What follows belongs to an exercise in optimizing a design on an open flow for small area; a production flow would make more cautious choices.
At most, simulation tests tie the RTL to the original design; equivalence was not proved.
Some runs may be left out. An edit can pass the tests and still lose a function that they never use.
The RTL of runs 4 and 5 was laid out without a check of its function.

File: design.v
module LT24Top (
    input              clock,
    input              globalReset,
    output             resetApp,
    output             LT24_WRn,
    output             LT24_RDn,
    output             LT24_CSn,
    output             LT24_RS,
    output             LT24_RESETn,
    output [     15:0] LT24_D,
    output             LT24_LCD_ON
);
assign LT24_RDn    = 1'b1;
assign LT24_CSn    = 1'b0;
assign LT24_LCD_ON = 1'b1;
reg [3:0] resetSync;
always @(posedge clock or posedge globalReset)
    if (globalReset) resetSync <= 4'hF;
    else             resetSync <= {resetSync[2:0], 1'b0};
wire reset = resetSync[3];
assign LT24_RESETn = ~reset;
reg [12:0] q;
reg        run;
always @(posedge clock or posedge reset)
    if (reset) begin
        q   <= 13'd3071;
        run <= 1'b0;
    end else begin
        q <= q + 13'd1;
        if (&q) run <= 1'b1;
    end
assign resetApp = reset | ~run;
wire [3:0] p = q[3:0];            
wire romPhase = (q[12:8] == 5'h1F);
reg [8:0] romWord;
always @(*) begin
    case (q[7:0])
        8'd51: romWord = 9'h0ef;
        8'd52: romWord = 9'h0ef;
        8'd53: romWord = 9'h103;
        8'd54: romWord = 9'h103;
        8'd55: romWord = 9'h180;
        8'd56: romWord = 9'h180;
        8'd57: romWord = 9'h102;
        8'd58: romWord = 9'h102;
        8'd59: romWord = 9'h0cf;
        8'd60: romWord = 9'h0cf;
        8'd61: romWord = 9'h100;
        8'd62: romWord = 9'h100;
        8'd63: romWord = 9'h181;
        8'd64: romWord = 9'h181;
        8'd65: romWord = 9'h1c0;
        8'd66: romWord = 9'h1c0;
        8'd67: romWord = 9'h0ed;
        8'd68: romWord = 9'h0ed;
        8'd69: romWord = 9'h164;
        8'd70: romWord = 9'h164;
        8'd71: romWord = 9'h103;
        8'd72: romWord = 9'h103;
        8'd73: romWord = 9'h112;
        8'd74: romWord = 9'h112;
        8'd75: romWord = 9'h181;
        8'd76: romWord = 9'h181;
        8'd77: romWord = 9'h0e8;
        8'd78: romWord = 9'h0e8;
        8'd79: romWord = 9'h185;
        8'd80: romWord = 9'h185;
        8'd81: romWord = 9'h101;
        8'd82: romWord = 9'h101;
        8'd83: romWord = 9'h178;
        8'd84: romWord = 9'h178;
        8'd85: romWord = 9'h0cb;
        8'd86: romWord = 9'h0cb;
        8'd87: romWord = 9'h139;
        8'd88: romWord = 9'h139;
        8'd89: romWord = 9'h12c;
        8'd90: romWord = 9'h12c;
        8'd91: romWord = 9'h100;
        8'd92: romWord = 9'h100;
        8'd93: romWord = 9'h134;
        8'd94: romWord = 9'h134;
        8'd95: romWord = 9'h102;
        8'd96: romWord = 9'h102;
        8'd97: romWord = 9'h0f7;
        8'd98: romWord = 9'h0f7;
        8'd99: romWord = 9'h120;
        8'd100: romWord = 9'h120;
        8'd101: romWord = 9'h0ea;
        8'd102: romWord = 9'h0ea;
        8'd103: romWord = 9'h100;
        8'd104: romWord = 9'h100;
        8'd105: romWord = 9'h100;
        8'd106: romWord = 9'h100;
        8'd107: romWord = 9'h0c0;
        8'd108: romWord = 9'h0c0;
        8'd109: romWord = 9'h123;
        8'd110: romWord = 9'h123;
        8'd111: romWord = 9'h0c1;
        8'd112: romWord = 9'h0c1;
        8'd113: romWord = 9'h110;
        8'd114: romWord = 9'h110;
        8'd115: romWord = 9'h0c5;
        8'd116: romWord = 9'h0c5;
        8'd117: romWord = 9'h13e;
        8'd118: romWord = 9'h13e;
        8'd119: romWord = 9'h128;
        8'd120: romWord = 9'h128;
        8'd121: romWord = 9'h0c7;
        8'd122: romWord = 9'h0c7;
        8'd123: romWord = 9'h186;
        8'd124: romWord = 9'h186;
        8'd125: romWord = 9'h036;
        8'd126: romWord = 9'h036;
        8'd127: romWord = 9'h148;
        8'd128: romWord = 9'h148;
        8'd129: romWord = 9'h03a;
        8'd130: romWord = 9'h03a;
        8'd131: romWord = 9'h155;
        8'd132: romWord = 9'h155;
        8'd133: romWord = 9'h0b1;
        8'd134: romWord = 9'h0b1;
        8'd135: romWord = 9'h100;
        8'd136: romWord = 9'h100;
        8'd137: romWord = 9'h11b;
        8'd138: romWord = 9'h11b;
        8'd139: romWord = 9'h0b6;
        8'd140: romWord = 9'h0b6;
        8'd141: romWord = 9'h108;
        8'd142: romWord = 9'h108;
        8'd143: romWord = 9'h182;
        8'd144: romWord = 9'h182;
        8'd145: romWord = 9'h127;
        8'd146: romWord = 9'h127;
        8'd147: romWord = 9'h0f2;
        8'd148: romWord = 9'h0f2;
        8'd149: romWord = 9'h100;
        8'd150: romWord = 9'h100;
        8'd151: romWord = 9'h026;
        8'd152: romWord = 9'h026;
        8'd153: romWord = 9'h101;
        8'd154: romWord = 9'h101;
        8'd155: romWord = 9'h0e0;
        8'd156: romWord = 9'h0e0;
        8'd157: romWord = 9'h10f;
        8'd158: romWord = 9'h10f;
        8'd159: romWord = 9'h131;
        8'd160: romWord = 9'h131;
        8'd161: romWord = 9'h12b;
        8'd162: romWord = 9'h12b;
        8'd163: romWord = 9'h10c;
        8'd164: romWord = 9'h10c;
        8'd165: romWord = 9'h10e;
        8'd166: romWord = 9'h10e;
        8'd167: romWord = 9'h108;
        8'd168: romWord = 9'h108;
        8'd169: romWord = 9'h14e;
        8'd170: romWord = 9'h14e;
        8'd171: romWord = 9'h1f1;
        8'd172: romWord = 9'h1f1;
        8'd173: romWord = 9'h137;
        8'd174: romWord = 9'h137;
        8'd175: romWord = 9'h107;
        8'd176: romWord = 9'h107;
        8'd177: romWord = 9'h110;
        8'd178: romWord = 9'h110;
        8'd179: romWord = 9'h103;
        8'd180: romWord = 9'h103;
        8'd181: romWord = 9'h10e;
        8'd182: romWord = 9'h10e;
        8'd183: romWord = 9'h109;
        8'd184: romWord = 9'h109;
        8'd185: romWord = 9'h100;
        8'd186: romWord = 9'h100;
        8'd187: romWord = 9'h0e1;
        8'd188: romWord = 9'h0e1;
        8'd189: romWord = 9'h100;
        8'd190: romWord = 9'h100;
        8'd191: romWord = 9'h10e;
        8'd192: romWord = 9'h10e;
        8'd193: romWord = 9'h114;
        8'd194: romWord = 9'h114;
        8'd195: romWord = 9'h103;
        8'd196: romWord = 9'h103;
        8'd197: romWord = 9'h111;
        8'd198: romWord = 9'h111;
        8'd199: romWord = 9'h107;
        8'd200: romWord = 9'h107;
        8'd201: romWord = 9'h131;
        8'd202: romWord = 9'h131;
        8'd203: romWord = 9'h1c1;
        8'd204: romWord = 9'h1c1;
        8'd205: romWord = 9'h148;
        8'd206: romWord = 9'h148;
        8'd207: romWord = 9'h108;
        8'd208: romWord = 9'h108;
        8'd209: romWord = 9'h10f;
        8'd210: romWord = 9'h10f;
        8'd211: romWord = 9'h10c;
        8'd212: romWord = 9'h10c;
        8'd213: romWord = 9'h131;
        8'd214: romWord = 9'h131;
        8'd215: romWord = 9'h136;
        8'd216: romWord = 9'h136;
        8'd217: romWord = 9'h10f;
        8'd218: romWord = 9'h10f;
        8'd219: romWord = 9'h0b1;
        8'd220: romWord = 9'h0b1;
        8'd221: romWord = 9'h100;
        8'd222: romWord = 9'h100;
        8'd223: romWord = 9'h101;
        8'd224: romWord = 9'h101;
        8'd225: romWord = 9'h0f6;
        8'd226: romWord = 9'h0f6;
        8'd227: romWord = 9'h101;
        8'd228: romWord = 9'h101;
        8'd229: romWord = 9'h110;
        8'd230: romWord = 9'h110;
        8'd231: romWord = 9'h100;
        8'd232: romWord = 9'h100;
        8'd233: romWord = 9'h011;
        8'd234: romWord = 9'h011;
        8'd235: romWord = 9'h02a;
        8'd236: romWord = 9'h02a;
        8'd237: romWord = 9'h100;
        8'd238: romWord = 9'h100;
        8'd239: romWord = 9'h100;
        8'd240: romWord = 9'h100;
        8'd241: romWord = 9'h100;
        8'd242: romWord = 9'h100;
        8'd243: romWord = 9'h1ef;
        8'd244: romWord = 9'h1ef;
        8'd245: romWord = 9'h02b;
        8'd246: romWord = 9'h02b;
        8'd247: romWord = 9'h100;
        8'd248: romWord = 9'h100;
        8'd249: romWord = 9'h100;
        8'd250: romWord = 9'h100;
        8'd251: romWord = 9'h101;
        8'd252: romWord = 9'h101;
        8'd253: romWord = 9'h13f;
        8'd254: romWord = 9'h13f;
        8'd255: romWord = 9'h029;
        default: romWord = 9'h100;
    endcase
end
reg [7:0] xAddr;
reg [8:0] yAddr;
reg [4:0] xTrack;    
reg [4:0] yTrack;    
reg [3:0] colourCode;
wire pixStep = run & (p == 4'd15);
always @(posedge clock or posedge resetApp)
    if (resetApp) begin
        xAddr <= 8'd0; yAddr <= 9'd0; xTrack <= 5'd0; yTrack <= 5'd0;
    end else if (pixStep) begin
        if (xAddr != 8'd239) begin
            xAddr  <= xAddr + 8'd1;
            xTrack <= (xTrack >= 5'd18) ? 5'd0 : xTrack + 5'd1;
        end else begin
            xAddr  <= 8'd0;
            xTrack <= 5'd0;
            yAddr  <= (yAddr == 9'd319) ? 9'd0 : yAddr + 9'd1;
            yTrack <= ((yTrack >= 5'd18) || (yAddr == 9'd0)) ? 5'd0 : yTrack + 5'd1;
        end
    end
reg [18:0] lc;
reg [2:0]  ls;
always @(posedge clock or posedge resetApp)
    if (resetApp) begin
        lc <= 19'd286705;
        ls <= 3'd0;
    end else if (lc == 19'd286720) begin
        lc <= 19'd0;
        case (ls)
            3'd0: ls <= 3'd1;
            3'd1: ls <= 3'd3;
            3'd2: ls <= 3'd3;
            3'd3: ls <= 3'd4;
            3'd4: ls <= 3'd5;
            3'd5: ls <= 3'd6;
            3'd6: ls <= 3'd7;
            3'd7: ls <= 3'd2;
        endcase
    end else begin
        lc <= lc + 19'd1;
    end
wire lGreen = (lc >= 19'd81920) && (lc < 19'd204800);
wire lSeen  = (lc >= 19'd81920);
wire go_z1L = (ls==3'd4);
wire bp_z1L = (ls==3'd0)|(ls==3'd1)|(ls==3'd5);
wire b_z1L = lSeen ? go_z1L : bp_z1L;
wire [3:0] lc_z1L = go_z1L ? (lGreen ? 4'd9 : 4'd8) : 4'd7;
wire go_z1C = (ls==3'd3);
wire bp_z1C = (ls==3'd4);
wire b_z1C = lSeen ? go_z1C : bp_z1C;
wire [3:0] lc_z1C = go_z1C ? (lGreen ? 4'd9 : 4'd8) : 4'd7;
wire go_z1R = (ls==3'd0)|(ls==3'd4)|(ls==3'd5)|(ls==3'd6)|(ls==3'd7);
wire bp_z1R = (ls==3'd2)|(ls==3'd5)|(ls==3'd6)|(ls==3'd7);
wire b_z1R = lSeen ? go_z1R : bp_z1R;
wire [3:0] lc_z1R = go_z1R ? (lGreen ? 4'd9 : 4'd8) : 4'd7;
wire go_z1P = (ls==3'd1)|(ls==3'd2);
wire bp_z1P = (ls==3'd0)|(ls==3'd1)|(ls==3'd3);
wire b_z1P = lSeen ? go_z1P : bp_z1P;
wire [3:0] lc_z1P = go_z1P ? (lGreen ? 4'd9 : 4'd8) : 4'd7;
wire go_z2L = (ls==3'd0)|(ls==3'd5)|(ls==3'd7);
wire bp_z2L = (ls==3'd0)|(ls==3'd1)|(ls==3'd2)|(ls==3'd6);
wire b_z2L = lSeen ? go_z2L : bp_z2L;
wire [3:0] lc_z2L = go_z2L ? ((lGreen | (ls==3'd7) | (ls==3'd0)) ? 4'd9 : 4'd8) : 4'd7;
wire go_z2C = (ls==3'd4);
wire bp_z2C = (ls==3'd5);
wire b_z2C = lSeen ? go_z2C : bp_z2C;
wire [3:0] lc_z2C = go_z2C ? (lGreen ? 4'd9 : 4'd8) : 4'd7;
wire go_z2R = (ls==3'd0)|(ls==3'd1)|(ls==3'd2)|(ls==3'd5)|(ls==3'd6)|(ls==3'd7);
wire bp_z2R = (ls==3'd2)|(ls==3'd3)|(ls==3'd6)|(ls==3'd7);
wire b_z2R = lSeen ? go_z2R : bp_z2R;
wire [3:0] lc_z2R = go_z2R ? (lGreen ? 4'd9 : 4'd8) : 4'd7;
wire go_z2P = (ls==3'd3);
wire bp_z2P = (ls==3'd0)|(ls==3'd1)|(ls==3'd4);
wire b_z2P = lSeen ? go_z2P : bp_z2P;
wire [3:0] lc_z2P = go_z2P ? (lGreen ? 4'd9 : 4'd8) : 4'd7;
wire go_z3L = (ls==3'd1)|(ls==3'd2);
wire bp_z3L = (ls==3'd0)|(ls==3'd1)|(ls==3'd3);
wire b_z3L = lSeen ? go_z3L : bp_z3L;
wire [3:0] lc_z3L = go_z3L ? (lGreen ? 4'd9 : 4'd8) : 4'd7;
wire go_z3C = (ls==3'd3)|(ls==3'd5);
wire bp_z3C = (ls==3'd4)|(ls==3'd6);
wire b_z3C = lSeen ? go_z3C : bp_z3C;
wire [3:0] lc_z3C = go_z3C ? (lGreen ? 4'd9 : 4'd8) : 4'd7;
wire go_z3R = (ls==3'd1)|(ls==3'd2)|(ls==3'd3);
wire bp_z3R = (ls==3'd3)|(ls==3'd4);
wire b_z3R = lSeen ? go_z3R : bp_z3R;
wire [3:0] lc_z3R = go_z3R ? (lGreen ? 4'd9 : 4'd8) : 4'd7;
wire go_z3P = (ls==3'd4);
wire bp_z3P = (ls==3'd0)|(ls==3'd1)|(ls==3'd5);
wire b_z3P = lSeen ? go_z3P : bp_z3P;
wire [3:0] lc_z3P = go_z3P ? (lGreen ? 4'd9 : 4'd8) : 4'd7;
wire go_z4L = (ls==3'd0)|(ls==3'd6)|(ls==3'd7);
wire bp_z4L = (ls==3'd0)|(ls==3'd1)|(ls==3'd2)|(ls==3'd7);
wire b_z4L = lSeen ? go_z4L : bp_z4L;
wire [3:0] lc_z4L = go_z4L ? (lGreen ? 4'd9 : 4'd8) : 4'd7;
wire go_z4C = (ls==3'd0)|(ls==3'd1)|(ls==3'd2)|(ls==3'd6)|(ls==3'd7);
wire bp_z4C = (ls==3'd2)|(ls==3'd3)|(ls==3'd7);
wire b_z4C = lSeen ? go_z4C : bp_z4C;
wire [3:0] lc_z4C = go_z4C ? (lGreen ? 4'd9 : 4'd8) : 4'd7;
wire go_z4R = (ls==3'd3)|(ls==3'd4);
wire bp_z4R = (ls==3'd4)|(ls==3'd5);
wire b_z4R = lSeen ? go_z4R : bp_z4R;
wire [3:0] lc_z4R = go_z4R ? (lGreen ? 4'd9 : 4'd8) : 4'd7;
wire go_z4P = (ls==3'd5);
wire bp_z4P = (ls==3'd0)|(ls==3'd1)|(ls==3'd6);
wire b_z4P = lSeen ? go_z4P : bp_z4P;
wire [3:0] lc_z4P = go_z4P ? (lGreen ? 4'd9 : 4'd8) : 4'd7;
wire tick = run & (q[10:0] == 11'd1038);
wire par  = q[11];
reg [7:0] idx_z1L;
reg [2:0] u_z1L;
wire mv_z1L = (u_z1L == 3'd0) & ~((idx_z1L == 8'd46) & ~b_z1L);
always @(posedge clock or posedge resetApp)
    if (resetApp) begin idx_z1L <= 8'd0; u_z1L <= 3'd0; end
    else if (tick & par) begin
        if (mv_z1L) idx_z1L <= (idx_z1L == 8'd217) ? 8'd0 : idx_z1L + 8'd1;
        else u_z1L <= u_z1L + 3'd1;
    end
reg [7:0] idx_z1C;
reg [2:0] u_z1C;
wire mv_z1C = (u_z1C == 3'd0) & ~((idx_z1C == 8'd46) & ~b_z1C);
always @(posedge clock or posedge resetApp)
    if (resetApp) begin idx_z1C <= 8'd0; u_z1C <= 3'd0; end
    else if (tick & par) begin
        if (mv_z1C) idx_z1C <= (idx_z1C == 8'd233) ? 8'd0 : idx_z1C + 8'd1;
        else u_z1C <= u_z1C + 3'd1;
    end
reg [7:0] idx_z1R;
reg [2:0] u_z1R;
wire mv_z1R = (u_z1R == 3'd0) & ~((idx_z1R == 8'd46) & ~b_z1R);
always @(posedge clock or posedge resetApp)
    if (resetApp) begin idx_z1R <= 8'd0; u_z1R <= 3'd0; end
    else if (tick & par) begin
        if (mv_z1R) idx_z1R <= (idx_z1R == 8'd183) ? 8'd0 : idx_z1R + 8'd1;
        else u_z1R <= u_z1R + 3'd1;
    end
reg [7:0] idx_z2L;
reg [2:0] u_z2L;
wire mv_z2L = (u_z2L == 3'd0) & ~((idx_z2L == 8'd85) & ~b_z2L);
always @(posedge clock or posedge resetApp)
    if (resetApp) begin idx_z2L <= 8'd0; u_z2L <= 3'd0; end
    else if (tick & par) begin
        if (mv_z2L) idx_z2L <= (idx_z2L == 8'd216) ? 8'd0 : idx_z2L + 8'd1;
        else u_z2L <= u_z2L + 3'd1;
    end
reg [8:0] idx_z2C;
reg [2:0] u_z2C;
wire mv_z2C = (u_z2C == 3'd0) & ~((idx_z2C == 9'd85) & ~b_z2C);
always @(posedge clock or posedge resetApp)
    if (resetApp) begin idx_z2C <= 9'd0; u_z2C <= 3'd0; end
    else if (tick & par) begin
        if (mv_z2C) idx_z2C <= (idx_z2C == 9'd313) ? 9'd0 : idx_z2C + 9'd1;
        else u_z2C <= u_z2C + 3'd1;
    end
reg [7:0] idx_z2R;
reg [2:0] u_z2R;
wire mv_z2R = (u_z2R == 3'd0) & ~((idx_z2R == 8'd85) & ~b_z2R);
always @(posedge clock or posedge resetApp)
    if (resetApp) begin idx_z2R <= 8'd0; u_z2R <= 3'd0; end
    else if (tick & par) begin
        if (mv_z2R) idx_z2R <= (idx_z2R == 8'd182) ? 8'd0 : idx_z2R + 8'd1;
        else u_z2R <= u_z2R + 3'd1;
    end
reg [7:0] idx_z3L;
reg [2:0] u_z3L;
wire mv_z3L = (u_z3L == 3'd0) & ~((idx_z3L == 8'd45) & ~b_z3L);
always @(posedge clock or posedge resetApp)
    if (resetApp) begin idx_z3L <= 8'd0; u_z3L <= 3'd0; end
    else if (tick & par) begin
        if (mv_z3L) idx_z3L <= (idx_z3L == 8'd215) ? 8'd0 : idx_z3L + 8'd1;
        else u_z3L <= u_z3L + 3'd1;
    end
reg [7:0] idx_z3C;
reg [2:0] u_z3C;
wire mv_z3C = (u_z3C == 3'd0) & ~((idx_z3C == 8'd45) & ~b_z3C);
always @(posedge clock or posedge resetApp)
    if (resetApp) begin idx_z3C <= 8'd0; u_z3C <= 3'd0; end
    else if (tick & par) begin
        if (mv_z3C) idx_z3C <= (idx_z3C == 8'd233) ? 8'd0 : idx_z3C + 8'd1;
        else u_z3C <= u_z3C + 3'd1;
    end
reg [7:0] idx_z3R;
reg [2:0] u_z3R;
wire mv_z3R = (u_z3R == 3'd0) & ~((idx_z3R == 8'd45) & ~b_z3R);
always @(posedge clock or posedge resetApp)
    if (resetApp) begin idx_z3R <= 8'd0; u_z3R <= 3'd0; end
    else if (tick & par) begin
        if (mv_z3R) idx_z3R <= (idx_z3R == 8'd183) ? 8'd0 : idx_z3R + 8'd1;
        else u_z3R <= u_z3R + 3'd1;
    end
reg [7:0] idx_z4L;
reg [2:0] u_z4L;
wire mv_z4L = (u_z4L == 3'd0) & ~((idx_z4L == 8'd86) & ~b_z4L);
always @(posedge clock or posedge resetApp)
    if (resetApp) begin idx_z4L <= 8'd0; u_z4L <= 3'd0; end
    else if (tick & par) begin
        if (mv_z4L) idx_z4L <= (idx_z4L == 8'd216) ? 8'd0 : idx_z4L + 8'd1;
        else u_z4L <= u_z4L + 3'd1;
    end
reg [8:0] idx_z4C;
reg [2:0] u_z4C;
wire mv_z4C = (u_z4C == 3'd0) & ~((idx_z4C == 9'd86) & ~b_z4C);
always @(posedge clock or posedge resetApp)
    if (resetApp) begin idx_z4C <= 9'd0; u_z4C <= 3'd0; end
    else if (tick & par) begin
        if (mv_z4C) idx_z4C <= (idx_z4C == 9'd313) ? 9'd0 : idx_z4C + 9'd1;
        else u_z4C <= u_z4C + 3'd1;
    end
reg [7:0] idx_z4R;
reg [2:0] u_z4R;
wire mv_z4R = (u_z4R == 3'd0) & ~((idx_z4R == 8'd86) & ~b_z4R);
always @(posedge clock or posedge resetApp)
    if (resetApp) begin idx_z4R <= 8'd0; u_z4R <= 3'd0; end
    else if (tick & par) begin
        if (mv_z4R) idx_z4R <= (idx_z4R == 8'd184) ? 8'd0 : idx_z4R + 8'd1;
        else u_z4R <= u_z4R + 3'd1;
    end
wire hit_z1L = (((idx_z1L<=84)) && ((yAddr>=139)&&(yAddr<=149)) && (({2'b0,xAddr} + {2'b0,idx_z1L}) >= 228) && (({2'b0,xAddr} + {2'b0,idx_z1L}) <= 238)) ||
    ((idx_z1L==8'd85) && ((xAddr>=117)&&(xAddr<=127)) && ((yAddr>=148)&&(yAddr<=158))) ||
    ((idx_z1L==8'd86) && ((xAddr>=108)&&(xAddr<=118)) && ((yAddr>=157)&&(yAddr<=167))) ||
    (((idx_z1L>=87)&&(idx_z1L<=217)) && ((xAddr>=99)&&(xAddr<=109)) && ((({2'b0,yAddr} - {3'b0,idx_z1L}) >= 11'd97) && (({2'b0,yAddr} - {3'b0,idx_z1L}) <= 11'd107)));
wire hit_z1C = (((idx_z1C<=228)) && ((yAddr>=124)&&(yAddr<=134)) && (({2'b0,xAddr} + {2'b0,idx_z1C}) >= 228) && (({2'b0,xAddr} + {2'b0,idx_z1C}) <= 238));
wire hit_z1R = (((idx_z1R<=69)) && ((yAddr>=109)&&(yAddr<=119)) && (({2'b0,xAddr} + {2'b0,idx_z1R}) >= 228) && (({2'b0,xAddr} + {2'b0,idx_z1R}) <= 238)) ||
    (((idx_z1R>=70)&&(idx_z1R<=178)) && ((xAddr>=159)&&(xAddr<=169)) && (({1'b0,yAddr} + {2'b0,idx_z1R}) >= 178) && (({1'b0,yAddr} + {2'b0,idx_z1R}) <= 188));
wire hit_z2L = (((idx_z2L<=123)) && ((xAddr>=99)&&(xAddr<=109)) && ((({2'b0,yAddr} - {3'b0,idx_z2L}) >= 11'd1) && (({2'b0,yAddr} - {3'b0,idx_z2L}) <= 11'd11))) ||
    ((idx_z2L==8'd124) && ((xAddr>=108)&&(xAddr<=118)) && ((yAddr>=151)&&(yAddr<=161))) ||
    ((idx_z2L==8'd125) && ((xAddr>=117)&&(xAddr<=127)) && ((yAddr>=160)&&(yAddr<=170))) ||
    (((idx_z2L>=126)&&(idx_z2L<=216)) && ((yAddr>=169)&&(yAddr<=179)) && ((({3'b0,xAddr} - {3'b0,idx_z2L}) >= 11'd18) && (({3'b0,xAddr} - {3'b0,idx_z2L}) <= 11'd28)));
wire hit_z2C = (1'b1 && ((xAddr>=84)&&(xAddr<=94)) && ((({2'b0,yAddr} - {2'b0,idx_z2C}) >= 11'd1) && (({2'b0,yAddr} - {2'b0,idx_z2C}) <= 11'd11)));
wire hit_z2R = (((idx_z2R<=108)) && ((xAddr>=69)&&(xAddr<=79)) && ((({2'b0,yAddr} - {3'b0,idx_z2R}) >= 11'd1) && (({2'b0,yAddr} - {3'b0,idx_z2R}) <= 11'd11))) ||
    (((idx_z2R>=109)&&(idx_z2R<=177)) && ((yAddr>=109)&&(yAddr<=119)) && (({2'b0,xAddr} + {2'b0,idx_z2R}) >= 177) && (({2'b0,xAddr} + {2'b0,idx_z2R}) <= 187));
wire hit_z3L = (((idx_z3L<=83)) && ((yAddr>=169)&&(yAddr<=179)) && ((({3'b0,xAddr} - {3'b0,idx_z3L}) >= 11'd1) && (({3'b0,xAddr} - {3'b0,idx_z3L}) <= 11'd11))) ||
    ((idx_z3L==8'd84) && ((xAddr>=111)&&(xAddr<=121)) && ((yAddr>=160)&&(yAddr<=170))) ||
    ((idx_z3L==8'd85) && ((xAddr>=120)&&(xAddr<=130)) && ((yAddr>=151)&&(yAddr<=161))) ||
    (((idx_z3L>=86)&&(idx_z3L<=210)) && ((xAddr>=129)&&(xAddr<=139)) && (({1'b0,yAddr} + {2'b0,idx_z3L}) >= 210) && (({1'b0,yAddr} + {2'b0,idx_z3L}) <= 220));
wire hit_z3C = (1'b1 && ((yAddr>=184)&&(yAddr<=194)) && ((({3'b0,xAddr} - {3'b0,idx_z3C}) >= 11'd1) && (({3'b0,xAddr} - {3'b0,idx_z3C}) <= 11'd11)));
wire hit_z3R = (((idx_z3R<=68)) && ((yAddr>=199)&&(yAddr<=209)) && ((({3'b0,xAddr} - {3'b0,idx_z3R}) >= 11'd1) && (({3'b0,xAddr} - {3'b0,idx_z3R}) <= 11'd11))) ||
    (((idx_z3R>=69)&&(idx_z3R<=183)) && ((xAddr>=69)&&(xAddr<=79)) && ((({2'b0,yAddr} - {3'b0,idx_z3R}) >= 11'd131) && (({2'b0,yAddr} - {3'b0,idx_z3R}) <= 11'd141)));
wire hit_z4L = (((idx_z4L<=124)) && ((xAddr>=129)&&(xAddr<=139)) && (({1'b0,yAddr} + {2'b0,idx_z4L}) >= 308) && (({1'b0,yAddr} + {2'b0,idx_z4L}) <= 318)) ||
    ((idx_z4L==8'd125) && ((xAddr>=120)&&(xAddr<=130)) && ((yAddr>=157)&&(yAddr<=167))) ||
    ((idx_z4L==8'd126) && ((xAddr>=111)&&(xAddr<=121)) && ((yAddr>=148)&&(yAddr<=158))) ||
    (((idx_z4L>=127)&&(idx_z4L<=211)) && ((yAddr>=139)&&(yAddr<=149)) && (({2'b0,xAddr} + {2'b0,idx_z4L}) >= 211) && (({2'b0,xAddr} + {2'b0,idx_z4L}) <= 221));
wire hit_z4C = (((idx_z4C<=308)) && ((xAddr>=144)&&(xAddr<=154)) && (({1'b0,yAddr} + {1'b0,idx_z4C}) >= 308) && (({1'b0,yAddr} + {1'b0,idx_z4C}) <= 318));
wire hit_z4R = (((idx_z4R<=109)) && ((xAddr>=159)&&(xAddr<=169)) && (({1'b0,yAddr} + {2'b0,idx_z4R}) >= 308) && (({1'b0,yAddr} + {2'b0,idx_z4R}) <= 318)) ||
    (((idx_z4R>=110)&&(idx_z4R<=184)) && ((yAddr>=199)&&(yAddr<=209)) && ((({3'b0,xAddr} - {3'b0,idx_z4R}) >= 11'd50) && (({3'b0,xAddr} - {3'b0,idx_z4R}) <= 11'd60)));
wire ch_z1L = ((xAddr==189) && (yAddr==84)) ||
    (((xAddr>=186)&&(xAddr<=192)) && (yAddr==85)) ||
    (((xAddr>=185)&&(xAddr<=193)) && ((yAddr>=86)&&(yAddr<=88))) ||
    (((xAddr>=184)&&(xAddr<=194)) && (yAddr==89)) ||
    (((xAddr>=185)&&(xAddr<=193)) && ((yAddr>=90)&&(yAddr<=92))) ||
    (((xAddr>=186)&&(xAddr<=192)) && (yAddr==93)) ||
    ((xAddr==189) && (yAddr==94));
wire ch_z1C = ((xAddr==189) && (yAddr==74)) ||
    (((xAddr>=186)&&(xAddr<=192)) && (yAddr==75)) ||
    (((xAddr>=185)&&(xAddr<=193)) && ((yAddr>=76)&&(yAddr<=78))) ||
    (((xAddr>=184)&&(xAddr<=194)) && (yAddr==79)) ||
    (((xAddr>=185)&&(xAddr<=193)) && ((yAddr>=80)&&(yAddr<=82))) ||
    (((xAddr>=186)&&(xAddr<=192)) && (yAddr==83)) ||
    ((xAddr==189) && (yAddr==84));
wire ch_z1R = ((xAddr==189) && (yAddr==64)) ||
    (((xAddr>=186)&&(xAddr<=192)) && (yAddr==65)) ||
    (((xAddr>=185)&&(xAddr<=193)) && ((yAddr>=66)&&(yAddr<=68))) ||
    (((xAddr>=184)&&(xAddr<=194)) && (yAddr==69)) ||
    (((xAddr>=185)&&(xAddr<=193)) && ((yAddr>=70)&&(yAddr<=72))) ||
    (((xAddr>=186)&&(xAddr<=192)) && (yAddr==73)) ||
    ((xAddr==189) && (yAddr==74));
wire ch_z1P = ((xAddr==189) && (yAddr==54)) ||
    (((xAddr>=186)&&(xAddr<=192)) && (yAddr==55)) ||
    (((xAddr>=185)&&(xAddr<=193)) && ((yAddr>=56)&&(yAddr<=58))) ||
    (((xAddr>=184)&&(xAddr<=194)) && (yAddr==59)) ||
    (((xAddr>=185)&&(xAddr<=193)) && ((yAddr>=60)&&(yAddr<=62))) ||
    (((xAddr>=186)&&(xAddr<=192)) && (yAddr==63)) ||
    ((xAddr==189) && (yAddr==64));
wire ch_z2L = ((xAddr==49) && (yAddr==84)) ||
    (((xAddr>=46)&&(xAddr<=52)) && (yAddr==85)) ||
    (((xAddr>=45)&&(xAddr<=53)) && ((yAddr>=86)&&(yAddr<=88))) ||
    (((xAddr>=44)&&(xAddr<=54)) && (yAddr==89)) ||
    (((xAddr>=45)&&(xAddr<=53)) && ((yAddr>=90)&&(yAddr<=92))) ||
    (((xAddr>=46)&&(xAddr<=52)) && (yAddr==93)) ||
    ((xAddr==49) && (yAddr==94));
wire ch_z2C = ((xAddr==39) && (yAddr==84)) ||
    (((xAddr>=36)&&(xAddr<=42)) && (yAddr==85)) ||
    (((xAddr>=35)&&(xAddr<=43)) && ((yAddr>=86)&&(yAddr<=88))) ||
    (((xAddr>=34)&&(xAddr<=44)) && (yAddr==89)) ||
    (((xAddr>=35)&&(xAddr<=43)) && ((yAddr>=90)&&(yAddr<=92))) ||
    (((xAddr>=36)&&(xAddr<=42)) && (yAddr==93)) ||
    ((xAddr==39) && (yAddr==94));
wire ch_z2R = ((xAddr==29) && (yAddr==84)) ||
    (((xAddr>=26)&&(xAddr<=32)) && (yAddr==85)) ||
    (((xAddr>=25)&&(xAddr<=33)) && ((yAddr>=86)&&(yAddr<=88))) ||
    (((xAddr>=24)&&(xAddr<=34)) && (yAddr==89)) ||
    (((xAddr>=25)&&(xAddr<=33)) && ((yAddr>=90)&&(yAddr<=92))) ||
    (((xAddr>=26)&&(xAddr<=32)) && (yAddr==93)) ||
    ((xAddr==29) && (yAddr==94));
wire ch_z2P = ((xAddr==19) && (yAddr==84)) ||
    (((xAddr>=16)&&(xAddr<=22)) && (yAddr==85)) ||
    (((xAddr>=15)&&(xAddr<=23)) && ((yAddr>=86)&&(yAddr<=88))) ||
    (((xAddr>=14)&&(xAddr<=24)) && (yAddr==89)) ||
    (((xAddr>=15)&&(xAddr<=23)) && ((yAddr>=90)&&(yAddr<=92))) ||
    (((xAddr>=16)&&(xAddr<=22)) && (yAddr==93)) ||
    ((xAddr==19) && (yAddr==94));
wire ch_z3L = ((xAddr==50) && (yAddr==224)) ||
    (((xAddr>=47)&&(xAddr<=53)) && (yAddr==225)) ||
    (((xAddr>=46)&&(xAddr<=54)) && ((yAddr>=226)&&(yAddr<=228))) ||
    (((xAddr>=45)&&(xAddr<=55)) && (yAddr==229)) ||
    (((xAddr>=46)&&(xAddr<=54)) && ((yAddr>=230)&&(yAddr<=232))) ||
    (((xAddr>=47)&&(xAddr<=53)) && (yAddr==233)) ||
    ((xAddr==50) && (yAddr==234));
wire ch_z3C = ((xAddr==50) && (yAddr==234)) ||
    (((xAddr>=47)&&(xAddr<=53)) && (yAddr==235)) ||
    (((xAddr>=46)&&(xAddr<=54)) && ((yAddr>=236)&&(yAddr<=238))) ||
    (((xAddr>=45)&&(xAddr<=55)) && (yAddr==239)) ||
    (((xAddr>=46)&&(xAddr<=54)) && ((yAddr>=240)&&(yAddr<=242))) ||
    (((xAddr>=47)&&(xAddr<=53)) && (yAddr==243)) ||
    ((xAddr==50) && (yAddr==244));
wire ch_z3R = ((xAddr==50) && (yAddr==244)) ||
    (((xAddr>=47)&&(xAddr<=53)) && (yAddr==245)) ||
    (((xAddr>=46)&&(xAddr<=54)) && ((yAddr>=246)&&(yAddr<=248))) ||
    (((xAddr>=45)&&(xAddr<=55)) && (yAddr==249)) ||
    (((xAddr>=46)&&(xAddr<=54)) && ((yAddr>=250)&&(yAddr<=252))) ||
    (((xAddr>=47)&&(xAddr<=53)) && (yAddr==253)) ||
    ((xAddr==50) && (yAddr==254));
wire ch_z3P = (((xAddr>=46)&&(xAddr<=54)) && ((yAddr>=256)&&(yAddr<=258))) ||
    (((xAddr>=45)&&(xAddr<=55)) && (yAddr==259)) ||
    (((xAddr>=46)&&(xAddr<=54)) && ((yAddr>=260)&&(yAddr<=262))) ||
    (((xAddr>=47)&&(xAddr<=53)) && (yAddr==263)) ||
    ((xAddr==50) && (yAddr==264));
wire ch_z4L = ((xAddr==189) && (yAddr==224)) ||
    (((xAddr>=186)&&(xAddr<=192)) && (yAddr==225)) ||
    (((xAddr>=185)&&(xAddr<=193)) && ((yAddr>=226)&&(yAddr<=228))) ||
    (((xAddr>=184)&&(xAddr<=194)) && (yAddr==229)) ||
    (((xAddr>=185)&&(xAddr<=193)) && ((yAddr>=230)&&(yAddr<=232))) ||
    (((xAddr>=186)&&(xAddr<=192)) && (yAddr==233)) ||
    ((xAddr==189) && (yAddr==234));
wire ch_z4C = ((xAddr==199) && (yAddr==224)) ||
    (((xAddr>=196)&&(xAddr<=202)) && (yAddr==225)) ||
    (((xAddr>=195)&&(xAddr<=203)) && ((yAddr>=226)&&(yAddr<=228))) ||
    (((xAddr>=194)&&(xAddr<=204)) && (yAddr==229)) ||
    (((xAddr>=195)&&(xAddr<=203)) && ((yAddr>=230)&&(yAddr<=232))) ||
    (((xAddr>=196)&&(xAddr<=202)) && (yAddr==233)) ||
    ((xAddr==199) && (yAddr==234));
wire ch_z4R = ((xAddr==209) && (yAddr==224)) ||
    (((xAddr>=206)&&(xAddr<=212)) && (yAddr==225)) ||
    (((xAddr>=205)&&(xAddr<=213)) && ((yAddr>=226)&&(yAddr<=228))) ||
    (((xAddr>=204)&&(xAddr<=214)) && (yAddr==229)) ||
    (((xAddr>=205)&&(xAddr<=213)) && ((yAddr>=230)&&(yAddr<=232))) ||
    (((xAddr>=206)&&(xAddr<=212)) && (yAddr==233)) ||
    ((xAddr==209) && (yAddr==234));
wire ch_z4P = ((xAddr==219) && (yAddr==224)) ||
    (((xAddr>=216)&&(xAddr<=222)) && (yAddr==225)) ||
    (((xAddr>=215)&&(xAddr<=223)) && ((yAddr>=226)&&(yAddr<=228))) ||
    (((xAddr>=214)&&(xAddr<=224)) && (yAddr==229)) ||
    (((xAddr>=215)&&(xAddr<=223)) && ((yAddr>=230)&&(yAddr<=232))) ||
    (((xAddr>=216)&&(xAddr<=222)) && (yAddr==233)) ||
    ((xAddr==219) && (yAddr==234));
wire grass = ((xAddr <= 8'd59) || (xAddr >= 8'd179)) && ((yAddr <= 9'd99) || (yAddr >= 9'd219));
wire xDash = (xTrack <= 5'd9);
wire yDash = (yTrack <= 5'd9);
reg [3:0] code;
always @(*) begin
    code = grass ? 4'd1 : 4'd0;
    if ((xAddr == 8'd119) && yDash) code = 4'd2;
    else if ((yAddr == 9'd159) && xDash) code = 4'd2;
    if (b_z1P && (yAddr >= 9'd99) && (yAddr <= 9'd159) && (xAddr == 8'd179) && yDash) code = 4'd3;
    if (b_z2P && (xAddr <= 8'd179) && (xAddr >= 8'd119) && (yAddr == 9'd99) && xDash) code = 4'd3;
    if (b_z3P && (yAddr >= 9'd99) && (yAddr <= 9'd159) && (xAddr == 8'd59) && yDash) code = 4'd3;
    if (b_z4P && (xAddr >= 8'd59) && (xAddr <= 8'd119) && (yAddr == 9'd219) && xDash) code = 4'd3;
    if (hit_z1L) code = 4'd4;
    if (hit_z1C) code = 4'd5;
    if (hit_z1R) code = 4'd6;
    if (hit_z2L) code = 4'd5;
    if (hit_z2C) code = 4'd4;
    if (hit_z2R) code = 4'd6;
    if (hit_z3L) code = 4'd5;
    if (hit_z3C) code = 4'd6;
    if (hit_z3R) code = 4'd4;
    if (hit_z4L) code = 4'd6;
    if (hit_z4C) code = 4'd4;
    if (hit_z4R) code = 4'd5;
    if (ch_z1L) code = lc_z1L;
    if (ch_z1C) code = lc_z1C;
    if (ch_z1R) code = lc_z1R;
    if (ch_z1P) code = lc_z1P;
    if (ch_z2L) code = lc_z2L;
    if (ch_z2C) code = lc_z2C;
    if (ch_z2R) code = lc_z2R;
    if (ch_z2P) code = lc_z2P;
    if (ch_z3L) code = lc_z3L;
    if (ch_z3C) code = lc_z3C;
    if (ch_z3R) code = lc_z3R;
    if (ch_z3P) code = lc_z3P;
    if (ch_z4L) code = lc_z4L;
    if (ch_z4C) code = lc_z4C;
    if (ch_z4R) code = lc_z4R;
    if (ch_z4P) code = lc_z4P;
    if ((xAddr == 8'd0) && (yAddr == 9'd0) && (yTrack == 5'd0)) code = 4'd0;
end
always @(posedge clock or posedge resetApp)
    if (resetApp) colourCode <= 4'd10;
    else if (run & (p == 4'd14)) colourCode <= code;
reg [16:0] colourWord;  
always @(*) begin
    case (colourCode)
        4'd0: colourWord = 17'h10000;
        4'd1: colourWord = 17'h18400;
        4'd2: colourWord = 17'h1ffff;
        4'd3: colourWord = 17'h187f0;
        4'd4: colourWord = 17'h1fc08;
        4'd5: colourWord = 17'h1001f;
        4'd6: colourWord = 17'h187ff;
        4'd7: colourWord = 17'h1f800;
        4'd8: colourWord = 17'h1ffe0;
        4'd9: colourWord = 17'h187e0;
        4'd10: colourWord = 17'h00029;
        default: colourWord = 17'h10000;
    endcase
end
reg [16:0] busWord;  
always @(*) begin
    if (run) begin
        case (p)
            4'd1, 4'd2:   busWord = 17'h0002A;
            4'd3, 4'd4:   busWord = 17'h10000;
            4'd5, 4'd6:   busWord = {9'h100, xAddr};
            4'd7, 4'd8:   busWord = 17'h0002B;
            4'd9, 4'd10:  busWord = {16'h8000, yAddr[8]};
            4'd11, 4'd12: busWord = {9'h100, yAddr[7:0]};
            4'd13, 4'd14: busWord = 17'h0002C;
            default:      busWord = colourWord;
        endcase
    end else if (romPhase) begin
        busWord = {romWord[8], 8'h00, romWord[7:0]};
    end else begin
        busWord = 17'h10000;
    end
end
assign LT24_RS  = busWord[16];
assign LT24_D   = busWord[15:0];
assign LT24_WRn = (run | (romPhase & (q[7:0] >= 8'h33))) & ~q[0];
endmodule
File: config.mk
export PLATFORM = sky130hd
export DESIGN_NAME = LT24Top
export DESIGN_NICKNAME = LT24Top
export VERILOG_FILES = /design/flow/design.v
export SDC_FILE = /design/flow/constraint.sdc
export NUM_CORES = 4
export LEC_CHECK = 0
export CAP_MARGIN = 20
export CORE_MARGIN = 2
export CORE_UTILIZATION = 40
export PLACE_DENSITY = 0.6
export SLEW_MARGIN = 20
File: constraint.sdc
create_clock -name core_clock -period 20.0 [get_ports {clock}]
set_input_delay 4.0000 -clock core_clock [delete_from_list [all_inputs] [get_ports {clock}]]
set_output_delay 4.0000 -clock core_clock [all_outputs]
set_load 0.01 [all_outputs]
File: run.sh
#!/bin/bash
# synth_recipe.tcl (not shown) runs the flow's synth.tcl, then flattens the netlist and writes it again
# the make line also repeats each setting of config.mk as NAME=value (left out here)
make -C /OpenROAD-flow-scripts/flow DESIGN_CONFIG=/design/flow/config.mk WORK_HOME=/design/flow/orfs CLKGATE_MAP_FILE= SYNTH_SCRIPT=/design/flow/synth_recipe.tcl finish
**Run 1: zoomed window**

Window x 48 to 78, y 173 to 203 um. Cells in grey, sequential cells in the stronger grey; small squares are vias.
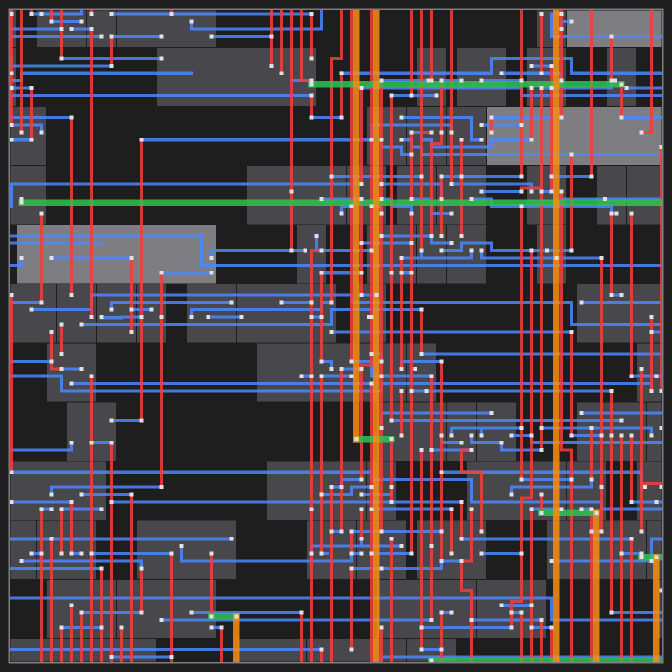
- blue: met1
- green: met3
- orange: met4
- red: met2
- most frequent: ha_1 (12), inv_1 (8)
- netlist names of flops here include: `idx_z2R` (2)
- sequential cells in the window: 2
- cells with their middle in the window: 59

**Run 1: drive-strength map**

Scale bar: 100 um.
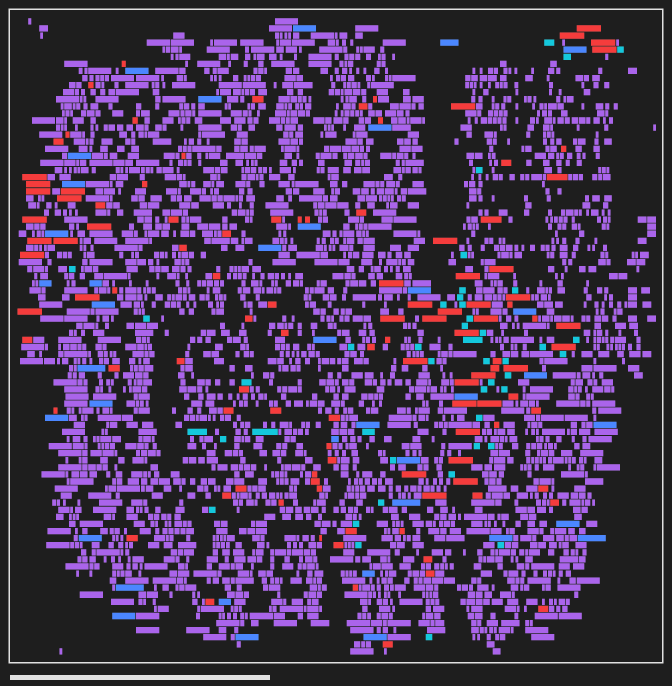
- red: drive 2 (cells 109)
- blue: drive 6 and up (cells 37)
- cyan: drive 3 to 4 (cells 44)
- purple: drive 1 or less (cells 2919)
Final WS setup: 10.82 ns
bufs w/o clock: 58
Layout area overhead: 7.44%
Final Cell Area: 26100 um2

**Run 1: the clock network**

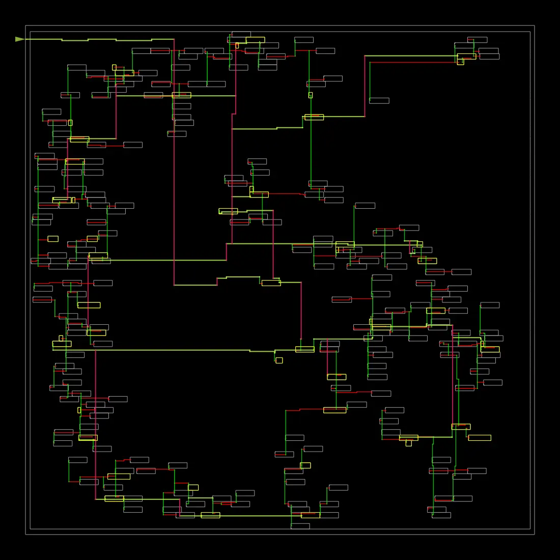
clk sinks: 205
CLK BUF: 37
clk_skew: 0.0350 ns

**Run 1: ports around the boundary**

Scale bar: 100 um. Pins as bars across the die edge, other pins in grey.
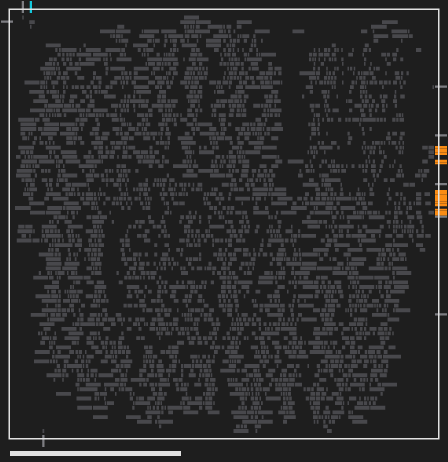
- cyan: `resetApp` (pins 1; direction output; edge north)
- orange: `LT24_D` (pins 16; direction output; edge east)
IO buf count: 21
die width: 251 um
DIE HEIGHT: 251 um

==> metrics.md, run 1 <==
| Metric | Value |
|---|---|
| Seq/Total Area, Yosys | `0.212` |
| Setup TNS | `0 ns` |
| Required @ worst endpoint | `16.00 ns` |
| Commonest non-fill, non-tap cell in the layout | `nand2_1` |
| Nets@finish | `3379` |
| Root Buffer | `clkbuf_16` |
| Non-CTS inverters | `197` |
| Status | `complete, no violations` |
| Hpwl dp | `64.1 mm` |
| Largest register FFs | `19` |
| Commonest cells after routing, fill and taps aside | `nand2_1 (284), ha_1 (269), nor2_1 (240), o21ai_0 (235), a21oi_1 (231)` |
| Main combinational cell family by area after synthesis | `simple AND/OR/NAND/NOR gates` |
| Unrepaired setup endpoints after global routing | `no` |
| Commonest cells post-synth | `nand2_1 (284), ha_1 (269), nor2_1 (241)` |
| H-Tree Depth | `1` |
| Yosys cell types | `96` |
| CP startpoint kind | `flip-flop` |
| Largest area contributor in the netlist | `dfrtp_1` |
| Max Buffers Root-to-Sink | `3` |
| Highest metal used | `met5` |
| CP max-delay cell | `dfstp_2` |
| Core footprint | `60200 um2` |
| Top FF cell, synth | `dfrtp_1` |
| Initial Utilization | `0.404` |
| Metal3 WL | `6.54 mm` |
| Largest class | `multi-input gates` |
| Max-cap violations | `0` |
| Post-synthesis mux area share | `0.0183` |
| Synth Area in Adders | `0.155` |
| Slew Limit Fails | `0` |
| Area of the multi-input gates | `17800 um2` |
| Vias | `24800` |
| M1 GR Usage | `0.362` |
| Nature of the critical path endpoint | `primary output` |
| Sequential share of cell area | `0.198` |
**Run 1: gate-type map**

Scale bar: 100 um.
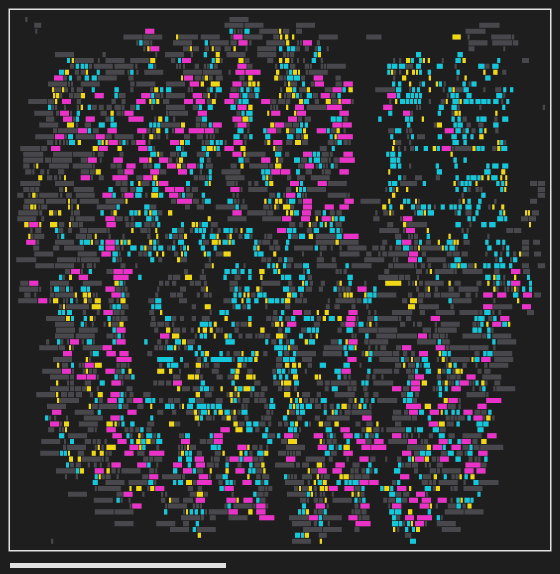

==> run 2: a larger rewrite; changed files in full <==
==> design.v <==
module LT24Top (
    input              clock,
    input              globalReset,
    output             resetApp,
    output             LT24_WRn,
    output             LT24_RDn,
    output             LT24_CSn,
    output             LT24_RS,
    output             LT24_RESETn,
    output [     15:0] LT24_D,
    output             LT24_LCD_ON
);
assign LT24_RDn    = 1'b1;
assign LT24_CSn    = 1'b0;
assign LT24_LCD_ON = 1'b1;
reg [3:0] resetSync;
always @(posedge clock or posedge globalReset)
    if (globalReset) resetSync <= 4'hF;
    else             resetSync <= {resetSync[2:0], 1'b0};
wire reset = resetSync[3];
assign LT24_RESETn = ~reset;
reg [12:0] q;
reg        run;
always @(posedge clock or posedge reset)
    if (reset) begin
        q   <= 13'd3072;
        run <= 1'b0;
    end else begin
        q <= q + 13'd1;
        if (q[12:8] == 5'd0) run <= 1'b1;
    end
assign resetApp = reset | ~run;
wire [6:0] romIdx = q[7:1];
wire romHi   = (q[12:8] == 5'h1F);
wire romLast = (q[12:8] == 5'h00);
wire romOn   = (romIdx[6]|(romIdx[5]|(romIdx[4]&(romIdx[3]&(romIdx[2]|romIdx[1])))));
reg [8:0] romWord;
always @(*) begin
    case (romIdx)
        7'd26: romWord = 9'h0ef;
        7'd27: romWord = 9'h103;
        7'd28: romWord = 9'h180;
        7'd29: romWord = 9'h102;
        7'd30: romWord = 9'h0cf;
        7'd31: romWord = 9'h100;
        7'd32: romWord = 9'h181;
        7'd33: romWord = 9'h1c0;
        7'd34: romWord = 9'h0ed;
        7'd35: romWord = 9'h164;
        7'd36: romWord = 9'h103;
        7'd37: romWord = 9'h112;
        7'd38: romWord = 9'h181;
        7'd39: romWord = 9'h0e8;
        7'd40: romWord = 9'h185;
        7'd41: romWord = 9'h101;
        7'd42: romWord = 9'h178;
        7'd43: romWord = 9'h0cb;
        7'd44: romWord = 9'h139;
        7'd45: romWord = 9'h12c;
        7'd46: romWord = 9'h100;
        7'd47: romWord = 9'h134;
        7'd48: romWord = 9'h102;
        7'd49: romWord = 9'h0f7;
        7'd50: romWord = 9'h120;
        7'd51: romWord = 9'h0ea;
        7'd52: romWord = 9'h100;
        7'd53: romWord = 9'h100;
        7'd54: romWord = 9'h0c0;
        7'd55: romWord = 9'h123;
        7'd56: romWord = 9'h0c1;
        7'd57: romWord = 9'h110;
        7'd58: romWord = 9'h0c5;
        7'd59: romWord = 9'h13e;
        7'd60: romWord = 9'h128;
        7'd61: romWord = 9'h0c7;
        7'd62: romWord = 9'h186;
        7'd63: romWord = 9'h036;
        7'd64: romWord = 9'h148;
        7'd65: romWord = 9'h03a;
        7'd66: romWord = 9'h155;
        7'd67: romWord = 9'h0b1;
        7'd68: romWord = 9'h100;
        7'd69: romWord = 9'h11b;
        7'd70: romWord = 9'h0b6;
        7'd71: romWord = 9'h108;
        7'd72: romWord = 9'h182;
        7'd73: romWord = 9'h127;
        7'd74: romWord = 9'h0f2;
        7'd75: romWord = 9'h100;
        7'd76: romWord = 9'h026;
        7'd77: romWord = 9'h101;
        7'd78: romWord = 9'h0e0;
        7'd79: romWord = 9'h10f;
        7'd80: romWord = 9'h131;
        7'd81: romWord = 9'h12b;
        7'd82: romWord = 9'h10c;
        7'd83: romWord = 9'h10e;
        7'd84: romWord = 9'h108;
        7'd85: romWord = 9'h14e;
        7'd86: romWord = 9'h1f1;
        7'd87: romWord = 9'h137;
        7'd88: romWord = 9'h107;
        7'd89: romWord = 9'h110;
        7'd90: romWord = 9'h103;
        7'd91: romWord = 9'h10e;
        7'd92: romWord = 9'h109;
        7'd93: romWord = 9'h100;
        7'd94: romWord = 9'h0e1;
        7'd95: romWord = 9'h100;
        7'd96: romWord = 9'h10e;
        7'd97: romWord = 9'h114;
        7'd98: romWord = 9'h103;
        7'd99: romWord = 9'h111;
        7'd100: romWord = 9'h107;
        7'd101: romWord = 9'h131;
        7'd102: romWord = 9'h1c1;
        7'd103: romWord = 9'h148;
        7'd104: romWord = 9'h108;
        7'd105: romWord = 9'h10f;
        7'd106: romWord = 9'h10c;
        7'd107: romWord = 9'h131;
        7'd108: romWord = 9'h136;
        7'd109: romWord = 9'h10f;
        7'd110: romWord = 9'h0b1;
        7'd111: romWord = 9'h100;
        7'd112: romWord = 9'h101;
        7'd113: romWord = 9'h0f6;
        7'd114: romWord = 9'h101;
        7'd115: romWord = 9'h110;
        7'd116: romWord = 9'h100;
        7'd117: romWord = 9'h011;
        7'd118: romWord = 9'h02a;
        7'd119: romWord = 9'h100;
        7'd120: romWord = 9'h100;
        7'd121: romWord = 9'h100;
        7'd122: romWord = 9'h1ef;
        7'd123: romWord = 9'h02b;
        7'd124: romWord = 9'h100;
        7'd125: romWord = 9'h100;
        7'd126: romWord = 9'h101;
        7'd127: romWord = 9'h13f;
        default: romWord = 9'h100;
    endcase
end
reg [7:0] xAddr;
reg [8:0] yAddr;
reg [4:0] xTrack;    
reg [4:0] yTrack;    
wire [3:0] qp = q[3:0];    
wire pixStep = run & (qp == 4'd0);
always @(posedge clock or posedge resetApp)
    if (resetApp) begin
        xAddr <= 8'd0; yAddr <= 9'd0; xTrack <= 5'd0; yTrack <= 5'd0;
    end else if (pixStep) begin
        if (xAddr != 8'd239) begin
            xAddr  <= xAddr + 8'd1;
            xTrack <= ((xTrack[4]&(xTrack[3]|(xTrack[2]|xTrack[1])))) ? 5'd0 : xTrack + 5'd1;
        end else begin
            xAddr  <= 8'd0;
            xTrack <= 5'd0;
            yAddr  <= (yAddr == 9'd319) ? 9'd0 : yAddr + 9'd1;
            yTrack <= (((yTrack[4]&(yTrack[3]|(yTrack[2]|yTrack[1])))) || (yAddr == 9'd0)) ? 5'd0 : yTrack + 5'd1;
        end
    end
reg [18:0] lc;
reg [2:0]  ls;
always @(posedge clock or posedge resetApp)
    if (resetApp) begin
        lc <= 19'd286705;
        ls <= 3'd0;
    end else if (lc == 19'd286720) begin
        lc <= 19'd0;
        case (ls)
            3'd0: ls <= 3'd1;
            3'd1: ls <= 3'd3;
            3'd2: ls <= 3'd3;
            3'd3: ls <= 3'd4;
            3'd4: ls <= 3'd5;
            3'd5: ls <= 3'd6;
            3'd6: ls <= 3'd7;
            3'd7: ls <= 3'd2;
        endcase
    end else begin
        lc <= lc + 19'd1;
    end
wire lSeen  = (lc[18]|(lc[17]|(lc[16]&(lc[15]|lc[14]))));
wire lGreen = lSeen & ~(lc[18]|(lc[17]&(lc[16]&(lc[15]|(lc[14]|lc[13])))));
wire lAhead = (lc[18]|(lc[17]|(lc[16]&(lc[15]|(lc[14]|(lc[13]&(lc[12]&(lc[11]&(lc[10]&(lc[9]&(lc[8]&(lc[7]&(lc[6]&(lc[5]&(lc[4]&(lc[3]|lc[2]))))))))))))))));
wire go_z1L = ((ls==3'd4));
wire [3:0] lc_z1L = go_z1L ? (lGreen ? 4'd9 : 4'd8) : 4'd7;
wire go_z1C = ((ls==3'd3));
wire [3:0] lc_z1C = go_z1C ? (lGreen ? 4'd9 : 4'd8) : 4'd7;
wire go_z1R = ((ls==3'd0)|(ls==3'd4)|(ls==3'd5)|(ls==3'd6)|(ls==3'd7));
wire [3:0] lc_z1R = go_z1R ? (lGreen ? 4'd9 : 4'd8) : 4'd7;
wire go_z1P = ((ls==3'd1)|(ls==3'd2));
wire [3:0] lc_z1P = go_z1P ? (lGreen ? 4'd9 : 4'd8) : 4'd7;
wire go_z2L = ((ls==3'd0)|(ls==3'd5)|(ls==3'd7));
wire [3:0] lc_z2L = go_z2L ? ((lGreen | (ls==3'd7) | (ls==3'd0)) ? 4'd9 : 4'd8) : 4'd7;
wire go_z2C = ((ls==3'd4));
wire [3:0] lc_z2C = go_z2C ? (lGreen ? 4'd9 : 4'd8) : 4'd7;
wire go_z2R = ((ls==3'd0)|(ls==3'd1)|(ls==3'd2)|(ls==3'd5)|(ls==3'd6)|(ls==3'd7));
wire [3:0] lc_z2R = go_z2R ? (lGreen ? 4'd9 : 4'd8) : 4'd7;
wire go_z2P = ((ls==3'd3));
wire [3:0] lc_z2P = go_z2P ? (lGreen ? 4'd9 : 4'd8) : 4'd7;
wire go_z3L = ((ls==3'd1)|(ls==3'd2));
wire [3:0] lc_z3L = go_z3L ? (lGreen ? 4'd9 : 4'd8) : 4'd7;
wire go_z3C = ((ls==3'd3)|(ls==3'd5));
wire [3:0] lc_z3C = go_z3C ? (lGreen ? 4'd9 : 4'd8) : 4'd7;
wire go_z3R = ((ls==3'd1)|(ls==3'd2)|(ls==3'd3));
wire [3:0] lc_z3R = go_z3R ? (lGreen ? 4'd9 : 4'd8) : 4'd7;
wire go_z3P = ((ls==3'd4));
wire [3:0] lc_z3P = go_z3P ? (lGreen ? 4'd9 : 4'd8) : 4'd7;
wire go_z4L = ((ls==3'd0)|(ls==3'd6)|(ls==3'd7));
wire [3:0] lc_z4L = go_z4L ? (lGreen ? 4'd9 : 4'd8) : 4'd7;
wire go_z4C = ((ls==3'd0)|(ls==3'd1)|(ls==3'd2)|(ls==3'd6)|(ls==3'd7));
wire [3:0] lc_z4C = go_z4C ? (lGreen ? 4'd9 : 4'd8) : 4'd7;
wire go_z4R = ((ls==3'd3)|(ls==3'd4));
wire [3:0] lc_z4R = go_z4R ? (lGreen ? 4'd9 : 4'd8) : 4'd7;
wire go_z4P = ((ls==3'd5));
wire [3:0] lc_z4P = go_z4P ? (lGreen ? 4'd9 : 4'd8) : 4'd7;
wire b_z1P = lSeen ? go_z1P : ((ls==3'd0)|(ls==3'd1)|(ls==3'd3));
wire b_z2P = lSeen ? go_z2P : ((ls==3'd0)|(ls==3'd1)|(ls==3'd4));
wire b_z3P = lSeen ? go_z3P : ((ls==3'd0)|(ls==3'd1)|(ls==3'd5));
wire b_z4P = lSeen ? go_z4P : ((ls==3'd0)|(ls==3'd1)|(ls==3'd6));
reg [3:0] carId;
always @(posedge clock or posedge reset)
    if (reset) carId <= 4'd1;
    else       carId <= (carId == 4'd12) ? 4'd1 : carId + 4'd1;
reg  [167:0] ring;
wire [13:0]  head = ring[167:154];
wire [8:0]   hM   = head[8:0];
wire [1:0]   hSeg = head[10:9];
wire [2:0]   hU   = head[13:11];
reg  [13:0]  headNext;
always @(posedge clock) ring <= {ring[153:0], headNext};
wire inWin  = (q[3:2] != 2'd0);                  
wire updWin = run & (q[10:4] == 7'd64);
wire upd    = updWin & inWin;
wire par    = q[11];
reg  [2:0] snapLs;
reg        snapSeen;
always @(posedge clock)
    if (updWin & (qp == 4'd3)) begin
        snapLs   <= ls;
        snapSeen <= lAhead;
    end
reg [8:0] tE;
always @(*) begin
    case ({carId, hSeg})
        6'd4: tE = 9'd149;
        6'd5: tE = 9'd0;
        6'd6: tE = 9'd0;
        6'd7: tE = 9'd319;
        6'd8: tE = 9'd0;
        6'd12: tE = 9'd164;
        6'd15: tE = 9'd0;
        6'd16: tE = 9'd129;
        6'd17: tE = 9'd0;
        6'd18: tE = 9'd0;
        6'd19: tE = 9'd239;
        6'd20: tE = 9'd319;
        6'd24: tE = 9'd114;
        6'd27: tE = 9'd0;
        6'd28: tE = 9'd89;
        6'd29: tE = 9'd0;
        6'd30: tE = 9'd0;
        6'd31: tE = 9'd0;
        6'd32: tE = 9'd239;
        6'd36: tE = 9'd74;
        6'd39: tE = 9'd319;
        6'd40: tE = 9'd189;
        6'd41: tE = 9'd0;
        6'd42: tE = 9'd0;
        6'd43: tE = 9'd0;
        6'd44: tE = 9'd0;
        6'd48: tE = 9'd204;
        6'd51: tE = 9'd239;
        default: tE = 9'd0;
    endcase
end
reg [8:0] tL;
always @(*) begin
    case ({carId, hSeg})
        6'd4: tL = 9'd122;
        6'd5: tL = 9'd113;
        6'd6: tL = 9'd189;
        6'd7: tL = 9'd233;
        6'd8: tL = 9'd233;
        6'd12: tL = 9'd113;
        6'd15: tL = 9'd233;
        6'd16: tL = 9'd113;
        6'd17: tL = 9'd122;
        6'd18: tL = 9'd149;
        6'd19: tL = 9'd6;
        6'd20: tL = 9'd6;
        6'd24: tL = 9'd73;
        6'd27: tL = 9'd6;
        6'd28: tL = 9'd116;
        6'd29: tL = 9'd125;
        6'd30: tL = 9'd129;
        6'd31: tL = 9'd6;
        6'd32: tL = 9'd6;
        6'd36: tL = 9'd205;
        6'd39: tL = 9'd6;
        6'd40: tL = 9'd125;
        6'd41: tL = 9'd116;
        6'd42: tL = 9'd89;
        6'd43: tL = 9'd313;
        6'd44: tL = 9'd313;
        6'd48: tL = 9'd165;
        6'd51: tL = 9'd313;
        default: tL = 9'd0;
    endcase
end
reg [1:0] tNS;
always @(*) begin
    case ({carId, hSeg})
        6'd4: tNS = 2'd1;
        6'd5: tNS = 2'd2;
        6'd6: tNS = 2'd3;
        6'd7: tNS = 2'd0;
        6'd8: tNS = 2'd0;
        6'd12: tNS = 2'd3;
        6'd15: tNS = 2'd0;
        6'd16: tNS = 2'd1;
        6'd17: tNS = 2'd2;
        6'd18: tNS = 2'd3;
        6'd19: tNS = 2'd0;
        6'd20: tNS = 2'd0;
        6'd24: tNS = 2'd3;
        6'd27: tNS = 2'd0;
        6'd28: tNS = 2'd1;
        6'd29: tNS = 2'd2;
        6'd30: tNS = 2'd3;
        6'd31: tNS = 2'd0;
        6'd32: tNS = 2'd0;
        6'd36: tNS = 2'd3;
        6'd39: tNS = 2'd0;
        6'd40: tNS = 2'd1;
        6'd41: tNS = 2'd2;
        6'd42: tNS = 2'd3;
        6'd43: tNS = 2'd0;
        6'd44: tNS = 2'd0;
        6'd48: tNS = 2'd3;
        6'd51: tNS = 2'd0;
        default: tNS = 2'd0;
    endcase
end
reg [0:0] tDir;
always @(*) begin
    case ({carId, hSeg})
        6'd4: tDir = 1'd0;
        6'd5: tDir = 1'd1;
        6'd6: tDir = 1'd1;
        6'd7: tDir = 1'd1;
        6'd8: tDir = 1'd0;
        6'd12: tDir = 1'd0;
        6'd15: tDir = 1'd0;
        6'd16: tDir = 1'd1;
        6'd17: tDir = 1'd1;
        6'd18: tDir = 1'd1;
        6'd19: tDir = 1'd1;
        6'd20: tDir = 1'd1;
        6'd24: tDir = 1'd1;
        6'd27: tDir = 1'd0;
        6'd28: tDir = 1'd1;
        6'd29: tDir = 1'd1;
        6'd30: tDir = 1'd1;
        6'd31: tDir = 1'd0;
        6'd32: tDir = 1'd1;
        6'd36: tDir = 1'd1;
        6'd39: tDir = 1'd1;
        6'd40: tDir = 1'd0;
        6'd41: tDir = 1'd1;
        6'd42: tDir = 1'd1;
        6'd43: tDir = 1'd0;
        6'd44: tDir = 1'd0;
        6'd48: tDir = 1'd0;
        6'd51: tDir = 1'd1;
        default: tDir = 1'd0;
    endcase
end
reg [0:0] tAx;
always @(*) begin
    case ({carId, hSeg})
        6'd4: tAx = 1'd0;
        6'd5: tAx = 1'd0;
        6'd6: tAx = 1'd0;
        6'd7: tAx = 1'd1;
        6'd8: tAx = 1'd0;
        6'd12: tAx = 1'd0;
        6'd15: tAx = 1'd1;
        6'd16: tAx = 1'd1;
        6'd17: tAx = 1'd0;
        6'd18: tAx = 1'd0;
        6'd19: tAx = 1'd0;
        6'd20: tAx = 1'd1;
        6'd24: tAx = 1'd1;
        6'd27: tAx = 1'd0;
        6'd28: tAx = 1'd0;
        6'd29: tAx = 1'd0;
        6'd30: tAx = 1'd0;
        6'd31: tAx = 1'd1;
        6'd32: tAx = 1'd0;
        6'd36: tAx = 1'd0;
        6'd39: tAx = 1'd1;
        6'd40: tAx = 1'd1;
        6'd41: tAx = 1'd0;
        6'd42: tAx = 1'd0;
        6'd43: tAx = 1'd0;
        6'd44: tAx = 1'd1;
        6'd48: tAx = 1'd1;
        6'd51: tAx = 1'd0;
        default: tAx = 1'd0;
    endcase
end
reg [8:0] tF5;
always @(*) begin
    case ({carId, hSeg})
        6'd4: tF5 = 9'd139;
        6'd5: tF5 = 9'd148;
        6'd6: tF5 = 9'd157;
        6'd7: tF5 = 9'd99;
        6'd8: tF5 = 9'd124;
        6'd12: tF5 = 9'd109;
        6'd15: tF5 = 9'd159;
        6'd16: tF5 = 9'd99;
        6'd17: tF5 = 9'd151;
        6'd18: tF5 = 9'd160;
        6'd19: tF5 = 9'd169;
        6'd20: tF5 = 9'd84;
        6'd24: tF5 = 9'd69;
        6'd27: tF5 = 9'd109;
        6'd28: tF5 = 9'd169;
        6'd29: tF5 = 9'd160;
        6'd30: tF5 = 9'd151;
        6'd31: tF5 = 9'd129;
        6'd32: tF5 = 9'd184;
        6'd36: tF5 = 9'd199;
        6'd39: tF5 = 9'd69;
        6'd40: tF5 = 9'd129;
        6'd41: tF5 = 9'd157;
        6'd42: tF5 = 9'd148;
        6'd43: tF5 = 9'd139;
        6'd44: tF5 = 9'd144;
        6'd48: tF5 = 9'd159;
        6'd51: tF5 = 9'd199;
        default: tF5 = 9'd0;
    endcase
end
reg [8:0] tStart, tStop;
reg bCar;
always @(*) begin
    case (carId)
        4'd1: begin tStart = 9'd233; tStop = 9'd187; bCar = snapSeen ? ((snapLs==3'd4)) : ((snapLs==3'd0)|(snapLs==3'd1)|(snapLs==3'd5)); end
        4'd2: begin tStart = 9'd233; tStop = 9'd187; bCar = snapSeen ? ((snapLs==3'd3)) : ((snapLs==3'd4)); end
        4'd3: begin tStart = 9'd233; tStop = 9'd187; bCar = snapSeen ? ((snapLs==3'd0)|(snapLs==3'd4)|(snapLs==3'd5)|(snapLs==3'd6)|(snapLs==3'd7)) : ((snapLs==3'd2)|(snapLs==3'd5)|(snapLs==3'd6)|(snapLs==3'd7)); end
        4'd4: begin tStart = 9'd6; tStop = 9'd91; bCar = snapSeen ? ((snapLs==3'd0)|(snapLs==3'd5)|(snapLs==3'd7)) : ((snapLs==3'd0)|(snapLs==3'd1)|(snapLs==3'd2)|(snapLs==3'd6)); end
        4'd5: begin tStart = 9'd6; tStop = 9'd91; bCar = snapSeen ? ((snapLs==3'd4)) : ((snapLs==3'd5)); end
        4'd6: begin tStart = 9'd6; tStop = 9'd91; bCar = snapSeen ? ((snapLs==3'd0)|(snapLs==3'd1)|(snapLs==3'd2)|(snapLs==3'd5)|(snapLs==3'd6)|(snapLs==3'd7)) : ((snapLs==3'd2)|(snapLs==3'd3)|(snapLs==3'd6)|(snapLs==3'd7)); end
        4'd7: begin tStart = 9'd6; tStop = 9'd51; bCar = snapSeen ? ((snapLs==3'd1)|(snapLs==3'd2)) : ((snapLs==3'd0)|(snapLs==3'd1)|(snapLs==3'd3)); end
        4'd8: begin tStart = 9'd6; tStop = 9'd51; bCar = snapSeen ? ((snapLs==3'd3)|(snapLs==3'd5)) : ((snapLs==3'd4)|(snapLs==3'd6)); end
        4'd9: begin tStart = 9'd6; tStop = 9'd51; bCar = snapSeen ? ((snapLs==3'd1)|(snapLs==3'd2)|(snapLs==3'd3)) : ((snapLs==3'd3)|(snapLs==3'd4)); end
        4'd10: begin tStart = 9'd313; tStop = 9'd227; bCar = snapSeen ? ((snapLs==3'd0)|(snapLs==3'd6)|(snapLs==3'd7)) : ((snapLs==3'd0)|(snapLs==3'd1)|(snapLs==3'd2)|(snapLs==3'd7)); end
        4'd11: begin tStart = 9'd313; tStop = 9'd227; bCar = snapSeen ? ((snapLs==3'd0)|(snapLs==3'd1)|(snapLs==3'd2)|(snapLs==3'd6)|(snapLs==3'd7)) : ((snapLs==3'd2)|(snapLs==3'd3)|(snapLs==3'd7)); end
        4'd12: begin tStart = 9'd313; tStop = 9'd227; bCar = snapSeen ? ((snapLs==3'd3)|(snapLs==3'd4)) : ((snapLs==3'd4)|(snapLs==3'd5)); end
        default: begin tStart = 9'd0; tStop = 9'd0; bCar = 1'b0; end
    endcase
end
wire atStop  = (hSeg == 2'd0) & (hM == tStop);
wire mv      = par & (hU == 3'd0) & ~(atStop & ~bCar);
wire segEnd  = hSeg[0] ^ hSeg[1] | (hM == tE);
wire [8:0] hStep = hM + {{8{~tDir}}, 1'b1};
always @(*) begin
    headNext = head;
    if (resetApp) headNext = {3'd0, 2'd0, tStart};
    else if (upd) begin
        if (mv) begin
            if (segEnd) headNext = {3'd0, tNS, tL};
            else        headNext = {3'd0, hSeg, hStep};
        end else if (par) begin
            headNext = {hU + 3'd1, hSeg, hM};
        end
    end
end
wire [8:0] pixM = tAx ? yAddr : {1'b0, xAddr};
wire [8:0] pixF = tAx ? {1'b0, xAddr} : yAddr;
wire [9:0] dM = {1'b0, pixM} - {1'b0, hM} + 10'd5;
wire [9:0] dF = {1'b0, pixF} - {1'b0, tF5};
wire carHit = ~(dM[9]|(dM[8]|(dM[7]|(dM[6]|(dM[5]|(dM[4]|(dM[3]&(dM[2]|(dM[1]&dM[0]))))))))) & ~(dF[9]|(dF[8]|(dF[7]|(dF[6]|(dF[5]|(dF[4]|(dF[3]&(dF[2]|(dF[1]&dF[0]))))))))) & (hM[8]|(hM[7]|(hM[6]|(hM[5]|(hM[4]|(hM[3]|(hM[2]&(hM[1]|hM[0]))))))));
reg  [3:0] bestCar;    
wire takeCar = carHit & (carId > bestCar);
wire [3:0] carSel = takeCar ? carId : bestCar;
always @(posedge clock)
    if (qp == 4'd4)  bestCar <= carHit ? carId : 4'd0;
    else if (inWin)  bestCar <= carSel;
wire cg_z1 = (((yAddr==9'd54)|(yAddr==9'd64)|(yAddr==9'd74)|(yAddr==9'd84)|(yAddr==9'd94)) & (xAddr==8'd189)) |
    (((yAddr==9'd55)|(yAddr==9'd63)|(yAddr==9'd65)|(yAddr==9'd73)|(yAddr==9'd75)|(yAddr==9'd83)|(yAddr==9'd85)|(yAddr==9'd93)) & ((xAddr[7]&(xAddr[6]|(xAddr[5]&(xAddr[4]&(xAddr[3]&(xAddr[2]|xAddr[1]))))))&~(xAddr[7]&(xAddr[6]&(xAddr[5]|(xAddr[4]|(xAddr[3]|(xAddr[2]|(xAddr[1]|xAddr[0]))))))))) |
    ((((yAddr[8]|(yAddr[7]|(yAddr[6]|(yAddr[5]&(yAddr[4]&yAddr[3])))))&~(yAddr[8]|(yAddr[7]|(yAddr[6]|(yAddr[5]&(yAddr[4]&(yAddr[3]&(yAddr[2]|(yAddr[1]&yAddr[0])))))))))|((yAddr[8]|(yAddr[7]|(yAddr[6]|(yAddr[5]&(yAddr[4]&(yAddr[3]&yAddr[2]))))))&~(yAddr[8]|(yAddr[7]|(yAddr[6]|(yAddr[5]&(yAddr[4]&(yAddr[3]&(yAddr[2]&(yAddr[1]&yAddr[0])))))))))|((yAddr[8]|(yAddr[7]|(yAddr[6]&(yAddr[5]|(yAddr[4]|(yAddr[3]|(yAddr[2]|yAddr[1])))))))&~(yAddr[8]|(yAddr[7]|(yAddr[6]&(yAddr[5]|(yAddr[4]|(yAddr[3]|(yAddr[2]&(yAddr[1]|yAddr[0])))))))))|((yAddr[8]|(yAddr[7]|(yAddr[6]&(yAddr[5]|(yAddr[4]|(yAddr[3]|(yAddr[2]&yAddr[1])))))))&~(yAddr[8]|(yAddr[7]|(yAddr[6]&(yAddr[5]|(yAddr[4]|(yAddr[3]&(yAddr[2]|(yAddr[1]|yAddr[0])))))))))|((yAddr[8]|(yAddr[7]|(yAddr[6]&(yAddr[5]|(yAddr[4]|(yAddr[3]&yAddr[2]))))))&~(yAddr[8]|(yAddr[7]|(yAddr[6]&(yAddr[5]|(yAddr[4]|(yAddr[3]&(yAddr[2]&(yAddr[1]&yAddr[0])))))))))|((yAddr[8]|(yAddr[7]|(yAddr[6]&(yAddr[5]|yAddr[4]))))&~(yAddr[8]|(yAddr[7]|(yAddr[6]&(yAddr[5]|(yAddr[4]&(yAddr[3]|(yAddr[2]|(yAddr[1]&yAddr[0])))))))))|((yAddr[8]|(yAddr[7]|(yAddr[6]&(yAddr[5]|(yAddr[4]&(yAddr[3]|(yAddr[2]&yAddr[1])))))))&~(yAddr[8]|(yAddr[7]|(yAddr[6]&(yAddr[5]|(yAddr[4]&(yAddr[3]&(yAddr[2]|(yAddr[1]|yAddr[0])))))))))|((yAddr[8]|(yAddr[7]|(yAddr[6]&(yAddr[5]|(yAddr[4]&(yAddr[3]&(yAddr[2]|yAddr[1])))))))&~(yAddr[8]|(yAddr[7]|(yAddr[6]&(yAddr[5]|(yAddr[4]&(yAddr[3]&(yAddr[2]&(yAddr[1]|yAddr[0])))))))))) & ((xAddr[7]&(xAddr[6]|(xAddr[5]&(xAddr[4]&(xAddr[3]&(xAddr[2]|(xAddr[1]|xAddr[0])))))))&~(xAddr[7]&(xAddr[6]&(xAddr[5]|(xAddr[4]|(xAddr[3]|(xAddr[2]|xAddr[1])))))))) |
    (((yAddr==9'd59)|(yAddr==9'd69)|(yAddr==9'd79)|(yAddr==9'd89)) & ((xAddr[7]&(xAddr[6]|(xAddr[5]&(xAddr[4]&xAddr[3]))))&~(xAddr[7]&(xAddr[6]&(xAddr[5]|(xAddr[4]|(xAddr[3]|(xAddr[2]|(xAddr[1]&xAddr[0])))))))));
wire cg_z2 = (((xAddr==8'd14)|(xAddr==8'd24)|(xAddr==8'd34)|(xAddr==8'd44)|(xAddr==8'd54)) & (yAddr==9'd89)) |
    (((xAddr==8'd15)|(xAddr==8'd23)|(xAddr==8'd25)|(xAddr==8'd33)|(xAddr==8'd35)|(xAddr==8'd43)|(xAddr==8'd45)|(xAddr==8'd53)) & ((yAddr[8]|(yAddr[7]|(yAddr[6]&(yAddr[5]|(yAddr[4]&(yAddr[3]|(yAddr[2]&yAddr[1])))))))&~(yAddr[8]|(yAddr[7]|(yAddr[6]&(yAddr[5]|(yAddr[4]&(yAddr[3]&(yAddr[2]&(yAddr[1]|yAddr[0])))))))))) |
    ((((xAddr[7]|(xAddr[6]|(xAddr[5]|xAddr[4])))&~(xAddr[7]|(xAddr[6]|(xAddr[5]|(xAddr[4]&(xAddr[3]|(xAddr[2]|(xAddr[1]&xAddr[0]))))))))|((xAddr[7]|(xAddr[6]|(xAddr[5]|(xAddr[4]&(xAddr[3]|xAddr[2])))))&~(xAddr[7]|(xAddr[6]|(xAddr[5]|(xAddr[4]&(xAddr[3]|(xAddr[2]&(xAddr[1]&xAddr[0]))))))))|((xAddr[7]|(xAddr[6]|(xAddr[5]|(xAddr[4]&(xAddr[3]&(xAddr[2]|xAddr[1]))))))&~(xAddr[7]|(xAddr[6]|(xAddr[5]|(xAddr[4]&(xAddr[3]&(xAddr[2]&(xAddr[1]|xAddr[0]))))))))|((xAddr[7]|(xAddr[6]|(xAddr[5]|(xAddr[4]&(xAddr[3]&(xAddr[2]&xAddr[1]))))))&~(xAddr[7]|(xAddr[6]|(xAddr[5]&(xAddr[4]|(xAddr[3]|(xAddr[2]|(xAddr[1]|xAddr[0]))))))))|((xAddr[7]|(xAddr[6]|(xAddr[5]&(xAddr[4]|(xAddr[3]|xAddr[2])))))&~(xAddr[7]|(xAddr[6]|(xAddr[5]&(xAddr[4]|(xAddr[3]|(xAddr[2]&(xAddr[1]&xAddr[0]))))))))|((xAddr[7]|(xAddr[6]|(xAddr[5]&(xAddr[4]|xAddr[3]))))&~(xAddr[7]|(xAddr[6]|(xAddr[5]&(xAddr[4]|(xAddr[3]&(xAddr[2]|(xAddr[1]&xAddr[0]))))))))|((xAddr[7]|(xAddr[6]|(xAddr[5]&(xAddr[4]|(xAddr[3]&(xAddr[2]&xAddr[1]))))))&~(xAddr[7]|(xAddr[6]|(xAddr[5]&(xAddr[4]&(xAddr[3]|(xAddr[2]|(xAddr[1]|xAddr[0]))))))))|((xAddr[7]|(xAddr[6]|(xAddr[5]&(xAddr[4]&(xAddr[3]|(xAddr[2]|xAddr[1]))))))&~(xAddr[7]|(xAddr[6]|(xAddr[5]&(xAddr[4]&(xAddr[3]|(xAddr[2]&(xAddr[1]|xAddr[0]))))))))) & ((yAddr[8]|(yAddr[7]|(yAddr[6]&(yAddr[5]|(yAddr[4]&(yAddr[3]|(yAddr[2]&(yAddr[1]|yAddr[0]))))))))&~(yAddr[8]|(yAddr[7]|(yAddr[6]&(yAddr[5]|(yAddr[4]&(yAddr[3]&(yAddr[2]&yAddr[1]))))))))) |
    (((xAddr==8'd19)|(xAddr==8'd29)|(xAddr==8'd39)|(xAddr==8'd49)) & ((yAddr[8]|(yAddr[7]|(yAddr[6]&(yAddr[5]|(yAddr[4]&(yAddr[3]|yAddr[2]))))))&~(yAddr[8]|(yAddr[7]|(yAddr[6]&(yAddr[5]|(yAddr[4]&(yAddr[3]&(yAddr[2]&(yAddr[1]&yAddr[0]))))))))));
wire cg_z3 = (((yAddr==9'd224)|(yAddr==9'd234)|(yAddr==9'd244)|(yAddr==9'd254)|(yAddr==9'd264)) & (xAddr==8'd50)) |
    (((yAddr==9'd225)|(yAddr==9'd233)|(yAddr==9'd235)|(yAddr==9'd243)|(yAddr==9'd245)|(yAddr==9'd253)|(yAddr==9'd263)) & ((xAddr[7]|(xAddr[6]|(xAddr[5]&(xAddr[4]|(xAddr[3]&(xAddr[2]&(xAddr[1]&xAddr[0])))))))&~(xAddr[7]|(xAddr[6]|(xAddr[5]&(xAddr[4]&(xAddr[3]|(xAddr[2]&xAddr[1])))))))) |
    ((((yAddr[8]|(yAddr[7]&(yAddr[6]&(yAddr[5]&(yAddr[4]|(yAddr[3]|(yAddr[2]|yAddr[1])))))))&~(yAddr[8]|(yAddr[7]&(yAddr[6]&(yAddr[5]&(yAddr[4]|(yAddr[3]|(yAddr[2]&(yAddr[1]|yAddr[0])))))))))|((yAddr[8]|(yAddr[7]&(yAddr[6]&(yAddr[5]&(yAddr[4]|(yAddr[3]|(yAddr[2]&yAddr[1])))))))&~(yAddr[8]|(yAddr[7]&(yAddr[6]&(yAddr[5]&(yAddr[4]|(yAddr[3]&(yAddr[2]|(yAddr[1]|yAddr[0])))))))))|((yAddr[8]|(yAddr[7]&(yAddr[6]&(yAddr[5]&(yAddr[4]|(yAddr[3]&yAddr[2]))))))&~(yAddr[8]|(yAddr[7]&(yAddr[6]&(yAddr[5]&(yAddr[4]|(yAddr[3]&(yAddr[2]&(yAddr[1]&yAddr[0])))))))))|((yAddr[8]|(yAddr[7]&(yAddr[6]&(yAddr[5]&yAddr[4]))))&~(yAddr[8]|(yAddr[7]&(yAddr[6]&(yAddr[5]&(yAddr[4]&(yAddr[3]|(yAddr[2]|(yAddr[1]&yAddr[0])))))))))|((yAddr[8]|(yAddr[7]&(yAddr[6]&(yAddr[5]&(yAddr[4]&(yAddr[3]|(yAddr[2]&yAddr[1])))))))&~(yAddr[8]|(yAddr[7]&(yAddr[6]&(yAddr[5]&(yAddr[4]&(yAddr[3]&(yAddr[2]|(yAddr[1]|yAddr[0])))))))))|((yAddr[8]|(yAddr[7]&(yAddr[6]&(yAddr[5]&(yAddr[4]&(yAddr[3]&(yAddr[2]|yAddr[1])))))))&~(yAddr[8]|(yAddr[7]&(yAddr[6]&(yAddr[5]&(yAddr[4]&(yAddr[3]&(yAddr[2]&(yAddr[1]|yAddr[0])))))))))|(yAddr[8]&~(yAddr[8]&(yAddr[7]|(yAddr[6]|(yAddr[5]|(yAddr[4]|(yAddr[3]|(yAddr[2]|(yAddr[1]&yAddr[0])))))))))|((yAddr[8]&(yAddr[7]|(yAddr[6]|(yAddr[5]|(yAddr[4]|(yAddr[3]|yAddr[2]))))))&~(yAddr[8]&(yAddr[7]|(yAddr[6]|(yAddr[5]|(yAddr[4]|(yAddr[3]|(yAddr[2]&(yAddr[1]&yAddr[0])))))))))) & ((xAddr[7]|(xAddr[6]|(xAddr[5]&(xAddr[4]|(xAddr[3]&(xAddr[2]&xAddr[1]))))))&~(xAddr[7]|(xAddr[6]|(xAddr[5]&(xAddr[4]&(xAddr[3]|(xAddr[2]&(xAddr[1]&xAddr[0]))))))))) |
    (((yAddr==9'd229)|(yAddr==9'd239)|(yAddr==9'd249)|(yAddr==9'd259)) & ((xAddr[7]|(xAddr[6]|(xAddr[5]&(xAddr[4]|(xAddr[3]&(xAddr[2]&(xAddr[1]|xAddr[0])))))))&~(xAddr[7]|(xAddr[6]|(xAddr[5]&(xAddr[4]&xAddr[3]))))));
wire cg_z4 = (((xAddr==8'd184)|(xAddr==8'd194)|(xAddr==8'd204)|(xAddr==8'd214)|(xAddr==8'd224)) & (yAddr==9'd229)) |
    (((xAddr==8'd185)|(xAddr==8'd193)|(xAddr==8'd195)|(xAddr==8'd203)|(xAddr==8'd205)|(xAddr==8'd213)|(xAddr==8'd215)|(xAddr==8'd223)) & ((yAddr[8]|(yAddr[7]&(yAddr[6]&(yAddr[5]&(yAddr[4]|(yAddr[3]|(yAddr[2]|yAddr[1])))))))&~(yAddr[8]|(yAddr[7]&(yAddr[6]&(yAddr[5]&(yAddr[4]|(yAddr[3]&(yAddr[2]|(yAddr[1]|yAddr[0])))))))))) |
    ((((xAddr[7]&(xAddr[6]|(xAddr[5]&(xAddr[4]&(xAddr[3]&(xAddr[2]|xAddr[1]))))))&~(xAddr[7]&(xAddr[6]|(xAddr[5]&(xAddr[4]&(xAddr[3]&(xAddr[2]&(xAddr[1]|xAddr[0]))))))))|((xAddr[7]&(xAddr[6]|(xAddr[5]&(xAddr[4]&(xAddr[3]&(xAddr[2]&xAddr[1]))))))&~(xAddr[7]&(xAddr[6]&(xAddr[5]|(xAddr[4]|(xAddr[3]|(xAddr[2]|(xAddr[1]|xAddr[0]))))))))|((xAddr[7]&(xAddr[6]&(xAddr[5]|(xAddr[4]|(xAddr[3]|xAddr[2])))))&~(xAddr[7]&(xAddr[6]&(xAddr[5]|(xAddr[4]|(xAddr[3]|(xAddr[2]&(xAddr[1]&xAddr[0]))))))))|((xAddr[7]&(xAddr[6]&(xAddr[5]|(xAddr[4]|xAddr[3]))))&~(xAddr[7]&(xAddr[6]&(xAddr[5]|(xAddr[4]|(xAddr[3]&(xAddr[2]|(xAddr[1]&xAddr[0]))))))))|((xAddr[7]&(xAddr[6]&(xAddr[5]|(xAddr[4]|(xAddr[3]&(xAddr[2]&xAddr[1]))))))&~(xAddr[7]&(xAddr[6]&(xAddr[5]|(xAddr[4]&(xAddr[3]|(xAddr[2]|(xAddr[1]|xAddr[0]))))))))|((xAddr[7]&(xAddr[6]&(xAddr[5]|(xAddr[4]&(xAddr[3]|(xAddr[2]|xAddr[1]))))))&~(xAddr[7]&(xAddr[6]&(xAddr[5]|(xAddr[4]&(xAddr[3]|(xAddr[2]&(xAddr[1]|xAddr[0]))))))))|((xAddr[7]&(xAddr[6]&(xAddr[5]|(xAddr[4]&xAddr[3]))))&~(xAddr[7]&(xAddr[6]&(xAddr[5]|(xAddr[4]&(xAddr[3]&(xAddr[2]|(xAddr[1]&xAddr[0]))))))))|((xAddr[7]&(xAddr[6]&(xAddr[5]|(xAddr[4]&(xAddr[3]&xAddr[2])))))&~(xAddr[7]&(xAddr[6]&(xAddr[5]|(xAddr[4]&(xAddr[3]&(xAddr[2]&(xAddr[1]&xAddr[0]))))))))) & ((yAddr[8]|(yAddr[7]&(yAddr[6]&(yAddr[5]&(yAddr[4]|(yAddr[3]|(yAddr[2]|(yAddr[1]|yAddr[0]))))))))&~(yAddr[8]|(yAddr[7]&(yAddr[6]&(yAddr[5]&(yAddr[4]|(yAddr[3]&(yAddr[2]|yAddr[1]))))))))) |
    (((xAddr==8'd189)|(xAddr==8'd199)|(xAddr==8'd209)|(xAddr==8'd219)) & ((yAddr[8]|(yAddr[7]&(yAddr[6]&yAddr[5])))&~(yAddr[8]|(yAddr[7]&(yAddr[6]&(yAddr[5]&(yAddr[4]|(yAddr[3]&(yAddr[2]|(yAddr[1]&yAddr[0]))))))))));
wire grass = (~(xAddr[7]|(xAddr[6]|(xAddr[5]&(xAddr[4]&(xAddr[3]&xAddr[2]))))) | (xAddr[7]&(xAddr[6]|(xAddr[5]&(xAddr[4]&(xAddr[3]|(xAddr[2]|(xAddr[1]&xAddr[0])))))))) & (~(yAddr[8]|(yAddr[7]|(yAddr[6]&(yAddr[5]&(yAddr[4]|(yAddr[3]|yAddr[2])))))) | (yAddr[8]|(yAddr[7]&(yAddr[6]&(yAddr[5]|(yAddr[4]&(yAddr[3]&(yAddr[2]|(yAddr[1]&yAddr[0])))))))));
wire xDash = ~(xTrack[4]|(xTrack[3]&(xTrack[2]|xTrack[1])));
wire yDash = ~(yTrack[4]|(yTrack[3]&(yTrack[2]|yTrack[1])));
reg [3:0] code;
always @(*) begin
    code = grass ? 4'd1 : 4'd0;
    if ((xAddr == 8'd119) && yDash) code = 4'd2;
    else if ((yAddr == 9'd159) && xDash) code = 4'd2;
    if (b_z1P && ((yAddr[8]|(yAddr[7]|(yAddr[6]&(yAddr[5]&(yAddr[4]|(yAddr[3]|(yAddr[2]|(yAddr[1]&yAddr[0]))))))))&~(yAddr[8]|(yAddr[7]&(yAddr[6]|yAddr[5])))) && (xAddr == 8'd179) && yDash) code = 4'd3;
    if (b_z2P && ((xAddr[7]|(xAddr[6]&(xAddr[5]&(xAddr[4]&(xAddr[3]|(xAddr[2]&(xAddr[1]&xAddr[0])))))))&~(xAddr[7]&(xAddr[6]|(xAddr[5]&(xAddr[4]&(xAddr[3]|xAddr[2])))))) && (yAddr == 9'd99) && xDash) code = 4'd3;
    if (b_z3P && ((yAddr[8]|(yAddr[7]|(yAddr[6]&(yAddr[5]&(yAddr[4]|(yAddr[3]|(yAddr[2]|(yAddr[1]&yAddr[0]))))))))&~(yAddr[8]|(yAddr[7]&(yAddr[6]|yAddr[5])))) && (xAddr == 8'd59) && yDash) code = 4'd3;
    if (b_z4P && ((xAddr[7]|(xAddr[6]|(xAddr[5]&(xAddr[4]&(xAddr[3]&(xAddr[2]|(xAddr[1]&xAddr[0])))))))&~(xAddr[7]|(xAddr[6]&(xAddr[5]&(xAddr[4]&xAddr[3]))))) && (yAddr == 9'd219) && xDash) code = 4'd3;
    case (carSel)
        4'd1: code = 4'd4;
        4'd2: code = 4'd5;
        4'd3: code = 4'd6;
        4'd4: code = 4'd5;
        4'd5: code = 4'd4;
        4'd6: code = 4'd6;
        4'd7: code = 4'd5;
        4'd8: code = 4'd6;
        4'd9: code = 4'd4;
        4'd10: code = 4'd6;
        4'd11: code = 4'd4;
        4'd12: code = 4'd5;
        default: ;
    endcase
    if (cg_z1 & (((yAddr[8]|(yAddr[7]|(yAddr[6]&(yAddr[5]|(yAddr[4]&(yAddr[3]|(yAddr[2]&(yAddr[1]|yAddr[0]))))))))&~(yAddr[8]|(yAddr[7]|(yAddr[6]&(yAddr[5]|(yAddr[4]&(yAddr[3]&(yAddr[2]&(yAddr[1]&yAddr[0]))))))))))) code = lc_z1L;
    if (cg_z1 & (((yAddr[8]|(yAddr[7]|(yAddr[6]&(yAddr[5]|(yAddr[4]|(yAddr[3]&(yAddr[2]|(yAddr[1]&yAddr[0]))))))))&~(yAddr[8]|(yAddr[7]|(yAddr[6]&(yAddr[5]|(yAddr[4]&(yAddr[3]|(yAddr[2]&(yAddr[1]|yAddr[0]))))))))))) code = lc_z1C;
    if (cg_z1 & (((yAddr[8]|(yAddr[7]|(yAddr[6]&(yAddr[5]|(yAddr[4]|(yAddr[3]|(yAddr[2]|(yAddr[1]|yAddr[0]))))))))&~(yAddr[8]|(yAddr[7]|(yAddr[6]&(yAddr[5]|(yAddr[4]|(yAddr[3]&(yAddr[2]|(yAddr[1]&yAddr[0]))))))))))) code = lc_z1R;
    if (cg_z1 & (((yAddr[8]|(yAddr[7]|(yAddr[6]|(yAddr[5]&(yAddr[4]&(yAddr[3]|(yAddr[2]&yAddr[1])))))))&~(yAddr[8]|(yAddr[7]|(yAddr[6]&(yAddr[5]|(yAddr[4]|(yAddr[3]|(yAddr[2]|(yAddr[1]|yAddr[0]))))))))))) code = lc_z1P;
    if (cg_z2 & (((xAddr[7]|(xAddr[6]|(xAddr[5]&(xAddr[4]|(xAddr[3]&(xAddr[2]&(xAddr[1]|xAddr[0])))))))&~(xAddr[7]|(xAddr[6]|(xAddr[5]&(xAddr[4]&(xAddr[3]|(xAddr[2]&(xAddr[1]&xAddr[0])))))))))) code = lc_z2L;
    if (cg_z2 & (((xAddr[7]|(xAddr[6]|(xAddr[5]&(xAddr[4]|(xAddr[3]|(xAddr[2]|(xAddr[1]&xAddr[0])))))))&~(xAddr[7]|(xAddr[6]|(xAddr[5]&(xAddr[4]|(xAddr[3]&(xAddr[2]&(xAddr[1]|xAddr[0])))))))))) code = lc_z2C;
    if (cg_z2 & (((xAddr[7]|(xAddr[6]|(xAddr[5]|(xAddr[4]&(xAddr[3]&(xAddr[2]|(xAddr[1]|xAddr[0])))))))&~(xAddr[7]|(xAddr[6]|(xAddr[5]&(xAddr[4]|(xAddr[3]|(xAddr[2]|(xAddr[1]&xAddr[0])))))))))) code = lc_z2R;
    if (cg_z2 & (((xAddr[7]|(xAddr[6]|(xAddr[5]|(xAddr[4]|(xAddr[3]&(xAddr[2]&xAddr[1]))))))&~(xAddr[7]|(xAddr[6]|(xAddr[5]|(xAddr[4]&(xAddr[3]&(xAddr[2]|(xAddr[1]|xAddr[0])))))))))) code = lc_z2P;
    if (cg_z3 & (((yAddr[8]|(yAddr[7]&(yAddr[6]&yAddr[5])))&~(yAddr[8]|(yAddr[7]&(yAddr[6]&(yAddr[5]&(yAddr[4]|(yAddr[3]&(yAddr[2]|yAddr[1])))))))))) code = lc_z3L;
    if (cg_z3 & (((yAddr[8]|(yAddr[7]&(yAddr[6]&(yAddr[5]&(yAddr[4]|(yAddr[3]&(yAddr[2]|yAddr[1])))))))&~(yAddr[8]|(yAddr[7]&(yAddr[6]&(yAddr[5]&(yAddr[4]&(yAddr[3]|yAddr[2]))))))))) code = lc_z3C;
    if (cg_z3 & (((yAddr[8]|(yAddr[7]&(yAddr[6]&(yAddr[5]&(yAddr[4]&(yAddr[3]|yAddr[2]))))))&~(yAddr[8]|(yAddr[7]&(yAddr[6]&(yAddr[5]&(yAddr[4]&(yAddr[3]&(yAddr[2]&(yAddr[1]&yAddr[0]))))))))))) code = lc_z3R;
    if (cg_z3 & ((yAddr[8]&~(yAddr[8]&(yAddr[7]|(yAddr[6]|(yAddr[5]|(yAddr[4]|(yAddr[3]&(yAddr[2]|(yAddr[1]|yAddr[0]))))))))))) code = lc_z3P;
    if (cg_z4 & (((xAddr[7]&(xAddr[6]|(xAddr[5]&(xAddr[4]&xAddr[3]))))&~(xAddr[7]&(xAddr[6]&(xAddr[5]|(xAddr[4]|(xAddr[3]|(xAddr[2]|xAddr[1]))))))))) code = lc_z4L;
    if (cg_z4 & (((xAddr[7]&(xAddr[6]&(xAddr[5]|(xAddr[4]|(xAddr[3]|(xAddr[2]|xAddr[1]))))))&~(xAddr[7]&(xAddr[6]&(xAddr[5]|(xAddr[4]|(xAddr[3]&xAddr[2])))))))) code = lc_z4C;
    if (cg_z4 & (((xAddr[7]&(xAddr[6]&(xAddr[5]|(xAddr[4]|(xAddr[3]&xAddr[2])))))&~(xAddr[7]&(xAddr[6]&(xAddr[5]|(xAddr[4]&(xAddr[3]|(xAddr[2]&xAddr[1]))))))))) code = lc_z4R;
    if (cg_z4 & (((xAddr[7]&(xAddr[6]&(xAddr[5]|(xAddr[4]&(xAddr[3]|(xAddr[2]&xAddr[1]))))))&~(xAddr[7]&(xAddr[6]&(xAddr[5]&(xAddr[4]|(xAddr[3]|(xAddr[2]|(xAddr[1]|xAddr[0])))))))))) code = lc_z4P;
    if ((xAddr == 8'd0) && (yAddr == 9'd0) && (yTrack == 5'd0)) code = 4'd0;
end
reg [3:0] colourCode;
always @(posedge clock or posedge resetApp)
    if (resetApp) colourCode <= 4'd10;
    else if (qp == 4'd15) colourCode <= code;
reg [16:0] colourWord;  
always @(*) begin
    case (colourCode)
        4'd0: colourWord = 17'h10000;
        4'd1: colourWord = 17'h18400;
        4'd2: colourWord = 17'h1ffff;
        4'd3: colourWord = 17'h187f0;
        4'd4: colourWord = 17'h1fc08;
        4'd5: colourWord = 17'h1001f;
        4'd6: colourWord = 17'h187ff;
        4'd7: colourWord = 17'h1f800;
        4'd8: colourWord = 17'h1ffe0;
        4'd9: colourWord = 17'h187e0;
        4'd10: colourWord = 17'h00029;
        default: colourWord = 17'h10000;
    endcase
end
reg [16:0] busWord;  
always @(*) begin
    if (run) begin
        case (q[3:1])
            3'd1: busWord = 17'h0002A;
            3'd2: busWord = 17'h10000;
            3'd3: busWord = {9'h100, xAddr};
            3'd4: busWord = 17'h0002B;
            3'd5: busWord = {16'h8000, yAddr[8]};
            3'd6: busWord = {9'h100, yAddr[7:0]};
            3'd7: busWord = 17'h0002C;
            default: busWord = colourWord;
        endcase
    end else if (romLast) begin
        busWord = 17'h00029;
    end else if (romHi) begin
        busWord = {romWord[8], 8'h00, romWord[7:0]};
    end else begin
        busWord = 17'h10000;
    end
end
assign LT24_RS  = busWord[16];
assign LT24_D   = busWord[15:0];
assign LT24_WRn = q[0] & (run | (romHi & romOn));
endmodule
**Run 2: gate-type map**

Scale bar: 50 um.
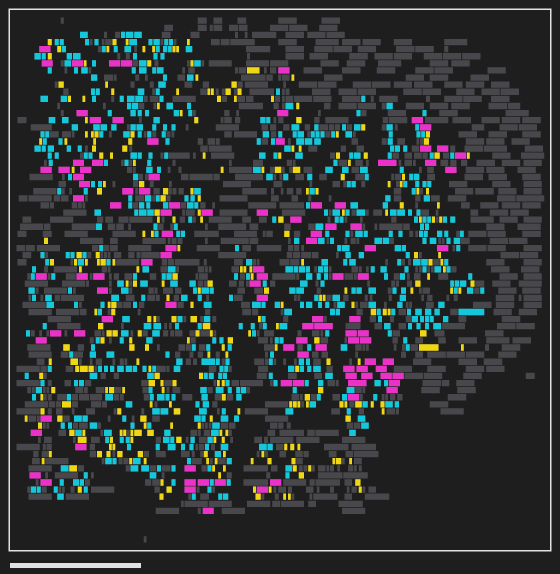
- cyan: inverting AOI/OAI gates (cells 550; most used o21ai_0; where all over the die)
- yellow: NOR gates (cells 287; most used nor2_1)
- magenta: adder and majority cells (cells 104; most used ha_1)
fin cells: 2518
fraction of area in multi-input gates: 0.557

**Run 2: clock tree branches**

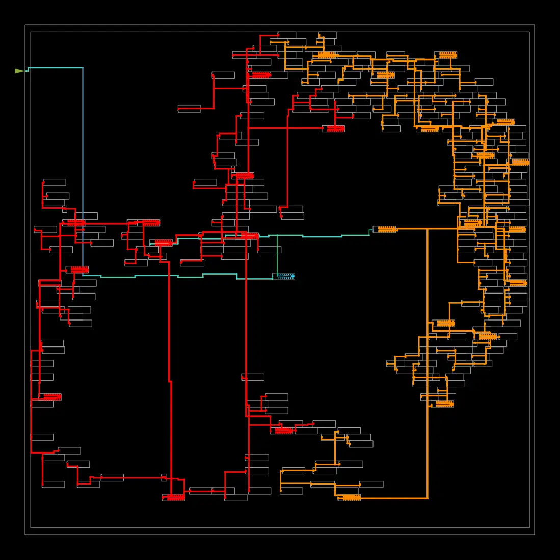
clk sinks: 251
Root Buffer: clkbuf_16
H-Tree Depth: 1
cts bufs inserted: 27

**Run 2: ports around the boundary**

Scale bar: 50 um. Pins as bars across the die edge, other pins in grey.
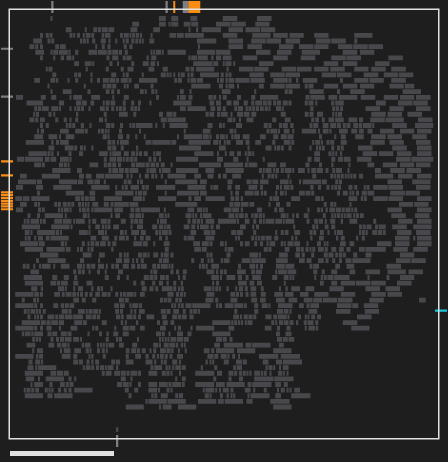
- cyan: `resetApp` (pins 1; direction output; edge east)
- orange: `LT24_D` (pins 16; direction output; edge 9 west, 7 north)
- all pins by edge: 12 north, 11 west, 1 south, 1 east
die width: 207 um
DIE HEIGHT: 207 um

==> metrics.md, run 2 <==
| Metric | Value |
|---|---|
| Total Routed Length | `51.5 mm` |
| Hpwl dp | `36.9 mm` |
| Top FF cell, synth | `dfxtp_1` |
| Synth Area in Adders | `0.0804` |
| CP max-delay cell | `dfrtp_1` |
| Fin crit share | `0.412` |
| Crit path buffers/inverters | `1` |
| Largest class | `multi-input gates` |
| Commonest cells post-synth | `nand2_1 (215), o21ai_0 (173), dfxtp_1 (168)` |
| Max-cap violations | `0` |
| GR Overflow Total | `0` |
| Seq/Total Area, Yosys | `0.335` |
| TritonCTS clock tree | `yes` |
| Nets@finish | `2072` |
| CP startpoint kind | `flip-flop` |
| Largest register FFs | `168` |
| NonClk Buf Share | `0.0236` |
| Cells after synthesis | `2036` |
| Worst reg2reg path depth | `22` |
| Yosys cell types | `96` |
| Setup TNS | `0 ns` |
| Fill count | `4110` |
| Most common cell in the synthesized netlist | `nand2_1` |
| Hold buffers post-CTS | `0` |
| Highest metal used | `met4` |
| Clk_skew | `0.0195 ns` |
| Setup slack, reg-to-reg | `13.56 ns` |
| Final setup vio count | `0` |
| Sequential share of cell area | `0.310` |
| Area of the multi-input gates | `9910 um2` |
| Slew Limit Fails | `0` |
| Synth area leaders | `dfxtp_1 (20%), dfrtp_1 (8.2%), ha_1 (7.6%), o21ai_0 (5.3%), nand2_1 (4.9%)` |
| Metal-1 WL | `22.9 mm` |
| Max Buffers Root-to-Sink | `3` |
| Metal3 WL | `3.54 mm` |
| IO buf count | `21` |
| GP Congestion | `0.984` |
| M1 GR Usage | `0.327` |
| Nature of the critical path endpoint | `primary output` |
| Top Usage Layer GRT | `met2` |
| Initial Utilization | `0.404` |
| Vias | `15400` |
| Multi-input gates | `1549` |
| Unrepaired setup endpoints after global routing | `no` |
| CLK BUF | `37` |
| 1st-iter DRT viols | `1629` |
| Layout area overhead | `8.20%` |
| Final WS setup | `11.76 ns` |
| Async SR Flop Fraction | `0.299` |
| Largest area contributor in the netlist | `dfxtp_1` |
| Post-synthesis mux area share | `0.0238` |
| Final Cell Area | `17800 um2` |
| Main combinational cell family by area after synthesis | `compound AO/OA/AOI/OAI gates` |
| Status | `complete, no violations` |
| Commonest cells after routing, fill and taps aside | `nand2_1 (215), o21ai_0 (173), dfxtp_1 (168), nor2_1 (167), a21oi_1 (136)` |
| Core footprint | `40700 um2` |
| Bufs w/o clock | `49` |
| Non-CTS inverters | `89` |
| Commonest non-fill, non-tap cell in the layout | `nand2_1` |
| Required @ worst endpoint | `16.00 ns` |
**Run 2: sequential cells coloured by netlist name**

Scale bar: 50 um.
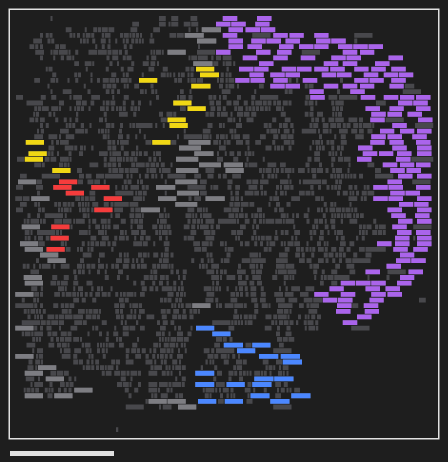

==> run 2 -> run 3 <==
--- a/design.v
+++ b/design.v
@@ -187,37 +187,21 @@
 wire lGreen = lSeen & ~(lc[18]|(lc[17]&(lc[16]&(lc[15]|(lc[14]|lc[13])))));
 wire lAhead = (lc[18]|(lc[17]|(lc[16]&(lc[15]|(lc[14]|(lc[13]&(lc[12]&(lc[11]&(lc[10]&(lc[9]&(lc[8]&(lc[7]&(lc[6]&(lc[5]&(lc[4]&(lc[3]|lc[2]))))))))))))))));
 wire go_z1L = ((ls==3'd4));
-wire [3:0] lc_z1L = go_z1L ? (lGreen ? 4'd9 : 4'd8) : 4'd7;
 wire go_z1C = ((ls==3'd3));
-wire [3:0] lc_z1C = go_z1C ? (lGreen ? 4'd9 : 4'd8) : 4'd7;
 wire go_z1R = ((ls==3'd0)|(ls==3'd4)|(ls==3'd5)|(ls==3'd6)|(ls==3'd7));
-wire [3:0] lc_z1R = go_z1R ? (lGreen ? 4'd9 : 4'd8) : 4'd7;
 wire go_z1P = ((ls==3'd1)|(ls==3'd2));
-wire [3:0] lc_z1P = go_z1P ? (lGreen ? 4'd9 : 4'd8) : 4'd7;
 wire go_z2L = ((ls==3'd0)|(ls==3'd5)|(ls==3'd7));
-wire [3:0] lc_z2L = go_z2L ? ((lGreen | (ls==3'd7) | (ls==3'd0)) ? 4'd9 : 4'd8) : 4'd7;
 wire go_z2C = ((ls==3'd4));
-wire [3:0] lc_z2C = go_z2C ? (lGreen ? 4'd9 : 4'd8) : 4'd7;
 wire go_z2R = ((ls==3'd0)|(ls==3'd1)|(ls==3'd2)|(ls==3'd5)|(ls==3'd6)|(ls==3'd7));
-wire [3:0] lc_z2R = go_z2R ? (lGreen ? 4'd9 : 4'd8) : 4'd7;
 wire go_z2P = ((ls==3'd3));
-wire [3:0] lc_z2P = go_z2P ? (lGreen ? 4'd9 : 4'd8) : 4'd7;
 wire go_z3L = ((ls==3'd1)|(ls==3'd2));
-wire [3:0] lc_z3L = go_z3L ? (lGreen ? 4'd9 : 4'd8) : 4'd7;
 wire go_z3C = ((ls==3'd3)|(ls==3'd5));
-wire [3:0] lc_z3C = go_z3C ? (lGreen ? 4'd9 : 4'd8) : 4'd7;
 wire go_z3R = ((ls==3'd1)|(ls==3'd2)|(ls==3'd3));
-wire [3:0] lc_z3R = go_z3R ? (lGreen ? 4'd9 : 4'd8) : 4'd7;
 wire go_z3P = ((ls==3'd4));
-wire [3:0] lc_z3P = go_z3P ? (lGreen ? 4'd9 : 4'd8) : 4'd7;
 wire go_z4L = ((ls==3'd0)|(ls==3'd6)|(ls==3'd7));
-wire [3:0] lc_z4L = go_z4L ? (lGreen ? 4'd9 : 4'd8) : 4'd7;
 wire go_z4C = ((ls==3'd0)|(ls==3'd1)|(ls==3'd2)|(ls==3'd6)|(ls==3'd7));
-wire [3:0] lc_z4C = go_z4C ? (lGreen ? 4'd9 : 4'd8) : 4'd7;
 wire go_z4R = ((ls==3'd3)|(ls==3'd4));
-wire [3:0] lc_z4R = go_z4R ? (lGreen ? 4'd9 : 4'd8) : 4'd7;
 wire go_z4P = ((ls==3'd5));
-wire [3:0] lc_z4P = go_z4P ? (lGreen ? 4'd9 : 4'd8) : 4'd7;
 wire b_z1P = lSeen ? go_z1P : ((ls==3'd0)|(ls==3'd1)|(ls==3'd3));
 wire b_z2P = lSeen ? go_z2P : ((ls==3'd0)|(ls==3'd1)|(ls==3'd4));
 wire b_z3P = lSeen ? go_z3P : ((ls==3'd0)|(ls==3'd1)|(ls==3'd5));
@@ -275,7 +259,7 @@
         6'd44: tE = 9'd0;
         6'd48: tE = 9'd204;
         6'd51: tE = 9'd239;
-        default: tE = 9'd0;
+        default: tE = 9'bx;
     endcase
 end
 reg [8:0] tL;
@@ -309,7 +293,7 @@
         6'd44: tL = 9'd313;
         6'd48: tL = 9'd165;
         6'd51: tL = 9'd313;
-        default: tL = 9'd0;
+        default: tL = 9'bx;
     endcase
 end
 reg [1:0] tNS;
@@ -343,7 +327,7 @@
         6'd44: tNS = 2'd0;
         6'd48: tNS = 2'd3;
         6'd51: tNS = 2'd0;
-        default: tNS = 2'd0;
+        default: tNS = 2'bx;
     endcase
 end
 reg [0:0] tDir;
@@ -377,7 +361,7 @@
         6'd44: tDir = 1'd0;
         6'd48: tDir = 1'd0;
         6'd51: tDir = 1'd1;
-        default: tDir = 1'd0;
+        default: tDir = 1'bx;
     endcase
 end
 reg [0:0] tAx;
@@ -411,7 +395,7 @@
         6'd44: tAx = 1'd1;
         6'd48: tAx = 1'd1;
         6'd51: tAx = 1'd0;
-        default: tAx = 1'd0;
+        default: tAx = 1'bx;
     endcase
 end
 reg [8:0] tF5;
@@ -445,7 +429,7 @@
         6'd44: tF5 = 9'd144;
         6'd48: tF5 = 9'd159;
         6'd51: tF5 = 9'd199;
-        default: tF5 = 9'd0;
+        default: tF5 = 9'bx;
     endcase
 end
 reg [8:0] tStart, tStop;
@@ -510,6 +494,60 @@
     (((xAddr==8'd185)|(xAddr==8'd193)|(xAddr==8'd195)|(xAddr==8'd203)|(xAddr==8'd205)|(xAddr==8'd213)|(xAddr==8'd215)|(xAddr==8'd223)) & ((yAddr[8]|(yAddr[7]&(yAddr[6]&(yAddr[5]&(yAddr[4]|(yAddr[3]|(yAddr[2]|yAddr[1])))))))&~(yAddr[8]|(yAddr[7]&(yAddr[6]&(yAddr[5]&(yAddr[4]|(yAddr[3]&(yAddr[2]|(yAddr[1]|yAddr[0])))))))))) |
     ((((xAddr[7]&(xAddr[6]|(xAddr[5]&(xAddr[4]&(xAddr[3]&(xAddr[2]|xAddr[1]))))))&~(xAddr[7]&(xAddr[6]|(xAddr[5]&(xAddr[4]&(xAddr[3]&(xAddr[2]&(xAddr[1]|xAddr[0]))))))))|((xAddr[7]&(xAddr[6]|(xAddr[5]&(xAddr[4]&(xAddr[3]&(xAddr[2]&xAddr[1]))))))&~(xAddr[7]&(xAddr[6]&(xAddr[5]|(xAddr[4]|(xAddr[3]|(xAddr[2]|(xAddr[1]|xAddr[0]))))))))|((xAddr[7]&(xAddr[6]&(xAddr[5]|(xAddr[4]|(xAddr[3]|xAddr[2])))))&~(xAddr[7]&(xAddr[6]&(xAddr[5]|(xAddr[4]|(xAddr[3]|(xAddr[2]&(xAddr[1]&xAddr[0]))))))))|((xAddr[7]&(xAddr[6]&(xAddr[5]|(xAddr[4]|xAddr[3]))))&~(xAddr[7]&(xAddr[6]&(xAddr[5]|(xAddr[4]|(xAddr[3]&(xAddr[2]|(xAddr[1]&xAddr[0]))))))))|((xAddr[7]&(xAddr[6]&(xAddr[5]|(xAddr[4]|(xAddr[3]&(xAddr[2]&xAddr[1]))))))&~(xAddr[7]&(xAddr[6]&(xAddr[5]|(xAddr[4]&(xAddr[3]|(xAddr[2]|(xAddr[1]|xAddr[0]))))))))|((xAddr[7]&(xAddr[6]&(xAddr[5]|(xAddr[4]&(xAddr[3]|(xAddr[2]|xAddr[1]))))))&~(xAddr[7]&(xAddr[6]&(xAddr[5]|(xAddr[4]&(xAddr[3]|(xAddr[2]&(xAddr[1]|xAddr[0]))))))))|((xAddr[7]&(xAddr[6]&(xAddr[5]|(xAddr[4]&xAddr[3]))))&~(xAddr[7]&(xAddr[6]&(xAddr[5]|(xAddr[4]&(xAddr[3]&(xAddr[2]|(xAddr[1]&xAddr[0]))))))))|((xAddr[7]&(xAddr[6]&(xAddr[5]|(xAddr[4]&(xAddr[3]&xAddr[2])))))&~(xAddr[7]&(xAddr[6]&(xAddr[5]|(xAddr[4]&(xAddr[3]&(xAddr[2]&(xAddr[1]&xAddr[0]))))))))) & ((yAddr[8]|(yAddr[7]&(yAddr[6]&(yAddr[5]&(yAddr[4]|(yAddr[3]|(yAddr[2]|(yAddr[1]|yAddr[0]))))))))&~(yAddr[8]|(yAddr[7]&(yAddr[6]&(yAddr[5]&(yAddr[4]|(yAddr[3]&(yAddr[2]|yAddr[1]))))))))) |
     (((xAddr==8'd189)|(xAddr==8'd199)|(xAddr==8'd209)|(xAddr==8'd219)) & ((yAddr[8]|(yAddr[7]&(yAddr[6]&yAddr[5])))&~(yAddr[8]|(yAddr[7]&(yAddr[6]&(yAddr[5]&(yAddr[4]|(yAddr[3]&(yAddr[2]|(yAddr[1]&yAddr[0]))))))))));
+wire circHit = cg_z1 | cg_z2 | cg_z3 | cg_z4;
+wire qRight = (xAddr[7]|(xAddr[6]&(xAddr[5]&(xAddr[4]&xAddr[3]))));
+wire qLow = (yAddr[8]|(yAddr[7]&(yAddr[6]|yAddr[5])));
+wire [1:0] circGrp = qLow ? (qRight ? 2'd3 : 2'd2) : (qRight ? 2'd0 : 2'd1);
+reg [1:0] circSub;
+always @(*) begin
+    circSub = 2'd0;
+    case (circGrp)
+        2'd0: begin
+            if (((yAddr[8]|(yAddr[7]|(yAddr[6]&(yAddr[5]|(yAddr[4]|(yAddr[3]&(yAddr[2]|(yAddr[1]&yAddr[0]))))))))&~(yAddr[8]|(yAddr[7]|(yAddr[6]&(yAddr[5]|(yAddr[4]&(yAddr[3]|(yAddr[2]&(yAddr[1]|yAddr[0])))))))))) circSub = 2'd1;
+            if (((yAddr[8]|(yAddr[7]|(yAddr[6]&(yAddr[5]|(yAddr[4]|(yAddr[3]|(yAddr[2]|(yAddr[1]|yAddr[0]))))))))&~(yAddr[8]|(yAddr[7]|(yAddr[6]&(yAddr[5]|(yAddr[4]|(yAddr[3]&(yAddr[2]|(yAddr[1]&yAddr[0])))))))))) circSub = 2'd2;
+            if (((yAddr[8]|(yAddr[7]|(yAddr[6]|(yAddr[5]&(yAddr[4]&(yAddr[3]|(yAddr[2]&yAddr[1])))))))&~(yAddr[8]|(yAddr[7]|(yAddr[6]&(yAddr[5]|(yAddr[4]|(yAddr[3]|(yAddr[2]|(yAddr[1]|yAddr[0])))))))))) circSub = 2'd3;
+        end
+        2'd1: begin
+            if (((xAddr[7]|(xAddr[6]|(xAddr[5]&(xAddr[4]|(xAddr[3]|(xAddr[2]|(xAddr[1]&xAddr[0])))))))&~(xAddr[7]|(xAddr[6]|(xAddr[5]&(xAddr[4]|(xAddr[3]&(xAddr[2]&(xAddr[1]|xAddr[0]))))))))) circSub = 2'd1;
+            if (((xAddr[7]|(xAddr[6]|(xAddr[5]|(xAddr[4]&(xAddr[3]&(xAddr[2]|(xAddr[1]|xAddr[0])))))))&~(xAddr[7]|(xAddr[6]|(xAddr[5]&(xAddr[4]|(xAddr[3]|(xAddr[2]|(xAddr[1]&xAddr[0]))))))))) circSub = 2'd2;
+            if (((xAddr[7]|(xAddr[6]|(xAddr[5]|(xAddr[4]|(xAddr[3]&(xAddr[2]&xAddr[1]))))))&~(xAddr[7]|(xAddr[6]|(xAddr[5]|(xAddr[4]&(xAddr[3]&(xAddr[2]|(xAddr[1]|xAddr[0]))))))))) circSub = 2'd3;
+        end
+        2'd2: begin
+            if (((yAddr[8]|(yAddr[7]&(yAddr[6]&(yAddr[5]&(yAddr[4]|(yAddr[3]&(yAddr[2]|yAddr[1])))))))&~(yAddr[8]|(yAddr[7]&(yAddr[6]&(yAddr[5]&(yAddr[4]&(yAddr[3]|yAddr[2])))))))) circSub = 2'd1;
+            if (((yAddr[8]|(yAddr[7]&(yAddr[6]&(yAddr[5]&(yAddr[4]&(yAddr[3]|yAddr[2]))))))&~(yAddr[8]|(yAddr[7]&(yAddr[6]&(yAddr[5]&(yAddr[4]&(yAddr[3]&(yAddr[2]&(yAddr[1]&yAddr[0])))))))))) circSub = 2'd2;
+            if ((yAddr[8]&~(yAddr[8]&(yAddr[7]|(yAddr[6]|(yAddr[5]|(yAddr[4]|(yAddr[3]&(yAddr[2]|(yAddr[1]|yAddr[0])))))))))) circSub = 2'd3;
+        end
+        2'd3: begin
+            if (((xAddr[7]&(xAddr[6]&(xAddr[5]|(xAddr[4]|(xAddr[3]|(xAddr[2]|xAddr[1]))))))&~(xAddr[7]&(xAddr[6]&(xAddr[5]|(xAddr[4]|(xAddr[3]&xAddr[2]))))))) circSub = 2'd1;
+            if (((xAddr[7]&(xAddr[6]&(xAddr[5]|(xAddr[4]|(xAddr[3]&xAddr[2])))))&~(xAddr[7]&(xAddr[6]&(xAddr[5]|(xAddr[4]&(xAddr[3]|(xAddr[2]&xAddr[1])))))))) circSub = 2'd2;
+            if (((xAddr[7]&(xAddr[6]&(xAddr[5]|(xAddr[4]&(xAddr[3]|(xAddr[2]&xAddr[1]))))))&~(xAddr[7]&(xAddr[6]&(xAddr[5]&(xAddr[4]|(xAddr[3]|(xAddr[2]|(xAddr[1]|xAddr[0]))))))))) circSub = 2'd3;
+        end
+    endcase
+end
+wire [3:0] circId = {circGrp, circSub};
+reg circGo;
+always @(*) begin
+    case (circId)
+        4'd0: circGo = go_z1L;
+        4'd1: circGo = go_z1C;
+        4'd2: circGo = go_z1R;
+        4'd3: circGo = go_z1P;
+        4'd4: circGo = go_z2L;
+        4'd5: circGo = go_z2C;
+        4'd6: circGo = go_z2R;
+        4'd7: circGo = go_z2P;
+        4'd8: circGo = go_z3L;
+        4'd9: circGo = go_z3C;
+        4'd10: circGo = go_z3R;
+        4'd11: circGo = go_z3P;
+        4'd12: circGo = go_z4L;
+        4'd13: circGo = go_z4C;
+        4'd14: circGo = go_z4R;
+        4'd15: circGo = go_z4P;
+    endcase
+end
+wire circGreen = lGreen | ((circId == 4'd4) & ((ls==3'd7) | (ls==3'd0)));
+wire [3:0] circCode = circGo ? (circGreen ? 4'd9 : 4'd8) : 4'd7;
 wire grass = (~(xAddr[7]|(xAddr[6]|(xAddr[5]&(xAddr[4]&(xAddr[3]&xAddr[2]))))) | (xAddr[7]&(xAddr[6]|(xAddr[5]&(xAddr[4]&(xAddr[3]|(xAddr[2]|(xAddr[1]&xAddr[0])))))))) & (~(yAddr[8]|(yAddr[7]|(yAddr[6]&(yAddr[5]&(yAddr[4]|(yAddr[3]|yAddr[2])))))) | (yAddr[8]|(yAddr[7]&(yAddr[6]&(yAddr[5]|(yAddr[4]&(yAddr[3]&(yAddr[2]|(yAddr[1]&yAddr[0])))))))));
 wire xDash = ~(xTrack[4]|(xTrack[3]&(xTrack[2]|xTrack[1])));
 wire yDash = ~(yTrack[4]|(yTrack[3]&(yTrack[2]|yTrack[1])));
@@ -537,22 +575,7 @@
         4'd12: code = 4'd5;
         default: ;
     endcase
-    if (cg_z1 & (((yAddr[8]|(yAddr[7]|(yAddr[6]&(yAddr[5]|(yAddr[4]&(yAddr[3]|(yAddr[2]&(yAddr[1]|yAddr[0]))))))))&~(yAddr[8]|(yAddr[7]|(yAddr[6]&(yAddr[5]|(yAddr[4]&(yAddr[3]&(yAddr[2]&(yAddr[1]&yAddr[0]))))))))))) code = lc_z1L;
-    if (cg_z1 & (((yAddr[8]|(yAddr[7]|(yAddr[6]&(yAddr[5]|(yAddr[4]|(yAddr[3]&(yAddr[2]|(yAddr[1]&yAddr[0]))))))))&~(yAddr[8]|(yAddr[7]|(yAddr[6]&(yAddr[5]|(yAddr[4]&(yAddr[3]|(yAddr[2]&(yAddr[1]|yAddr[0]))))))))))) code = lc_z1C;
-    if (cg_z1 & (((yAddr[8]|(yAddr[7]|(yAddr[6]&(yAddr[5]|(yAddr[4]|(yAddr[3]|(yAddr[2]|(yAddr[1]|yAddr[0]))))))))&~(yAddr[8]|(yAddr[7]|(yAddr[6]&(yAddr[5]|(yAddr[4]|(yAddr[3]&(yAddr[2]|(yAddr[1]&yAddr[0]))))))))))) code = lc_z1R;
-    if (cg_z1 & (((yAddr[8]|(yAddr[7]|(yAddr[6]|(yAddr[5]&(yAddr[4]&(yAddr[3]|(yAddr[2]&yAddr[1])))))))&~(yAddr[8]|(yAddr[7]|(yAddr[6]&(yAddr[5]|(yAddr[4]|(yAddr[3]|(yAddr[2]|(yAddr[1]|yAddr[0]))))))))))) code = lc_z1P;
-    if (cg_z2 & (((xAddr[7]|(xAddr[6]|(xAddr[5]&(xAddr[4]|(xAddr[3]&(xAddr[2]&(xAddr[1]|xAddr[0])))))))&~(xAddr[7]|(xAddr[6]|(xAddr[5]&(xAddr[4]&(xAddr[3]|(xAddr[2]&(xAddr[1]&xAddr[0])))))))))) code = lc_z2L;
-    if (cg_z2 & (((xAddr[7]|(xAddr[6]|(xAddr[5]&(xAddr[4]|(xAddr[3]|(xAddr[2]|(xAddr[1]&xAddr[0])))))))&~(xAddr[7]|(xAddr[6]|(xAddr[5]&(xAddr[4]|(xAddr[3]&(xAddr[2]&(xAddr[1]|xAddr[0])))))))))) code = lc_z2C;
-    if (cg_z2 & (((xAddr[7]|(xAddr[6]|(xAddr[5]|(xAddr[4]&(xAddr[3]&(xAddr[2]|(xAddr[1]|xAddr[0])))))))&~(xAddr[7]|(xAddr[6]|(xAddr[5]&(xAddr[4]|(xAddr[3]|(xAddr[2]|(xAddr[1]&xAddr[0])))))))))) code = lc_z2R;
-    if (cg_z2 & (((xAddr[7]|(xAddr[6]|(xAddr[5]|(xAddr[4]|(xAddr[3]&(xAddr[2]&xAddr[1]))))))&~(xAddr[7]|(xAddr[6]|(xAddr[5]|(xAddr[4]&(xAddr[3]&(xAddr[2]|(xAddr[1]|xAddr[0])))))))))) code = lc_z2P;
-    if (cg_z3 & (((yAddr[8]|(yAddr[7]&(yAddr[6]&yAddr[5])))&~(yAddr[8]|(yAddr[7]&(yAddr[6]&(yAddr[5]&(yAddr[4]|(yAddr[3]&(yAddr[2]|yAddr[1])))))))))) code = lc_z3L;
-    if (cg_z3 & (((yAddr[8]|(yAddr[7]&(yAddr[6]&(yAddr[5]&(yAddr[4]|(yAddr[3]&(yAddr[2]|yAddr[1])))))))&~(yAddr[8]|(yAddr[7]&(yAddr[6]&(yAddr[5]&(yAddr[4]&(yAddr[3]|yAddr[2]))))))))) code = lc_z3C;
-    if (cg_z3 & (((yAddr[8]|(yAddr[7]&(yAddr[6]&(yAddr[5]&(yAddr[4]&(yAddr[3]|yAddr[2]))))))&~(yAddr[8]|(yAddr[7]&(yAddr[6]&(yAddr[5]&(yAddr[4]&(yAddr[3]&(yAddr[2]&(yAddr[1]&yAddr[0]))))))))))) code = lc_z3R;
-    if (cg_z3 & ((yAddr[8]&~(yAddr[8]&(yAddr[7]|(yAddr[6]|(yAddr[5]|(yAddr[4]|(yAddr[3]&(yAddr[2]|(yAddr[1]|yAddr[0]))))))))))) code = lc_z3P;
-    if (cg_z4 & (((xAddr[7]&(xAddr[6]|(xAddr[5]&(xAddr[4]&xAddr[3]))))&~(xAddr[7]&(xAddr[6]&(xAddr[5]|(xAddr[4]|(xAddr[3]|(xAddr[2]|xAddr[1]))))))))) code = lc_z4L;
-    if (cg_z4 & (((xAddr[7]&(xAddr[6]&(xAddr[5]|(xAddr[4]|(xAddr[3]|(xAddr[2]|xAddr[1]))))))&~(xAddr[7]&(xAddr[6]&(xAddr[5]|(xAddr[4]|(xAddr[3]&xAddr[2])))))))) code = lc_z4C;
-    if (cg_z4 & (((xAddr[7]&(xAddr[6]&(xAddr[5]|(xAddr[4]|(xAddr[3]&xAddr[2])))))&~(xAddr[7]&(xAddr[6]&(xAddr[5]|(xAddr[4]&(xAddr[3]|(xAddr[2]&xAddr[1]))))))))) code = lc_z4R;
-    if (cg_z4 & (((xAddr[7]&(xAddr[6]&(xAddr[5]|(xAddr[4]&(xAddr[3]|(xAddr[2]&xAddr[1]))))))&~(xAddr[7]&(xAddr[6]&(xAddr[5]&(xAddr[4]|(xAddr[3]|(xAddr[2]|(xAddr[1]|xAddr[0])))))))))) code = lc_z4P;
+    if (circHit) code = circCode;
     if ((xAddr == 8'd0) && (yAddr == 9'd0) && (yTrack == 5'd0)) code = 4'd0;
 end
 reg [3:0] colourCode;
**Run 3: sequential cells coloured by netlist name**

Scale bar: 50 um.
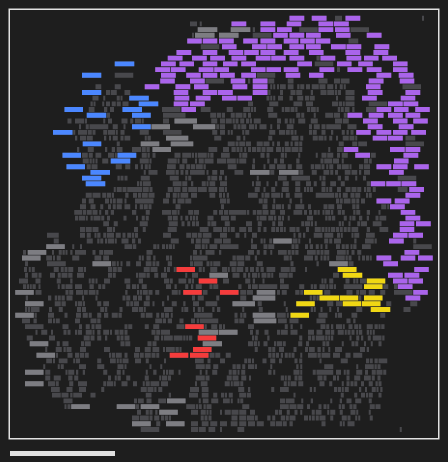
- red: `yAddr` (sequential cells 9; where south)
- purple: `ring` (sequential cells 168)
- yellow: `q` (sequential cells 13)
- blue: `lc` (sequential cells 19; where north-west)
- not coloured: 42
register area: 5510 um2
sequential share of cell area: 0.317
Util after Layout: 0.439

**Run 3: the clock network**

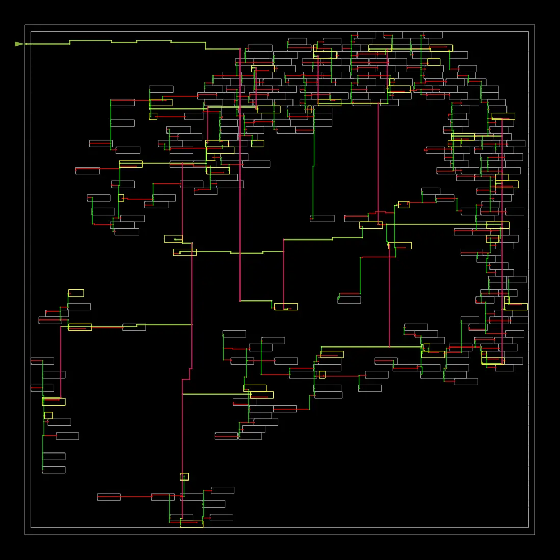
CLK BUF: 35
Clock Latency Late Sink: 0.57 ns

**Run 3: gate-type map**

Scale bar: 50 um.
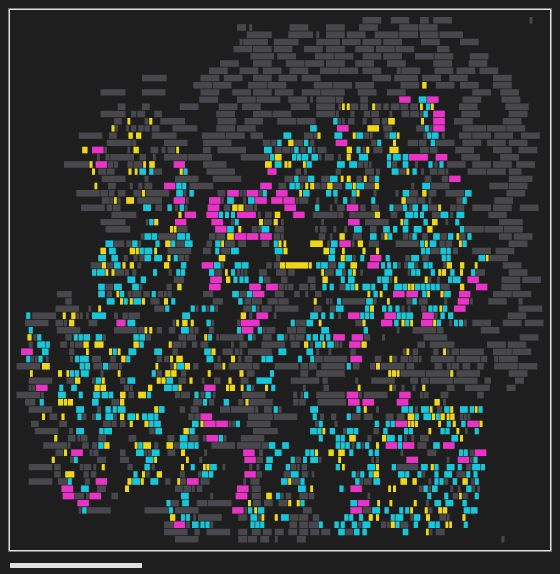
- magenta: adder and majority cells (cells 104; most used ha_1)
- cyan: inverting AOI/OAI gates (cells 515; most used o21ai_0)
- yellow: NOR gates (cells 305; most used nor2_1)
fin cells: 2414
fraction of area in multi-input gates: 0.552

==> metrics.md, run 3 <==
| Metric | Value |
|---|---|
| Status | `complete, no violations` |
| 1st-iter DRT viols | `1751` |
| Setup slack, reg-to-reg | `13.51 ns` |
| Top Usage Layer GRT | `met2` |
| CP max-delay cell | `clkinv_1` |
| NonClk Buf Share | `0.0225` |
| CP startpoint kind | `flip-flop` |
| Nature of the critical path endpoint | `primary output` |
| Die width | `204 um` |
| Top FF cell, synth | `dfxtp_1` |
| Multi-input gates | `1465` |
| Commonest cells after routing, fill and taps aside | `nor2_1 (184), dfxtp_1 (168), o21ai_0 (156), nand2_1 (151), a21oi_1 (134)` |
| Slew Limit Fails | `0` |
| Non-CTS inverters | `79` |
| Largest class | `multi-input gates` |
| Max Buffers Root-to-Sink | `3` |
| Setup TNS | `0 ns` |
| Unrepaired setup endpoints after global routing | `no` |
| Metal-1 WL | `21.3 mm` |
| Commonest non-fill, non-tap cell in the layout | `nor2_1` |
| Required @ worst endpoint | `16.00 ns` |
| IO buf count | `21` |
| GP Congestion | `0.956` |
| Final WS setup | `11.64 ns` |
| Largest area contributor in the netlist | `dfxtp_1` |
| Max-cap violations | `0` |
| GR Overflow Total | `0` |
| Bufs w/o clock | `45` |
| Total Routed Length | `47.4 mm` |
| Hold buffers post-CTS | `0` |
| Area of the multi-input gates | `9590 um2` |
| Async SR Flop Fraction | `0.299` |
| Nets@finish | `1973` |
| Cells after synthesis | `1935` |
| Main combinational cell family by area after synthesis | `compound AO/OA/AOI/OAI gates` |
| Post-synthesis mux area share | `0.0313` |
| Worst reg2reg path depth | `20` |
| Clk sinks | `251` |
| Vias | `14600` |
| Most common cell in the synthesized netlist | `nor2_1` |
| Seq/Total Area, Yosys | `0.345` |
| Metal3 WL | `3.43 mm` |
| Hpwl dp | `33.4 mm` |
| Largest register FFs | `168` |
| M1 GR Usage | `0.320` |
| Commonest cells post-synth | `nor2_1 (184), dfxtp_1 (168), o21ai_0 (156)` |
| Final Cell Area | `17400 um2` |
| Highest metal used | `met4` |
| Synth area leaders | `dfxtp_1 (21%), dfrtp_1 (8.5%), ha_1 (7.8%), o21ai_0 (4.9%), nor2_1 (4.3%)` |
| DIE HEIGHT | `204 um` |
| Initial Utilization | `0.404` |
| Yosys cell types | `95` |
| Core footprint | `39500 um2` |
**Run 3: clock tree branches**

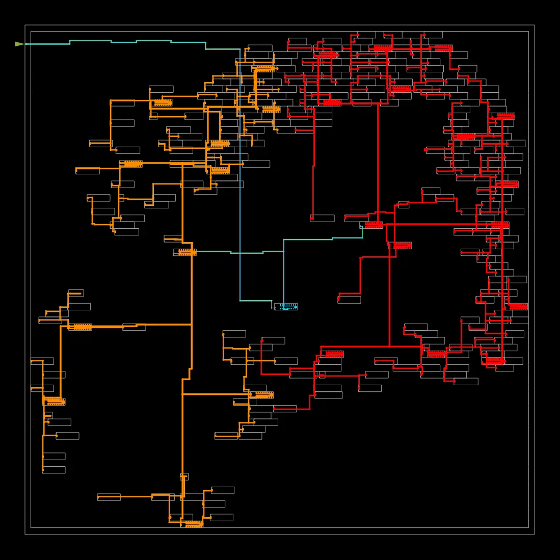

==> run 3 -> run 4 <==
--- a/design.v
+++ b/design.v
@@ -206,17 +206,23 @@
 wire b_z2P = lSeen ? go_z2P : ((ls==3'd0)|(ls==3'd1)|(ls==3'd4));
 wire b_z3P = lSeen ? go_z3P : ((ls==3'd0)|(ls==3'd1)|(ls==3'd5));
 wire b_z4P = lSeen ? go_z4P : ((ls==3'd0)|(ls==3'd1)|(ls==3'd6));
-reg [3:0] carId;
+reg [1:0] carZ;
+reg [1:0] carL;
 always @(posedge clock or posedge reset)
-    if (reset) carId <= 4'd1;
-    else       carId <= (carId == 4'd12) ? 4'd1 : carId + 4'd1;
-reg  [167:0] ring;
-wire [13:0]  head = ring[167:154];
+    if (reset) begin
+        carZ <= 2'd0; carL <= 2'd1;
+    end else if (carL == 2'd3) begin
+        carZ <= carZ + 2'd1; carL <= 2'd1;
+    end else begin
+        carL <= carL + 2'd1;
+    end
+wire [3:0] carId = {carZ, carL};
+reg  [131:0] ring;
+wire [10:0]  head = ring[131:121];
 wire [8:0]   hM   = head[8:0];
 wire [1:0]   hSeg = head[10:9];
-wire [2:0]   hU   = head[13:11];
-reg  [13:0]  headNext;
-always @(posedge clock) ring <= {ring[153:0], headNext};
+reg  [10:0]  headNext;
+always @(posedge clock) ring <= {ring[120:0], headNext};
 wire inWin  = (q[3:2] != 2'd0);                  
 wire updWin = run & (q[10:4] == 7'd64);
 wire upd    = updWin & inWin;
@@ -238,27 +244,27 @@
         6'd8: tE = 9'd0;
         6'd12: tE = 9'd164;
         6'd15: tE = 9'd0;
-        6'd16: tE = 9'd129;
-        6'd17: tE = 9'd0;
-        6'd18: tE = 9'd0;
-        6'd19: tE = 9'd239;
-        6'd20: tE = 9'd319;
-        6'd24: tE = 9'd114;
-        6'd27: tE = 9'd0;
-        6'd28: tE = 9'd89;
-        6'd29: tE = 9'd0;
-        6'd30: tE = 9'd0;
+        6'd20: tE = 9'd129;
+        6'd21: tE = 9'd0;
+        6'd22: tE = 9'd0;
+        6'd23: tE = 9'd239;
+        6'd24: tE = 9'd319;
+        6'd28: tE = 9'd114;
         6'd31: tE = 9'd0;
-        6'd32: tE = 9'd239;
-        6'd36: tE = 9'd74;
-        6'd39: tE = 9'd319;
-        6'd40: tE = 9'd189;
-        6'd41: tE = 9'd0;
-        6'd42: tE = 9'd0;
-        6'd43: tE = 9'd0;
-        6'd44: tE = 9'd0;
-        6'd48: tE = 9'd204;
-        6'd51: tE = 9'd239;
+        6'd36: tE = 9'd89;
+        6'd37: tE = 9'd0;
+        6'd38: tE = 9'd0;
+        6'd39: tE = 9'd0;
+        6'd40: tE = 9'd239;
+        6'd44: tE = 9'd74;
+        6'd47: tE = 9'd319;
+        6'd52: tE = 9'd189;
+        6'd53: tE = 9'd0;
+        6'd54: tE = 9'd0;
+        6'd55: tE = 9'd0;
+        6'd56: tE = 9'd0;
+        6'd60: tE = 9'd204;
+        6'd63: tE = 9'd239;
         default: tE = 9'bx;
     endcase
 end
@@ -272,27 +278,27 @@
         6'd8: tL = 9'd233;
         6'd12: tL = 9'd113;
         6'd15: tL = 9'd233;
-        6'd16: tL = 9'd113;
-        6'd17: tL = 9'd122;
-        6'd18: tL = 9'd149;
-        6'd19: tL = 9'd6;
-        6'd20: tL = 9'd6;
-        6'd24: tL = 9'd73;
-        6'd27: tL = 9'd6;
-        6'd28: tL = 9'd116;
-        6'd29: tL = 9'd125;
-        6'd30: tL = 9'd129;
+        6'd20: tL = 9'd113;
+        6'd21: tL = 9'd122;
+        6'd22: tL = 9'd149;
+        6'd23: tL = 9'd6;
+        6'd24: tL = 9'd6;
+        6'd28: tL = 9'd73;
         6'd31: tL = 9'd6;
-        6'd32: tL = 9'd6;
-        6'd36: tL = 9'd205;
+        6'd36: tL = 9'd116;
+        6'd37: tL = 9'd125;
+        6'd38: tL = 9'd129;
         6'd39: tL = 9'd6;
-        6'd40: tL = 9'd125;
-        6'd41: tL = 9'd116;
-        6'd42: tL = 9'd89;
-        6'd43: tL = 9'd313;
-        6'd44: tL = 9'd313;
-        6'd48: tL = 9'd165;
-        6'd51: tL = 9'd313;
+        6'd40: tL = 9'd6;
+        6'd44: tL = 9'd205;
+        6'd47: tL = 9'd6;
+        6'd52: tL = 9'd125;
+        6'd53: tL = 9'd116;
+        6'd54: tL = 9'd89;
+        6'd55: tL = 9'd313;
+        6'd56: tL = 9'd313;
+        6'd60: tL = 9'd165;
+        6'd63: tL = 9'd313;
         default: tL = 9'bx;
     endcase
 end
@@ -306,27 +312,27 @@
         6'd8: tNS = 2'd0;
         6'd12: tNS = 2'd3;
         6'd15: tNS = 2'd0;
-        6'd16: tNS = 2'd1;
-        6'd17: tNS = 2'd2;
-        6'd18: tNS = 2'd3;
-        6'd19: tNS = 2'd0;
-        6'd20: tNS = 2'd0;
-        6'd24: tNS = 2'd3;
-        6'd27: tNS = 2'd0;
-        6'd28: tNS = 2'd1;
-        6'd29: tNS = 2'd2;
-        6'd30: tNS = 2'd3;
+        6'd20: tNS = 2'd1;
+        6'd21: tNS = 2'd2;
+        6'd22: tNS = 2'd3;
+        6'd23: tNS = 2'd0;
+        6'd24: tNS = 2'd0;
+        6'd28: tNS = 2'd3;
         6'd31: tNS = 2'd0;
-        6'd32: tNS = 2'd0;
-        6'd36: tNS = 2'd3;
+        6'd36: tNS = 2'd1;
+        6'd37: tNS = 2'd2;
+        6'd38: tNS = 2'd3;
         6'd39: tNS = 2'd0;
-        6'd40: tNS = 2'd1;
-        6'd41: tNS = 2'd2;
-        6'd42: tNS = 2'd3;
-        6'd43: tNS = 2'd0;
-        6'd44: tNS = 2'd0;
-        6'd48: tNS = 2'd3;
-        6'd51: tNS = 2'd0;
+        6'd40: tNS = 2'd0;
+        6'd44: tNS = 2'd3;
+        6'd47: tNS = 2'd0;
+        6'd52: tNS = 2'd1;
+        6'd53: tNS = 2'd2;
+        6'd54: tNS = 2'd3;
+        6'd55: tNS = 2'd0;
+        6'd56: tNS = 2'd0;
+        6'd60: tNS = 2'd3;
+        6'd63: tNS = 2'd0;
         default: tNS = 2'bx;
     endcase
 end
@@ -340,27 +346,27 @@
         6'd8: tDir = 1'd0;
         6'd12: tDir = 1'd0;
         6'd15: tDir = 1'd0;
-        6'd16: tDir = 1'd1;
-        6'd17: tDir = 1'd1;
-        6'd18: tDir = 1'd1;
-        6'd19: tDir = 1'd1;
         6'd20: tDir = 1'd1;
+        6'd21: tDir = 1'd1;
+        6'd22: tDir = 1'd1;
+        6'd23: tDir = 1'd1;
         6'd24: tDir = 1'd1;
-        6'd27: tDir = 1'd0;
         6'd28: tDir = 1'd1;
-        6'd29: tDir = 1'd1;
-        6'd30: tDir = 1'd1;
         6'd31: tDir = 1'd0;
-        6'd32: tDir = 1'd1;
         6'd36: tDir = 1'd1;
-        6'd39: tDir = 1'd1;
-        6'd40: tDir = 1'd0;
-        6'd41: tDir = 1'd1;
-        6'd42: tDir = 1'd1;
-        6'd43: tDir = 1'd0;
-        6'd44: tDir = 1'd0;
-        6'd48: tDir = 1'd0;
-        6'd51: tDir = 1'd1;
+        6'd37: tDir = 1'd1;
+        6'd38: tDir = 1'd1;
+        6'd39: tDir = 1'd0;
+        6'd40: tDir = 1'd1;
+        6'd44: tDir = 1'd1;
+        6'd47: tDir = 1'd1;
+        6'd52: tDir = 1'd0;
+        6'd53: tDir = 1'd1;
+        6'd54: tDir = 1'd1;
+        6'd55: tDir = 1'd0;
+        6'd56: tDir = 1'd0;
+        6'd60: tDir = 1'd0;
+        6'd63: tDir = 1'd1;
         default: tDir = 1'bx;
     endcase
 end
@@ -374,27 +380,27 @@
         6'd8: tAx = 1'd0;
         6'd12: tAx = 1'd0;
         6'd15: tAx = 1'd1;
-        6'd16: tAx = 1'd1;
-        6'd17: tAx = 1'd0;
-        6'd18: tAx = 1'd0;
-        6'd19: tAx = 1'd0;
         6'd20: tAx = 1'd1;
+        6'd21: tAx = 1'd0;
+        6'd22: tAx = 1'd0;
+        6'd23: tAx = 1'd0;
         6'd24: tAx = 1'd1;
-        6'd27: tAx = 1'd0;
-        6'd28: tAx = 1'd0;
-        6'd29: tAx = 1'd0;
-        6'd30: tAx = 1'd0;
-        6'd31: tAx = 1'd1;
-        6'd32: tAx = 1'd0;
+        6'd28: tAx = 1'd1;
+        6'd31: tAx = 1'd0;
         6'd36: tAx = 1'd0;
+        6'd37: tAx = 1'd0;
+        6'd38: tAx = 1'd0;
         6'd39: tAx = 1'd1;
-        6'd40: tAx = 1'd1;
-        6'd41: tAx = 1'd0;
-        6'd42: tAx = 1'd0;
-        6'd43: tAx = 1'd0;
-        6'd44: tAx = 1'd1;
-        6'd48: tAx = 1'd1;
-        6'd51: tAx = 1'd0;
+        6'd40: tAx = 1'd0;
+        6'd44: tAx = 1'd0;
+        6'd47: tAx = 1'd1;
+        6'd52: tAx = 1'd1;
+        6'd53: tAx = 1'd0;
+        6'd54: tAx = 1'd0;
+        6'd55: tAx = 1'd0;
+        6'd56: tAx = 1'd1;
+        6'd60: tAx = 1'd1;
+        6'd63: tAx = 1'd0;
         default: tAx = 1'bx;
     endcase
 end
@@ -408,70 +414,77 @@
         6'd8: tF5 = 9'd124;
         6'd12: tF5 = 9'd109;
         6'd15: tF5 = 9'd159;
-        6'd16: tF5 = 9'd99;
-        6'd17: tF5 = 9'd151;
-        6'd18: tF5 = 9'd160;
-        6'd19: tF5 = 9'd169;
-        6'd20: tF5 = 9'd84;
-        6'd24: tF5 = 9'd69;
-        6'd27: tF5 = 9'd109;
-        6'd28: tF5 = 9'd169;
-        6'd29: tF5 = 9'd160;
-        6'd30: tF5 = 9'd151;
-        6'd31: tF5 = 9'd129;
-        6'd32: tF5 = 9'd184;
-        6'd36: tF5 = 9'd199;
-        6'd39: tF5 = 9'd69;
-        6'd40: tF5 = 9'd129;
-        6'd41: tF5 = 9'd157;
-        6'd42: tF5 = 9'd148;
-        6'd43: tF5 = 9'd139;
-        6'd44: tF5 = 9'd144;
-        6'd48: tF5 = 9'd159;
-        6'd51: tF5 = 9'd199;
+        6'd20: tF5 = 9'd99;
+        6'd21: tF5 = 9'd151;
+        6'd22: tF5 = 9'd160;
+        6'd23: tF5 = 9'd169;
+        6'd24: tF5 = 9'd84;
+        6'd28: tF5 = 9'd69;
+        6'd31: tF5 = 9'd109;
+        6'd36: tF5 = 9'd169;
+        6'd37: tF5 = 9'd160;
+        6'd38: tF5 = 9'd151;
+        6'd39: tF5 = 9'd129;
+        6'd40: tF5 = 9'd184;
+        6'd44: tF5 = 9'd199;
+        6'd47: tF5 = 9'd69;
+        6'd52: tF5 = 9'd129;
+        6'd53: tF5 = 9'd157;
+        6'd54: tF5 = 9'd148;
+        6'd55: tF5 = 9'd139;
+        6'd56: tF5 = 9'd144;
+        6'd60: tF5 = 9'd159;
+        6'd63: tF5 = 9'd199;
         default: tF5 = 9'bx;
     endcase
 end
 reg [8:0] tStart, tStop;
+always @(*) begin
+    case (carZ)
+        2'd0: begin tStart = 9'd233; tStop = 9'd187; end
+        2'd1: begin tStart = 9'd6; tStop = 9'd91; end
+        2'd2: begin tStart = 9'd6; tStop = 9'd51; end
+        2'd3: begin tStart = 9'd313; tStop = 9'd227; end
+    endcase
+end
 reg bCar;
 always @(*) begin
     case (carId)
-        4'd1: begin tStart = 9'd233; tStop = 9'd187; bCar = snapSeen ? ((snapLs==3'd4)) : ((snapLs==3'd0)|(snapLs==3'd1)|(snapLs==3'd5)); end
-        4'd2: begin tStart = 9'd233; tStop = 9'd187; bCar = snapSeen ? ((snapLs==3'd3)) : ((snapLs==3'd4)); end
-        4'd3: begin tStart = 9'd233; tStop = 9'd187; bCar = snapSeen ? ((snapLs==3'd0)|(snapLs==3'd4)|(snapLs==3'd5)|(snapLs==3'd6)|(snapLs==3'd7)) : ((snapLs==3'd2)|(snapLs==3'd5)|(snapLs==3'd6)|(snapLs==3'd7)); end
-        4'd4: begin tStart = 9'd6; tStop = 9'd91; bCar = snapSeen ? ((snapLs==3'd0)|(snapLs==3'd5)|(snapLs==3'd7)) : ((snapLs==3'd0)|(snapLs==3'd1)|(snapLs==3'd2)|(snapLs==3'd6)); end
-        4'd5: begin tStart = 9'd6; tStop = 9'd91; bCar = snapSeen ? ((snapLs==3'd4)) : ((snapLs==3'd5)); end
-        4'd6: begin tStart = 9'd6; tStop = 9'd91; bCar = snapSeen ? ((snapLs==3'd0)|(snapLs==3'd1)|(snapLs==3'd2)|(snapLs==3'd5)|(snapLs==3'd6)|(snapLs==3'd7)) : ((snapLs==3'd2)|(snapLs==3'd3)|(snapLs==3'd6)|(snapLs==3'd7)); end
-        4'd7: begin tStart = 9'd6; tStop = 9'd51; bCar = snapSeen ? ((snapLs==3'd1)|(snapLs==3'd2)) : ((snapLs==3'd0)|(snapLs==3'd1)|(snapLs==3'd3)); end
-        4'd8: begin tStart = 9'd6; tStop = 9'd51; bCar = snapSeen ? ((snapLs==3'd3)|(snapLs==3'd5)) : ((snapLs==3'd4)|(snapLs==3'd6)); end
-        4'd9: begin tStart = 9'd6; tStop = 9'd51; bCar = snapSeen ? ((snapLs==3'd1)|(snapLs==3'd2)|(snapLs==3'd3)) : ((snapLs==3'd3)|(snapLs==3'd4)); end
-        4'd10: begin tStart = 9'd313; tStop = 9'd227; bCar = snapSeen ? ((snapLs==3'd0)|(snapLs==3'd6)|(snapLs==3'd7)) : ((snapLs==3'd0)|(snapLs==3'd1)|(snapLs==3'd2)|(snapLs==3'd7)); end
-        4'd11: begin tStart = 9'd313; tStop = 9'd227; bCar = snapSeen ? ((snapLs==3'd0)|(snapLs==3'd1)|(snapLs==3'd2)|(snapLs==3'd6)|(snapLs==3'd7)) : ((snapLs==3'd2)|(snapLs==3'd3)|(snapLs==3'd7)); end
-        4'd12: begin tStart = 9'd313; tStop = 9'd227; bCar = snapSeen ? ((snapLs==3'd3)|(snapLs==3'd4)) : ((snapLs==3'd4)|(snapLs==3'd5)); end
-        default: begin tStart = 9'd0; tStop = 9'd0; bCar = 1'b0; end
+        4'd1: bCar = snapSeen ? ((snapLs==3'd4)) : ((snapLs==3'd0)|(snapLs==3'd1)|(snapLs==3'd5));
+        4'd2: bCar = snapSeen ? ((snapLs==3'd3)) : ((snapLs==3'd4));
+        4'd3: bCar = snapSeen ? ((snapLs==3'd0)|(snapLs==3'd4)|(snapLs==3'd5)|(snapLs==3'd6)|(snapLs==3'd7)) : ((snapLs==3'd2)|(snapLs==3'd5)|(snapLs==3'd6)|(snapLs==3'd7));
+        4'd5: bCar = snapSeen ? ((snapLs==3'd0)|(snapLs==3'd5)|(snapLs==3'd7)) : ((snapLs==3'd0)|(snapLs==3'd1)|(snapLs==3'd2)|(snapLs==3'd6));
+        4'd6: bCar = snapSeen ? ((snapLs==3'd4)) : ((snapLs==3'd5));
+        4'd7: bCar = snapSeen ? ((snapLs==3'd0)|(snapLs==3'd1)|(snapLs==3'd2)|(snapLs==3'd5)|(snapLs==3'd6)|(snapLs==3'd7)) : ((snapLs==3'd2)|(snapLs==3'd3)|(snapLs==3'd6)|(snapLs==3'd7));
+        4'd9: bCar = snapSeen ? ((snapLs==3'd1)|(snapLs==3'd2)) : ((snapLs==3'd0)|(snapLs==3'd1)|(snapLs==3'd3));
+        4'd10: bCar = snapSeen ? ((snapLs==3'd3)|(snapLs==3'd5)) : ((snapLs==3'd4)|(snapLs==3'd6));
+        4'd11: bCar = snapSeen ? ((snapLs==3'd1)|(snapLs==3'd2)|(snapLs==3'd3)) : ((snapLs==3'd3)|(snapLs==3'd4));
+        4'd13: bCar = snapSeen ? ((snapLs==3'd0)|(snapLs==3'd6)|(snapLs==3'd7)) : ((snapLs==3'd0)|(snapLs==3'd1)|(snapLs==3'd2)|(snapLs==3'd7));
+        4'd14: bCar = snapSeen ? ((snapLs==3'd0)|(snapLs==3'd1)|(snapLs==3'd2)|(snapLs==3'd6)|(snapLs==3'd7)) : ((snapLs==3'd2)|(snapLs==3'd3)|(snapLs==3'd7));
+        4'd15: bCar = snapSeen ? ((snapLs==3'd3)|(snapLs==3'd4)) : ((snapLs==3'd4)|(snapLs==3'd5));
+        default: bCar = 1'bx;
     endcase
 end
+wire held    = (hSeg == 2'd0) & (&hM[7:3]) & (hM[8] == carZ[0]);
 wire atStop  = (hSeg == 2'd0) & (hM == tStop);
-wire mv      = par & (hU == 3'd0) & ~(atStop & ~bCar);
 wire segEnd  = hSeg[0] ^ hSeg[1] | (hM == tE);
 wire [8:0] hStep = hM + {{8{~tDir}}, 1'b1};
 always @(*) begin
     headNext = head;
-    if (resetApp) headNext = {3'd0, 2'd0, tStart};
-    else if (upd) begin
-        if (mv) begin
-            if (segEnd) headNext = {3'd0, tNS, tL};
-            else        headNext = {3'd0, hSeg, hStep};
-        end else if (par) begin
-            headNext = {hU + 3'd1, hSeg, hM};
-        end
+    if (resetApp) headNext = {2'd0, tStart};
+    else if (upd & par) begin
+        if (held)                 headNext = (&hM[2:0]) ? {2'd0, tStop} : {2'd0, hM[8:3], hM[2:0] + 3'd1};
+        else if (atStop & ~bCar)  headNext = {2'd0, carZ[0], 8'd249};
+        else if (segEnd)          headNext = {tNS, tL};
+        else                      headNext = {hSeg, hStep};
     end
 end
+wire [8:0] drawM = held ? tStop : hM;
 wire [8:0] pixM = tAx ? yAddr : {1'b0, xAddr};
 wire [8:0] pixF = tAx ? {1'b0, xAddr} : yAddr;
-wire [9:0] dM = {1'b0, pixM} - {1'b0, hM} + 10'd5;
+wire [9:0] dM = {1'b0, pixM} - {1'b0, drawM} + 10'd5;
 wire [9:0] dF = {1'b0, pixF} - {1'b0, tF5};
-wire carHit = ~(dM[9]|(dM[8]|(dM[7]|(dM[6]|(dM[5]|(dM[4]|(dM[3]&(dM[2]|(dM[1]&dM[0]))))))))) & ~(dF[9]|(dF[8]|(dF[7]|(dF[6]|(dF[5]|(dF[4]|(dF[3]&(dF[2]|(dF[1]&dF[0]))))))))) & (hM[8]|(hM[7]|(hM[6]|(hM[5]|(hM[4]|(hM[3]|(hM[2]&(hM[1]|hM[0]))))))));
+wire carHit = ~(dM[9]|(dM[8]|(dM[7]|(dM[6]|(dM[5]|(dM[4]|(dM[3]&(dM[2]|(dM[1]&dM[0]))))))))) & ~(dF[9]|(dF[8]|(dF[7]|(dF[6]|(dF[5]|(dF[4]|(dF[3]&(dF[2]|(dF[1]&dF[0]))))))))) & (drawM[8]|(drawM[7]|(drawM[6]|(drawM[5]|(drawM[4]|(drawM[3]|(drawM[2]&(drawM[1]|drawM[0]))))))));
 reg  [3:0] bestCar;    
 wire takeCar = carHit & (carId > bestCar);
 wire [3:0] carSel = takeCar ? carId : bestCar;
@@ -564,15 +577,15 @@
         4'd1: code = 4'd4;
         4'd2: code = 4'd5;
         4'd3: code = 4'd6;
-        4'd4: code = 4'd5;
-        4'd5: code = 4'd4;
-        4'd6: code = 4'd6;
-        4'd7: code = 4'd5;
-        4'd8: code = 4'd6;
-        4'd9: code = 4'd4;
+        4'd5: code = 4'd5;
+        4'd6: code = 4'd4;
+        4'd7: code = 4'd6;
+        4'd9: code = 4'd5;
         4'd10: code = 4'd6;
         4'd11: code = 4'd4;
-        4'd12: code = 4'd5;
+        4'd13: code = 4'd6;
+        4'd14: code = 4'd4;
+        4'd15: code = 4'd5;
         default: ;
     endcase
     if (circHit) code = circCode;
--- a/config.mk
+++ b/config.mk
@@ -8,5 +8,7 @@
 export CAP_MARGIN = 20
 export CORE_MARGIN = 2
 export CORE_UTILIZATION = 40
+export CTS_BUF_LIST = sky130_fd_sc_hd__clkbuf_8
+export CTS_CLUSTER_SIZE = 30
 export PLACE_DENSITY = 0.6
 export SLEW_MARGIN = 20
**Run 4: clock tree branches**

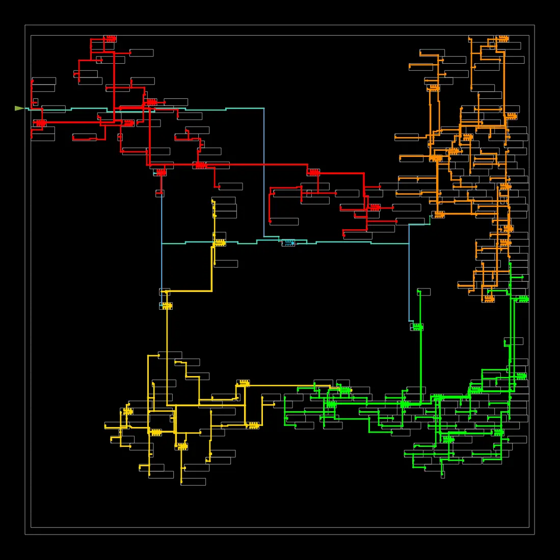
seq_cells: 215
H-Tree Depth: 2
Root Buffer: clkbuf_8

**Run 4: the clock network**

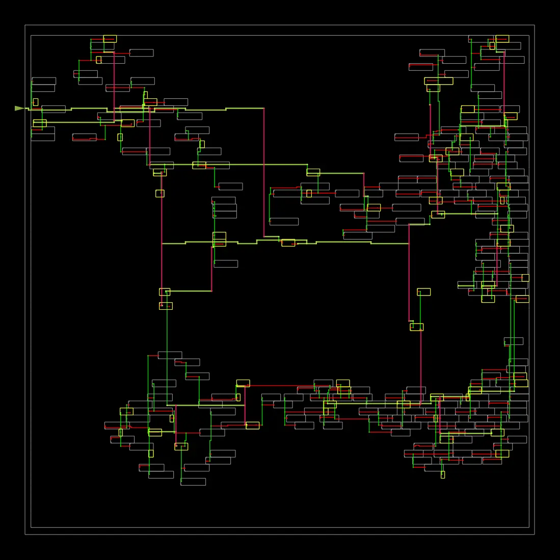
cts bufs inserted: 37
clk_skew: 0.0294 ns

**Run 4: gate-type map**

Scale bar: 50 um.
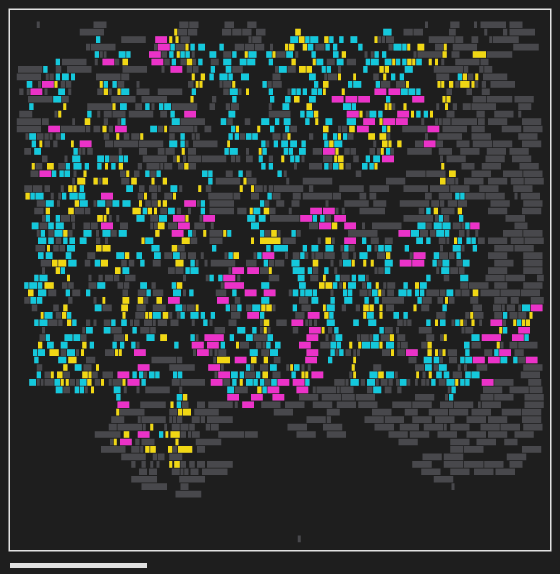
- yellow: NOR gates (cells 294; most used nor2_1)
- magenta: adder and majority cells (cells 100; most used ha_1)
- cyan: inverting AOI/OAI gates (cells 491; most used o21ai_0)
fin cells: 2285
commonest non-fill, non-tap cell in the layout: nor2_1
fraction of area in multi-input gates: 0.579

==> metrics.md, run 4 <==
| Metric | Value |
|---|---|
| Main combinational cell family by area after synthesis | `compound AO/OA/AOI/OAI gates` |
| Cells after synthesis | `1846` |
| Seq/Total Area, Yosys | `0.321` |
| Multi-input gates | `1420` |
| Unrepaired setup endpoints after global routing | `no` |
| Total Routed Length | `45.9 mm` |
| Nets@finish | `1890` |
| Area of the multi-input gates | `9320 um2` |
| Most common cell in the synthesized netlist | `nor2_1` |
| Clock Latency Late Sink | `0.57 ns` |
| Layout area overhead | `7.96%` |
| Non-CTS inverters | `71` |
| Async SR Flop Fraction | `0.349` |
| Bufs w/o clock | `44` |
| Yosys cell types | `91` |
| Highest metal used | `met4` |
| GR Overflow Total | `0` |
| Commonest cells after routing, fill and taps aside | `nor2_1 (163), nand2_1 (157), dfxtp_1 (132), o21ai_0 (131), a21oi_1 (130)` |
| Metal-1 WL | `20.8 mm` |
| Largest area contributor in the netlist | `dfxtp_1` |
| Post-synthesis mux area share | `0.0273` |
| Synth Area in Adders | `0.0852` |
| Vias | `14000` |
| Fill count | `3697` |
| Hpwl dp | `32.1 mm` |
| M1 GR Usage | `0.328` |
| Commonest cells post-synth | `nor2_1 (163), nand2_1 (157), dfxtp_1 (132)` |
| Slew Limit Fails | `0` |
| Max-cap violations | `0` |
| Largest class | `multi-input gates` |
| Initial Utilization | `0.407` |
| Largest register FFs | `132` |
| Metal3 WL | `3.54 mm` |
| Setup TNS | `0 ns` |
| Hold buffers post-CTS | `0` |
| NonClk Buf Share | `0.0238` |
| Synth area leaders | `dfxtp_1 (18%), dfrtp_1 (9.1%), ha_1 (8.1%), o21ai_0 (4.4%), a21oi_1 (4.4%)` |
| Max Buffers Root-to-Sink | `3` |
| Status | `complete, no violations` |
| CP startpoint kind | `flip-flop` |
| Clk sinks | `215` |
| Sequential share of cell area | `0.297` |
| DIE HEIGHT | `197 um` |
| Setup slack, reg-to-reg | `14.00 ns` |
| Crit path buffers/inverters | `3` |
| Final Cell Area | `16100 um2` |
| CP max-delay cell | `clkinv_1` |
| TritonCTS clock tree | `yes` |
| Worst reg2reg path depth | `17` |
| Nature of the critical path endpoint | `primary output` |
| Top Usage Layer GRT | `met2` |
| IO buf count | `21` |
| Required @ worst endpoint | `16.00 ns` |
| Die width | `197 um` |
| CLK BUF | `46` |
**Run 4: ports around the boundary**

Scale bar: 50 um. Pins as bars across the die edge, other pins in grey.
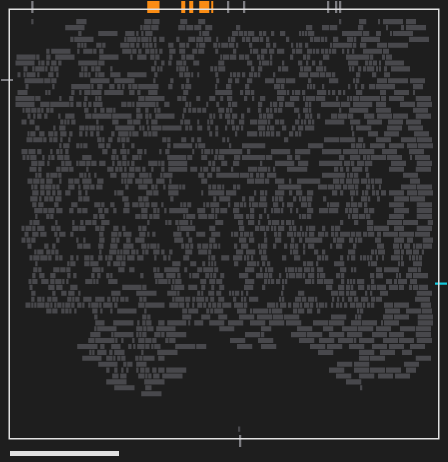

==> run 4 -> run 5 <==
--- a/config.mk
+++ b/config.mk
@@ -8,7 +8,7 @@
 export CAP_MARGIN = 20
 export CORE_MARGIN = 2
 export CORE_UTILIZATION = 40
-export CTS_BUF_LIST = sky130_fd_sc_hd__clkbuf_8
-export CTS_CLUSTER_SIZE = 30
+export CTS_BUF_LIST = sky130_fd_sc_hd__clkbuf_4
+export CTS_CLUSTER_SIZE = 20
 export PLACE_DENSITY = 0.6
 export SLEW_MARGIN = 20
**Run 5: ports around the boundary**

Scale bar: 50 um. Pins as bars across the die edge, other pins in grey.
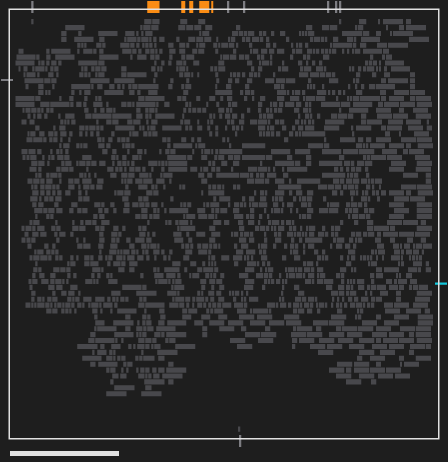
- cyan: `resetApp` (pins 1; direction output; edge east)
- orange: `LT24_D` (pins 16; direction output; edge north)
- all pins by edge: 22 north, 1 south, 1 west, 1 east
DIE HEIGHT: 197 um
die width: 197 um

**Run 5: drive-strength map**

Scale bar: 50 um.
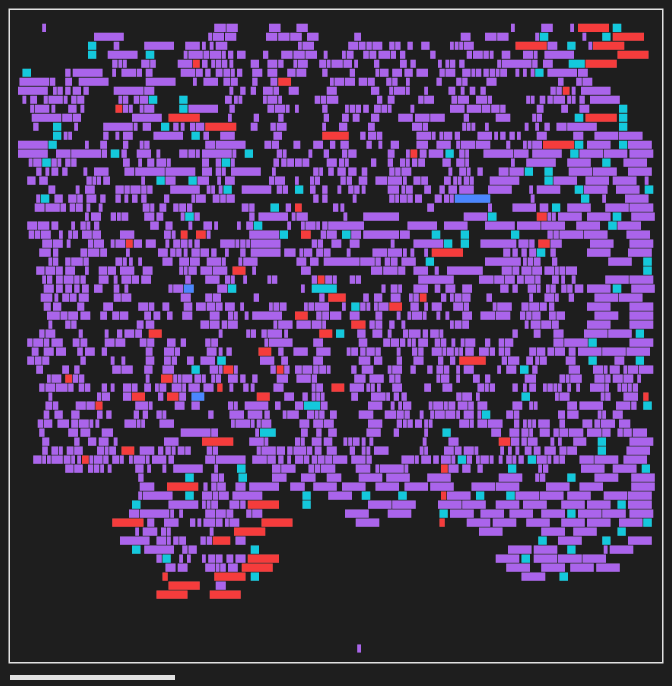
- cyan: drive 3 to 4 (cells 110)
- purple: drive 1 or less (cells 1672)
- red: drive 2 (cells 66)
- blue: drive 6 and up (cells 3)
bufs w/o clock: 44
Final Cell Area: 16100 um2
Layout area overhead: 7.80%
Final WS setup: 11.20 ns

**Run 5: gate-type map**

Scale bar: 50 um.
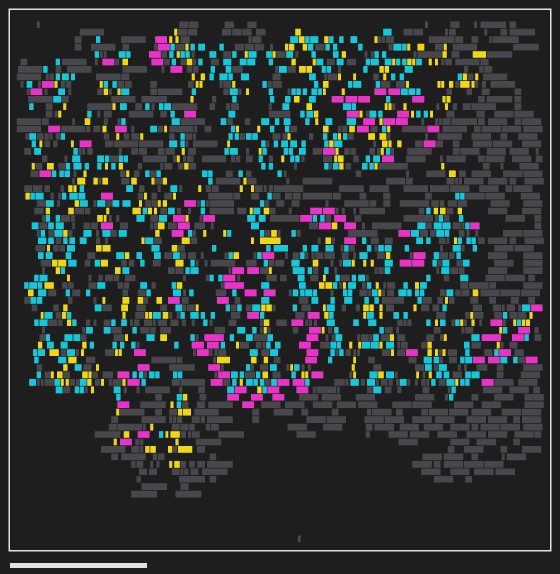
- yellow: NOR gates (cells 294; most used nor2_1)
- cyan: inverting AOI/OAI gates (cells 491; most used o21ai_0)
- magenta: adder and majority cells (cells 100; most used ha_1)
fin cells: 2321
fraction of area in multi-input gates: 0.579

==> metrics.md, run 5 <==
| Metric | Value |
|---|---|
| GR Overflow Total | `0` |
| Top FF cell, synth | `dfxtp_1` |
| Status | `complete, no violations` |
| Root Buffer | `clkbuf_4` |
| CP startpoint kind | `flip-flop` |
| Max Buffers Root-to-Sink | `3` |
| IO buf count | `21` |
| Commonest cells post-synth | `nor2_1 (163), nand2_1 (157), dfxtp_1 (132)` |
| Crit path buffers/inverters | `3` |
| Commonest non-fill, non-tap cell in the layout | `nor2_1` |
| Non-CTS inverters | `71` |
| Vias | `14100` |
| Initial Utilization | `0.407` |
| 1st-iter DRT viols | `1309` |
| Core footprint | `36700 um2` |
| Commonest cells after routing, fill and taps aside | `nor2_1 (163), nand2_1 (157), dfxtp_1 (132), o21ai_0 (131), a21oi_1 (130)` |
| Cells after synthesis | `1846` |
| Synth Area in Adders | `0.0852` |
| Total Routed Length | `45.6 mm` |
| Fin crit share | `0.440` |
| Nets@finish | `1908` |
| Most common cell in the synthesized netlist | `nor2_1` |
| TritonCTS clock tree | `yes` |
| Main combinational cell family by area after synthesis | `compound AO/OA/AOI/OAI gates` |
| Hpwl dp | `32.1 mm` |
| Multi-input gates | `1420` |
| Largest class | `multi-input gates` |
| Slew Limit Fails | `0` |
| Async SR Flop Fraction | `0.349` |
| Unrepaired setup endpoints after global routing | `no` |
| M1 GR Usage | `0.327` |
| Largest area contributor in the netlist | `dfxtp_1` |
| Synth area leaders | `dfxtp_1 (18%), dfrtp_1 (9.1%), ha_1 (8.1%), o21ai_0 (4.4%), a21oi_1 (4.4%)` |
| Clk sinks | `215` |
| Yosys cell types | `91` |
| Sequential share of cell area | `0.298` |
| GP Congestion | `0.954` |
| Max-cap violations | `0` |
| Cts bufs inserted | `55` |
| CLK BUF | `82` |
| Hold buffers post-CTS | `0` |
| H-Tree Depth | `2` |
| Required @ worst endpoint | `16.00 ns` |
| Highest metal used | `met4` |
| Worst reg2reg path depth | `17` |
| Area of the multi-input gates | `9320 um2` |
| Nature of the critical path endpoint | `primary output` |
| Clock Latency Late Sink | `0.73 ns` |
| CP max-delay cell | `clkinv_1` |
**Run 5: clock tree branches**

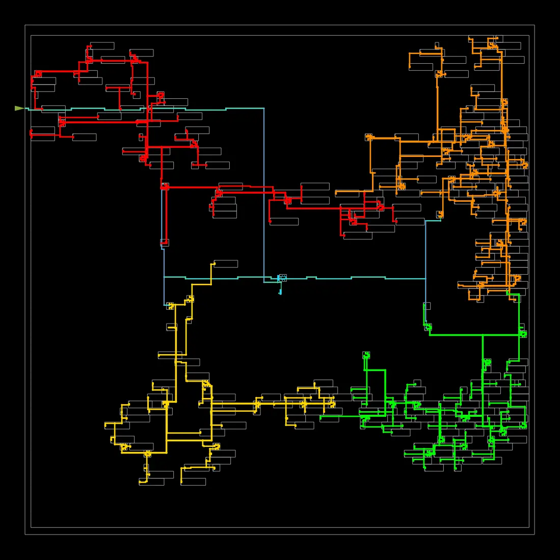

## Run 6: files that changed since run 5, shown whole
==> design.v <==
module LT24Top (
    input              clock,
    input              globalReset,
    output             resetApp,
    output             LT24_WRn,
    output             LT24_RDn,
    output             LT24_CSn,
    output             LT24_RS,
    output             LT24_RESETn,
    output [     15:0] LT24_D,
    output             LT24_LCD_ON
);
assign LT24_RDn    = 1'b1;
assign LT24_CSn    = 1'b0;
assign LT24_LCD_ON = 1'b1;
reg [3:0] resetSync;
always @(posedge clock or posedge globalReset)
    if (globalReset) resetSync <= 4'hF;
    else             resetSync <= {resetSync[2:0], 1'b0};
wire reset = resetSync[3];
assign LT24_RESETn = ~reset;
reg [12:0] q;
reg        run;
always @(posedge clock or posedge reset)
    if (reset) begin
        q   <= 13'd204;
        run <= 1'b0;
    end else begin
        q <= q + 13'd1;
        if (q == 13'h14CC) run <= 1'b1;
    end
assign resetApp = reset | ~run;
wire [6:0] romIdx = q[7:1];
wire romHi   = (q[12:8] == 5'h14);
reg [8:0] romWord;
always @(*) begin
    case (romIdx)
        7'd0: romWord = 9'h0ef;
        7'd1: romWord = 9'h103;
        7'd2: romWord = 9'h180;
        7'd3: romWord = 9'h102;
        7'd4: romWord = 9'h0cf;
        7'd5: romWord = 9'h100;
        7'd6: romWord = 9'h181;
        7'd7: romWord = 9'h1c0;
        7'd8: romWord = 9'h0ed;
        7'd9: romWord = 9'h164;
        7'd10: romWord = 9'h103;
        7'd11: romWord = 9'h112;
        7'd12: romWord = 9'h181;
        7'd13: romWord = 9'h0e8;
        7'd14: romWord = 9'h185;
        7'd15: romWord = 9'h101;
        7'd16: romWord = 9'h178;
        7'd17: romWord = 9'h0cb;
        7'd18: romWord = 9'h139;
        7'd19: romWord = 9'h12c;
        7'd20: romWord = 9'h100;
        7'd21: romWord = 9'h134;
        7'd22: romWord = 9'h102;
        7'd23: romWord = 9'h0f7;
        7'd24: romWord = 9'h120;
        7'd25: romWord = 9'h0ea;
        7'd26: romWord = 9'h100;
        7'd27: romWord = 9'h100;
        7'd28: romWord = 9'h0c0;
        7'd29: romWord = 9'h123;
        7'd30: romWord = 9'h0c1;
        7'd31: romWord = 9'h110;
        7'd32: romWord = 9'h0c5;
        7'd33: romWord = 9'h13e;
        7'd34: romWord = 9'h128;
        7'd35: romWord = 9'h0c7;
        7'd36: romWord = 9'h186;
        7'd37: romWord = 9'h036;
        7'd38: romWord = 9'h148;
        7'd39: romWord = 9'h03a;
        7'd40: romWord = 9'h155;
        7'd41: romWord = 9'h0b1;
        7'd42: romWord = 9'h100;
        7'd43: romWord = 9'h11b;
        7'd44: romWord = 9'h0b6;
        7'd45: romWord = 9'h108;
        7'd46: romWord = 9'h182;
        7'd47: romWord = 9'h127;
        7'd48: romWord = 9'h0f2;
        7'd49: romWord = 9'h100;
        7'd50: romWord = 9'h026;
        7'd51: romWord = 9'h101;
        7'd52: romWord = 9'h0e0;
        7'd53: romWord = 9'h10f;
        7'd54: romWord = 9'h131;
        7'd55: romWord = 9'h12b;
        7'd56: romWord = 9'h10c;
        7'd57: romWord = 9'h10e;
        7'd58: romWord = 9'h108;
        7'd59: romWord = 9'h14e;
        7'd60: romWord = 9'h1f1;
        7'd61: romWord = 9'h137;
        7'd62: romWord = 9'h107;
        7'd63: romWord = 9'h110;
        7'd64: romWord = 9'h103;
        7'd65: romWord = 9'h10e;
        7'd66: romWord = 9'h109;
        7'd67: romWord = 9'h100;
        7'd68: romWord = 9'h0e1;
        7'd69: romWord = 9'h100;
        7'd70: romWord = 9'h10e;
        7'd71: romWord = 9'h114;
        7'd72: romWord = 9'h103;
        7'd73: romWord = 9'h111;
        7'd74: romWord = 9'h107;
        7'd75: romWord = 9'h131;
        7'd76: romWord = 9'h1c1;
        7'd77: romWord = 9'h148;
        7'd78: romWord = 9'h108;
        7'd79: romWord = 9'h10f;
        7'd80: romWord = 9'h10c;
        7'd81: romWord = 9'h131;
        7'd82: romWord = 9'h136;
        7'd83: romWord = 9'h10f;
        7'd84: romWord = 9'h0b1;
        7'd85: romWord = 9'h100;
        7'd86: romWord = 9'h101;
        7'd87: romWord = 9'h0f6;
        7'd88: romWord = 9'h101;
        7'd89: romWord = 9'h110;
        7'd90: romWord = 9'h100;
        7'd91: romWord = 9'h011;
        7'd92: romWord = 9'h02a;
        7'd93: romWord = 9'h100;
        7'd94: romWord = 9'h100;
        7'd95: romWord = 9'h100;
        7'd96: romWord = 9'h1ef;
        7'd97: romWord = 9'h02b;
        7'd98: romWord = 9'h100;
        7'd99: romWord = 9'h100;
        7'd100: romWord = 9'h101;
        7'd101: romWord = 9'h13f;
        7'd102: romWord = 9'h029;
        default: romWord = 9'bx;
    endcase
end
reg [7:0] xAddr;
reg [8:0] yAddr;
reg [4:0] xTrack;    
reg [4:0] yTrack;    
wire [3:0] qp = q[3:0];    
wire pixStep = run & (qp == 4'd12);
always @(posedge clock or posedge resetApp)
    if (resetApp) begin
        xAddr <= 8'd0; yAddr <= 9'd0; xTrack <= 5'd0; yTrack <= 5'd0;
    end else if (pixStep) begin
        if (xAddr != 8'd239) begin
            xAddr  <= xAddr + 8'd1;
            xTrack <= ((xTrack[4]&(xTrack[3]|(xTrack[2]|xTrack[1])))) ? 5'd0 : xTrack + 5'd1;
        end else begin
            xAddr  <= 8'd0;
            xTrack <= 5'd0;
            yAddr  <= (yAddr == 9'd319) ? 9'd0 : yAddr + 9'd1;
            yTrack <= (((yTrack[4]&(yTrack[3]|(yTrack[2]|yTrack[1])))) || (yAddr == 9'd0)) ? 5'd0 : yTrack + 5'd1;
        end
    end
reg [18:0] lc;
reg [2:0]  ls;
always @(posedge clock or posedge resetApp)
    if (resetApp) begin
        lc <= 19'd286705;
        ls <= 3'd0;
    end else if (lc == 19'd286720) begin
        lc <= 19'd0;
        case (ls)
            3'd0: ls <= 3'd1;
            3'd1: ls <= 3'd3;
            3'd2: ls <= 3'd3;
            3'd3: ls <= 3'd4;
            3'd4: ls <= 3'd5;
            3'd5: ls <= 3'd6;
            3'd6: ls <= 3'd7;
            3'd7: ls <= 3'd2;
        endcase
    end else begin
        lc <= lc + 19'd1;
    end
wire lSeen  = (lc[18]|(lc[17]|(lc[16]&(lc[15]|lc[14]))));
wire lGreen = lSeen & ~(lc[18]|(lc[17]&(lc[16]&(lc[15]|(lc[14]|lc[13])))));
wire lAhead = (lc[18]|(lc[17]|(lc[16]&(lc[15]|(lc[14]|(lc[13]&(lc[12]&(lc[11]&(lc[10]&(lc[9]&(lc[8]&(lc[7]&(lc[6]&(lc[5]&(lc[4]&(lc[3]|lc[2]))))))))))))))));
wire go_z1L = ((ls==3'd4));
wire go_z1C = ((ls==3'd3));
wire go_z1R = ((ls==3'd0)|(ls==3'd4)|(ls==3'd5)|(ls==3'd6)|(ls==3'd7));
wire go_z1P = ((ls==3'd1)|(ls==3'd2));
wire go_z2L = ((ls==3'd0)|(ls==3'd5)|(ls==3'd7));
wire go_z2C = ((ls==3'd4));
wire go_z2R = ((ls==3'd0)|(ls==3'd1)|(ls==3'd2)|(ls==3'd5)|(ls==3'd6)|(ls==3'd7));
wire go_z2P = ((ls==3'd3));
wire go_z3L = ((ls==3'd1)|(ls==3'd2));
wire go_z3C = ((ls==3'd3)|(ls==3'd5));
wire go_z3R = ((ls==3'd1)|(ls==3'd2)|(ls==3'd3));
wire go_z3P = ((ls==3'd4));
wire go_z4L = ((ls==3'd0)|(ls==3'd6)|(ls==3'd7));
wire go_z4C = ((ls==3'd0)|(ls==3'd1)|(ls==3'd2)|(ls==3'd6)|(ls==3'd7));
wire go_z4R = ((ls==3'd3)|(ls==3'd4));
wire go_z4P = ((ls==3'd5));
wire b_z1P = lSeen ? go_z1P : ((ls==3'd0)|(ls==3'd1)|(ls==3'd3));
wire b_z2P = lSeen ? go_z2P : ((ls==3'd0)|(ls==3'd1)|(ls==3'd4));
wire b_z3P = lSeen ? go_z3P : ((ls==3'd0)|(ls==3'd1)|(ls==3'd5));
wire b_z4P = lSeen ? go_z4P : ((ls==3'd0)|(ls==3'd1)|(ls==3'd6));
reg [1:0] carZ;
reg [1:0] carL;
always @(posedge clock or posedge reset)
    if (reset) begin
        carZ <= 2'd0; carL <= 2'd1;
    end else if (carL == 2'd3) begin
        carZ <= carZ + 2'd1; carL <= 2'd1;
    end else begin
        carL <= carL + 2'd1;
    end
wire [3:0] carId = {carZ, carL};
reg  [131:0] ring;
wire [10:0]  head = ring[131:121];
wire [8:0]   hM   = head[8:0];
wire [1:0]   hSeg = head[10:9];
reg  [10:0]  headNext;
always @(posedge clock) ring <= {ring[120:0], headNext};
wire inWin  = ~(q[3] & q[2]);                   
wire updWin = run & (q[10:4] == 7'd13);
wire upd    = updWin & inWin;
wire par    = ~q[11];
reg  [2:0] snapLs;
reg        snapSeen;
always @(posedge clock)
    if (run & (q[10:0] == 11'd207)) begin
        snapLs   <= ls;
        snapSeen <= lAhead;
    end
reg [8:0] tE;
always @(*) begin
    case ({carId, hSeg})
        6'd4: tE = 9'd149;
        6'd5: tE = 9'd0;
        6'd6: tE = 9'd0;
        6'd7: tE = 9'd319;
        6'd8: tE = 9'd0;
        6'd12: tE = 9'd164;
        6'd15: tE = 9'd0;
        6'd20: tE = 9'd129;
        6'd21: tE = 9'd0;
        6'd22: tE = 9'd0;
        6'd23: tE = 9'd239;
        6'd24: tE = 9'd319;
        6'd28: tE = 9'd114;
        6'd31: tE = 9'd0;
        6'd36: tE = 9'd89;
        6'd37: tE = 9'd0;
        6'd38: tE = 9'd0;
        6'd39: tE = 9'd0;
        6'd40: tE = 9'd239;
        6'd44: tE = 9'd74;
        6'd47: tE = 9'd319;
        6'd52: tE = 9'd189;
        6'd53: tE = 9'd0;
        6'd54: tE = 9'd0;
        6'd55: tE = 9'd0;
        6'd56: tE = 9'd0;
        6'd60: tE = 9'd204;
        6'd63: tE = 9'd239;
        default: tE = 9'bx;
    endcase
end
reg [8:0] tL;
always @(*) begin
    case ({carId, hSeg})
        6'd4: tL = 9'd122;
        6'd5: tL = 9'd113;
        6'd6: tL = 9'd189;
        6'd7: tL = 9'd233;
        6'd8: tL = 9'd233;
        6'd12: tL = 9'd113;
        6'd15: tL = 9'd233;
        6'd20: tL = 9'd113;
        6'd21: tL = 9'd122;
        6'd22: tL = 9'd149;
        6'd23: tL = 9'd6;
        6'd24: tL = 9'd6;
        6'd28: tL = 9'd73;
        6'd31: tL = 9'd6;
        6'd36: tL = 9'd116;
        6'd37: tL = 9'd125;
        6'd38: tL = 9'd129;
        6'd39: tL = 9'd6;
        6'd40: tL = 9'd6;
        6'd44: tL = 9'd205;
        6'd47: tL = 9'd6;
        6'd52: tL = 9'd125;
        6'd53: tL = 9'd116;
        6'd54: tL = 9'd89;
        6'd55: tL = 9'd313;
        6'd56: tL = 9'd313;
        6'd60: tL = 9'd165;
        6'd63: tL = 9'd313;
        default: tL = 9'bx;
    endcase
end
reg [1:0] tNS;
always @(*) begin
    case ({carId, hSeg})
        6'd4: tNS = 2'd1;
        6'd5: tNS = 2'd2;
        6'd6: tNS = 2'd3;
        6'd7: tNS = 2'd0;
        6'd8: tNS = 2'd0;
        6'd12: tNS = 2'd3;
        6'd15: tNS = 2'd0;
        6'd20: tNS = 2'd1;
        6'd21: tNS = 2'd2;
        6'd22: tNS = 2'd3;
        6'd23: tNS = 2'd0;
        6'd24: tNS = 2'd0;
        6'd28: tNS = 2'd3;
        6'd31: tNS = 2'd0;
        6'd36: tNS = 2'd1;
        6'd37: tNS = 2'd2;
        6'd38: tNS = 2'd3;
        6'd39: tNS = 2'd0;
        6'd40: tNS = 2'd0;
        6'd44: tNS = 2'd3;
        6'd47: tNS = 2'd0;
        6'd52: tNS = 2'd1;
        6'd53: tNS = 2'd2;
        6'd54: tNS = 2'd3;
        6'd55: tNS = 2'd0;
        6'd56: tNS = 2'd0;
        6'd60: tNS = 2'd3;
        6'd63: tNS = 2'd0;
        default: tNS = 2'bx;
    endcase
end
reg [0:0] tDir;
always @(*) begin
    case ({carId, hSeg})
        6'd4: tDir = 1'd0;
        6'd5: tDir = 1'd1;
        6'd6: tDir = 1'd1;
        6'd7: tDir = 1'd1;
        6'd8: tDir = 1'd0;
        6'd12: tDir = 1'd0;
        6'd15: tDir = 1'd0;
        6'd20: tDir = 1'd1;
        6'd21: tDir = 1'd1;
        6'd22: tDir = 1'd1;
        6'd23: tDir = 1'd1;
        6'd24: tDir = 1'd1;
        6'd28: tDir = 1'd1;
        6'd31: tDir = 1'd0;
        6'd36: tDir = 1'd1;
        6'd37: tDir = 1'd1;
        6'd38: tDir = 1'd1;
        6'd39: tDir = 1'd0;
        6'd40: tDir = 1'd1;
        6'd44: tDir = 1'd1;
        6'd47: tDir = 1'd1;
        6'd52: tDir = 1'd0;
        6'd53: tDir = 1'd1;
        6'd54: tDir = 1'd1;
        6'd55: tDir = 1'd0;
        6'd56: tDir = 1'd0;
        6'd60: tDir = 1'd0;
        6'd63: tDir = 1'd1;
        default: tDir = 1'bx;
    endcase
end
reg [0:0] tAx;
always @(*) begin
    case ({carId, hSeg})
        6'd4: tAx = 1'd0;
        6'd5: tAx = 1'd0;
        6'd6: tAx = 1'd0;
        6'd7: tAx = 1'd1;
        6'd8: tAx = 1'd0;
        6'd12: tAx = 1'd0;
        6'd15: tAx = 1'd1;
        6'd20: tAx = 1'd1;
        6'd21: tAx = 1'd0;
        6'd22: tAx = 1'd0;
        6'd23: tAx = 1'd0;
        6'd24: tAx = 1'd1;
        6'd28: tAx = 1'd1;
        6'd31: tAx = 1'd0;
        6'd36: tAx = 1'd0;
        6'd37: tAx = 1'd0;
        6'd38: tAx = 1'd0;
        6'd39: tAx = 1'd1;
        6'd40: tAx = 1'd0;
        6'd44: tAx = 1'd0;
        6'd47: tAx = 1'd1;
        6'd52: tAx = 1'd1;
        6'd53: tAx = 1'd0;
        6'd54: tAx = 1'd0;
        6'd55: tAx = 1'd0;
        6'd56: tAx = 1'd1;
        6'd60: tAx = 1'd1;
        6'd63: tAx = 1'd0;
        default: tAx = 1'bx;
    endcase
end
reg [8:0] tF5;
always @(*) begin
    case ({carId, hSeg})
        6'd4: tF5 = 9'd139;
        6'd5: tF5 = 9'd148;
        6'd6: tF5 = 9'd157;
        6'd7: tF5 = 9'd99;
        6'd8: tF5 = 9'd124;
        6'd12: tF5 = 9'd109;
        6'd15: tF5 = 9'd159;
        6'd20: tF5 = 9'd99;
        6'd21: tF5 = 9'd151;
        6'd22: tF5 = 9'd160;
        6'd23: tF5 = 9'd169;
        6'd24: tF5 = 9'd84;
        6'd28: tF5 = 9'd69;
        6'd31: tF5 = 9'd109;
        6'd36: tF5 = 9'd169;
        6'd37: tF5 = 9'd160;
        6'd38: tF5 = 9'd151;
        6'd39: tF5 = 9'd129;
        6'd40: tF5 = 9'd184;
        6'd44: tF5 = 9'd199;
        6'd47: tF5 = 9'd69;
        6'd52: tF5 = 9'd129;
        6'd53: tF5 = 9'd157;
        6'd54: tF5 = 9'd148;
        6'd55: tF5 = 9'd139;
        6'd56: tF5 = 9'd144;
        6'd60: tF5 = 9'd159;
        6'd63: tF5 = 9'd199;
        default: tF5 = 9'bx;
    endcase
end
reg [8:0] tStart, tStop;
always @(*) begin
    case (carZ)
        2'd0: begin tStart = 9'd233; tStop = 9'd187; end
        2'd1: begin tStart = 9'd6; tStop = 9'd91; end
        2'd2: begin tStart = 9'd6; tStop = 9'd51; end
        2'd3: begin tStart = 9'd313; tStop = 9'd227; end
    endcase
end
reg bCar;
always @(*) begin
    case (carId)
        4'd1: bCar = snapSeen ? ((snapLs==3'd4)) : ((snapLs==3'd0)|(snapLs==3'd1)|(snapLs==3'd5));
        4'd2: bCar = snapSeen ? ((snapLs==3'd3)) : ((snapLs==3'd4));
        4'd3: bCar = snapSeen ? ((snapLs==3'd0)|(snapLs==3'd4)|(snapLs==3'd5)|(snapLs==3'd6)|(snapLs==3'd7)) : ((snapLs==3'd2)|(snapLs==3'd5)|(snapLs==3'd6)|(snapLs==3'd7));
        4'd5: bCar = snapSeen ? ((snapLs==3'd0)|(snapLs==3'd5)|(snapLs==3'd7)) : ((snapLs==3'd0)|(snapLs==3'd1)|(snapLs==3'd2)|(snapLs==3'd6));
        4'd6: bCar = snapSeen ? ((snapLs==3'd4)) : ((snapLs==3'd5));
        4'd7: bCar = snapSeen ? ((snapLs==3'd0)|(snapLs==3'd1)|(snapLs==3'd2)|(snapLs==3'd5)|(snapLs==3'd6)|(snapLs==3'd7)) : ((snapLs==3'd2)|(snapLs==3'd3)|(snapLs==3'd6)|(snapLs==3'd7));
        4'd9: bCar = snapSeen ? ((snapLs==3'd1)|(snapLs==3'd2)) : ((snapLs==3'd0)|(snapLs==3'd1)|(snapLs==3'd3));
        4'd10: bCar = snapSeen ? ((snapLs==3'd3)|(snapLs==3'd5)) : ((snapLs==3'd4)|(snapLs==3'd6));
        4'd11: bCar = snapSeen ? ((snapLs==3'd1)|(snapLs==3'd2)|(snapLs==3'd3)) : ((snapLs==3'd3)|(snapLs==3'd4));
        4'd13: bCar = snapSeen ? ((snapLs==3'd0)|(snapLs==3'd6)|(snapLs==3'd7)) : ((snapLs==3'd0)|(snapLs==3'd1)|(snapLs==3'd2)|(snapLs==3'd7));
        4'd14: bCar = snapSeen ? ((snapLs==3'd0)|(snapLs==3'd1)|(snapLs==3'd2)|(snapLs==3'd6)|(snapLs==3'd7)) : ((snapLs==3'd2)|(snapLs==3'd3)|(snapLs==3'd7));
        4'd15: bCar = snapSeen ? ((snapLs==3'd3)|(snapLs==3'd4)) : ((snapLs==3'd4)|(snapLs==3'd5));
        default: bCar = 1'bx;
    endcase
end
wire held    = (hSeg == 2'd0) & (&hM[7:3]) & (hM[8] == carZ[0]);
wire atStop  = (hSeg == 2'd0) & (hM == tStop);
wire segEnd  = hSeg[0] ^ hSeg[1] | (hM == tE);
wire [8:0] hStep = hM + {{8{~tDir}}, 1'b1};
always @(*) begin
    headNext = head;
    if (resetApp) headNext = {2'd0, tStart};
    else if (upd & par) begin
        if (held)                 headNext = (&hM[2:0]) ? {2'd0, tStop} : {2'd0, hM[8:3], hM[2:0] + 3'd1};
        else if (atStop & ~bCar)  headNext = {2'd0, carZ[0], 8'd249};
        else if (segEnd)          headNext = {tNS, tL};
        else                      headNext = {hSeg, hStep};
    end
end
wire [8:0] drawM = held ? tStop : hM;
wire [8:0] pixM = tAx ? yAddr : {1'b0, xAddr};
wire [8:0] pixF = tAx ? {1'b0, xAddr} : yAddr;
wire [9:0] dM = {1'b0, pixM} - {1'b0, drawM} + 10'd5;
wire [9:0] dF = {1'b0, pixF} - {1'b0, tF5};
wire carHit = ~(dM[9]|(dM[8]|(dM[7]|(dM[6]|(dM[5]|(dM[4]|(dM[3]&(dM[2]|(dM[1]&dM[0]))))))))) & ~(dF[9]|(dF[8]|(dF[7]|(dF[6]|(dF[5]|(dF[4]|(dF[3]&(dF[2]|(dF[1]&dF[0]))))))))) & (drawM[8]|(drawM[7]|(drawM[6]|(drawM[5]|(drawM[4]|(drawM[3]|(drawM[2]&(drawM[1]|drawM[0]))))))));
reg  [3:0] bestCar;    
wire takeCar = carHit & (carId > bestCar);
wire [3:0] carSel = takeCar ? carId : bestCar;
always @(posedge clock)
    if (qp == 4'd0)  bestCar <= carHit ? carId : 4'd0;
    else if (inWin)  bestCar <= carSel;
reg [3:0] c10x, c10y;     
always @(posedge clock or posedge resetApp)
    if (resetApp) begin
        c10x <= 4'd6; c10y <= 4'd6;
    end else if (pixStep) begin
        c10x <= (c10x == 4'd9) ? 4'd0 : c10x + 4'd1;
        if (xAddr == 8'd239) c10y <= (c10y == 4'd9) ? 4'd0 : c10y + 4'd1;
    end
reg [2:0] ax, ay;            
always @(*) begin
    case (c10x)
        4'd5: ax = 3'd0; 4'd4, 4'd6: ax = 3'd1; 4'd3, 4'd7: ax = 3'd2;
        4'd2, 4'd8: ax = 3'd3; 4'd1, 4'd9: ax = 3'd4; default: ax = 3'd5;
    endcase
    case (c10y)
        4'd5: ay = 3'd0; 4'd4, 4'd6: ay = 3'd1; 4'd3, 4'd7: ay = 3'd2;
        4'd2, 4'd8: ay = 3'd3; 4'd1, 4'd9: ay = 3'd4; default: ay = 3'd5;
    endcase
end
wire diskXY = (ay == 3'd0) | ((ay <= 3'd3) & (ax <= 3'd4)) | ((ay == 3'd4) & (ax <= 3'd3)) | ((ay == 3'd5) & (ax == 3'd0));
wire band1 = ((xAddr[7]&(xAddr[6]|(xAddr[5]&(xAddr[4]&xAddr[3]))))&~(xAddr[7]&(xAddr[6]&(xAddr[5]|(xAddr[4]|(xAddr[3]|(xAddr[2]|(xAddr[1]&xAddr[0])))))))) & ((yAddr[8]|(yAddr[7]|(yAddr[6]|(yAddr[5]&(yAddr[4]&(yAddr[3]|(yAddr[2]&yAddr[1])))))))&~(yAddr[8]|(yAddr[7]|(yAddr[6]&(yAddr[5]|(yAddr[4]&(yAddr[3]&(yAddr[2]&(yAddr[1]&yAddr[0])))))))));
wire band2 = ((xAddr[7]|(xAddr[6]|(xAddr[5]|(xAddr[4]|(xAddr[3]&(xAddr[2]&xAddr[1]))))))&~(xAddr[7]|(xAddr[6]|(xAddr[5]&(xAddr[4]&(xAddr[3]|(xAddr[2]&(xAddr[1]&xAddr[0])))))))) & ((yAddr[8]|(yAddr[7]|(yAddr[6]&(yAddr[5]|(yAddr[4]&(yAddr[3]|yAddr[2]))))))&~(yAddr[8]|(yAddr[7]|(yAddr[6]&(yAddr[5]|(yAddr[4]&(yAddr[3]&(yAddr[2]&(yAddr[1]&yAddr[0])))))))));
wire band3 = ((xAddr[7]|(xAddr[6]|(xAddr[5]&(xAddr[4]|(xAddr[3]&(xAddr[2]&(xAddr[1]|xAddr[0])))))))&~(xAddr[7]|(xAddr[6]|(xAddr[5]&(xAddr[4]&xAddr[3]))))) & ((yAddr[8]|(yAddr[7]&(yAddr[6]&yAddr[5])))&~(yAddr[8]&(yAddr[7]|(yAddr[6]|(yAddr[5]|(yAddr[4]|(yAddr[3]&(yAddr[2]|(yAddr[1]|yAddr[0])))))))));
wire band4 = ((xAddr[7]&(xAddr[6]|(xAddr[5]&(xAddr[4]&xAddr[3]))))&~(xAddr[7]&(xAddr[6]&(xAddr[5]&(xAddr[4]|(xAddr[3]|(xAddr[2]|(xAddr[1]|xAddr[0])))))))) & ((yAddr[8]|(yAddr[7]&(yAddr[6]&yAddr[5])))&~(yAddr[8]|(yAddr[7]&(yAddr[6]&(yAddr[5]&(yAddr[4]|(yAddr[3]&(yAddr[2]|(yAddr[1]&yAddr[0])))))))));
wire disk3 = (ay == 3'd0) ? ((xAddr[7]|(xAddr[6]|(xAddr[5]&(xAddr[4]|(xAddr[3]&(xAddr[2]&(xAddr[1]|xAddr[0])))))))&~(xAddr[7]|(xAddr[6]|(xAddr[5]&(xAddr[4]&xAddr[3]))))) : (ay <= 3'd3) ? ((xAddr[7]|(xAddr[6]|(xAddr[5]&(xAddr[4]|(xAddr[3]&(xAddr[2]&xAddr[1]))))))&~(xAddr[7]|(xAddr[6]|(xAddr[5]&(xAddr[4]&(xAddr[3]|(xAddr[2]&(xAddr[1]&xAddr[0])))))))) : (ay == 3'd4) ? ((xAddr[7]|(xAddr[6]|(xAddr[5]&(xAddr[4]|(xAddr[3]&(xAddr[2]&(xAddr[1]&xAddr[0])))))))&~(xAddr[7]|(xAddr[6]|(xAddr[5]&(xAddr[4]&(xAddr[3]|(xAddr[2]&xAddr[1]))))))) : (xAddr == 8'd50);
wire circHit = ((band1 | band2 | band4) & diskXY) | (band3 & disk3 & (yAddr != 9'd255));
wire qRight = (xAddr[7]|(xAddr[6]&(xAddr[5]&(xAddr[4]&xAddr[3]))));
wire qLow = (yAddr[8]|(yAddr[7]&(yAddr[6]|yAddr[5])));
wire [1:0] circGrp = qLow ? (qRight ? 2'd3 : 2'd2) : (qRight ? 2'd0 : 2'd1);
reg [1:0] circSub;
always @(*) begin
    circSub = 2'd0;
    case (circGrp)
        2'd0: begin
            if (((yAddr[8]|(yAddr[7]|(yAddr[6]&(yAddr[5]|(yAddr[4]|(yAddr[3]&(yAddr[2]|(yAddr[1]&yAddr[0]))))))))&~(yAddr[8]|(yAddr[7]|(yAddr[6]&(yAddr[5]|(yAddr[4]&(yAddr[3]|(yAddr[2]&(yAddr[1]|yAddr[0])))))))))) circSub = 2'd1;
            if (((yAddr[8]|(yAddr[7]|(yAddr[6]&(yAddr[5]|(yAddr[4]|(yAddr[3]|(yAddr[2]|(yAddr[1]|yAddr[0]))))))))&~(yAddr[8]|(yAddr[7]|(yAddr[6]&(yAddr[5]|(yAddr[4]|(yAddr[3]&(yAddr[2]|(yAddr[1]&yAddr[0])))))))))) circSub = 2'd2;
            if (((yAddr[8]|(yAddr[7]|(yAddr[6]|(yAddr[5]&(yAddr[4]&(yAddr[3]|(yAddr[2]&yAddr[1])))))))&~(yAddr[8]|(yAddr[7]|(yAddr[6]&(yAddr[5]|(yAddr[4]|(yAddr[3]|(yAddr[2]|(yAddr[1]|yAddr[0])))))))))) circSub = 2'd3;
        end
        2'd1: begin
            if (((xAddr[7]|(xAddr[6]|(xAddr[5]&(xAddr[4]|(xAddr[3]|(xAddr[2]|(xAddr[1]&xAddr[0])))))))&~(xAddr[7]|(xAddr[6]|(xAddr[5]&(xAddr[4]|(xAddr[3]&(xAddr[2]&(xAddr[1]|xAddr[0]))))))))) circSub = 2'd1;
            if (((xAddr[7]|(xAddr[6]|(xAddr[5]|(xAddr[4]&(xAddr[3]&(xAddr[2]|(xAddr[1]|xAddr[0])))))))&~(xAddr[7]|(xAddr[6]|(xAddr[5]&(xAddr[4]|(xAddr[3]|(xAddr[2]|(xAddr[1]&xAddr[0]))))))))) circSub = 2'd2;
            if (((xAddr[7]|(xAddr[6]|(xAddr[5]|(xAddr[4]|(xAddr[3]&(xAddr[2]&xAddr[1]))))))&~(xAddr[7]|(xAddr[6]|(xAddr[5]|(xAddr[4]&(xAddr[3]&(xAddr[2]|(xAddr[1]|xAddr[0]))))))))) circSub = 2'd3;
        end
        2'd2: begin
            if (((yAddr[8]|(yAddr[7]&(yAddr[6]&(yAddr[5]&(yAddr[4]|(yAddr[3]&(yAddr[2]|yAddr[1])))))))&~(yAddr[8]|(yAddr[7]&(yAddr[6]&(yAddr[5]&(yAddr[4]&(yAddr[3]|yAddr[2])))))))) circSub = 2'd1;
            if (((yAddr[8]|(yAddr[7]&(yAddr[6]&(yAddr[5]&(yAddr[4]&(yAddr[3]|yAddr[2]))))))&~(yAddr[8]|(yAddr[7]&(yAddr[6]&(yAddr[5]&(yAddr[4]&(yAddr[3]&(yAddr[2]&(yAddr[1]&yAddr[0])))))))))) circSub = 2'd2;
            if ((yAddr[8]&~(yAddr[8]&(yAddr[7]|(yAddr[6]|(yAddr[5]|(yAddr[4]|(yAddr[3]&(yAddr[2]|(yAddr[1]|yAddr[0])))))))))) circSub = 2'd3;
        end
        2'd3: begin
            if (((xAddr[7]&(xAddr[6]&(xAddr[5]|(xAddr[4]|(xAddr[3]|(xAddr[2]|xAddr[1]))))))&~(xAddr[7]&(xAddr[6]&(xAddr[5]|(xAddr[4]|(xAddr[3]&xAddr[2]))))))) circSub = 2'd1;
            if (((xAddr[7]&(xAddr[6]&(xAddr[5]|(xAddr[4]|(xAddr[3]&xAddr[2])))))&~(xAddr[7]&(xAddr[6]&(xAddr[5]|(xAddr[4]&(xAddr[3]|(xAddr[2]&xAddr[1])))))))) circSub = 2'd2;
            if (((xAddr[7]&(xAddr[6]&(xAddr[5]|(xAddr[4]&(xAddr[3]|(xAddr[2]&xAddr[1]))))))&~(xAddr[7]&(xAddr[6]&(xAddr[5]&(xAddr[4]|(xAddr[3]|(xAddr[2]|(xAddr[1]|xAddr[0]))))))))) circSub = 2'd3;
        end
    endcase
end
wire [3:0] circId = {circGrp, circSub};
reg circGo;
always @(*) begin
    case (circId)
        4'd0: circGo = go_z1L;
        4'd1: circGo = go_z1C;
        4'd2: circGo = go_z1R;
        4'd3: circGo = go_z1P;
        4'd4: circGo = go_z2L;
        4'd5: circGo = go_z2C;
        4'd6: circGo = go_z2R;
        4'd7: circGo = go_z2P;
        4'd8: circGo = go_z3L;
        4'd9: circGo = go_z3C;
        4'd10: circGo = go_z3R;
        4'd11: circGo = go_z3P;
        4'd12: circGo = go_z4L;
        4'd13: circGo = go_z4C;
        4'd14: circGo = go_z4R;
        4'd15: circGo = go_z4P;
    endcase
end
wire circGreen = lGreen | ((circId == 4'd4) & ((ls==3'd7) | (ls==3'd0)));
wire [3:0] circCode = circGo ? (circGreen ? 4'd9 : 4'd8) : 4'd7;
wire grass = (~(xAddr[7]|(xAddr[6]|(xAddr[5]&(xAddr[4]&(xAddr[3]&xAddr[2]))))) | (xAddr[7]&(xAddr[6]|(xAddr[5]&(xAddr[4]&(xAddr[3]|(xAddr[2]|(xAddr[1]&xAddr[0])))))))) & (~(yAddr[8]|(yAddr[7]|(yAddr[6]&(yAddr[5]&(yAddr[4]|(yAddr[3]|yAddr[2])))))) | (yAddr[8]|(yAddr[7]&(yAddr[6]&(yAddr[5]|(yAddr[4]&(yAddr[3]&(yAddr[2]|(yAddr[1]&yAddr[0])))))))));
wire xDash = ~(xTrack[4]|(xTrack[3]&(xTrack[2]|xTrack[1])));
wire yDash = ~(yTrack[4]|(yTrack[3]&(yTrack[2]|yTrack[1])));
reg [3:0] code;
always @(*) begin
    code = grass ? 4'd1 : 4'd0;
    if ((xAddr == 8'd119) && yDash) code = 4'd2;
    else if ((yAddr == 9'd159) && xDash) code = 4'd2;
    if (b_z1P && ((yAddr[8]|(yAddr[7]|(yAddr[6]&(yAddr[5]&(yAddr[4]|(yAddr[3]|(yAddr[2]|(yAddr[1]&yAddr[0]))))))))&~(yAddr[8]|(yAddr[7]&(yAddr[6]|yAddr[5])))) && (xAddr == 8'd179) && yDash) code = 4'd3;
    if (b_z2P && ((xAddr[7]|(xAddr[6]&(xAddr[5]&(xAddr[4]&(xAddr[3]|(xAddr[2]&(xAddr[1]&xAddr[0])))))))&~(xAddr[7]&(xAddr[6]|(xAddr[5]&(xAddr[4]&(xAddr[3]|xAddr[2])))))) && (yAddr == 9'd99) && xDash) code = 4'd3;
    if (b_z3P && ((yAddr[8]|(yAddr[7]|(yAddr[6]&(yAddr[5]&(yAddr[4]|(yAddr[3]|(yAddr[2]|(yAddr[1]&yAddr[0]))))))))&~(yAddr[8]|(yAddr[7]&(yAddr[6]|yAddr[5])))) && (xAddr == 8'd59) && yDash) code = 4'd3;
    if (b_z4P && ((xAddr[7]|(xAddr[6]|(xAddr[5]&(xAddr[4]&(xAddr[3]&(xAddr[2]|(xAddr[1]&xAddr[0])))))))&~(xAddr[7]|(xAddr[6]&(xAddr[5]&(xAddr[4]&xAddr[3]))))) && (yAddr == 9'd219) && xDash) code = 4'd3;
    case (carSel)
        4'd1: code = 4'd4;
        4'd2: code = 4'd5;
        4'd3: code = 4'd6;
        4'd5: code = 4'd5;
        4'd6: code = 4'd4;
        4'd7: code = 4'd6;
        4'd9: code = 4'd5;
        4'd10: code = 4'd6;
        4'd11: code = 4'd4;
        4'd13: code = 4'd6;
        4'd14: code = 4'd4;
        4'd15: code = 4'd5;
        default: ;
    endcase
    if (circHit) code = circCode;
    if ((xAddr == 8'd0) && (yAddr == 9'd0) && (yTrack == 5'd0)) code = 4'd0;
end
reg [3:0] colourCode;
always @(posedge clock or posedge resetApp)
    if (resetApp) colourCode <= 4'd10;
    else if (qp == 4'd11) colourCode <= code;
reg [16:0] colourWord;  
always @(*) begin
    case (colourCode)
        4'd0: colourWord = 17'h10000;
        4'd1: colourWord = 17'h18400;
        4'd2: colourWord = 17'h1ffff;
        4'd3: colourWord = 17'h187f0;
        4'd4: colourWord = 17'h1fc08;
        4'd5: colourWord = 17'h1001f;
        4'd6: colourWord = 17'h187ff;
        4'd7: colourWord = 17'h1f800;
        4'd8: colourWord = 17'h1ffe0;
        4'd9: colourWord = 17'h187e0;
        4'd10: colourWord = 17'h00029;
        default: colourWord = 17'h10000;
    endcase
end
reg [16:0] busWord;  
always @(*) begin
    if (run) begin
        case (q[3:1])
            3'd7: busWord = 17'h0002A;
            3'd0: busWord = 17'h10000;
            3'd1: busWord = {9'h100, xAddr};
            3'd2: busWord = 17'h0002B;
            3'd3: busWord = {16'h8000, yAddr[8]};
            3'd4: busWord = {9'h100, yAddr[7:0]};
            3'd5: busWord = 17'h0002C;
            default: busWord = colourWord;
        endcase
    end else if (romHi) begin
        busWord = {romWord[8], 8'h00, romWord[7:0]};
    end else begin
        busWord = 17'h10000;
    end
end
assign LT24_RS  = busWord[16];
assign LT24_D   = busWord[15:0];
assign LT24_WRn = q[0] & (run | romHi);
endmodule
==> config.mk <==
export PLATFORM = sky130hd
export DESIGN_NAME = LT24Top
export DESIGN_NICKNAME = LT24Top
export VERILOG_FILES = /design/flow/design.v
export SDC_FILE = /design/flow/constraint.sdc
export NUM_CORES = 4
export LEC_CHECK = 0
export CAP_MARGIN = 20
export CORE_MARGIN = 2
export CORE_UTILIZATION = 40
export CTS_BUF_LIST = sky130_fd_sc_hd__clkbuf_16
export CTS_CLUSTER_DIAMETER = 100
export CTS_CLUSTER_SIZE = 24
export PLACE_DENSITY = 0.6
export SLEW_MARGIN = 20
**Run 6: clock tree branches**

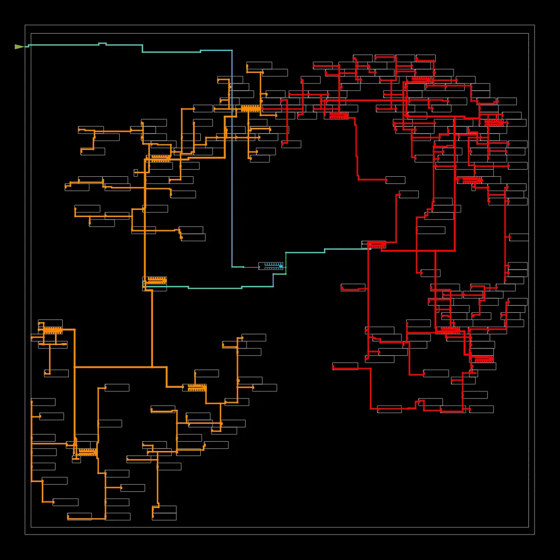
clk sinks: 223
Root Buffer: clkbuf_16
cts bufs inserted: 14
seq_cells: 223

**Run 6: ports around the boundary**

Scale bar: 50 um. Pins as bars across the die edge, other pins in grey.
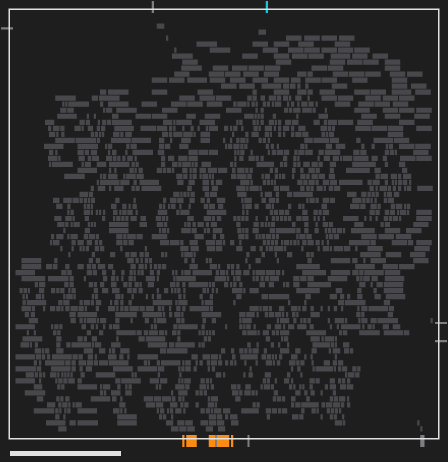
- cyan: `resetApp` (pins 1; direction output; edge north)
- orange: `LT24_D` (pins 16; direction output; edge south)
DIE HEIGHT: 194 um
die width: 194 um

==> metrics.md, run 6 <==
| Metric | Value |
|---|---|
| Status | `complete, no violations` |
| Metal3 WL | `2.68 mm` |
| Top Usage Layer GRT | `met2` |
| Commonest cells after routing, fill and taps aside | `nand2_1 (173), o21ai_0 (141), nor2_1 (133), dfxtp_1 (132), a21oi_1 (113)` |
| Largest register FFs | `132` |
| CP max-delay cell | `dfstp_2` |
| Largest area contributor in the netlist | `dfxtp_1` |
| Crit path buffers/inverters | `2` |
| Non-CTS inverters | `75` |
| Final WS setup | `11.41 ns` |
| Top FF cell, synth | `dfxtp_1` |
| IO buf count | `21` |
| Bufs w/o clock | `40` |
| Max Buffers Root-to-Sink | `3` |
| Required @ worst endpoint | `16.00 ns` |
| Max-cap violations | `0` |
| Post-synthesis mux area share | `0.0364` |
| Final setup vio count | `0` |
| Nets@finish | `1756` |
| Initial Utilization | `0.405` |
| Area of the multi-input gates | `8590 um2` |
| Metal-1 WL | `19.2 mm` |
| Commonest non-fill, non-tap cell in the layout | `nand2_1` |
| Fin crit share | `0.429` |
| Commonest cells post-synth | `nand2_1 (173), o21ai_0 (141), nor2_1 (133)` |
| Multi-input gates | `1308` |
| Worst reg2reg path depth | `21` |
| Vias | `12900` |
| Unrepaired setup endpoints after global routing | `no` |
| CP startpoint kind | `flip-flop` |
| H-Tree Depth | `1` |
| Setup slack, reg-to-reg | `13.45 ns` |
| Fraction of area in multi-input gates | `0.563` |
| Util after Layout | `0.430` |
| Seq/Total Area, Yosys | `0.347` |
| Setup TNS | `0 ns` |
| NonClk Buf Share | `0.0231` |
| GR Overflow Total | `0` |
| Slew Limit Fails | `0` |
| GP Congestion | `0.904` |
| Core footprint | `35500 um2` |
**Run 6: the clock network**

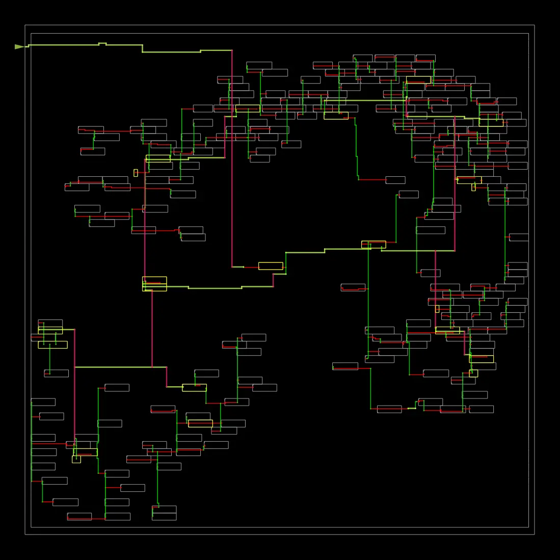
CLK BUF: 16
Clock Latency Late Sink: 0.50 ns
clk_skew: 0.0217 ns

**Run 6: gate-type map**

Scale bar: 50 um.
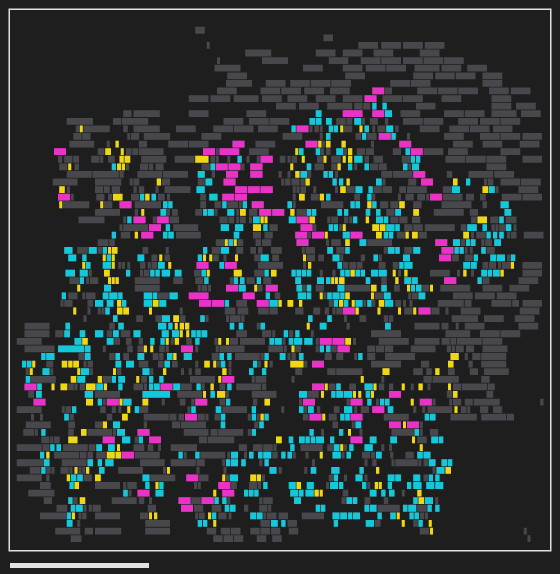

==> run 6 -> run 7 <==
==> flow/run.sh (new file) <==
#!/bin/bash
# Layout flow: the standard synthesis, then an area-oriented re-mapping of
# its combinational logic (every register and adder cell kept as the
# standard synthesis made it, same instance names and cell types), then the
# standard layout from floorplan to finish on that netlist.
set -e
set -o pipefail
HERE=$(pwd)
RES=$HERE/orfs/results/$FLOW_PLATFORM/LT24Top/base
LIB=$FLOW_HOME/platforms/$FLOW_PLATFORM/lib/sky130_fd_sc_hd__tt_025C_1v80.lib

YOSYS=""
for c in "${YOSYS_EXE:-}" "$FLOW_HOME/../tools/install/yosys/bin/yosys" "$(command -v yosys || true)"; do
    if [ -n "$c" ] && [ -x "$c" ]; then YOSYS=$c; break; fi
done
[ -n "$YOSYS" ] || { echo "no yosys found"; exit 1; }

# 1. standard synthesis
bash standard.sh synth > "$HERE/1_standard_synth.log" 2>&1
cp "$RES/1_2_yosys.v" "$HERE/1_2_yosys_standard.v"

# 2. re-map the combinational logic for area
cat > "$HERE/reopt.abc" <<'EOS'
strash; &get -n; &deepsyn -T 60; &put; dch -f; amap; topo; dnsize -c
EOS
cat > "$HERE/reopt.ys" <<EOS
read_liberty -ignore_miss_func $LIB
read_verilog $HERE/1_2_yosys_standard.v
blackbox sky130_fd_sc_hd__df* sky130_fd_sc_hd__ed* sky130_fd_sc_hd__sdf* sky130_fd_sc_hd__dl* sky130_fd_sc_hd__fa_* sky130_fd_sc_hd__ha_* sky130_fd_sc_hd__conb_*
hierarchy -top $FLOW_TOP
flatten
opt_clean
stat -liberty $LIB
abc -script $HERE/reopt.abc -liberty $LIB -dont_use sky130_fd_sc_hd__probe_p_8 -dont_use sky130_fd_sc_hd__probec_p_8 -dont_use sky130_fd_sc_hd__lpflow_*
opt_clean -purge
hierarchy -top $FLOW_TOP
stat -liberty $LIB
write_verilog -noattr -nohex -nodec $HERE/1_2_yosys_reopt.v
EOS
"$YOSYS" -s "$HERE/reopt.ys" > "$HERE/2_reopt_yosys.log" 2>&1

# registers and adder cells must be unchanged
grep -E "sky130_fd_sc_hd__(df|ed|sdf|dl|fa_|ha_|conb)" "$HERE/1_2_yosys_standard.v" | awk '{print $1, $2}' | sort > "$HERE/regs_standard.txt"
grep -E "sky130_fd_sc_hd__(df|ed|sdf|dl|fa_|ha_|conb)" "$HERE/1_2_yosys_reopt.v" | awk '{print $1, $2}' | sort > "$HERE/regs_reopt.txt"
cmp "$HERE/regs_standard.txt" "$HERE/regs_reopt.txt"

cp "$HERE/1_2_yosys_reopt.v" "$RES/1_2_yosys.v"
rm -f "$RES/1_synth.odb" "$RES/1_synth.sdc"

# 3. standard layout from the re-mapped netlist
bash standard.sh finish > "$HERE/3_standard_finish.log" 2>&1
==> standard.sh (new file) <==
#!/bin/bash
# synth_recipe.tcl (not shown) runs the flow's synth.tcl, then flattens the netlist and writes it again
# the make line also repeats each setting of config.mk as NAME=value (left out here)
make -C /OpenROAD-flow-scripts/flow DESIGN_CONFIG=/design/flow/config.mk WORK_HOME=/design/flow/orfs CLKGATE_MAP_FILE= SYNTH_SCRIPT=/design/flow/synth_recipe.tcl "${@:-finish}"
--- a/config.mk
+++ b/config.mk
@@ -8,8 +8,5 @@
 export CAP_MARGIN = 20
 export CORE_MARGIN = 2
 export CORE_UTILIZATION = 40
-export CTS_BUF_LIST = sky130_fd_sc_hd__clkbuf_16
-export CTS_CLUSTER_DIAMETER = 100
-export CTS_CLUSTER_SIZE = 24
 export PLACE_DENSITY = 0.6
 export SLEW_MARGIN = 20
removed: run.sh
**Run 7: gate-type map**

Scale bar: 50 um.
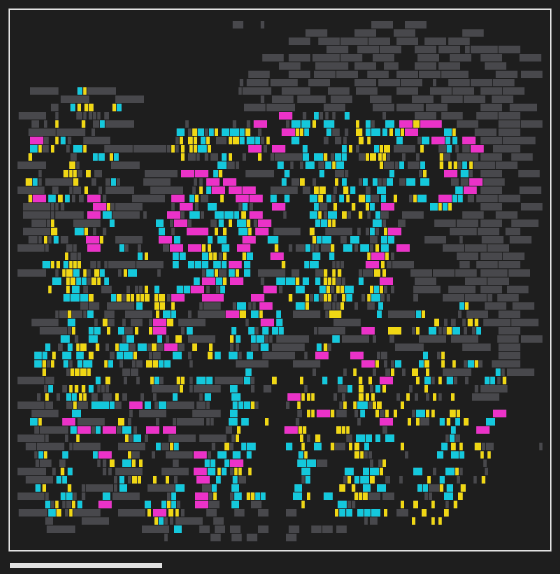
- yellow: NOR gates (cells 368; most used nor2_1; where all over the die)
- cyan: inverting AOI/OAI gates (cells 370; most used a21oi_1; where all over the die)
- magenta: adder and majority cells (cells 92; most used ha_1)
fin cells: 1937
fraction of area in multi-input gates: 0.463

**Run 7: clock tree branches**

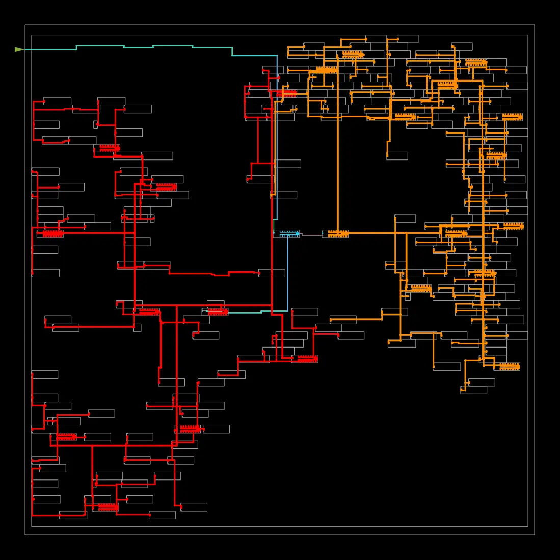
cts bufs inserted: 24
H-Tree Depth: 1

**Run 7: drive-strength map**

Scale bar: 50 um.
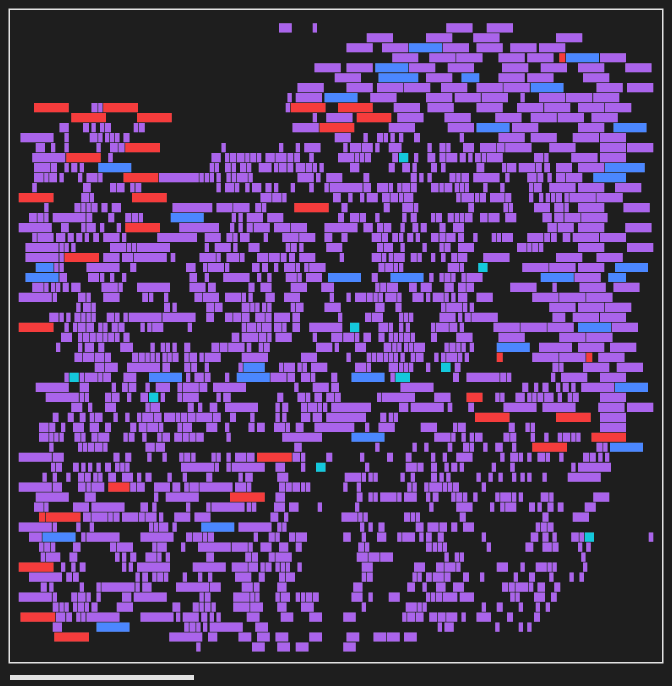
- purple: drive 1 or less (cells 1473)
- red: drive 2 (cells 33)
- cyan: drive 3 to 4 (cells 9)
- blue: drive 6 and up (cells 32)
Final Cell Area: 13600 um2
Layout area overhead: 13.3%
Final WS setup: 11.12 ns
bufs w/o clock: 28

==> metrics.md, run 7 <==
| Metric | Value |
|---|---|
| Core footprint | `29600 um2` |
| Seq_cells | `223` |
| Nets@finish | `1624` |
| Metal3 WL | `2.82 mm` |
| Slew Limit Fails | `0` |
| Area of the multi-input gates | `6320 um2` |
| Max-cap violations | `0` |
| Largest register FFs | `132` |
| Setup slack, reg-to-reg | `12.17 ns` |
| Status | `complete, no violations` |
| Clk sinks | `223` |
| CLK BUF | `35` |
| Fin crit share | `0.444` |
| Commonest non-fill, non-tap cell in the layout | `nor2_1` |
| Final setup vio count | `0` |
| Register area | `4990 um2` |
| Root Buffer | `clkbuf_16` |
| Clock Latency Late Sink | `0.53 ns` |
| Fill count | `2988` |
| Unrepaired setup endpoints after global routing | `no` |
| Metal-1 WL | `17.2 mm` |
| M1 GR Usage | `0.338` |
| Cells after synthesis | `1474` |
| Hold buffers post-CTS | `0` |
| Highest metal used | `met4` |
| DIE HEIGHT | `178 um` |
| Vias | `11400` |
| Commonest cells after routing, fill and taps aside | `nor2_1 (284), clkinv_1 (205), dfxtp_1 (132), nand2_1 (97), ha_1 (89)` |
| Nature of the critical path endpoint | `primary output` |
| GR Overflow Total | `0` |
| 1st-iter DRT viols | `1106` |
| CP startpoint kind | `flip-flop` |
| NonClk Buf Share | `0.0193` |
| GP Congestion | `0.996` |
| Sequential share of cell area | `0.366` |
| Hpwl dp | `28.4 mm` |
| TritonCTS clock tree | `yes` |
| IO buf count | `21` |
**Run 7: the clock network**

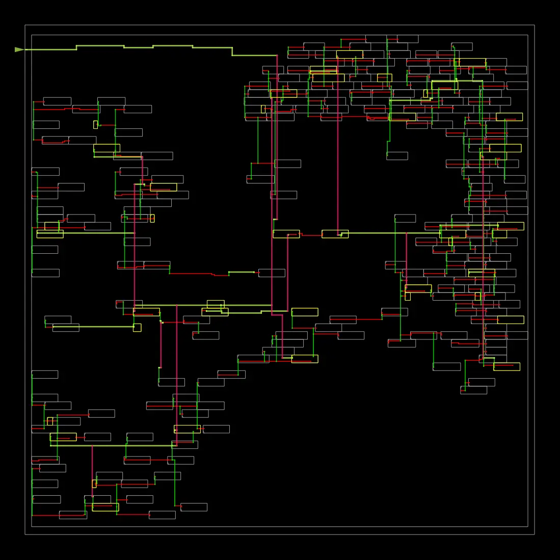

==> run 7 -> run 8 <==
--- a/config.mk
+++ b/config.mk
@@ -8,5 +8,8 @@
 export CAP_MARGIN = 20
 export CORE_MARGIN = 2
 export CORE_UTILIZATION = 40
+export CTS_BUF_LIST = sky130_fd_sc_hd__clkbuf_8
+export CTS_CLUSTER_DIAMETER = 60
+export CTS_CLUSTER_SIZE = 16
 export PLACE_DENSITY = 0.6
 export SLEW_MARGIN = 20
**Run 8: the clock network**

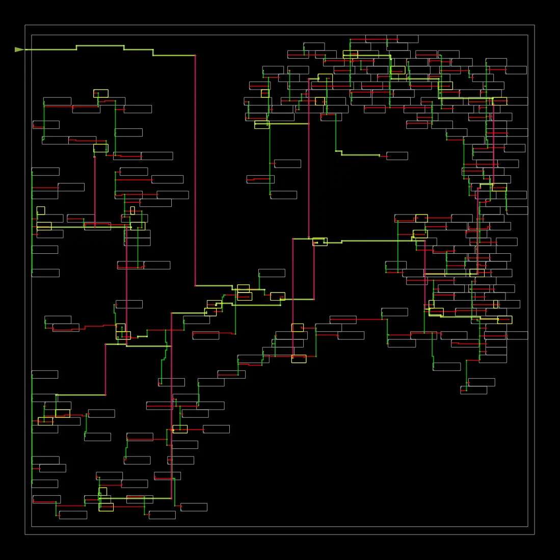
CLK BUF: 25
Clock Latency Late Sink: 0.58 ns

**Run 8: drive-strength map**

Scale bar: 50 um.
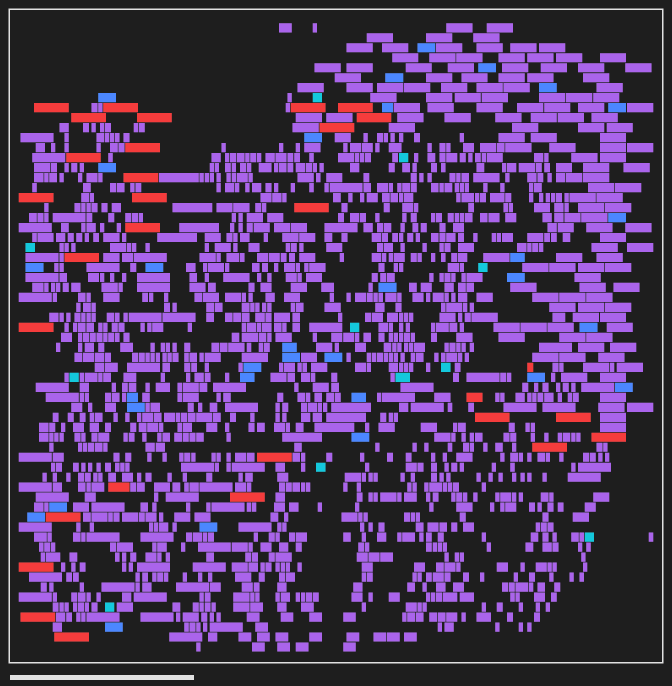
- cyan: drive 3 to 4 (cells 11)
- blue: drive 6 and up (cells 31)
- red: drive 2 (cells 30)
- purple: drive 1 or less (cells 1469)
Layout area overhead: 10.1%
Final Cell Area: 13300 um2
Final WS setup: 11.09 ns

==> metrics.md, run 8 <==
| Metric | Value |
|---|---|
| Metal3 WL | `2.93 mm` |
| TritonCTS clock tree | `yes` |
| 1st-iter DRT viols | `1000` |
| Sequential share of cell area | `0.376` |
| Core footprint | `29600 um2` |
| GP Congestion | `0.996` |
| First-pass GRT wire length | `59.3 mm` |
| Register area | `4990 um2` |
| WP data arrival | `4.91 ns` |
| FP Rows | `63` |
| Fin cells | `1931` |
| Vias per cell | `5.90` |
| Required @ worst endpoint | `16.00 ns` |
| Critical path class | `reg2out` |
| Area of the multi-input gates | `6320 um2` |
| Nature of the critical path endpoint | `primary output` |
| DP Area | `12800 um2` |
| Nets@finish | `1623` |
| M3 GR Usage | `0.0405` |
| Fraction of area in multi-input gates | `0.476` |
| Fin crit share | `0.445` |
| Commonest non-fill, non-tap cell in the layout | `nor2_1` |
| Residual DRC | `0` |
| IO buf count | `21` |
| Cell Area, Synth | `12100 um2` |
| Die width | `178 um` |
| Commonest cells after routing, fill and taps aside | `nor2_1 (284), clkinv_1 (205), dfxtp_1 (132), nand2_1 (97), ha_1 (89)` |
| Seq_cells | `223` |
| CP max-delay cell | `dfstp_2` |
| Metal-1 WL | `17.0 mm` |
| Vias | `11400` |
| Initial Utilization | `0.407` |
| Hold Vio Cnt, Final | `0` |
| Unrepaired setup endpoints after global routing | `no` |
| Largest class | `multi-input gates` |
| CP startpoint kind | `flip-flop` |
| DIE HEIGHT | `178 um` |
| Top Usage Layer GRT | `met2` |
| Multi-input gates | `1048` |
| Bufs w/o clock | `28` |
| CP endpoint | `LT24_D[3]` |
| Max-cap violations | `0` |
| NonClk Buf Share | `0.0198` |
| Clk_skew | `0.0385 ns` |
| Largest regs | `ring: 132 flops, lc: 19 flops, q: 13 flops` |
| Non-CTS inverters | `205` |
| M1 GR Usage | `0.335` |
| Slew margin rel. | `0.321` |
| Worst reg2reg path depth | `24` |
| Status | `complete, no violations` |
| GR Overflow Total | `0` |
| HP Class | `reg2reg` |
| Crit-path cells | `clkinv_1, nor2_1, clkinv_1, nor2_1, nor2_1, o21ai_0, a311oi_1, o41ai_1, clkdlybuf4s50_1` |
| Cells after synthesis | `1474` |
| Crit path max fanout | `24` |
| Slew Limit Fails | `0` |
| Crit path buffers/inverters | `3` |
| Setup TNS | `0 ns` |
| Detail Route Antenna Nets | `0` |
| Setup slack, reg-to-reg | `12.22 ns` |
| Util after Layout | `0.448` |
| Highest metal used | `met4` |
| Fill count | `3020` |
| Total Routed Length | `37.8 mm` |
| Avg WL per Cell | `19.6 um` |
| Hpwl dp | `28.4 mm` |
| Hold buffers post-CTS | `0` |
| Clk sinks | `223` |
| Max Buffers Root-to-Sink | `3` |
| Fin crit period | `8.91 ns` |
| Largest register FFs | `132` |
| Final setup vio count | `0` |
| H-Tree Depth | `1` |
**Run 8: clock tree branches**

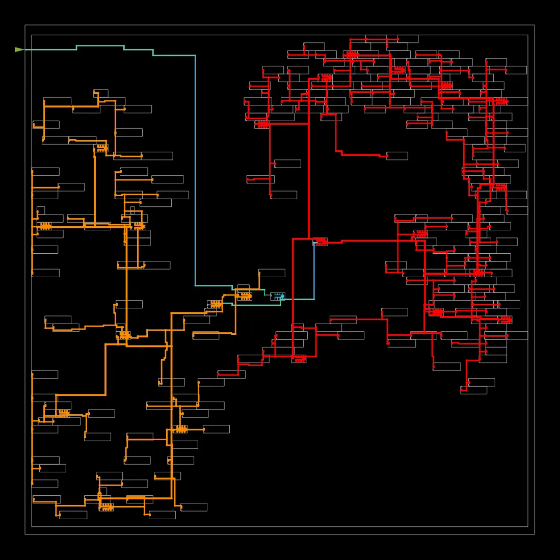
Root Buffer: clkbuf_8
cts bufs inserted: 23

**Run 8: gate-type map**

Scale bar: 50 um.
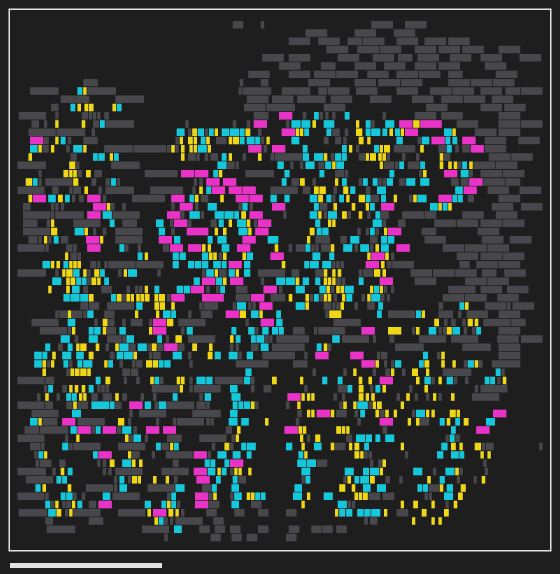

==> run 8 -> run 9 <==
--- a/config.mk
+++ b/config.mk
@@ -8,8 +8,8 @@
 export CAP_MARGIN = 20
 export CORE_MARGIN = 2
 export CORE_UTILIZATION = 40
-export CTS_BUF_LIST = sky130_fd_sc_hd__clkbuf_8
-export CTS_CLUSTER_DIAMETER = 60
-export CTS_CLUSTER_SIZE = 16
+export CTS_BUF_LIST = sky130_fd_sc_hd__clkbuf_16
+export CTS_CLUSTER_DIAMETER = 100
+export CTS_CLUSTER_SIZE = 24
 export PLACE_DENSITY = 0.6
 export SLEW_MARGIN = 20
**Run 9: gate-type map**

Scale bar: 50 um.
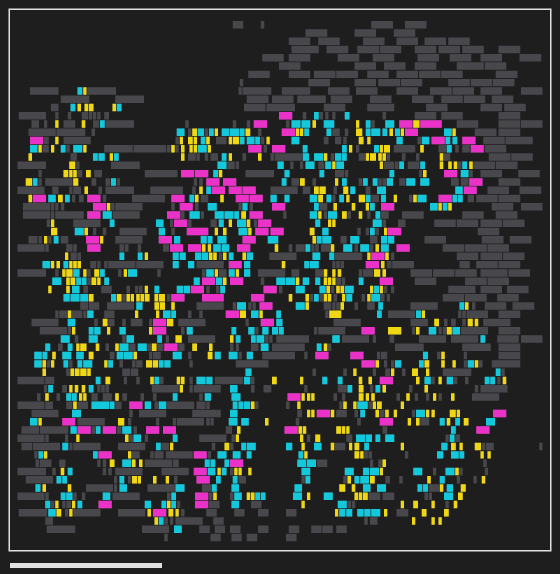
- cyan: inverting AOI/OAI gates (cells 370; most used a21oi_1; where all over the die)
- magenta: adder and majority cells (cells 92; most used ha_1)
- yellow: NOR gates (cells 368; most used nor2_1; where all over the die)
fraction of area in multi-input gates: 0.476
fin cells: 1915

**Run 9: drive-strength map**

Scale bar: 50 um.
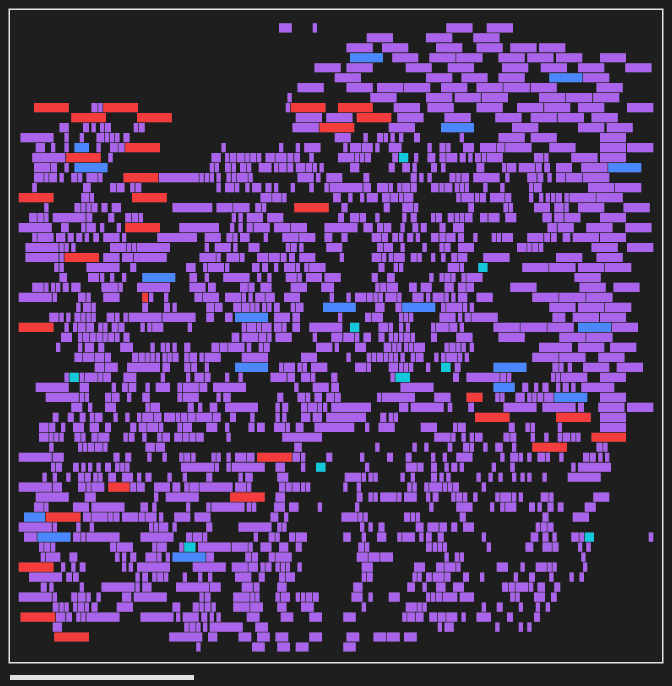
- cyan: drive 3 to 4 (cells 9)
- red: drive 2 (cells 30)
- purple: drive 1 or less (cells 1468)
- blue: drive 6 and up (cells 18)
Final Cell Area: 13300 um2
Final WS setup: 11.19 ns
Layout area overhead: 10.1%

**Run 9: sequential cells coloured by netlist name**

Scale bar: 50 um.
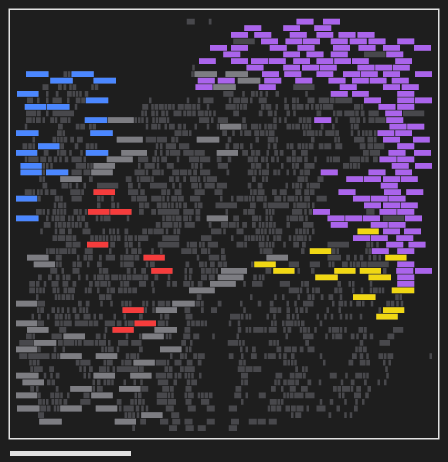
- yellow: `q` (sequential cells 13; where east)
- blue: `lc` (sequential cells 19)
- red: `yAddr` (sequential cells 9; where west)
- purple: `ring` (sequential cells 132; where north-east)
- not coloured: 50
sequential share of cell area: 0.376
Util after Layout: 0.448
register area: 4990 um2

==> metrics.md, run 9 <==
| Metric | Value |
|---|---|
| Unrepaired setup endpoints after global routing | `no` |
| Core footprint | `29600 um2` |
| Worst-path clk slew | `0.09 ns` |
| Die width | `178 um` |
| GP Congestion | `0.996` |
| NonClk Buf Share | `0.0198` |
| TritonCTS clock tree | `yes` |
| Hpwl dp | `28.4 mm` |
| Fin crit period | `8.81 ns` |
| Yosys Warn Count | `1` |
| Required @ worst endpoint | `16.00 ns` |
| HP Class | `reg2reg` |
| Critical path class | `reg2out` |
| Final setup vio count | `0` |
| Largest register FFs | `132` |
| Fill count | `3025` |
| Cell Area, Synth | `12100 um2` |
| Vias | `11400` |
| Hold Vio Cnt, Final | `0` |
| Bufs w/o clock | `28` |
| IO buf count | `21` |
| Crit path buffers/inverters | `3` |
| Root Buffer | `clkbuf_16` |
| Crit path max fanout | `24` |
| DIE HEIGHT | `178 um` |
| Commonest cells after routing, fill and taps aside | `nor2_1 (284), clkinv_1 (205), dfxtp_1 (132), nand2_1 (97), ha_1 (89)` |
| Nature of the critical path endpoint | `primary output` |
| CLK BUF | `15` |
| Commonest non-fill, non-tap cell in the layout | `nor2_1` |
| Slew margin rel. | `0.261` |
| Share of cells above drive strength 1 | `0.0374` |
| CP endpoint | `LT24_D[3]` |
| Top Usage Layer GRT | `met2` |
| Residual DRC | `0` |
| Metal-1 WL | `17.3 mm` |
| Avg WL per Cell | `19.7 um` |
| Non-CTS inverters | `205` |
| Area of the multi-input gates | `6320 um2` |
| Highest metal used | `met4` |
| Cells after synthesis | `1474` |
| Setup TNS | `0 ns` |
| Layout clock area frac | `0.0329` |
| Levels on crit path | `9` |
| Initial Utilization | `0.407` |
| Crit-path cells | `clkinv_1, nor2_1, clkinv_1, nor2_1, nor2_1, o21ai_0, a311oi_1, o41ai_1, clkdlybuf4s50_1` |
| H-Tree Depth | `1` |
| DP Area | `12800 um2` |
| Seq_cells | `223` |
| Vias per cell | `5.96` |
| CP startpoint kind | `flip-flop` |
| Worst reg2reg path depth | `24` |
| Setup slack, reg-to-reg | `12.08 ns` |
| Largest regs | `ring: 132 flops, lc: 19 flops, q: 13 flops` |
| Clock Latency Late Sink | `0.51 ns` |
| GR Overflow Total | `0` |
| Fin crit share | `0.441` |
| Slew Limit Fails | `0` |
| Detail Route Antenna Nets | `0` |
| FP Rows | `63` |
| 1st-iter DRT viols | `1161` |
| Metal3 WL | `2.78 mm` |
| Multi-input gates | `1048` |
| WP data arrival | `4.81 ns` |
| Largest class | `multi-input gates` |
| Clk sinks | `223` |
| M3 GR Usage | `0.0390` |
| CP max-delay cell | `dfstp_2` |
| Hold buffers post-CTS | `0` |
| Status | `complete, no violations` |
| Clk_skew | `0.0442 ns` |
| Total Routed Length | `37.7 mm` |
| First-pass GRT wire length | `59.4 mm` |
| Max-cap violations | `0` |
| Max Buffers Root-to-Sink | `3` |
| Cts bufs inserted | `14` |
| Nets@finish | `1614` |
| M1 GR Usage | `0.338` |
**Run 9: ports around the boundary**

Scale bar: 50 um. Pins as bars across the die edge, other pins in grey.
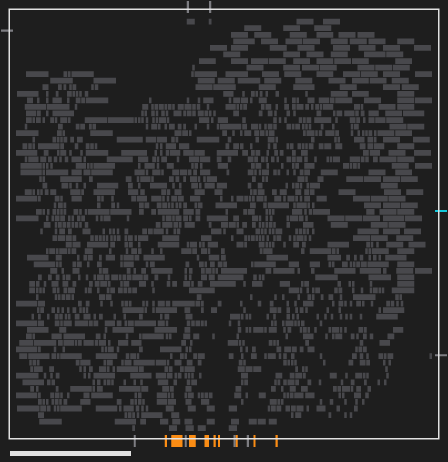

==> run 9 -> run 10 <==
--- a/flow/run.sh
+++ b/flow/run.sh
@@ -1,6 +1,6 @@
 #!/bin/bash
 # Layout flow: the standard synthesis, then an area-oriented re-mapping of
-# its combinational logic (every register and adder cell kept as the
+# its combinational logic (every register kept as the
 # standard synthesis made it, same instance names and cell types), then the
 # standard layout from floorplan to finish on that netlist.
 set -e
@@ -26,7 +26,7 @@
 cat > "$HERE/reopt.ys" <<EOS
 read_liberty -ignore_miss_func $LIB
 read_verilog $HERE/1_2_yosys_standard.v
-blackbox sky130_fd_sc_hd__df* sky130_fd_sc_hd__ed* sky130_fd_sc_hd__sdf* sky130_fd_sc_hd__dl* sky130_fd_sc_hd__fa_* sky130_fd_sc_hd__ha_* sky130_fd_sc_hd__conb_*
+blackbox sky130_fd_sc_hd__df* sky130_fd_sc_hd__ed* sky130_fd_sc_hd__sdf* sky130_fd_sc_hd__dl* sky130_fd_sc_hd__conb_*
 hierarchy -top $FLOW_TOP
 flatten
 opt_clean
@@ -39,9 +39,9 @@
 EOS
 "$YOSYS" -s "$HERE/reopt.ys" > "$HERE/2_reopt_yosys.log" 2>&1
 
-# registers and adder cells must be unchanged
-grep -E "sky130_fd_sc_hd__(df|ed|sdf|dl|fa_|ha_|conb)" "$HERE/1_2_yosys_standard.v" | awk '{print $1, $2}' | sort > "$HERE/regs_standard.txt"
-grep -E "sky130_fd_sc_hd__(df|ed|sdf|dl|fa_|ha_|conb)" "$HERE/1_2_yosys_reopt.v" | awk '{print $1, $2}' | sort > "$HERE/regs_reopt.txt"
+# registers must be unchanged
+grep -E "sky130_fd_sc_hd__(df|edf|sdf|dlx|dlr|dlclkp|sdlclkp)" "$HERE/1_2_yosys_standard.v" | awk '{print $1, $2}' | sort > "$HERE/regs_standard.txt"
+grep -E "sky130_fd_sc_hd__(df|edf|sdf|dlx|dlr|dlclkp|sdlclkp)" "$HERE/1_2_yosys_reopt.v" | awk '{print $1, $2}' | sort > "$HERE/regs_reopt.txt"
 cmp "$HERE/regs_standard.txt" "$HERE/regs_reopt.txt"
 
 cp "$HERE/1_2_yosys_reopt.v" "$RES/1_2_yosys.v"
--- a/config.mk
+++ b/config.mk
@@ -8,8 +8,8 @@
 export CAP_MARGIN = 20
 export CORE_MARGIN = 2
 export CORE_UTILIZATION = 40
-export CTS_BUF_LIST = sky130_fd_sc_hd__clkbuf_16
-export CTS_CLUSTER_DIAMETER = 100
-export CTS_CLUSTER_SIZE = 24
+export CTS_BUF_LIST = sky130_fd_sc_hd__clkbuf_8
+export CTS_CLUSTER_DIAMETER = 60
+export CTS_CLUSTER_SIZE = 16
 export PLACE_DENSITY = 0.6
 export SLEW_MARGIN = 20
**Run 10: ports around the boundary**

Scale bar: 50 um. Pins as bars across the die edge, other pins in grey.
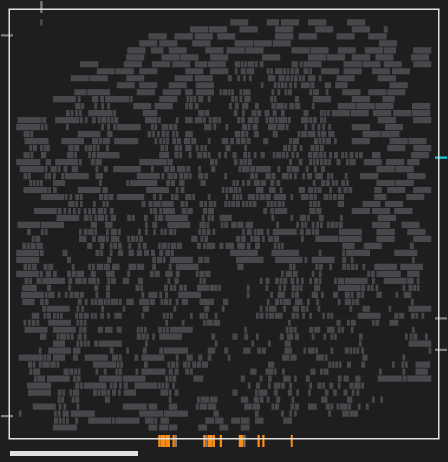
- cyan: `resetApp` (pins 1; direction output; edge east)
- orange: `LT24_D` (pins 16; direction output; edge south)
DIE HEIGHT: 167 um
die width: 167 um

**Run 10: the clock network**

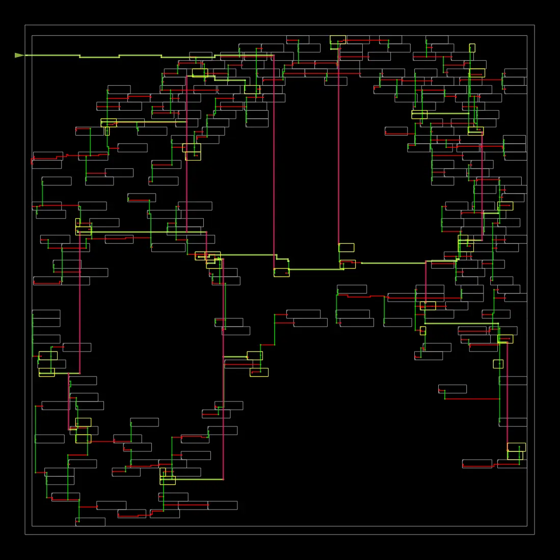
Clock Latency Late Sink: 0.55 ns

**Run 10: clock tree branches**

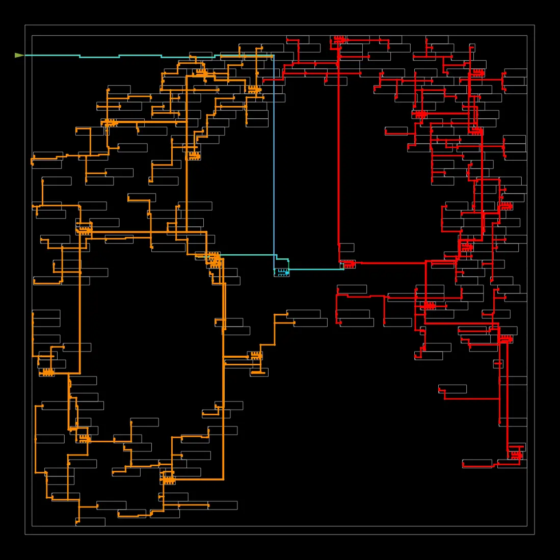
cts bufs inserted: 22

==> metrics.md, run 10 <==
| Metric | Value |
|---|---|
| IO buf count | `21` |
| Max Buffers Root-to-Sink | `3` |
| Register area | `4990 um2` |
| Levels on crit path | `13` |
| Final Cell Area | `11700 um2` |
| Area of the multi-input gates | `4910 um2` |
| First-pass GRT wire length | `53.6 mm` |
| Seq_cells | `223` |
| Worst reg2reg path depth | `22` |
| Core footprint | `26000 um2` |
| Final WS setup | `11.27 ns` |
| Nature of the critical path endpoint | `primary output` |
| Bufs w/o clock | `30` |
| Fraction of area in multi-input gates | `0.418` |
| Avg WL per Cell | `18.9 um` |
| Unrepaired setup endpoints after global routing | `no` |
| DP Area | `11300 um2` |
| Fill count | `2674` |
| Total Routed Length | `33.4 mm` |
| CP max-delay cell | `dfstp_2` |
| CLK BUF | `24` |
| Share of cells above drive strength 1 | `0.0505` |
| CP startpoint kind | `flip-flop` |
| GP Congestion | `0.947` |
| Slew Limit Fails | `0` |
| Setup slack, reg-to-reg | `13.43 ns` |
| CP endpoint | `LT24_D[3]` |
| Crit-path cells | `clkinv_1, nor2_1, clkinv_1, a21oi_1, a2111oi_0, a21oi_1, nor2_1, nor2_1, o21ai_0, a211oi_1, nor2_1, o41ai_1, clkdlybuf4s50_1` |
| Layout clock area frac | `0.0378` |
| M1 GR Usage | `0.347` |
| Layout area overhead | `11.0%` |
| GR Overflow Total | `0` |
| Cell Area, Synth | `10600 um2` |
| Clk sinks | `223` |
| Crit path max fanout | `17` |
| Max-cap violations | `0` |
| Metal3 WL | `2.88 mm` |
| Slew margin rel. | `0.294` |
| Fin cells | `1761` |
| Hold Vio Cnt, Final | `0` |
| Non-CTS inverters | `186` |
| Metal-1 WL | `15.0 mm` |
| Clk_skew | `0.0325 ns` |
| Top Usage Layer GRT | `met2` |
| Yosys Warn Count | `1` |
| Detail Route Antenna Nets | `0` |
| Multi-input gates | `951` |
| Setup TNS | `0 ns` |
| Status | `complete, no violations` |
| Largest register FFs | `132` |
| Largest regs | `ring: 132 flops, lc: 19 flops, q: 13 flops` |
**Run 10: drive-strength map**

Scale bar: 50 um.
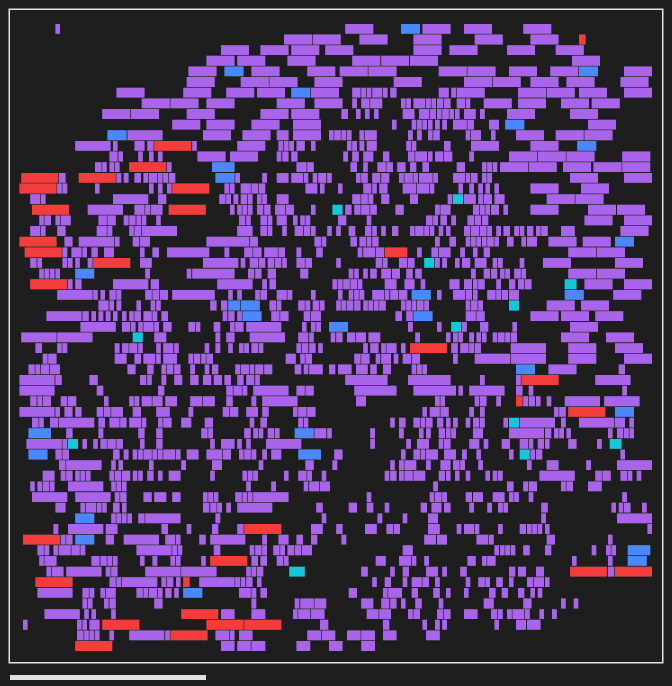

==> run 11: too many edits to list; what changed since run 10 <==
design.v: 645 -> 1767 lines; modules unchanged: 0
  LT24Top: edited, 645 -> 1767 lines
==> config.mk (replaced) <==
export PLATFORM = sky130hd
export DESIGN_NAME = LT24Top
export DESIGN_NICKNAME = LT24Top
export VERILOG_FILES = /design/flow/design.v
export SDC_FILE = /design/flow/constraint.sdc
export NUM_CORES = 4
export LEC_CHECK = 0
export CAP_MARGIN = 5
export CORE_MARGIN = 2
export CORE_UTILIZATION = 55
export CTS_BUF_LIST = sky130_fd_sc_hd__clkbuf_8
export CTS_CLUSTER_DIAMETER = 80
export CTS_CLUSTER_SIZE = 16
export PLACE_DENSITY = 0.7
export SLEW_MARGIN = 5
**Run 11: drive-strength map**

Scale bar: 50 um.
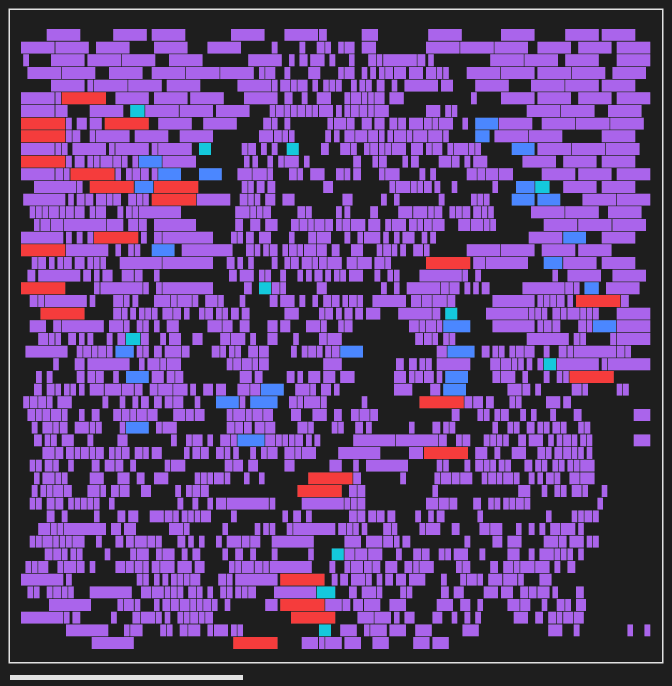
- blue: drive 6 and up (cells 27)
- red: drive 2 (cells 24)
- purple: drive 1 or less (cells 1376)
- cyan: drive 3 to 4 (cells 11)
bufs w/o clock: 27
Layout area overhead: 9.40%
Final Cell Area: 11100 um2

**Run 11: sequential cells coloured by netlist name**

Scale bar: 50 um.
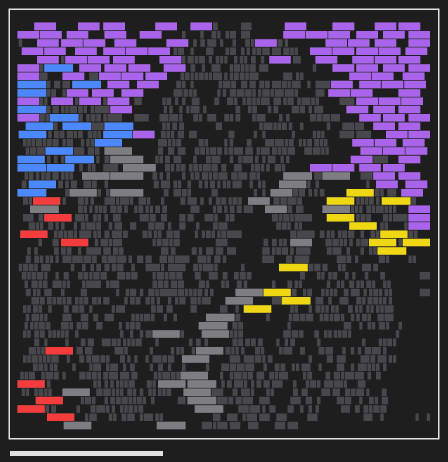
- red: `yAddr` (sequential cells 9)
- blue: `lc` (sequential cells 19)
- yellow: `q` (sequential cells 13; where east)
- purple: `ring` (sequential cells 120)
Util after Layout: 0.617
register area: 4280 um2
sequential share of cell area: 0.385

**Run 11: ports around the boundary**

Scale bar: 50 um. Pins as bars across the die edge, other pins in grey.
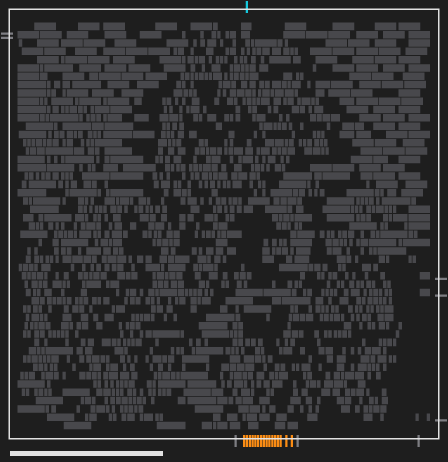
- cyan: `resetApp` (pins 1; direction output; edge north)
- orange: `LT24_D` (pins 16; direction output; edge south)
DIE HEIGHT: 140 um
die width: 140 um

==> metrics.md, run 11 <==
| Metric | Value |
|---|---|
| Slew margin rel. | `0.320` |
| Critical path class | `reg2out` |
| Nature of the critical path endpoint | `primary output` |
| First-pass GRT wire length | `54.5 mm` |
| Worst reg2reg path depth | `30` |
| M3 GR Usage | `0.0858` |
| Fin crit share | `0.445` |
| Status | `complete, no violations` |
| H-Tree Depth | `4` |
| Top Usage Layer GRT | `met2` |
| Unrepaired setup endpoints after global routing | `no` |
| Cell Area, Synth | `10200 um2` |
| Core footprint | `18000 um2` |
| Highest metal used | `met4` |
| 1st-iter DRT viols | `1684` |
| Final WS setup | `11.09 ns` |
| Required @ worst endpoint | `16.00 ns` |
| CLK BUF | `17` |
| Cts bufs inserted | `17` |
| Area of the multi-input gates | `5200 um2` |
| Vias | `11300` |
| HP Class | `reg2async` |
| IO buf count | `21` |
| Seq_cells | `194` |
| Share of cells above drive strength 1 | `0.0431` |
| Multi-input gates | `997` |
| Worst-path clk slew | `0.11 ns` |
| Largest regs | `ring: 120 flops, lc: 19 flops, q: 13 flops` |
| Hold Vio Cnt, Final | `0` |
| Metal3 WL | `4.31 mm` |
| Nets@finish | `1427` |
| Clk sinks | `194` |
| Setup slack, reg-to-reg | `11.60 ns` |
| Fraction of area in multi-input gates | `0.467` |
| Layout clock area frac | `0.0359` |
| GP Congestion | `1.07` |
| Detail Route Antenna Nets | `0` |
| Largest class | `multi-input gates` |
| CP endpoint | `LT24_D[5]` |
| Clk_skew | `0.0218 ns` |
| Non-CTS inverters | `188` |
| Clock Latency Late Sink | `0.47 ns` |
| Max Buffers Root-to-Sink | `2` |
| Fill count | `1633` |
| Commonest cells after routing, fill and taps aside | `nor2_1 (316), clkinv_1 (188), dfxtp_1 (124), nand2_1 (106), o21ai_0 (102)` |
| CP startpoint kind | `flip-flop` |
| Levels on crit path | `14` |
| Crit path max fanout | `19` |
| TritonCTS clock tree | `yes` |
| DP Area | `10700 um2` |
| GR Overflow Total | `0` |
| WP data arrival | `4.91 ns` |
| Commonest non-fill, non-tap cell in the layout | `nor2_1` |
| Slew Limit Fails | `0` |
| Fin cells | `1667` |
| Fin crit period | `8.91 ns` |
| Root Buffer | `clkbuf_8` |
| Setup TNS | `0 ns` |
**Run 11: clock tree branches**

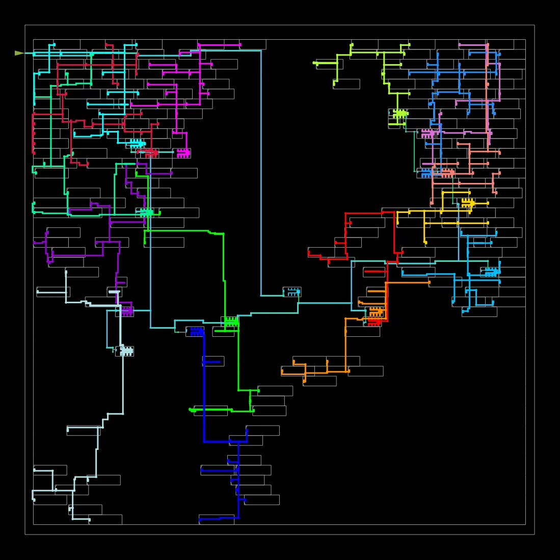

==> run 11 -> run 12 <==
--- a/design.v
+++ b/design.v
@@ -181,7 +181,6 @@
     end
 wire lSeen  = (lc[18]|(lc[17]|(lc[16]&(lc[15]|lc[14]))));
 wire lGreen = lSeen & ~(lc[18]|(lc[17]&(lc[16]&(lc[15]|(lc[14]|lc[13])))));
-wire lAhead = (lc[18]|(lc[17]|(lc[16]&(lc[15]|(lc[14]|(lc[13]&(lc[12]&(lc[11]&(lc[10]&(lc[9]&(lc[8]&(lc[7]&(lc[6]&(lc[5]&(lc[4]&(lc[3]|lc[2]))))))))))))))));
 wire go_z1L = ((ls==3'd4));
 wire go_z1C = ((ls==3'd3));
 wire go_z1R = ((ls==3'd0)|(ls==3'd4)|(ls==3'd5)|(ls==3'd6)|(ls==3'd7));
@@ -227,13 +226,8 @@
 wire updWin = run & (q[10:4] == 7'd13);
 wire upd    = updWin & inWin;
 wire par    = ~q[11];
-reg  [2:0] snapLs;
-reg        snapSeen;
-always @(posedge clock)
-    if (run & (q[10:0] == 11'd207)) begin
-        snapLs   <= ls;
-        snapSeen <= lAhead;
-    end
+wire [4:0] aheadNeed = {1'b0, q[3:0]} + 5'd5;
+wire seenFut = lSeen | ((lc[18:4] == 15'h13FF) & ({1'b0, lc[3:0]} >= aheadNeed));
 reg [8:0] tE;
 always @(*) begin
     case ({carId, hSeg})
@@ -456,18 +450,18 @@
 reg bCar;
 always @(*) begin
     case (carId)
-        4'd1: bCar = snapSeen ? ((snapLs==3'd4)) : ((snapLs==3'd0)|(snapLs==3'd1)|(snapLs==3'd5));
-        4'd2: bCar = snapSeen ? ((snapLs==3'd3)) : ((snapLs==3'd4));
-        4'd3: bCar = snapSeen ? ((snapLs==3'd0)|(snapLs==3'd4)|(snapLs==3'd5)|(snapLs==3'd6)|(snapLs==3'd7)) : ((snapLs==3'd2)|(snapLs==3'd5)|(snapLs==3'd6)|(snapLs==3'd7));
-        4'd5: bCar = snapSeen ? ((snapLs==3'd0)|(snapLs==3'd5)|(snapLs==3'd7)) : ((snapLs==3'd0)|(snapLs==3'd1)|(snapLs==3'd2)|(snapLs==3'd6));
-        4'd6: bCar = snapSeen ? ((snapLs==3'd4)) : ((snapLs==3'd5));
-        4'd7: bCar = snapSeen ? ((snapLs==3'd0)|(snapLs==3'd1)|(snapLs==3'd2)|(snapLs==3'd5)|(snapLs==3'd6)|(snapLs==3'd7)) : ((snapLs==3'd2)|(snapLs==3'd3)|(snapLs==3'd6)|(snapLs==3'd7));
-        4'd9: bCar = snapSeen ? ((snapLs==3'd1)|(snapLs==3'd2)) : ((snapLs==3'd0)|(snapLs==3'd1)|(snapLs==3'd3));
-        4'd10: bCar = snapSeen ? ((snapLs==3'd3)|(snapLs==3'd5)) : ((snapLs==3'd4)|(snapLs==3'd6));
-        4'd11: bCar = snapSeen ? ((snapLs==3'd1)|(snapLs==3'd2)|(snapLs==3'd3)) : ((snapLs==3'd3)|(snapLs==3'd4));
-        4'd13: bCar = snapSeen ? ((snapLs==3'd0)|(snapLs==3'd6)|(snapLs==3'd7)) : ((snapLs==3'd0)|(snapLs==3'd1)|(snapLs==3'd2)|(snapLs==3'd7));
-        4'd14: bCar = snapSeen ? ((snapLs==3'd0)|(snapLs==3'd1)|(snapLs==3'd2)|(snapLs==3'd6)|(snapLs==3'd7)) : ((snapLs==3'd2)|(snapLs==3'd3)|(snapLs==3'd7));
-        4'd15: bCar = snapSeen ? ((snapLs==3'd3)|(snapLs==3'd4)) : ((snapLs==3'd4)|(snapLs==3'd5));
+        4'd1: bCar = seenFut ? ((ls==3'd4)) : ((ls==3'd0)|(ls==3'd1)|(ls==3'd5));
+        4'd2: bCar = seenFut ? ((ls==3'd3)) : ((ls==3'd4));
+        4'd3: bCar = seenFut ? ((ls==3'd0)|(ls==3'd4)|(ls==3'd5)|(ls==3'd6)|(ls==3'd7)) : ((ls==3'd2)|(ls==3'd5)|(ls==3'd6)|(ls==3'd7));
+        4'd5: bCar = seenFut ? ((ls==3'd0)|(ls==3'd5)|(ls==3'd7)) : ((ls==3'd0)|(ls==3'd1)|(ls==3'd2)|(ls==3'd6));
+        4'd6: bCar = seenFut ? ((ls==3'd4)) : ((ls==3'd5));
+        4'd7: bCar = seenFut ? ((ls==3'd0)|(ls==3'd1)|(ls==3'd2)|(ls==3'd5)|(ls==3'd6)|(ls==3'd7)) : ((ls==3'd2)|(ls==3'd3)|(ls==3'd6)|(ls==3'd7));
+        4'd9: bCar = seenFut ? ((ls==3'd1)|(ls==3'd2)) : ((ls==3'd0)|(ls==3'd1)|(ls==3'd3));
+        4'd10: bCar = seenFut ? ((ls==3'd3)|(ls==3'd5)) : ((ls==3'd4)|(ls==3'd6));
+        4'd11: bCar = seenFut ? ((ls==3'd1)|(ls==3'd2)|(ls==3'd3)) : ((ls==3'd3)|(ls==3'd4));
+        4'd13: bCar = seenFut ? ((ls==3'd0)|(ls==3'd6)|(ls==3'd7)) : ((ls==3'd0)|(ls==3'd1)|(ls==3'd2)|(ls==3'd7));
+        4'd14: bCar = seenFut ? ((ls==3'd0)|(ls==3'd1)|(ls==3'd2)|(ls==3'd6)|(ls==3'd7)) : ((ls==3'd2)|(ls==3'd3)|(ls==3'd7));
+        4'd15: bCar = seenFut ? ((ls==3'd3)|(ls==3'd4)) : ((ls==3'd4)|(ls==3'd5));
         default: bCar = 1'bx;
     endcase
 end
==> config.mk (replaced) <==
export PLATFORM = sky130hd
export DESIGN_NAME = LT24Top
export DESIGN_NICKNAME = LT24Top
export VERILOG_FILES = /design/flow/design.v
export SDC_FILE = /design/flow/constraint.sdc
export NUM_CORES = 4
export LEC_CHECK = 0
export CAP_MARGIN = 20
export CORE_MARGIN = 2
export CORE_UTILIZATION = 40
export CTS_BUF_LIST = sky130_fd_sc_hd__clkbuf_16
export CTS_CLUSTER_DIAMETER = 100
export CTS_CLUSTER_SIZE = 24
export GPL_TIMING_DRIVEN = 0
export PLACE_DENSITY = 0.6
export SLEW_MARGIN = 20
**Run 12: clock tree branches**

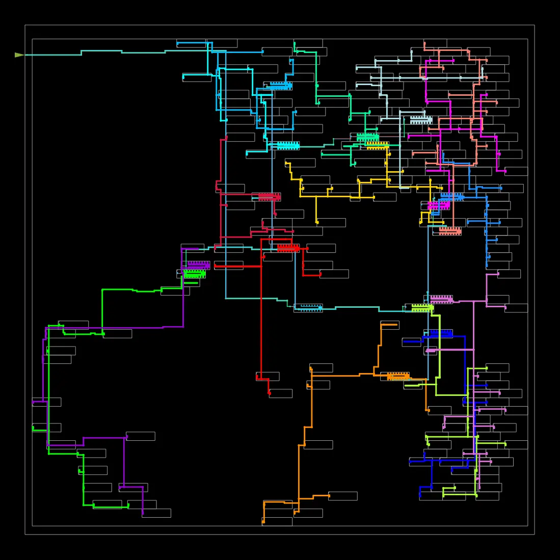
clk sinks: 190
Root Buffer: clkbuf_16
seq_cells: 190
cts bufs inserted: 17

**Run 12: the clock network**

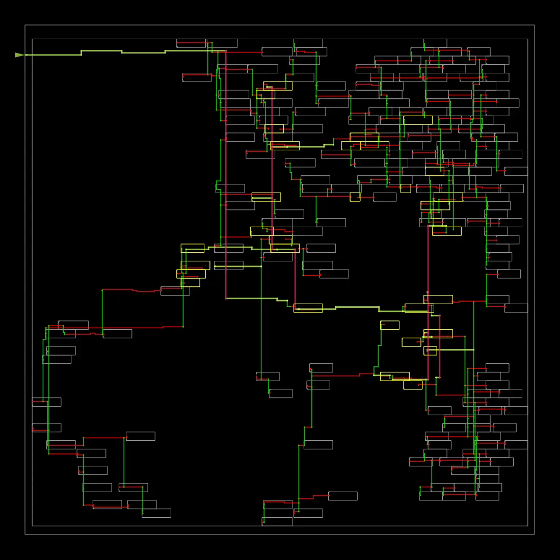
clk_skew: 0.0143 ns
Clock Latency Late Sink: 0.45 ns

==> metrics.md, run 12 <==
| Metric | Value |
|---|---|
| Status | `complete, no violations` |
| Vias | `10800` |
| Highest metal used | `met4` |
| TritonCTS clock tree | `yes` |
| Initial Utilization | `0.409` |
| Residual DRC | `0` |
| Register area | `4160 um2` |
| Largest class | `multi-input gates` |
| Hpwl dp | `26.4 mm` |
| Avg WL per Cell | `20.0 um` |
| Hold Vio Cnt, Final | `0` |
| Largest net degree at the start of global routing | `25` |
| Final setup vio count | `0` |
| Largest register FFs | `120` |
| Hold_ws | `0.275 ns` |
| Critical path class | `reg2out` |
| Required @ worst endpoint | `16.00 ns` |
| Fill count | `2502` |
| NonClk Buf Share | `0.0231` |
| DP Area | `10700 um2` |
| Nets@finish | `1424` |
| CP startpoint kind | `flip-flop` |
| Total Routed Length | `35.3 mm` |
| Max Buffers Root-to-Sink | `2` |
| FP Rows | `57` |
| Crit path max fanout | `17` |
| Initial antenna violation count | `0` |
| GR Overflow Total | `0` |
| Yosys Warn Count | `1` |
| WL met2 | `15.5 mm` |
| M3 GR Usage | `0.0424` |
| Worst reg2reg path depth | `25` |
| Unrepaired setup endpoints after global routing | `no` |
| Vias in the first global route | `9942` |
| DIE HEIGHT | `162 um` |
| CP max-delay cell | `dfstp_2` |
| Cell Area, Synth | `10000 um2` |
| Util after Layout | `0.464` |
| GP Congestion | `1.01` |
| Nature of the critical path endpoint | `primary output` |
| Cells after synthesis | `1377` |
| Vias per cell | `6.12` |
| Die width | `162 um` |
| Crit path buffers/inverters | `3` |
| Crit-path cells | `clkinv_1, nand2_1, nor2_1, clkinv_1, nor3_1, a311oi_1, o21ai_0, or3_1, o21ai_0, a2111oi_0, o21ai_0, clkdlybuf4s50_1` |
| Non-CTS inverters | `181` |
| Pre-CTS setup slack | `11.89 ns` |
| Layout clock area frac | `0.0575` |
| Worst-path clk slew | `0.08 ns` |
| Fraction of area in multi-input gates | `0.457` |
| Max Freq | `117 MHz` |
| M1 GR Usage | `0.376` |
| Metal-1 WL | `15.2 mm` |
| Tapcells | `324` |
| Detail Route Antenna Nets | `0` |
| Placed Cells | `1726` |
| Setup TNS | `0 ns` |
| IO buf count | `21` |
| GR met2 Demand/Resource | `0.421` |
| Share of cells above drive strength 1 | `0.0432` |
| Hold buffers post-CTS | `0` |
| Core footprint | `24500 um2` |
| First-pass GRT wire length | `55.9 mm` |
| Top reg by flops | `ring` |
| Top Usage Layer GRT | `met2` |
| HP Class | `reg2async` |
| Slew margin rel. | `0.353` |
| Setup slack, reg-to-reg | `11.59 ns` |
| Levels on crit path | `12` |
| Setup crit start | `q[2]$_DFF_PP1_` |
| Commonest cells after routing, fill and taps aside | `nor2_1 (336), clkinv_1 (181), dfxtp_1 (124), o21ai_0 (108), nand2_1 (99)` |
| Die area | `26300 um2` |
| Sequential share of cell area | `0.367` |
| Area of the multi-input gates | `5200 um2` |
| Largest regs | `ring: 120 flops, lc: 19 flops, q: 13 flops` |
| 1st-iter DRT viols | `1292` |
| H-Tree Depth | `4` |
| Slew Limit Fails | `0` |
| Multi-input gates | `1008` |
| Max-cap violations | `0` |
| Commonest non-fill, non-tap cell in the layout | `nor2_1` |
| Slowest cell delay on critical path | `0.66 ns` |
| WP data arrival | `4.57 ns` |
| CLK BUF | `17` |
| Fin crit share | `0.428` |
| CP endpoint | `LT24_D[6]` |
| Fin crit period | `8.57 ns` |
| Fin cells | `1759` |
| Metal3 WL | `2.98 mm` |
**Run 12: drive-strength map**

Scale bar: 50 um.
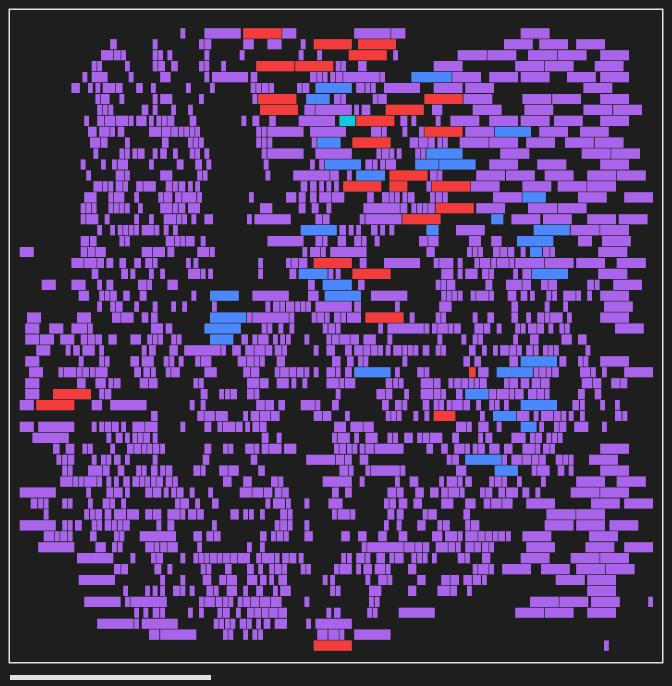
- blue: drive 6 and up (cells 34)
- cyan: drive 3 to 4 (cells 1)
- purple: drive 1 or less (cells 1373)
- red: drive 2 (cells 27)
Layout area overhead: 13.5%
Final Cell Area: 11400 um2
Final WS setup: 11.43 ns
bufs w/o clock: 24

**Run 12: ports around the boundary**

Scale bar: 50 um. Pins as bars across the die edge, other pins in grey.
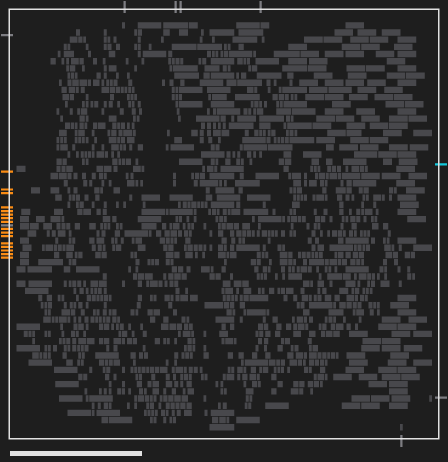

==> run 12 -> run 13 <==
--- a/config.mk
+++ b/config.mk
@@ -11,6 +11,5 @@
 export CTS_BUF_LIST = sky130_fd_sc_hd__clkbuf_16
 export CTS_CLUSTER_DIAMETER = 100
 export CTS_CLUSTER_SIZE = 24
-export GPL_TIMING_DRIVEN = 0
 export PLACE_DENSITY = 0.6
 export SLEW_MARGIN = 20
**Run 13: ports around the boundary**

Scale bar: 50 um. Pins as bars across the die edge, other pins in grey.
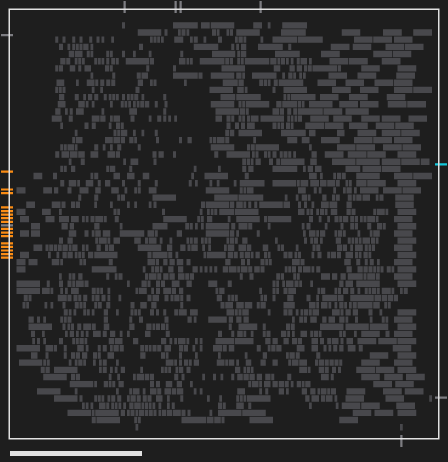
- orange: `LT24_D` (pins 16; direction output; edge west)
- cyan: `resetApp` (pins 1; direction output; edge east)
- all pins by edge: 18 west, 4 north, 2 east, 1 south
DIE HEIGHT: 162 um
die width: 162 um

**Run 13: the clock network**

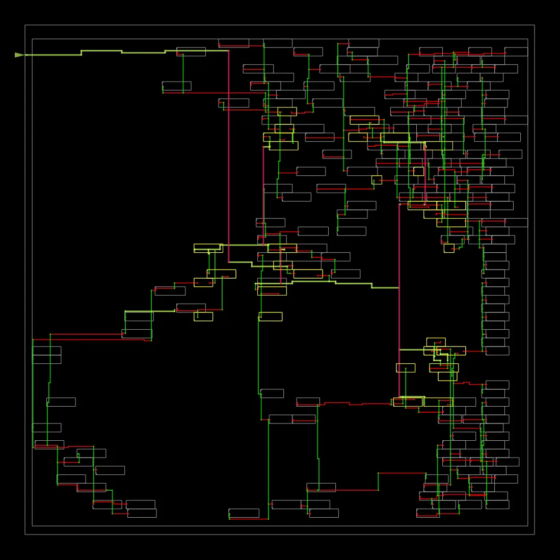
clk_skew: 0.0215 ns
CLK BUF: 17

==> metrics.md, run 13 <==
| Metric | Value |
|---|---|
| WP data arrival | `4.76 ns` |
| Unrepaired setup endpoints after global routing | `no` |
| Vias per cell | `6.09` |
| Layout clock area frac | `0.0568` |
| Share of cells above drive strength 1 | `0.0438` |
| Slowest cell delay on critical path | `0.67 ns` |
| M3 GR Usage | `0.0488` |
| Initial antenna violation count | `0` |
| Worst-path clk slew | `0.09 ns` |
| Yosys Warn Count | `1` |
| Hpwl dp | `27.3 mm` |
| Cells after synthesis | `1377` |
| Setup crit start | `q[2]$_DFF_PP1_` |
| Top reg by flops | `ring` |
| Nature of the critical path endpoint | `primary output` |
| M1 GR Usage | `0.383` |
| Status | `complete, no violations` |
| Commonest non-fill, non-tap cell in the layout | `nor2_1` |
| Area of the multi-input gates | `5190 um2` |
| Slew Limit Fails | `0` |
| FP Rows | `57` |
| GR met2 Demand/Resource | `0.434` |
| Final WS setup | `11.24 ns` |
| Residual DRC | `0` |
| Largest class | `multi-input gates` |
| DP Area | `10700 um2` |
| Placed Cells | `1729` |
| Cell Area, Synth | `10000 um2` |
| Setup TNS | `0 ns` |
| GR Overflow Total | `0` |
| Critical path class | `reg2out` |
| Worst reg2reg path depth | `26` |
| Largest net degree at the start of global routing | `48` |
| Fin cells | `1761` |
| Largest register FFs | `120` |
| CP startpoint kind | `flip-flop` |
| Multi-input gates | `1008` |
**Run 13: clock tree branches**

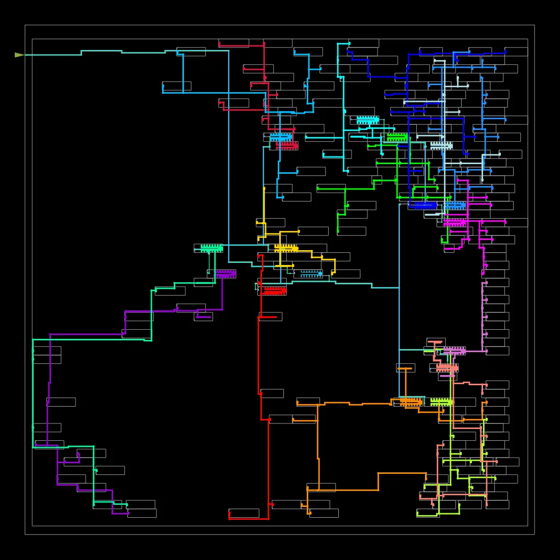
H-Tree Depth: 4

static timing again, ports no longer ideal:
How much do the figures lean on ideal ports? The routed layouts below were timed once more, with nothing changed but the port constraints. Step 1, drivers: a clkbuf_16 drives clock and a buf_2 each remaining input, both assumed. Step 2 moves the port delays by t, midway between the first and last clock arrival at a register: inputs arrive t later, outputs are due t later. That takes back most of the time a late clock gives input paths. a / b / c = ideal / step 1 / step 2; a / b = the first two.
run	t (ns)	setup slack, ns	latest minus earliest clock arrival (ns)
run 1	0.643	10.825 / 10.762 / 11.404	0.036 / 0.037
run 2	0.618	11.764 / 11.706 / 12.324	0.022 / 0.022
run 3	0.620	11.636 / 11.581 / 12.201	0.013 / 0.012
run 4	0.597	11.368 / 11.322 / 11.919	0.029 / 0.029
run 5	0.754	11.198 / 11.149 / 11.902	0.061 / 0.061
run 6	0.538	11.411 / 11.362 / 11.899	0.025 / 0.025
run 7	0.569	11.121 / 11.075 / 11.643	0.019 / 0.019
run 8	0.605	11.093 / 11.046 / 11.652	0.039 / 0.039
run 9	0.536	11.187 / 11.139 / 11.676	0.048 / 0.047
run 10	0.580	11.272 / 11.230 / 11.809	0.034 / 0.035
run 11	0.499	11.094 / 11.051 / 11.550	0.024 / 0.024
run 12	0.495	11.434 / 11.382 / 11.589	0.017 / 0.018
run 13	0.483	11.243 / 11.196 / 11.679	0.022 / 0.023
After both steps every run listed still meets setup and hold.
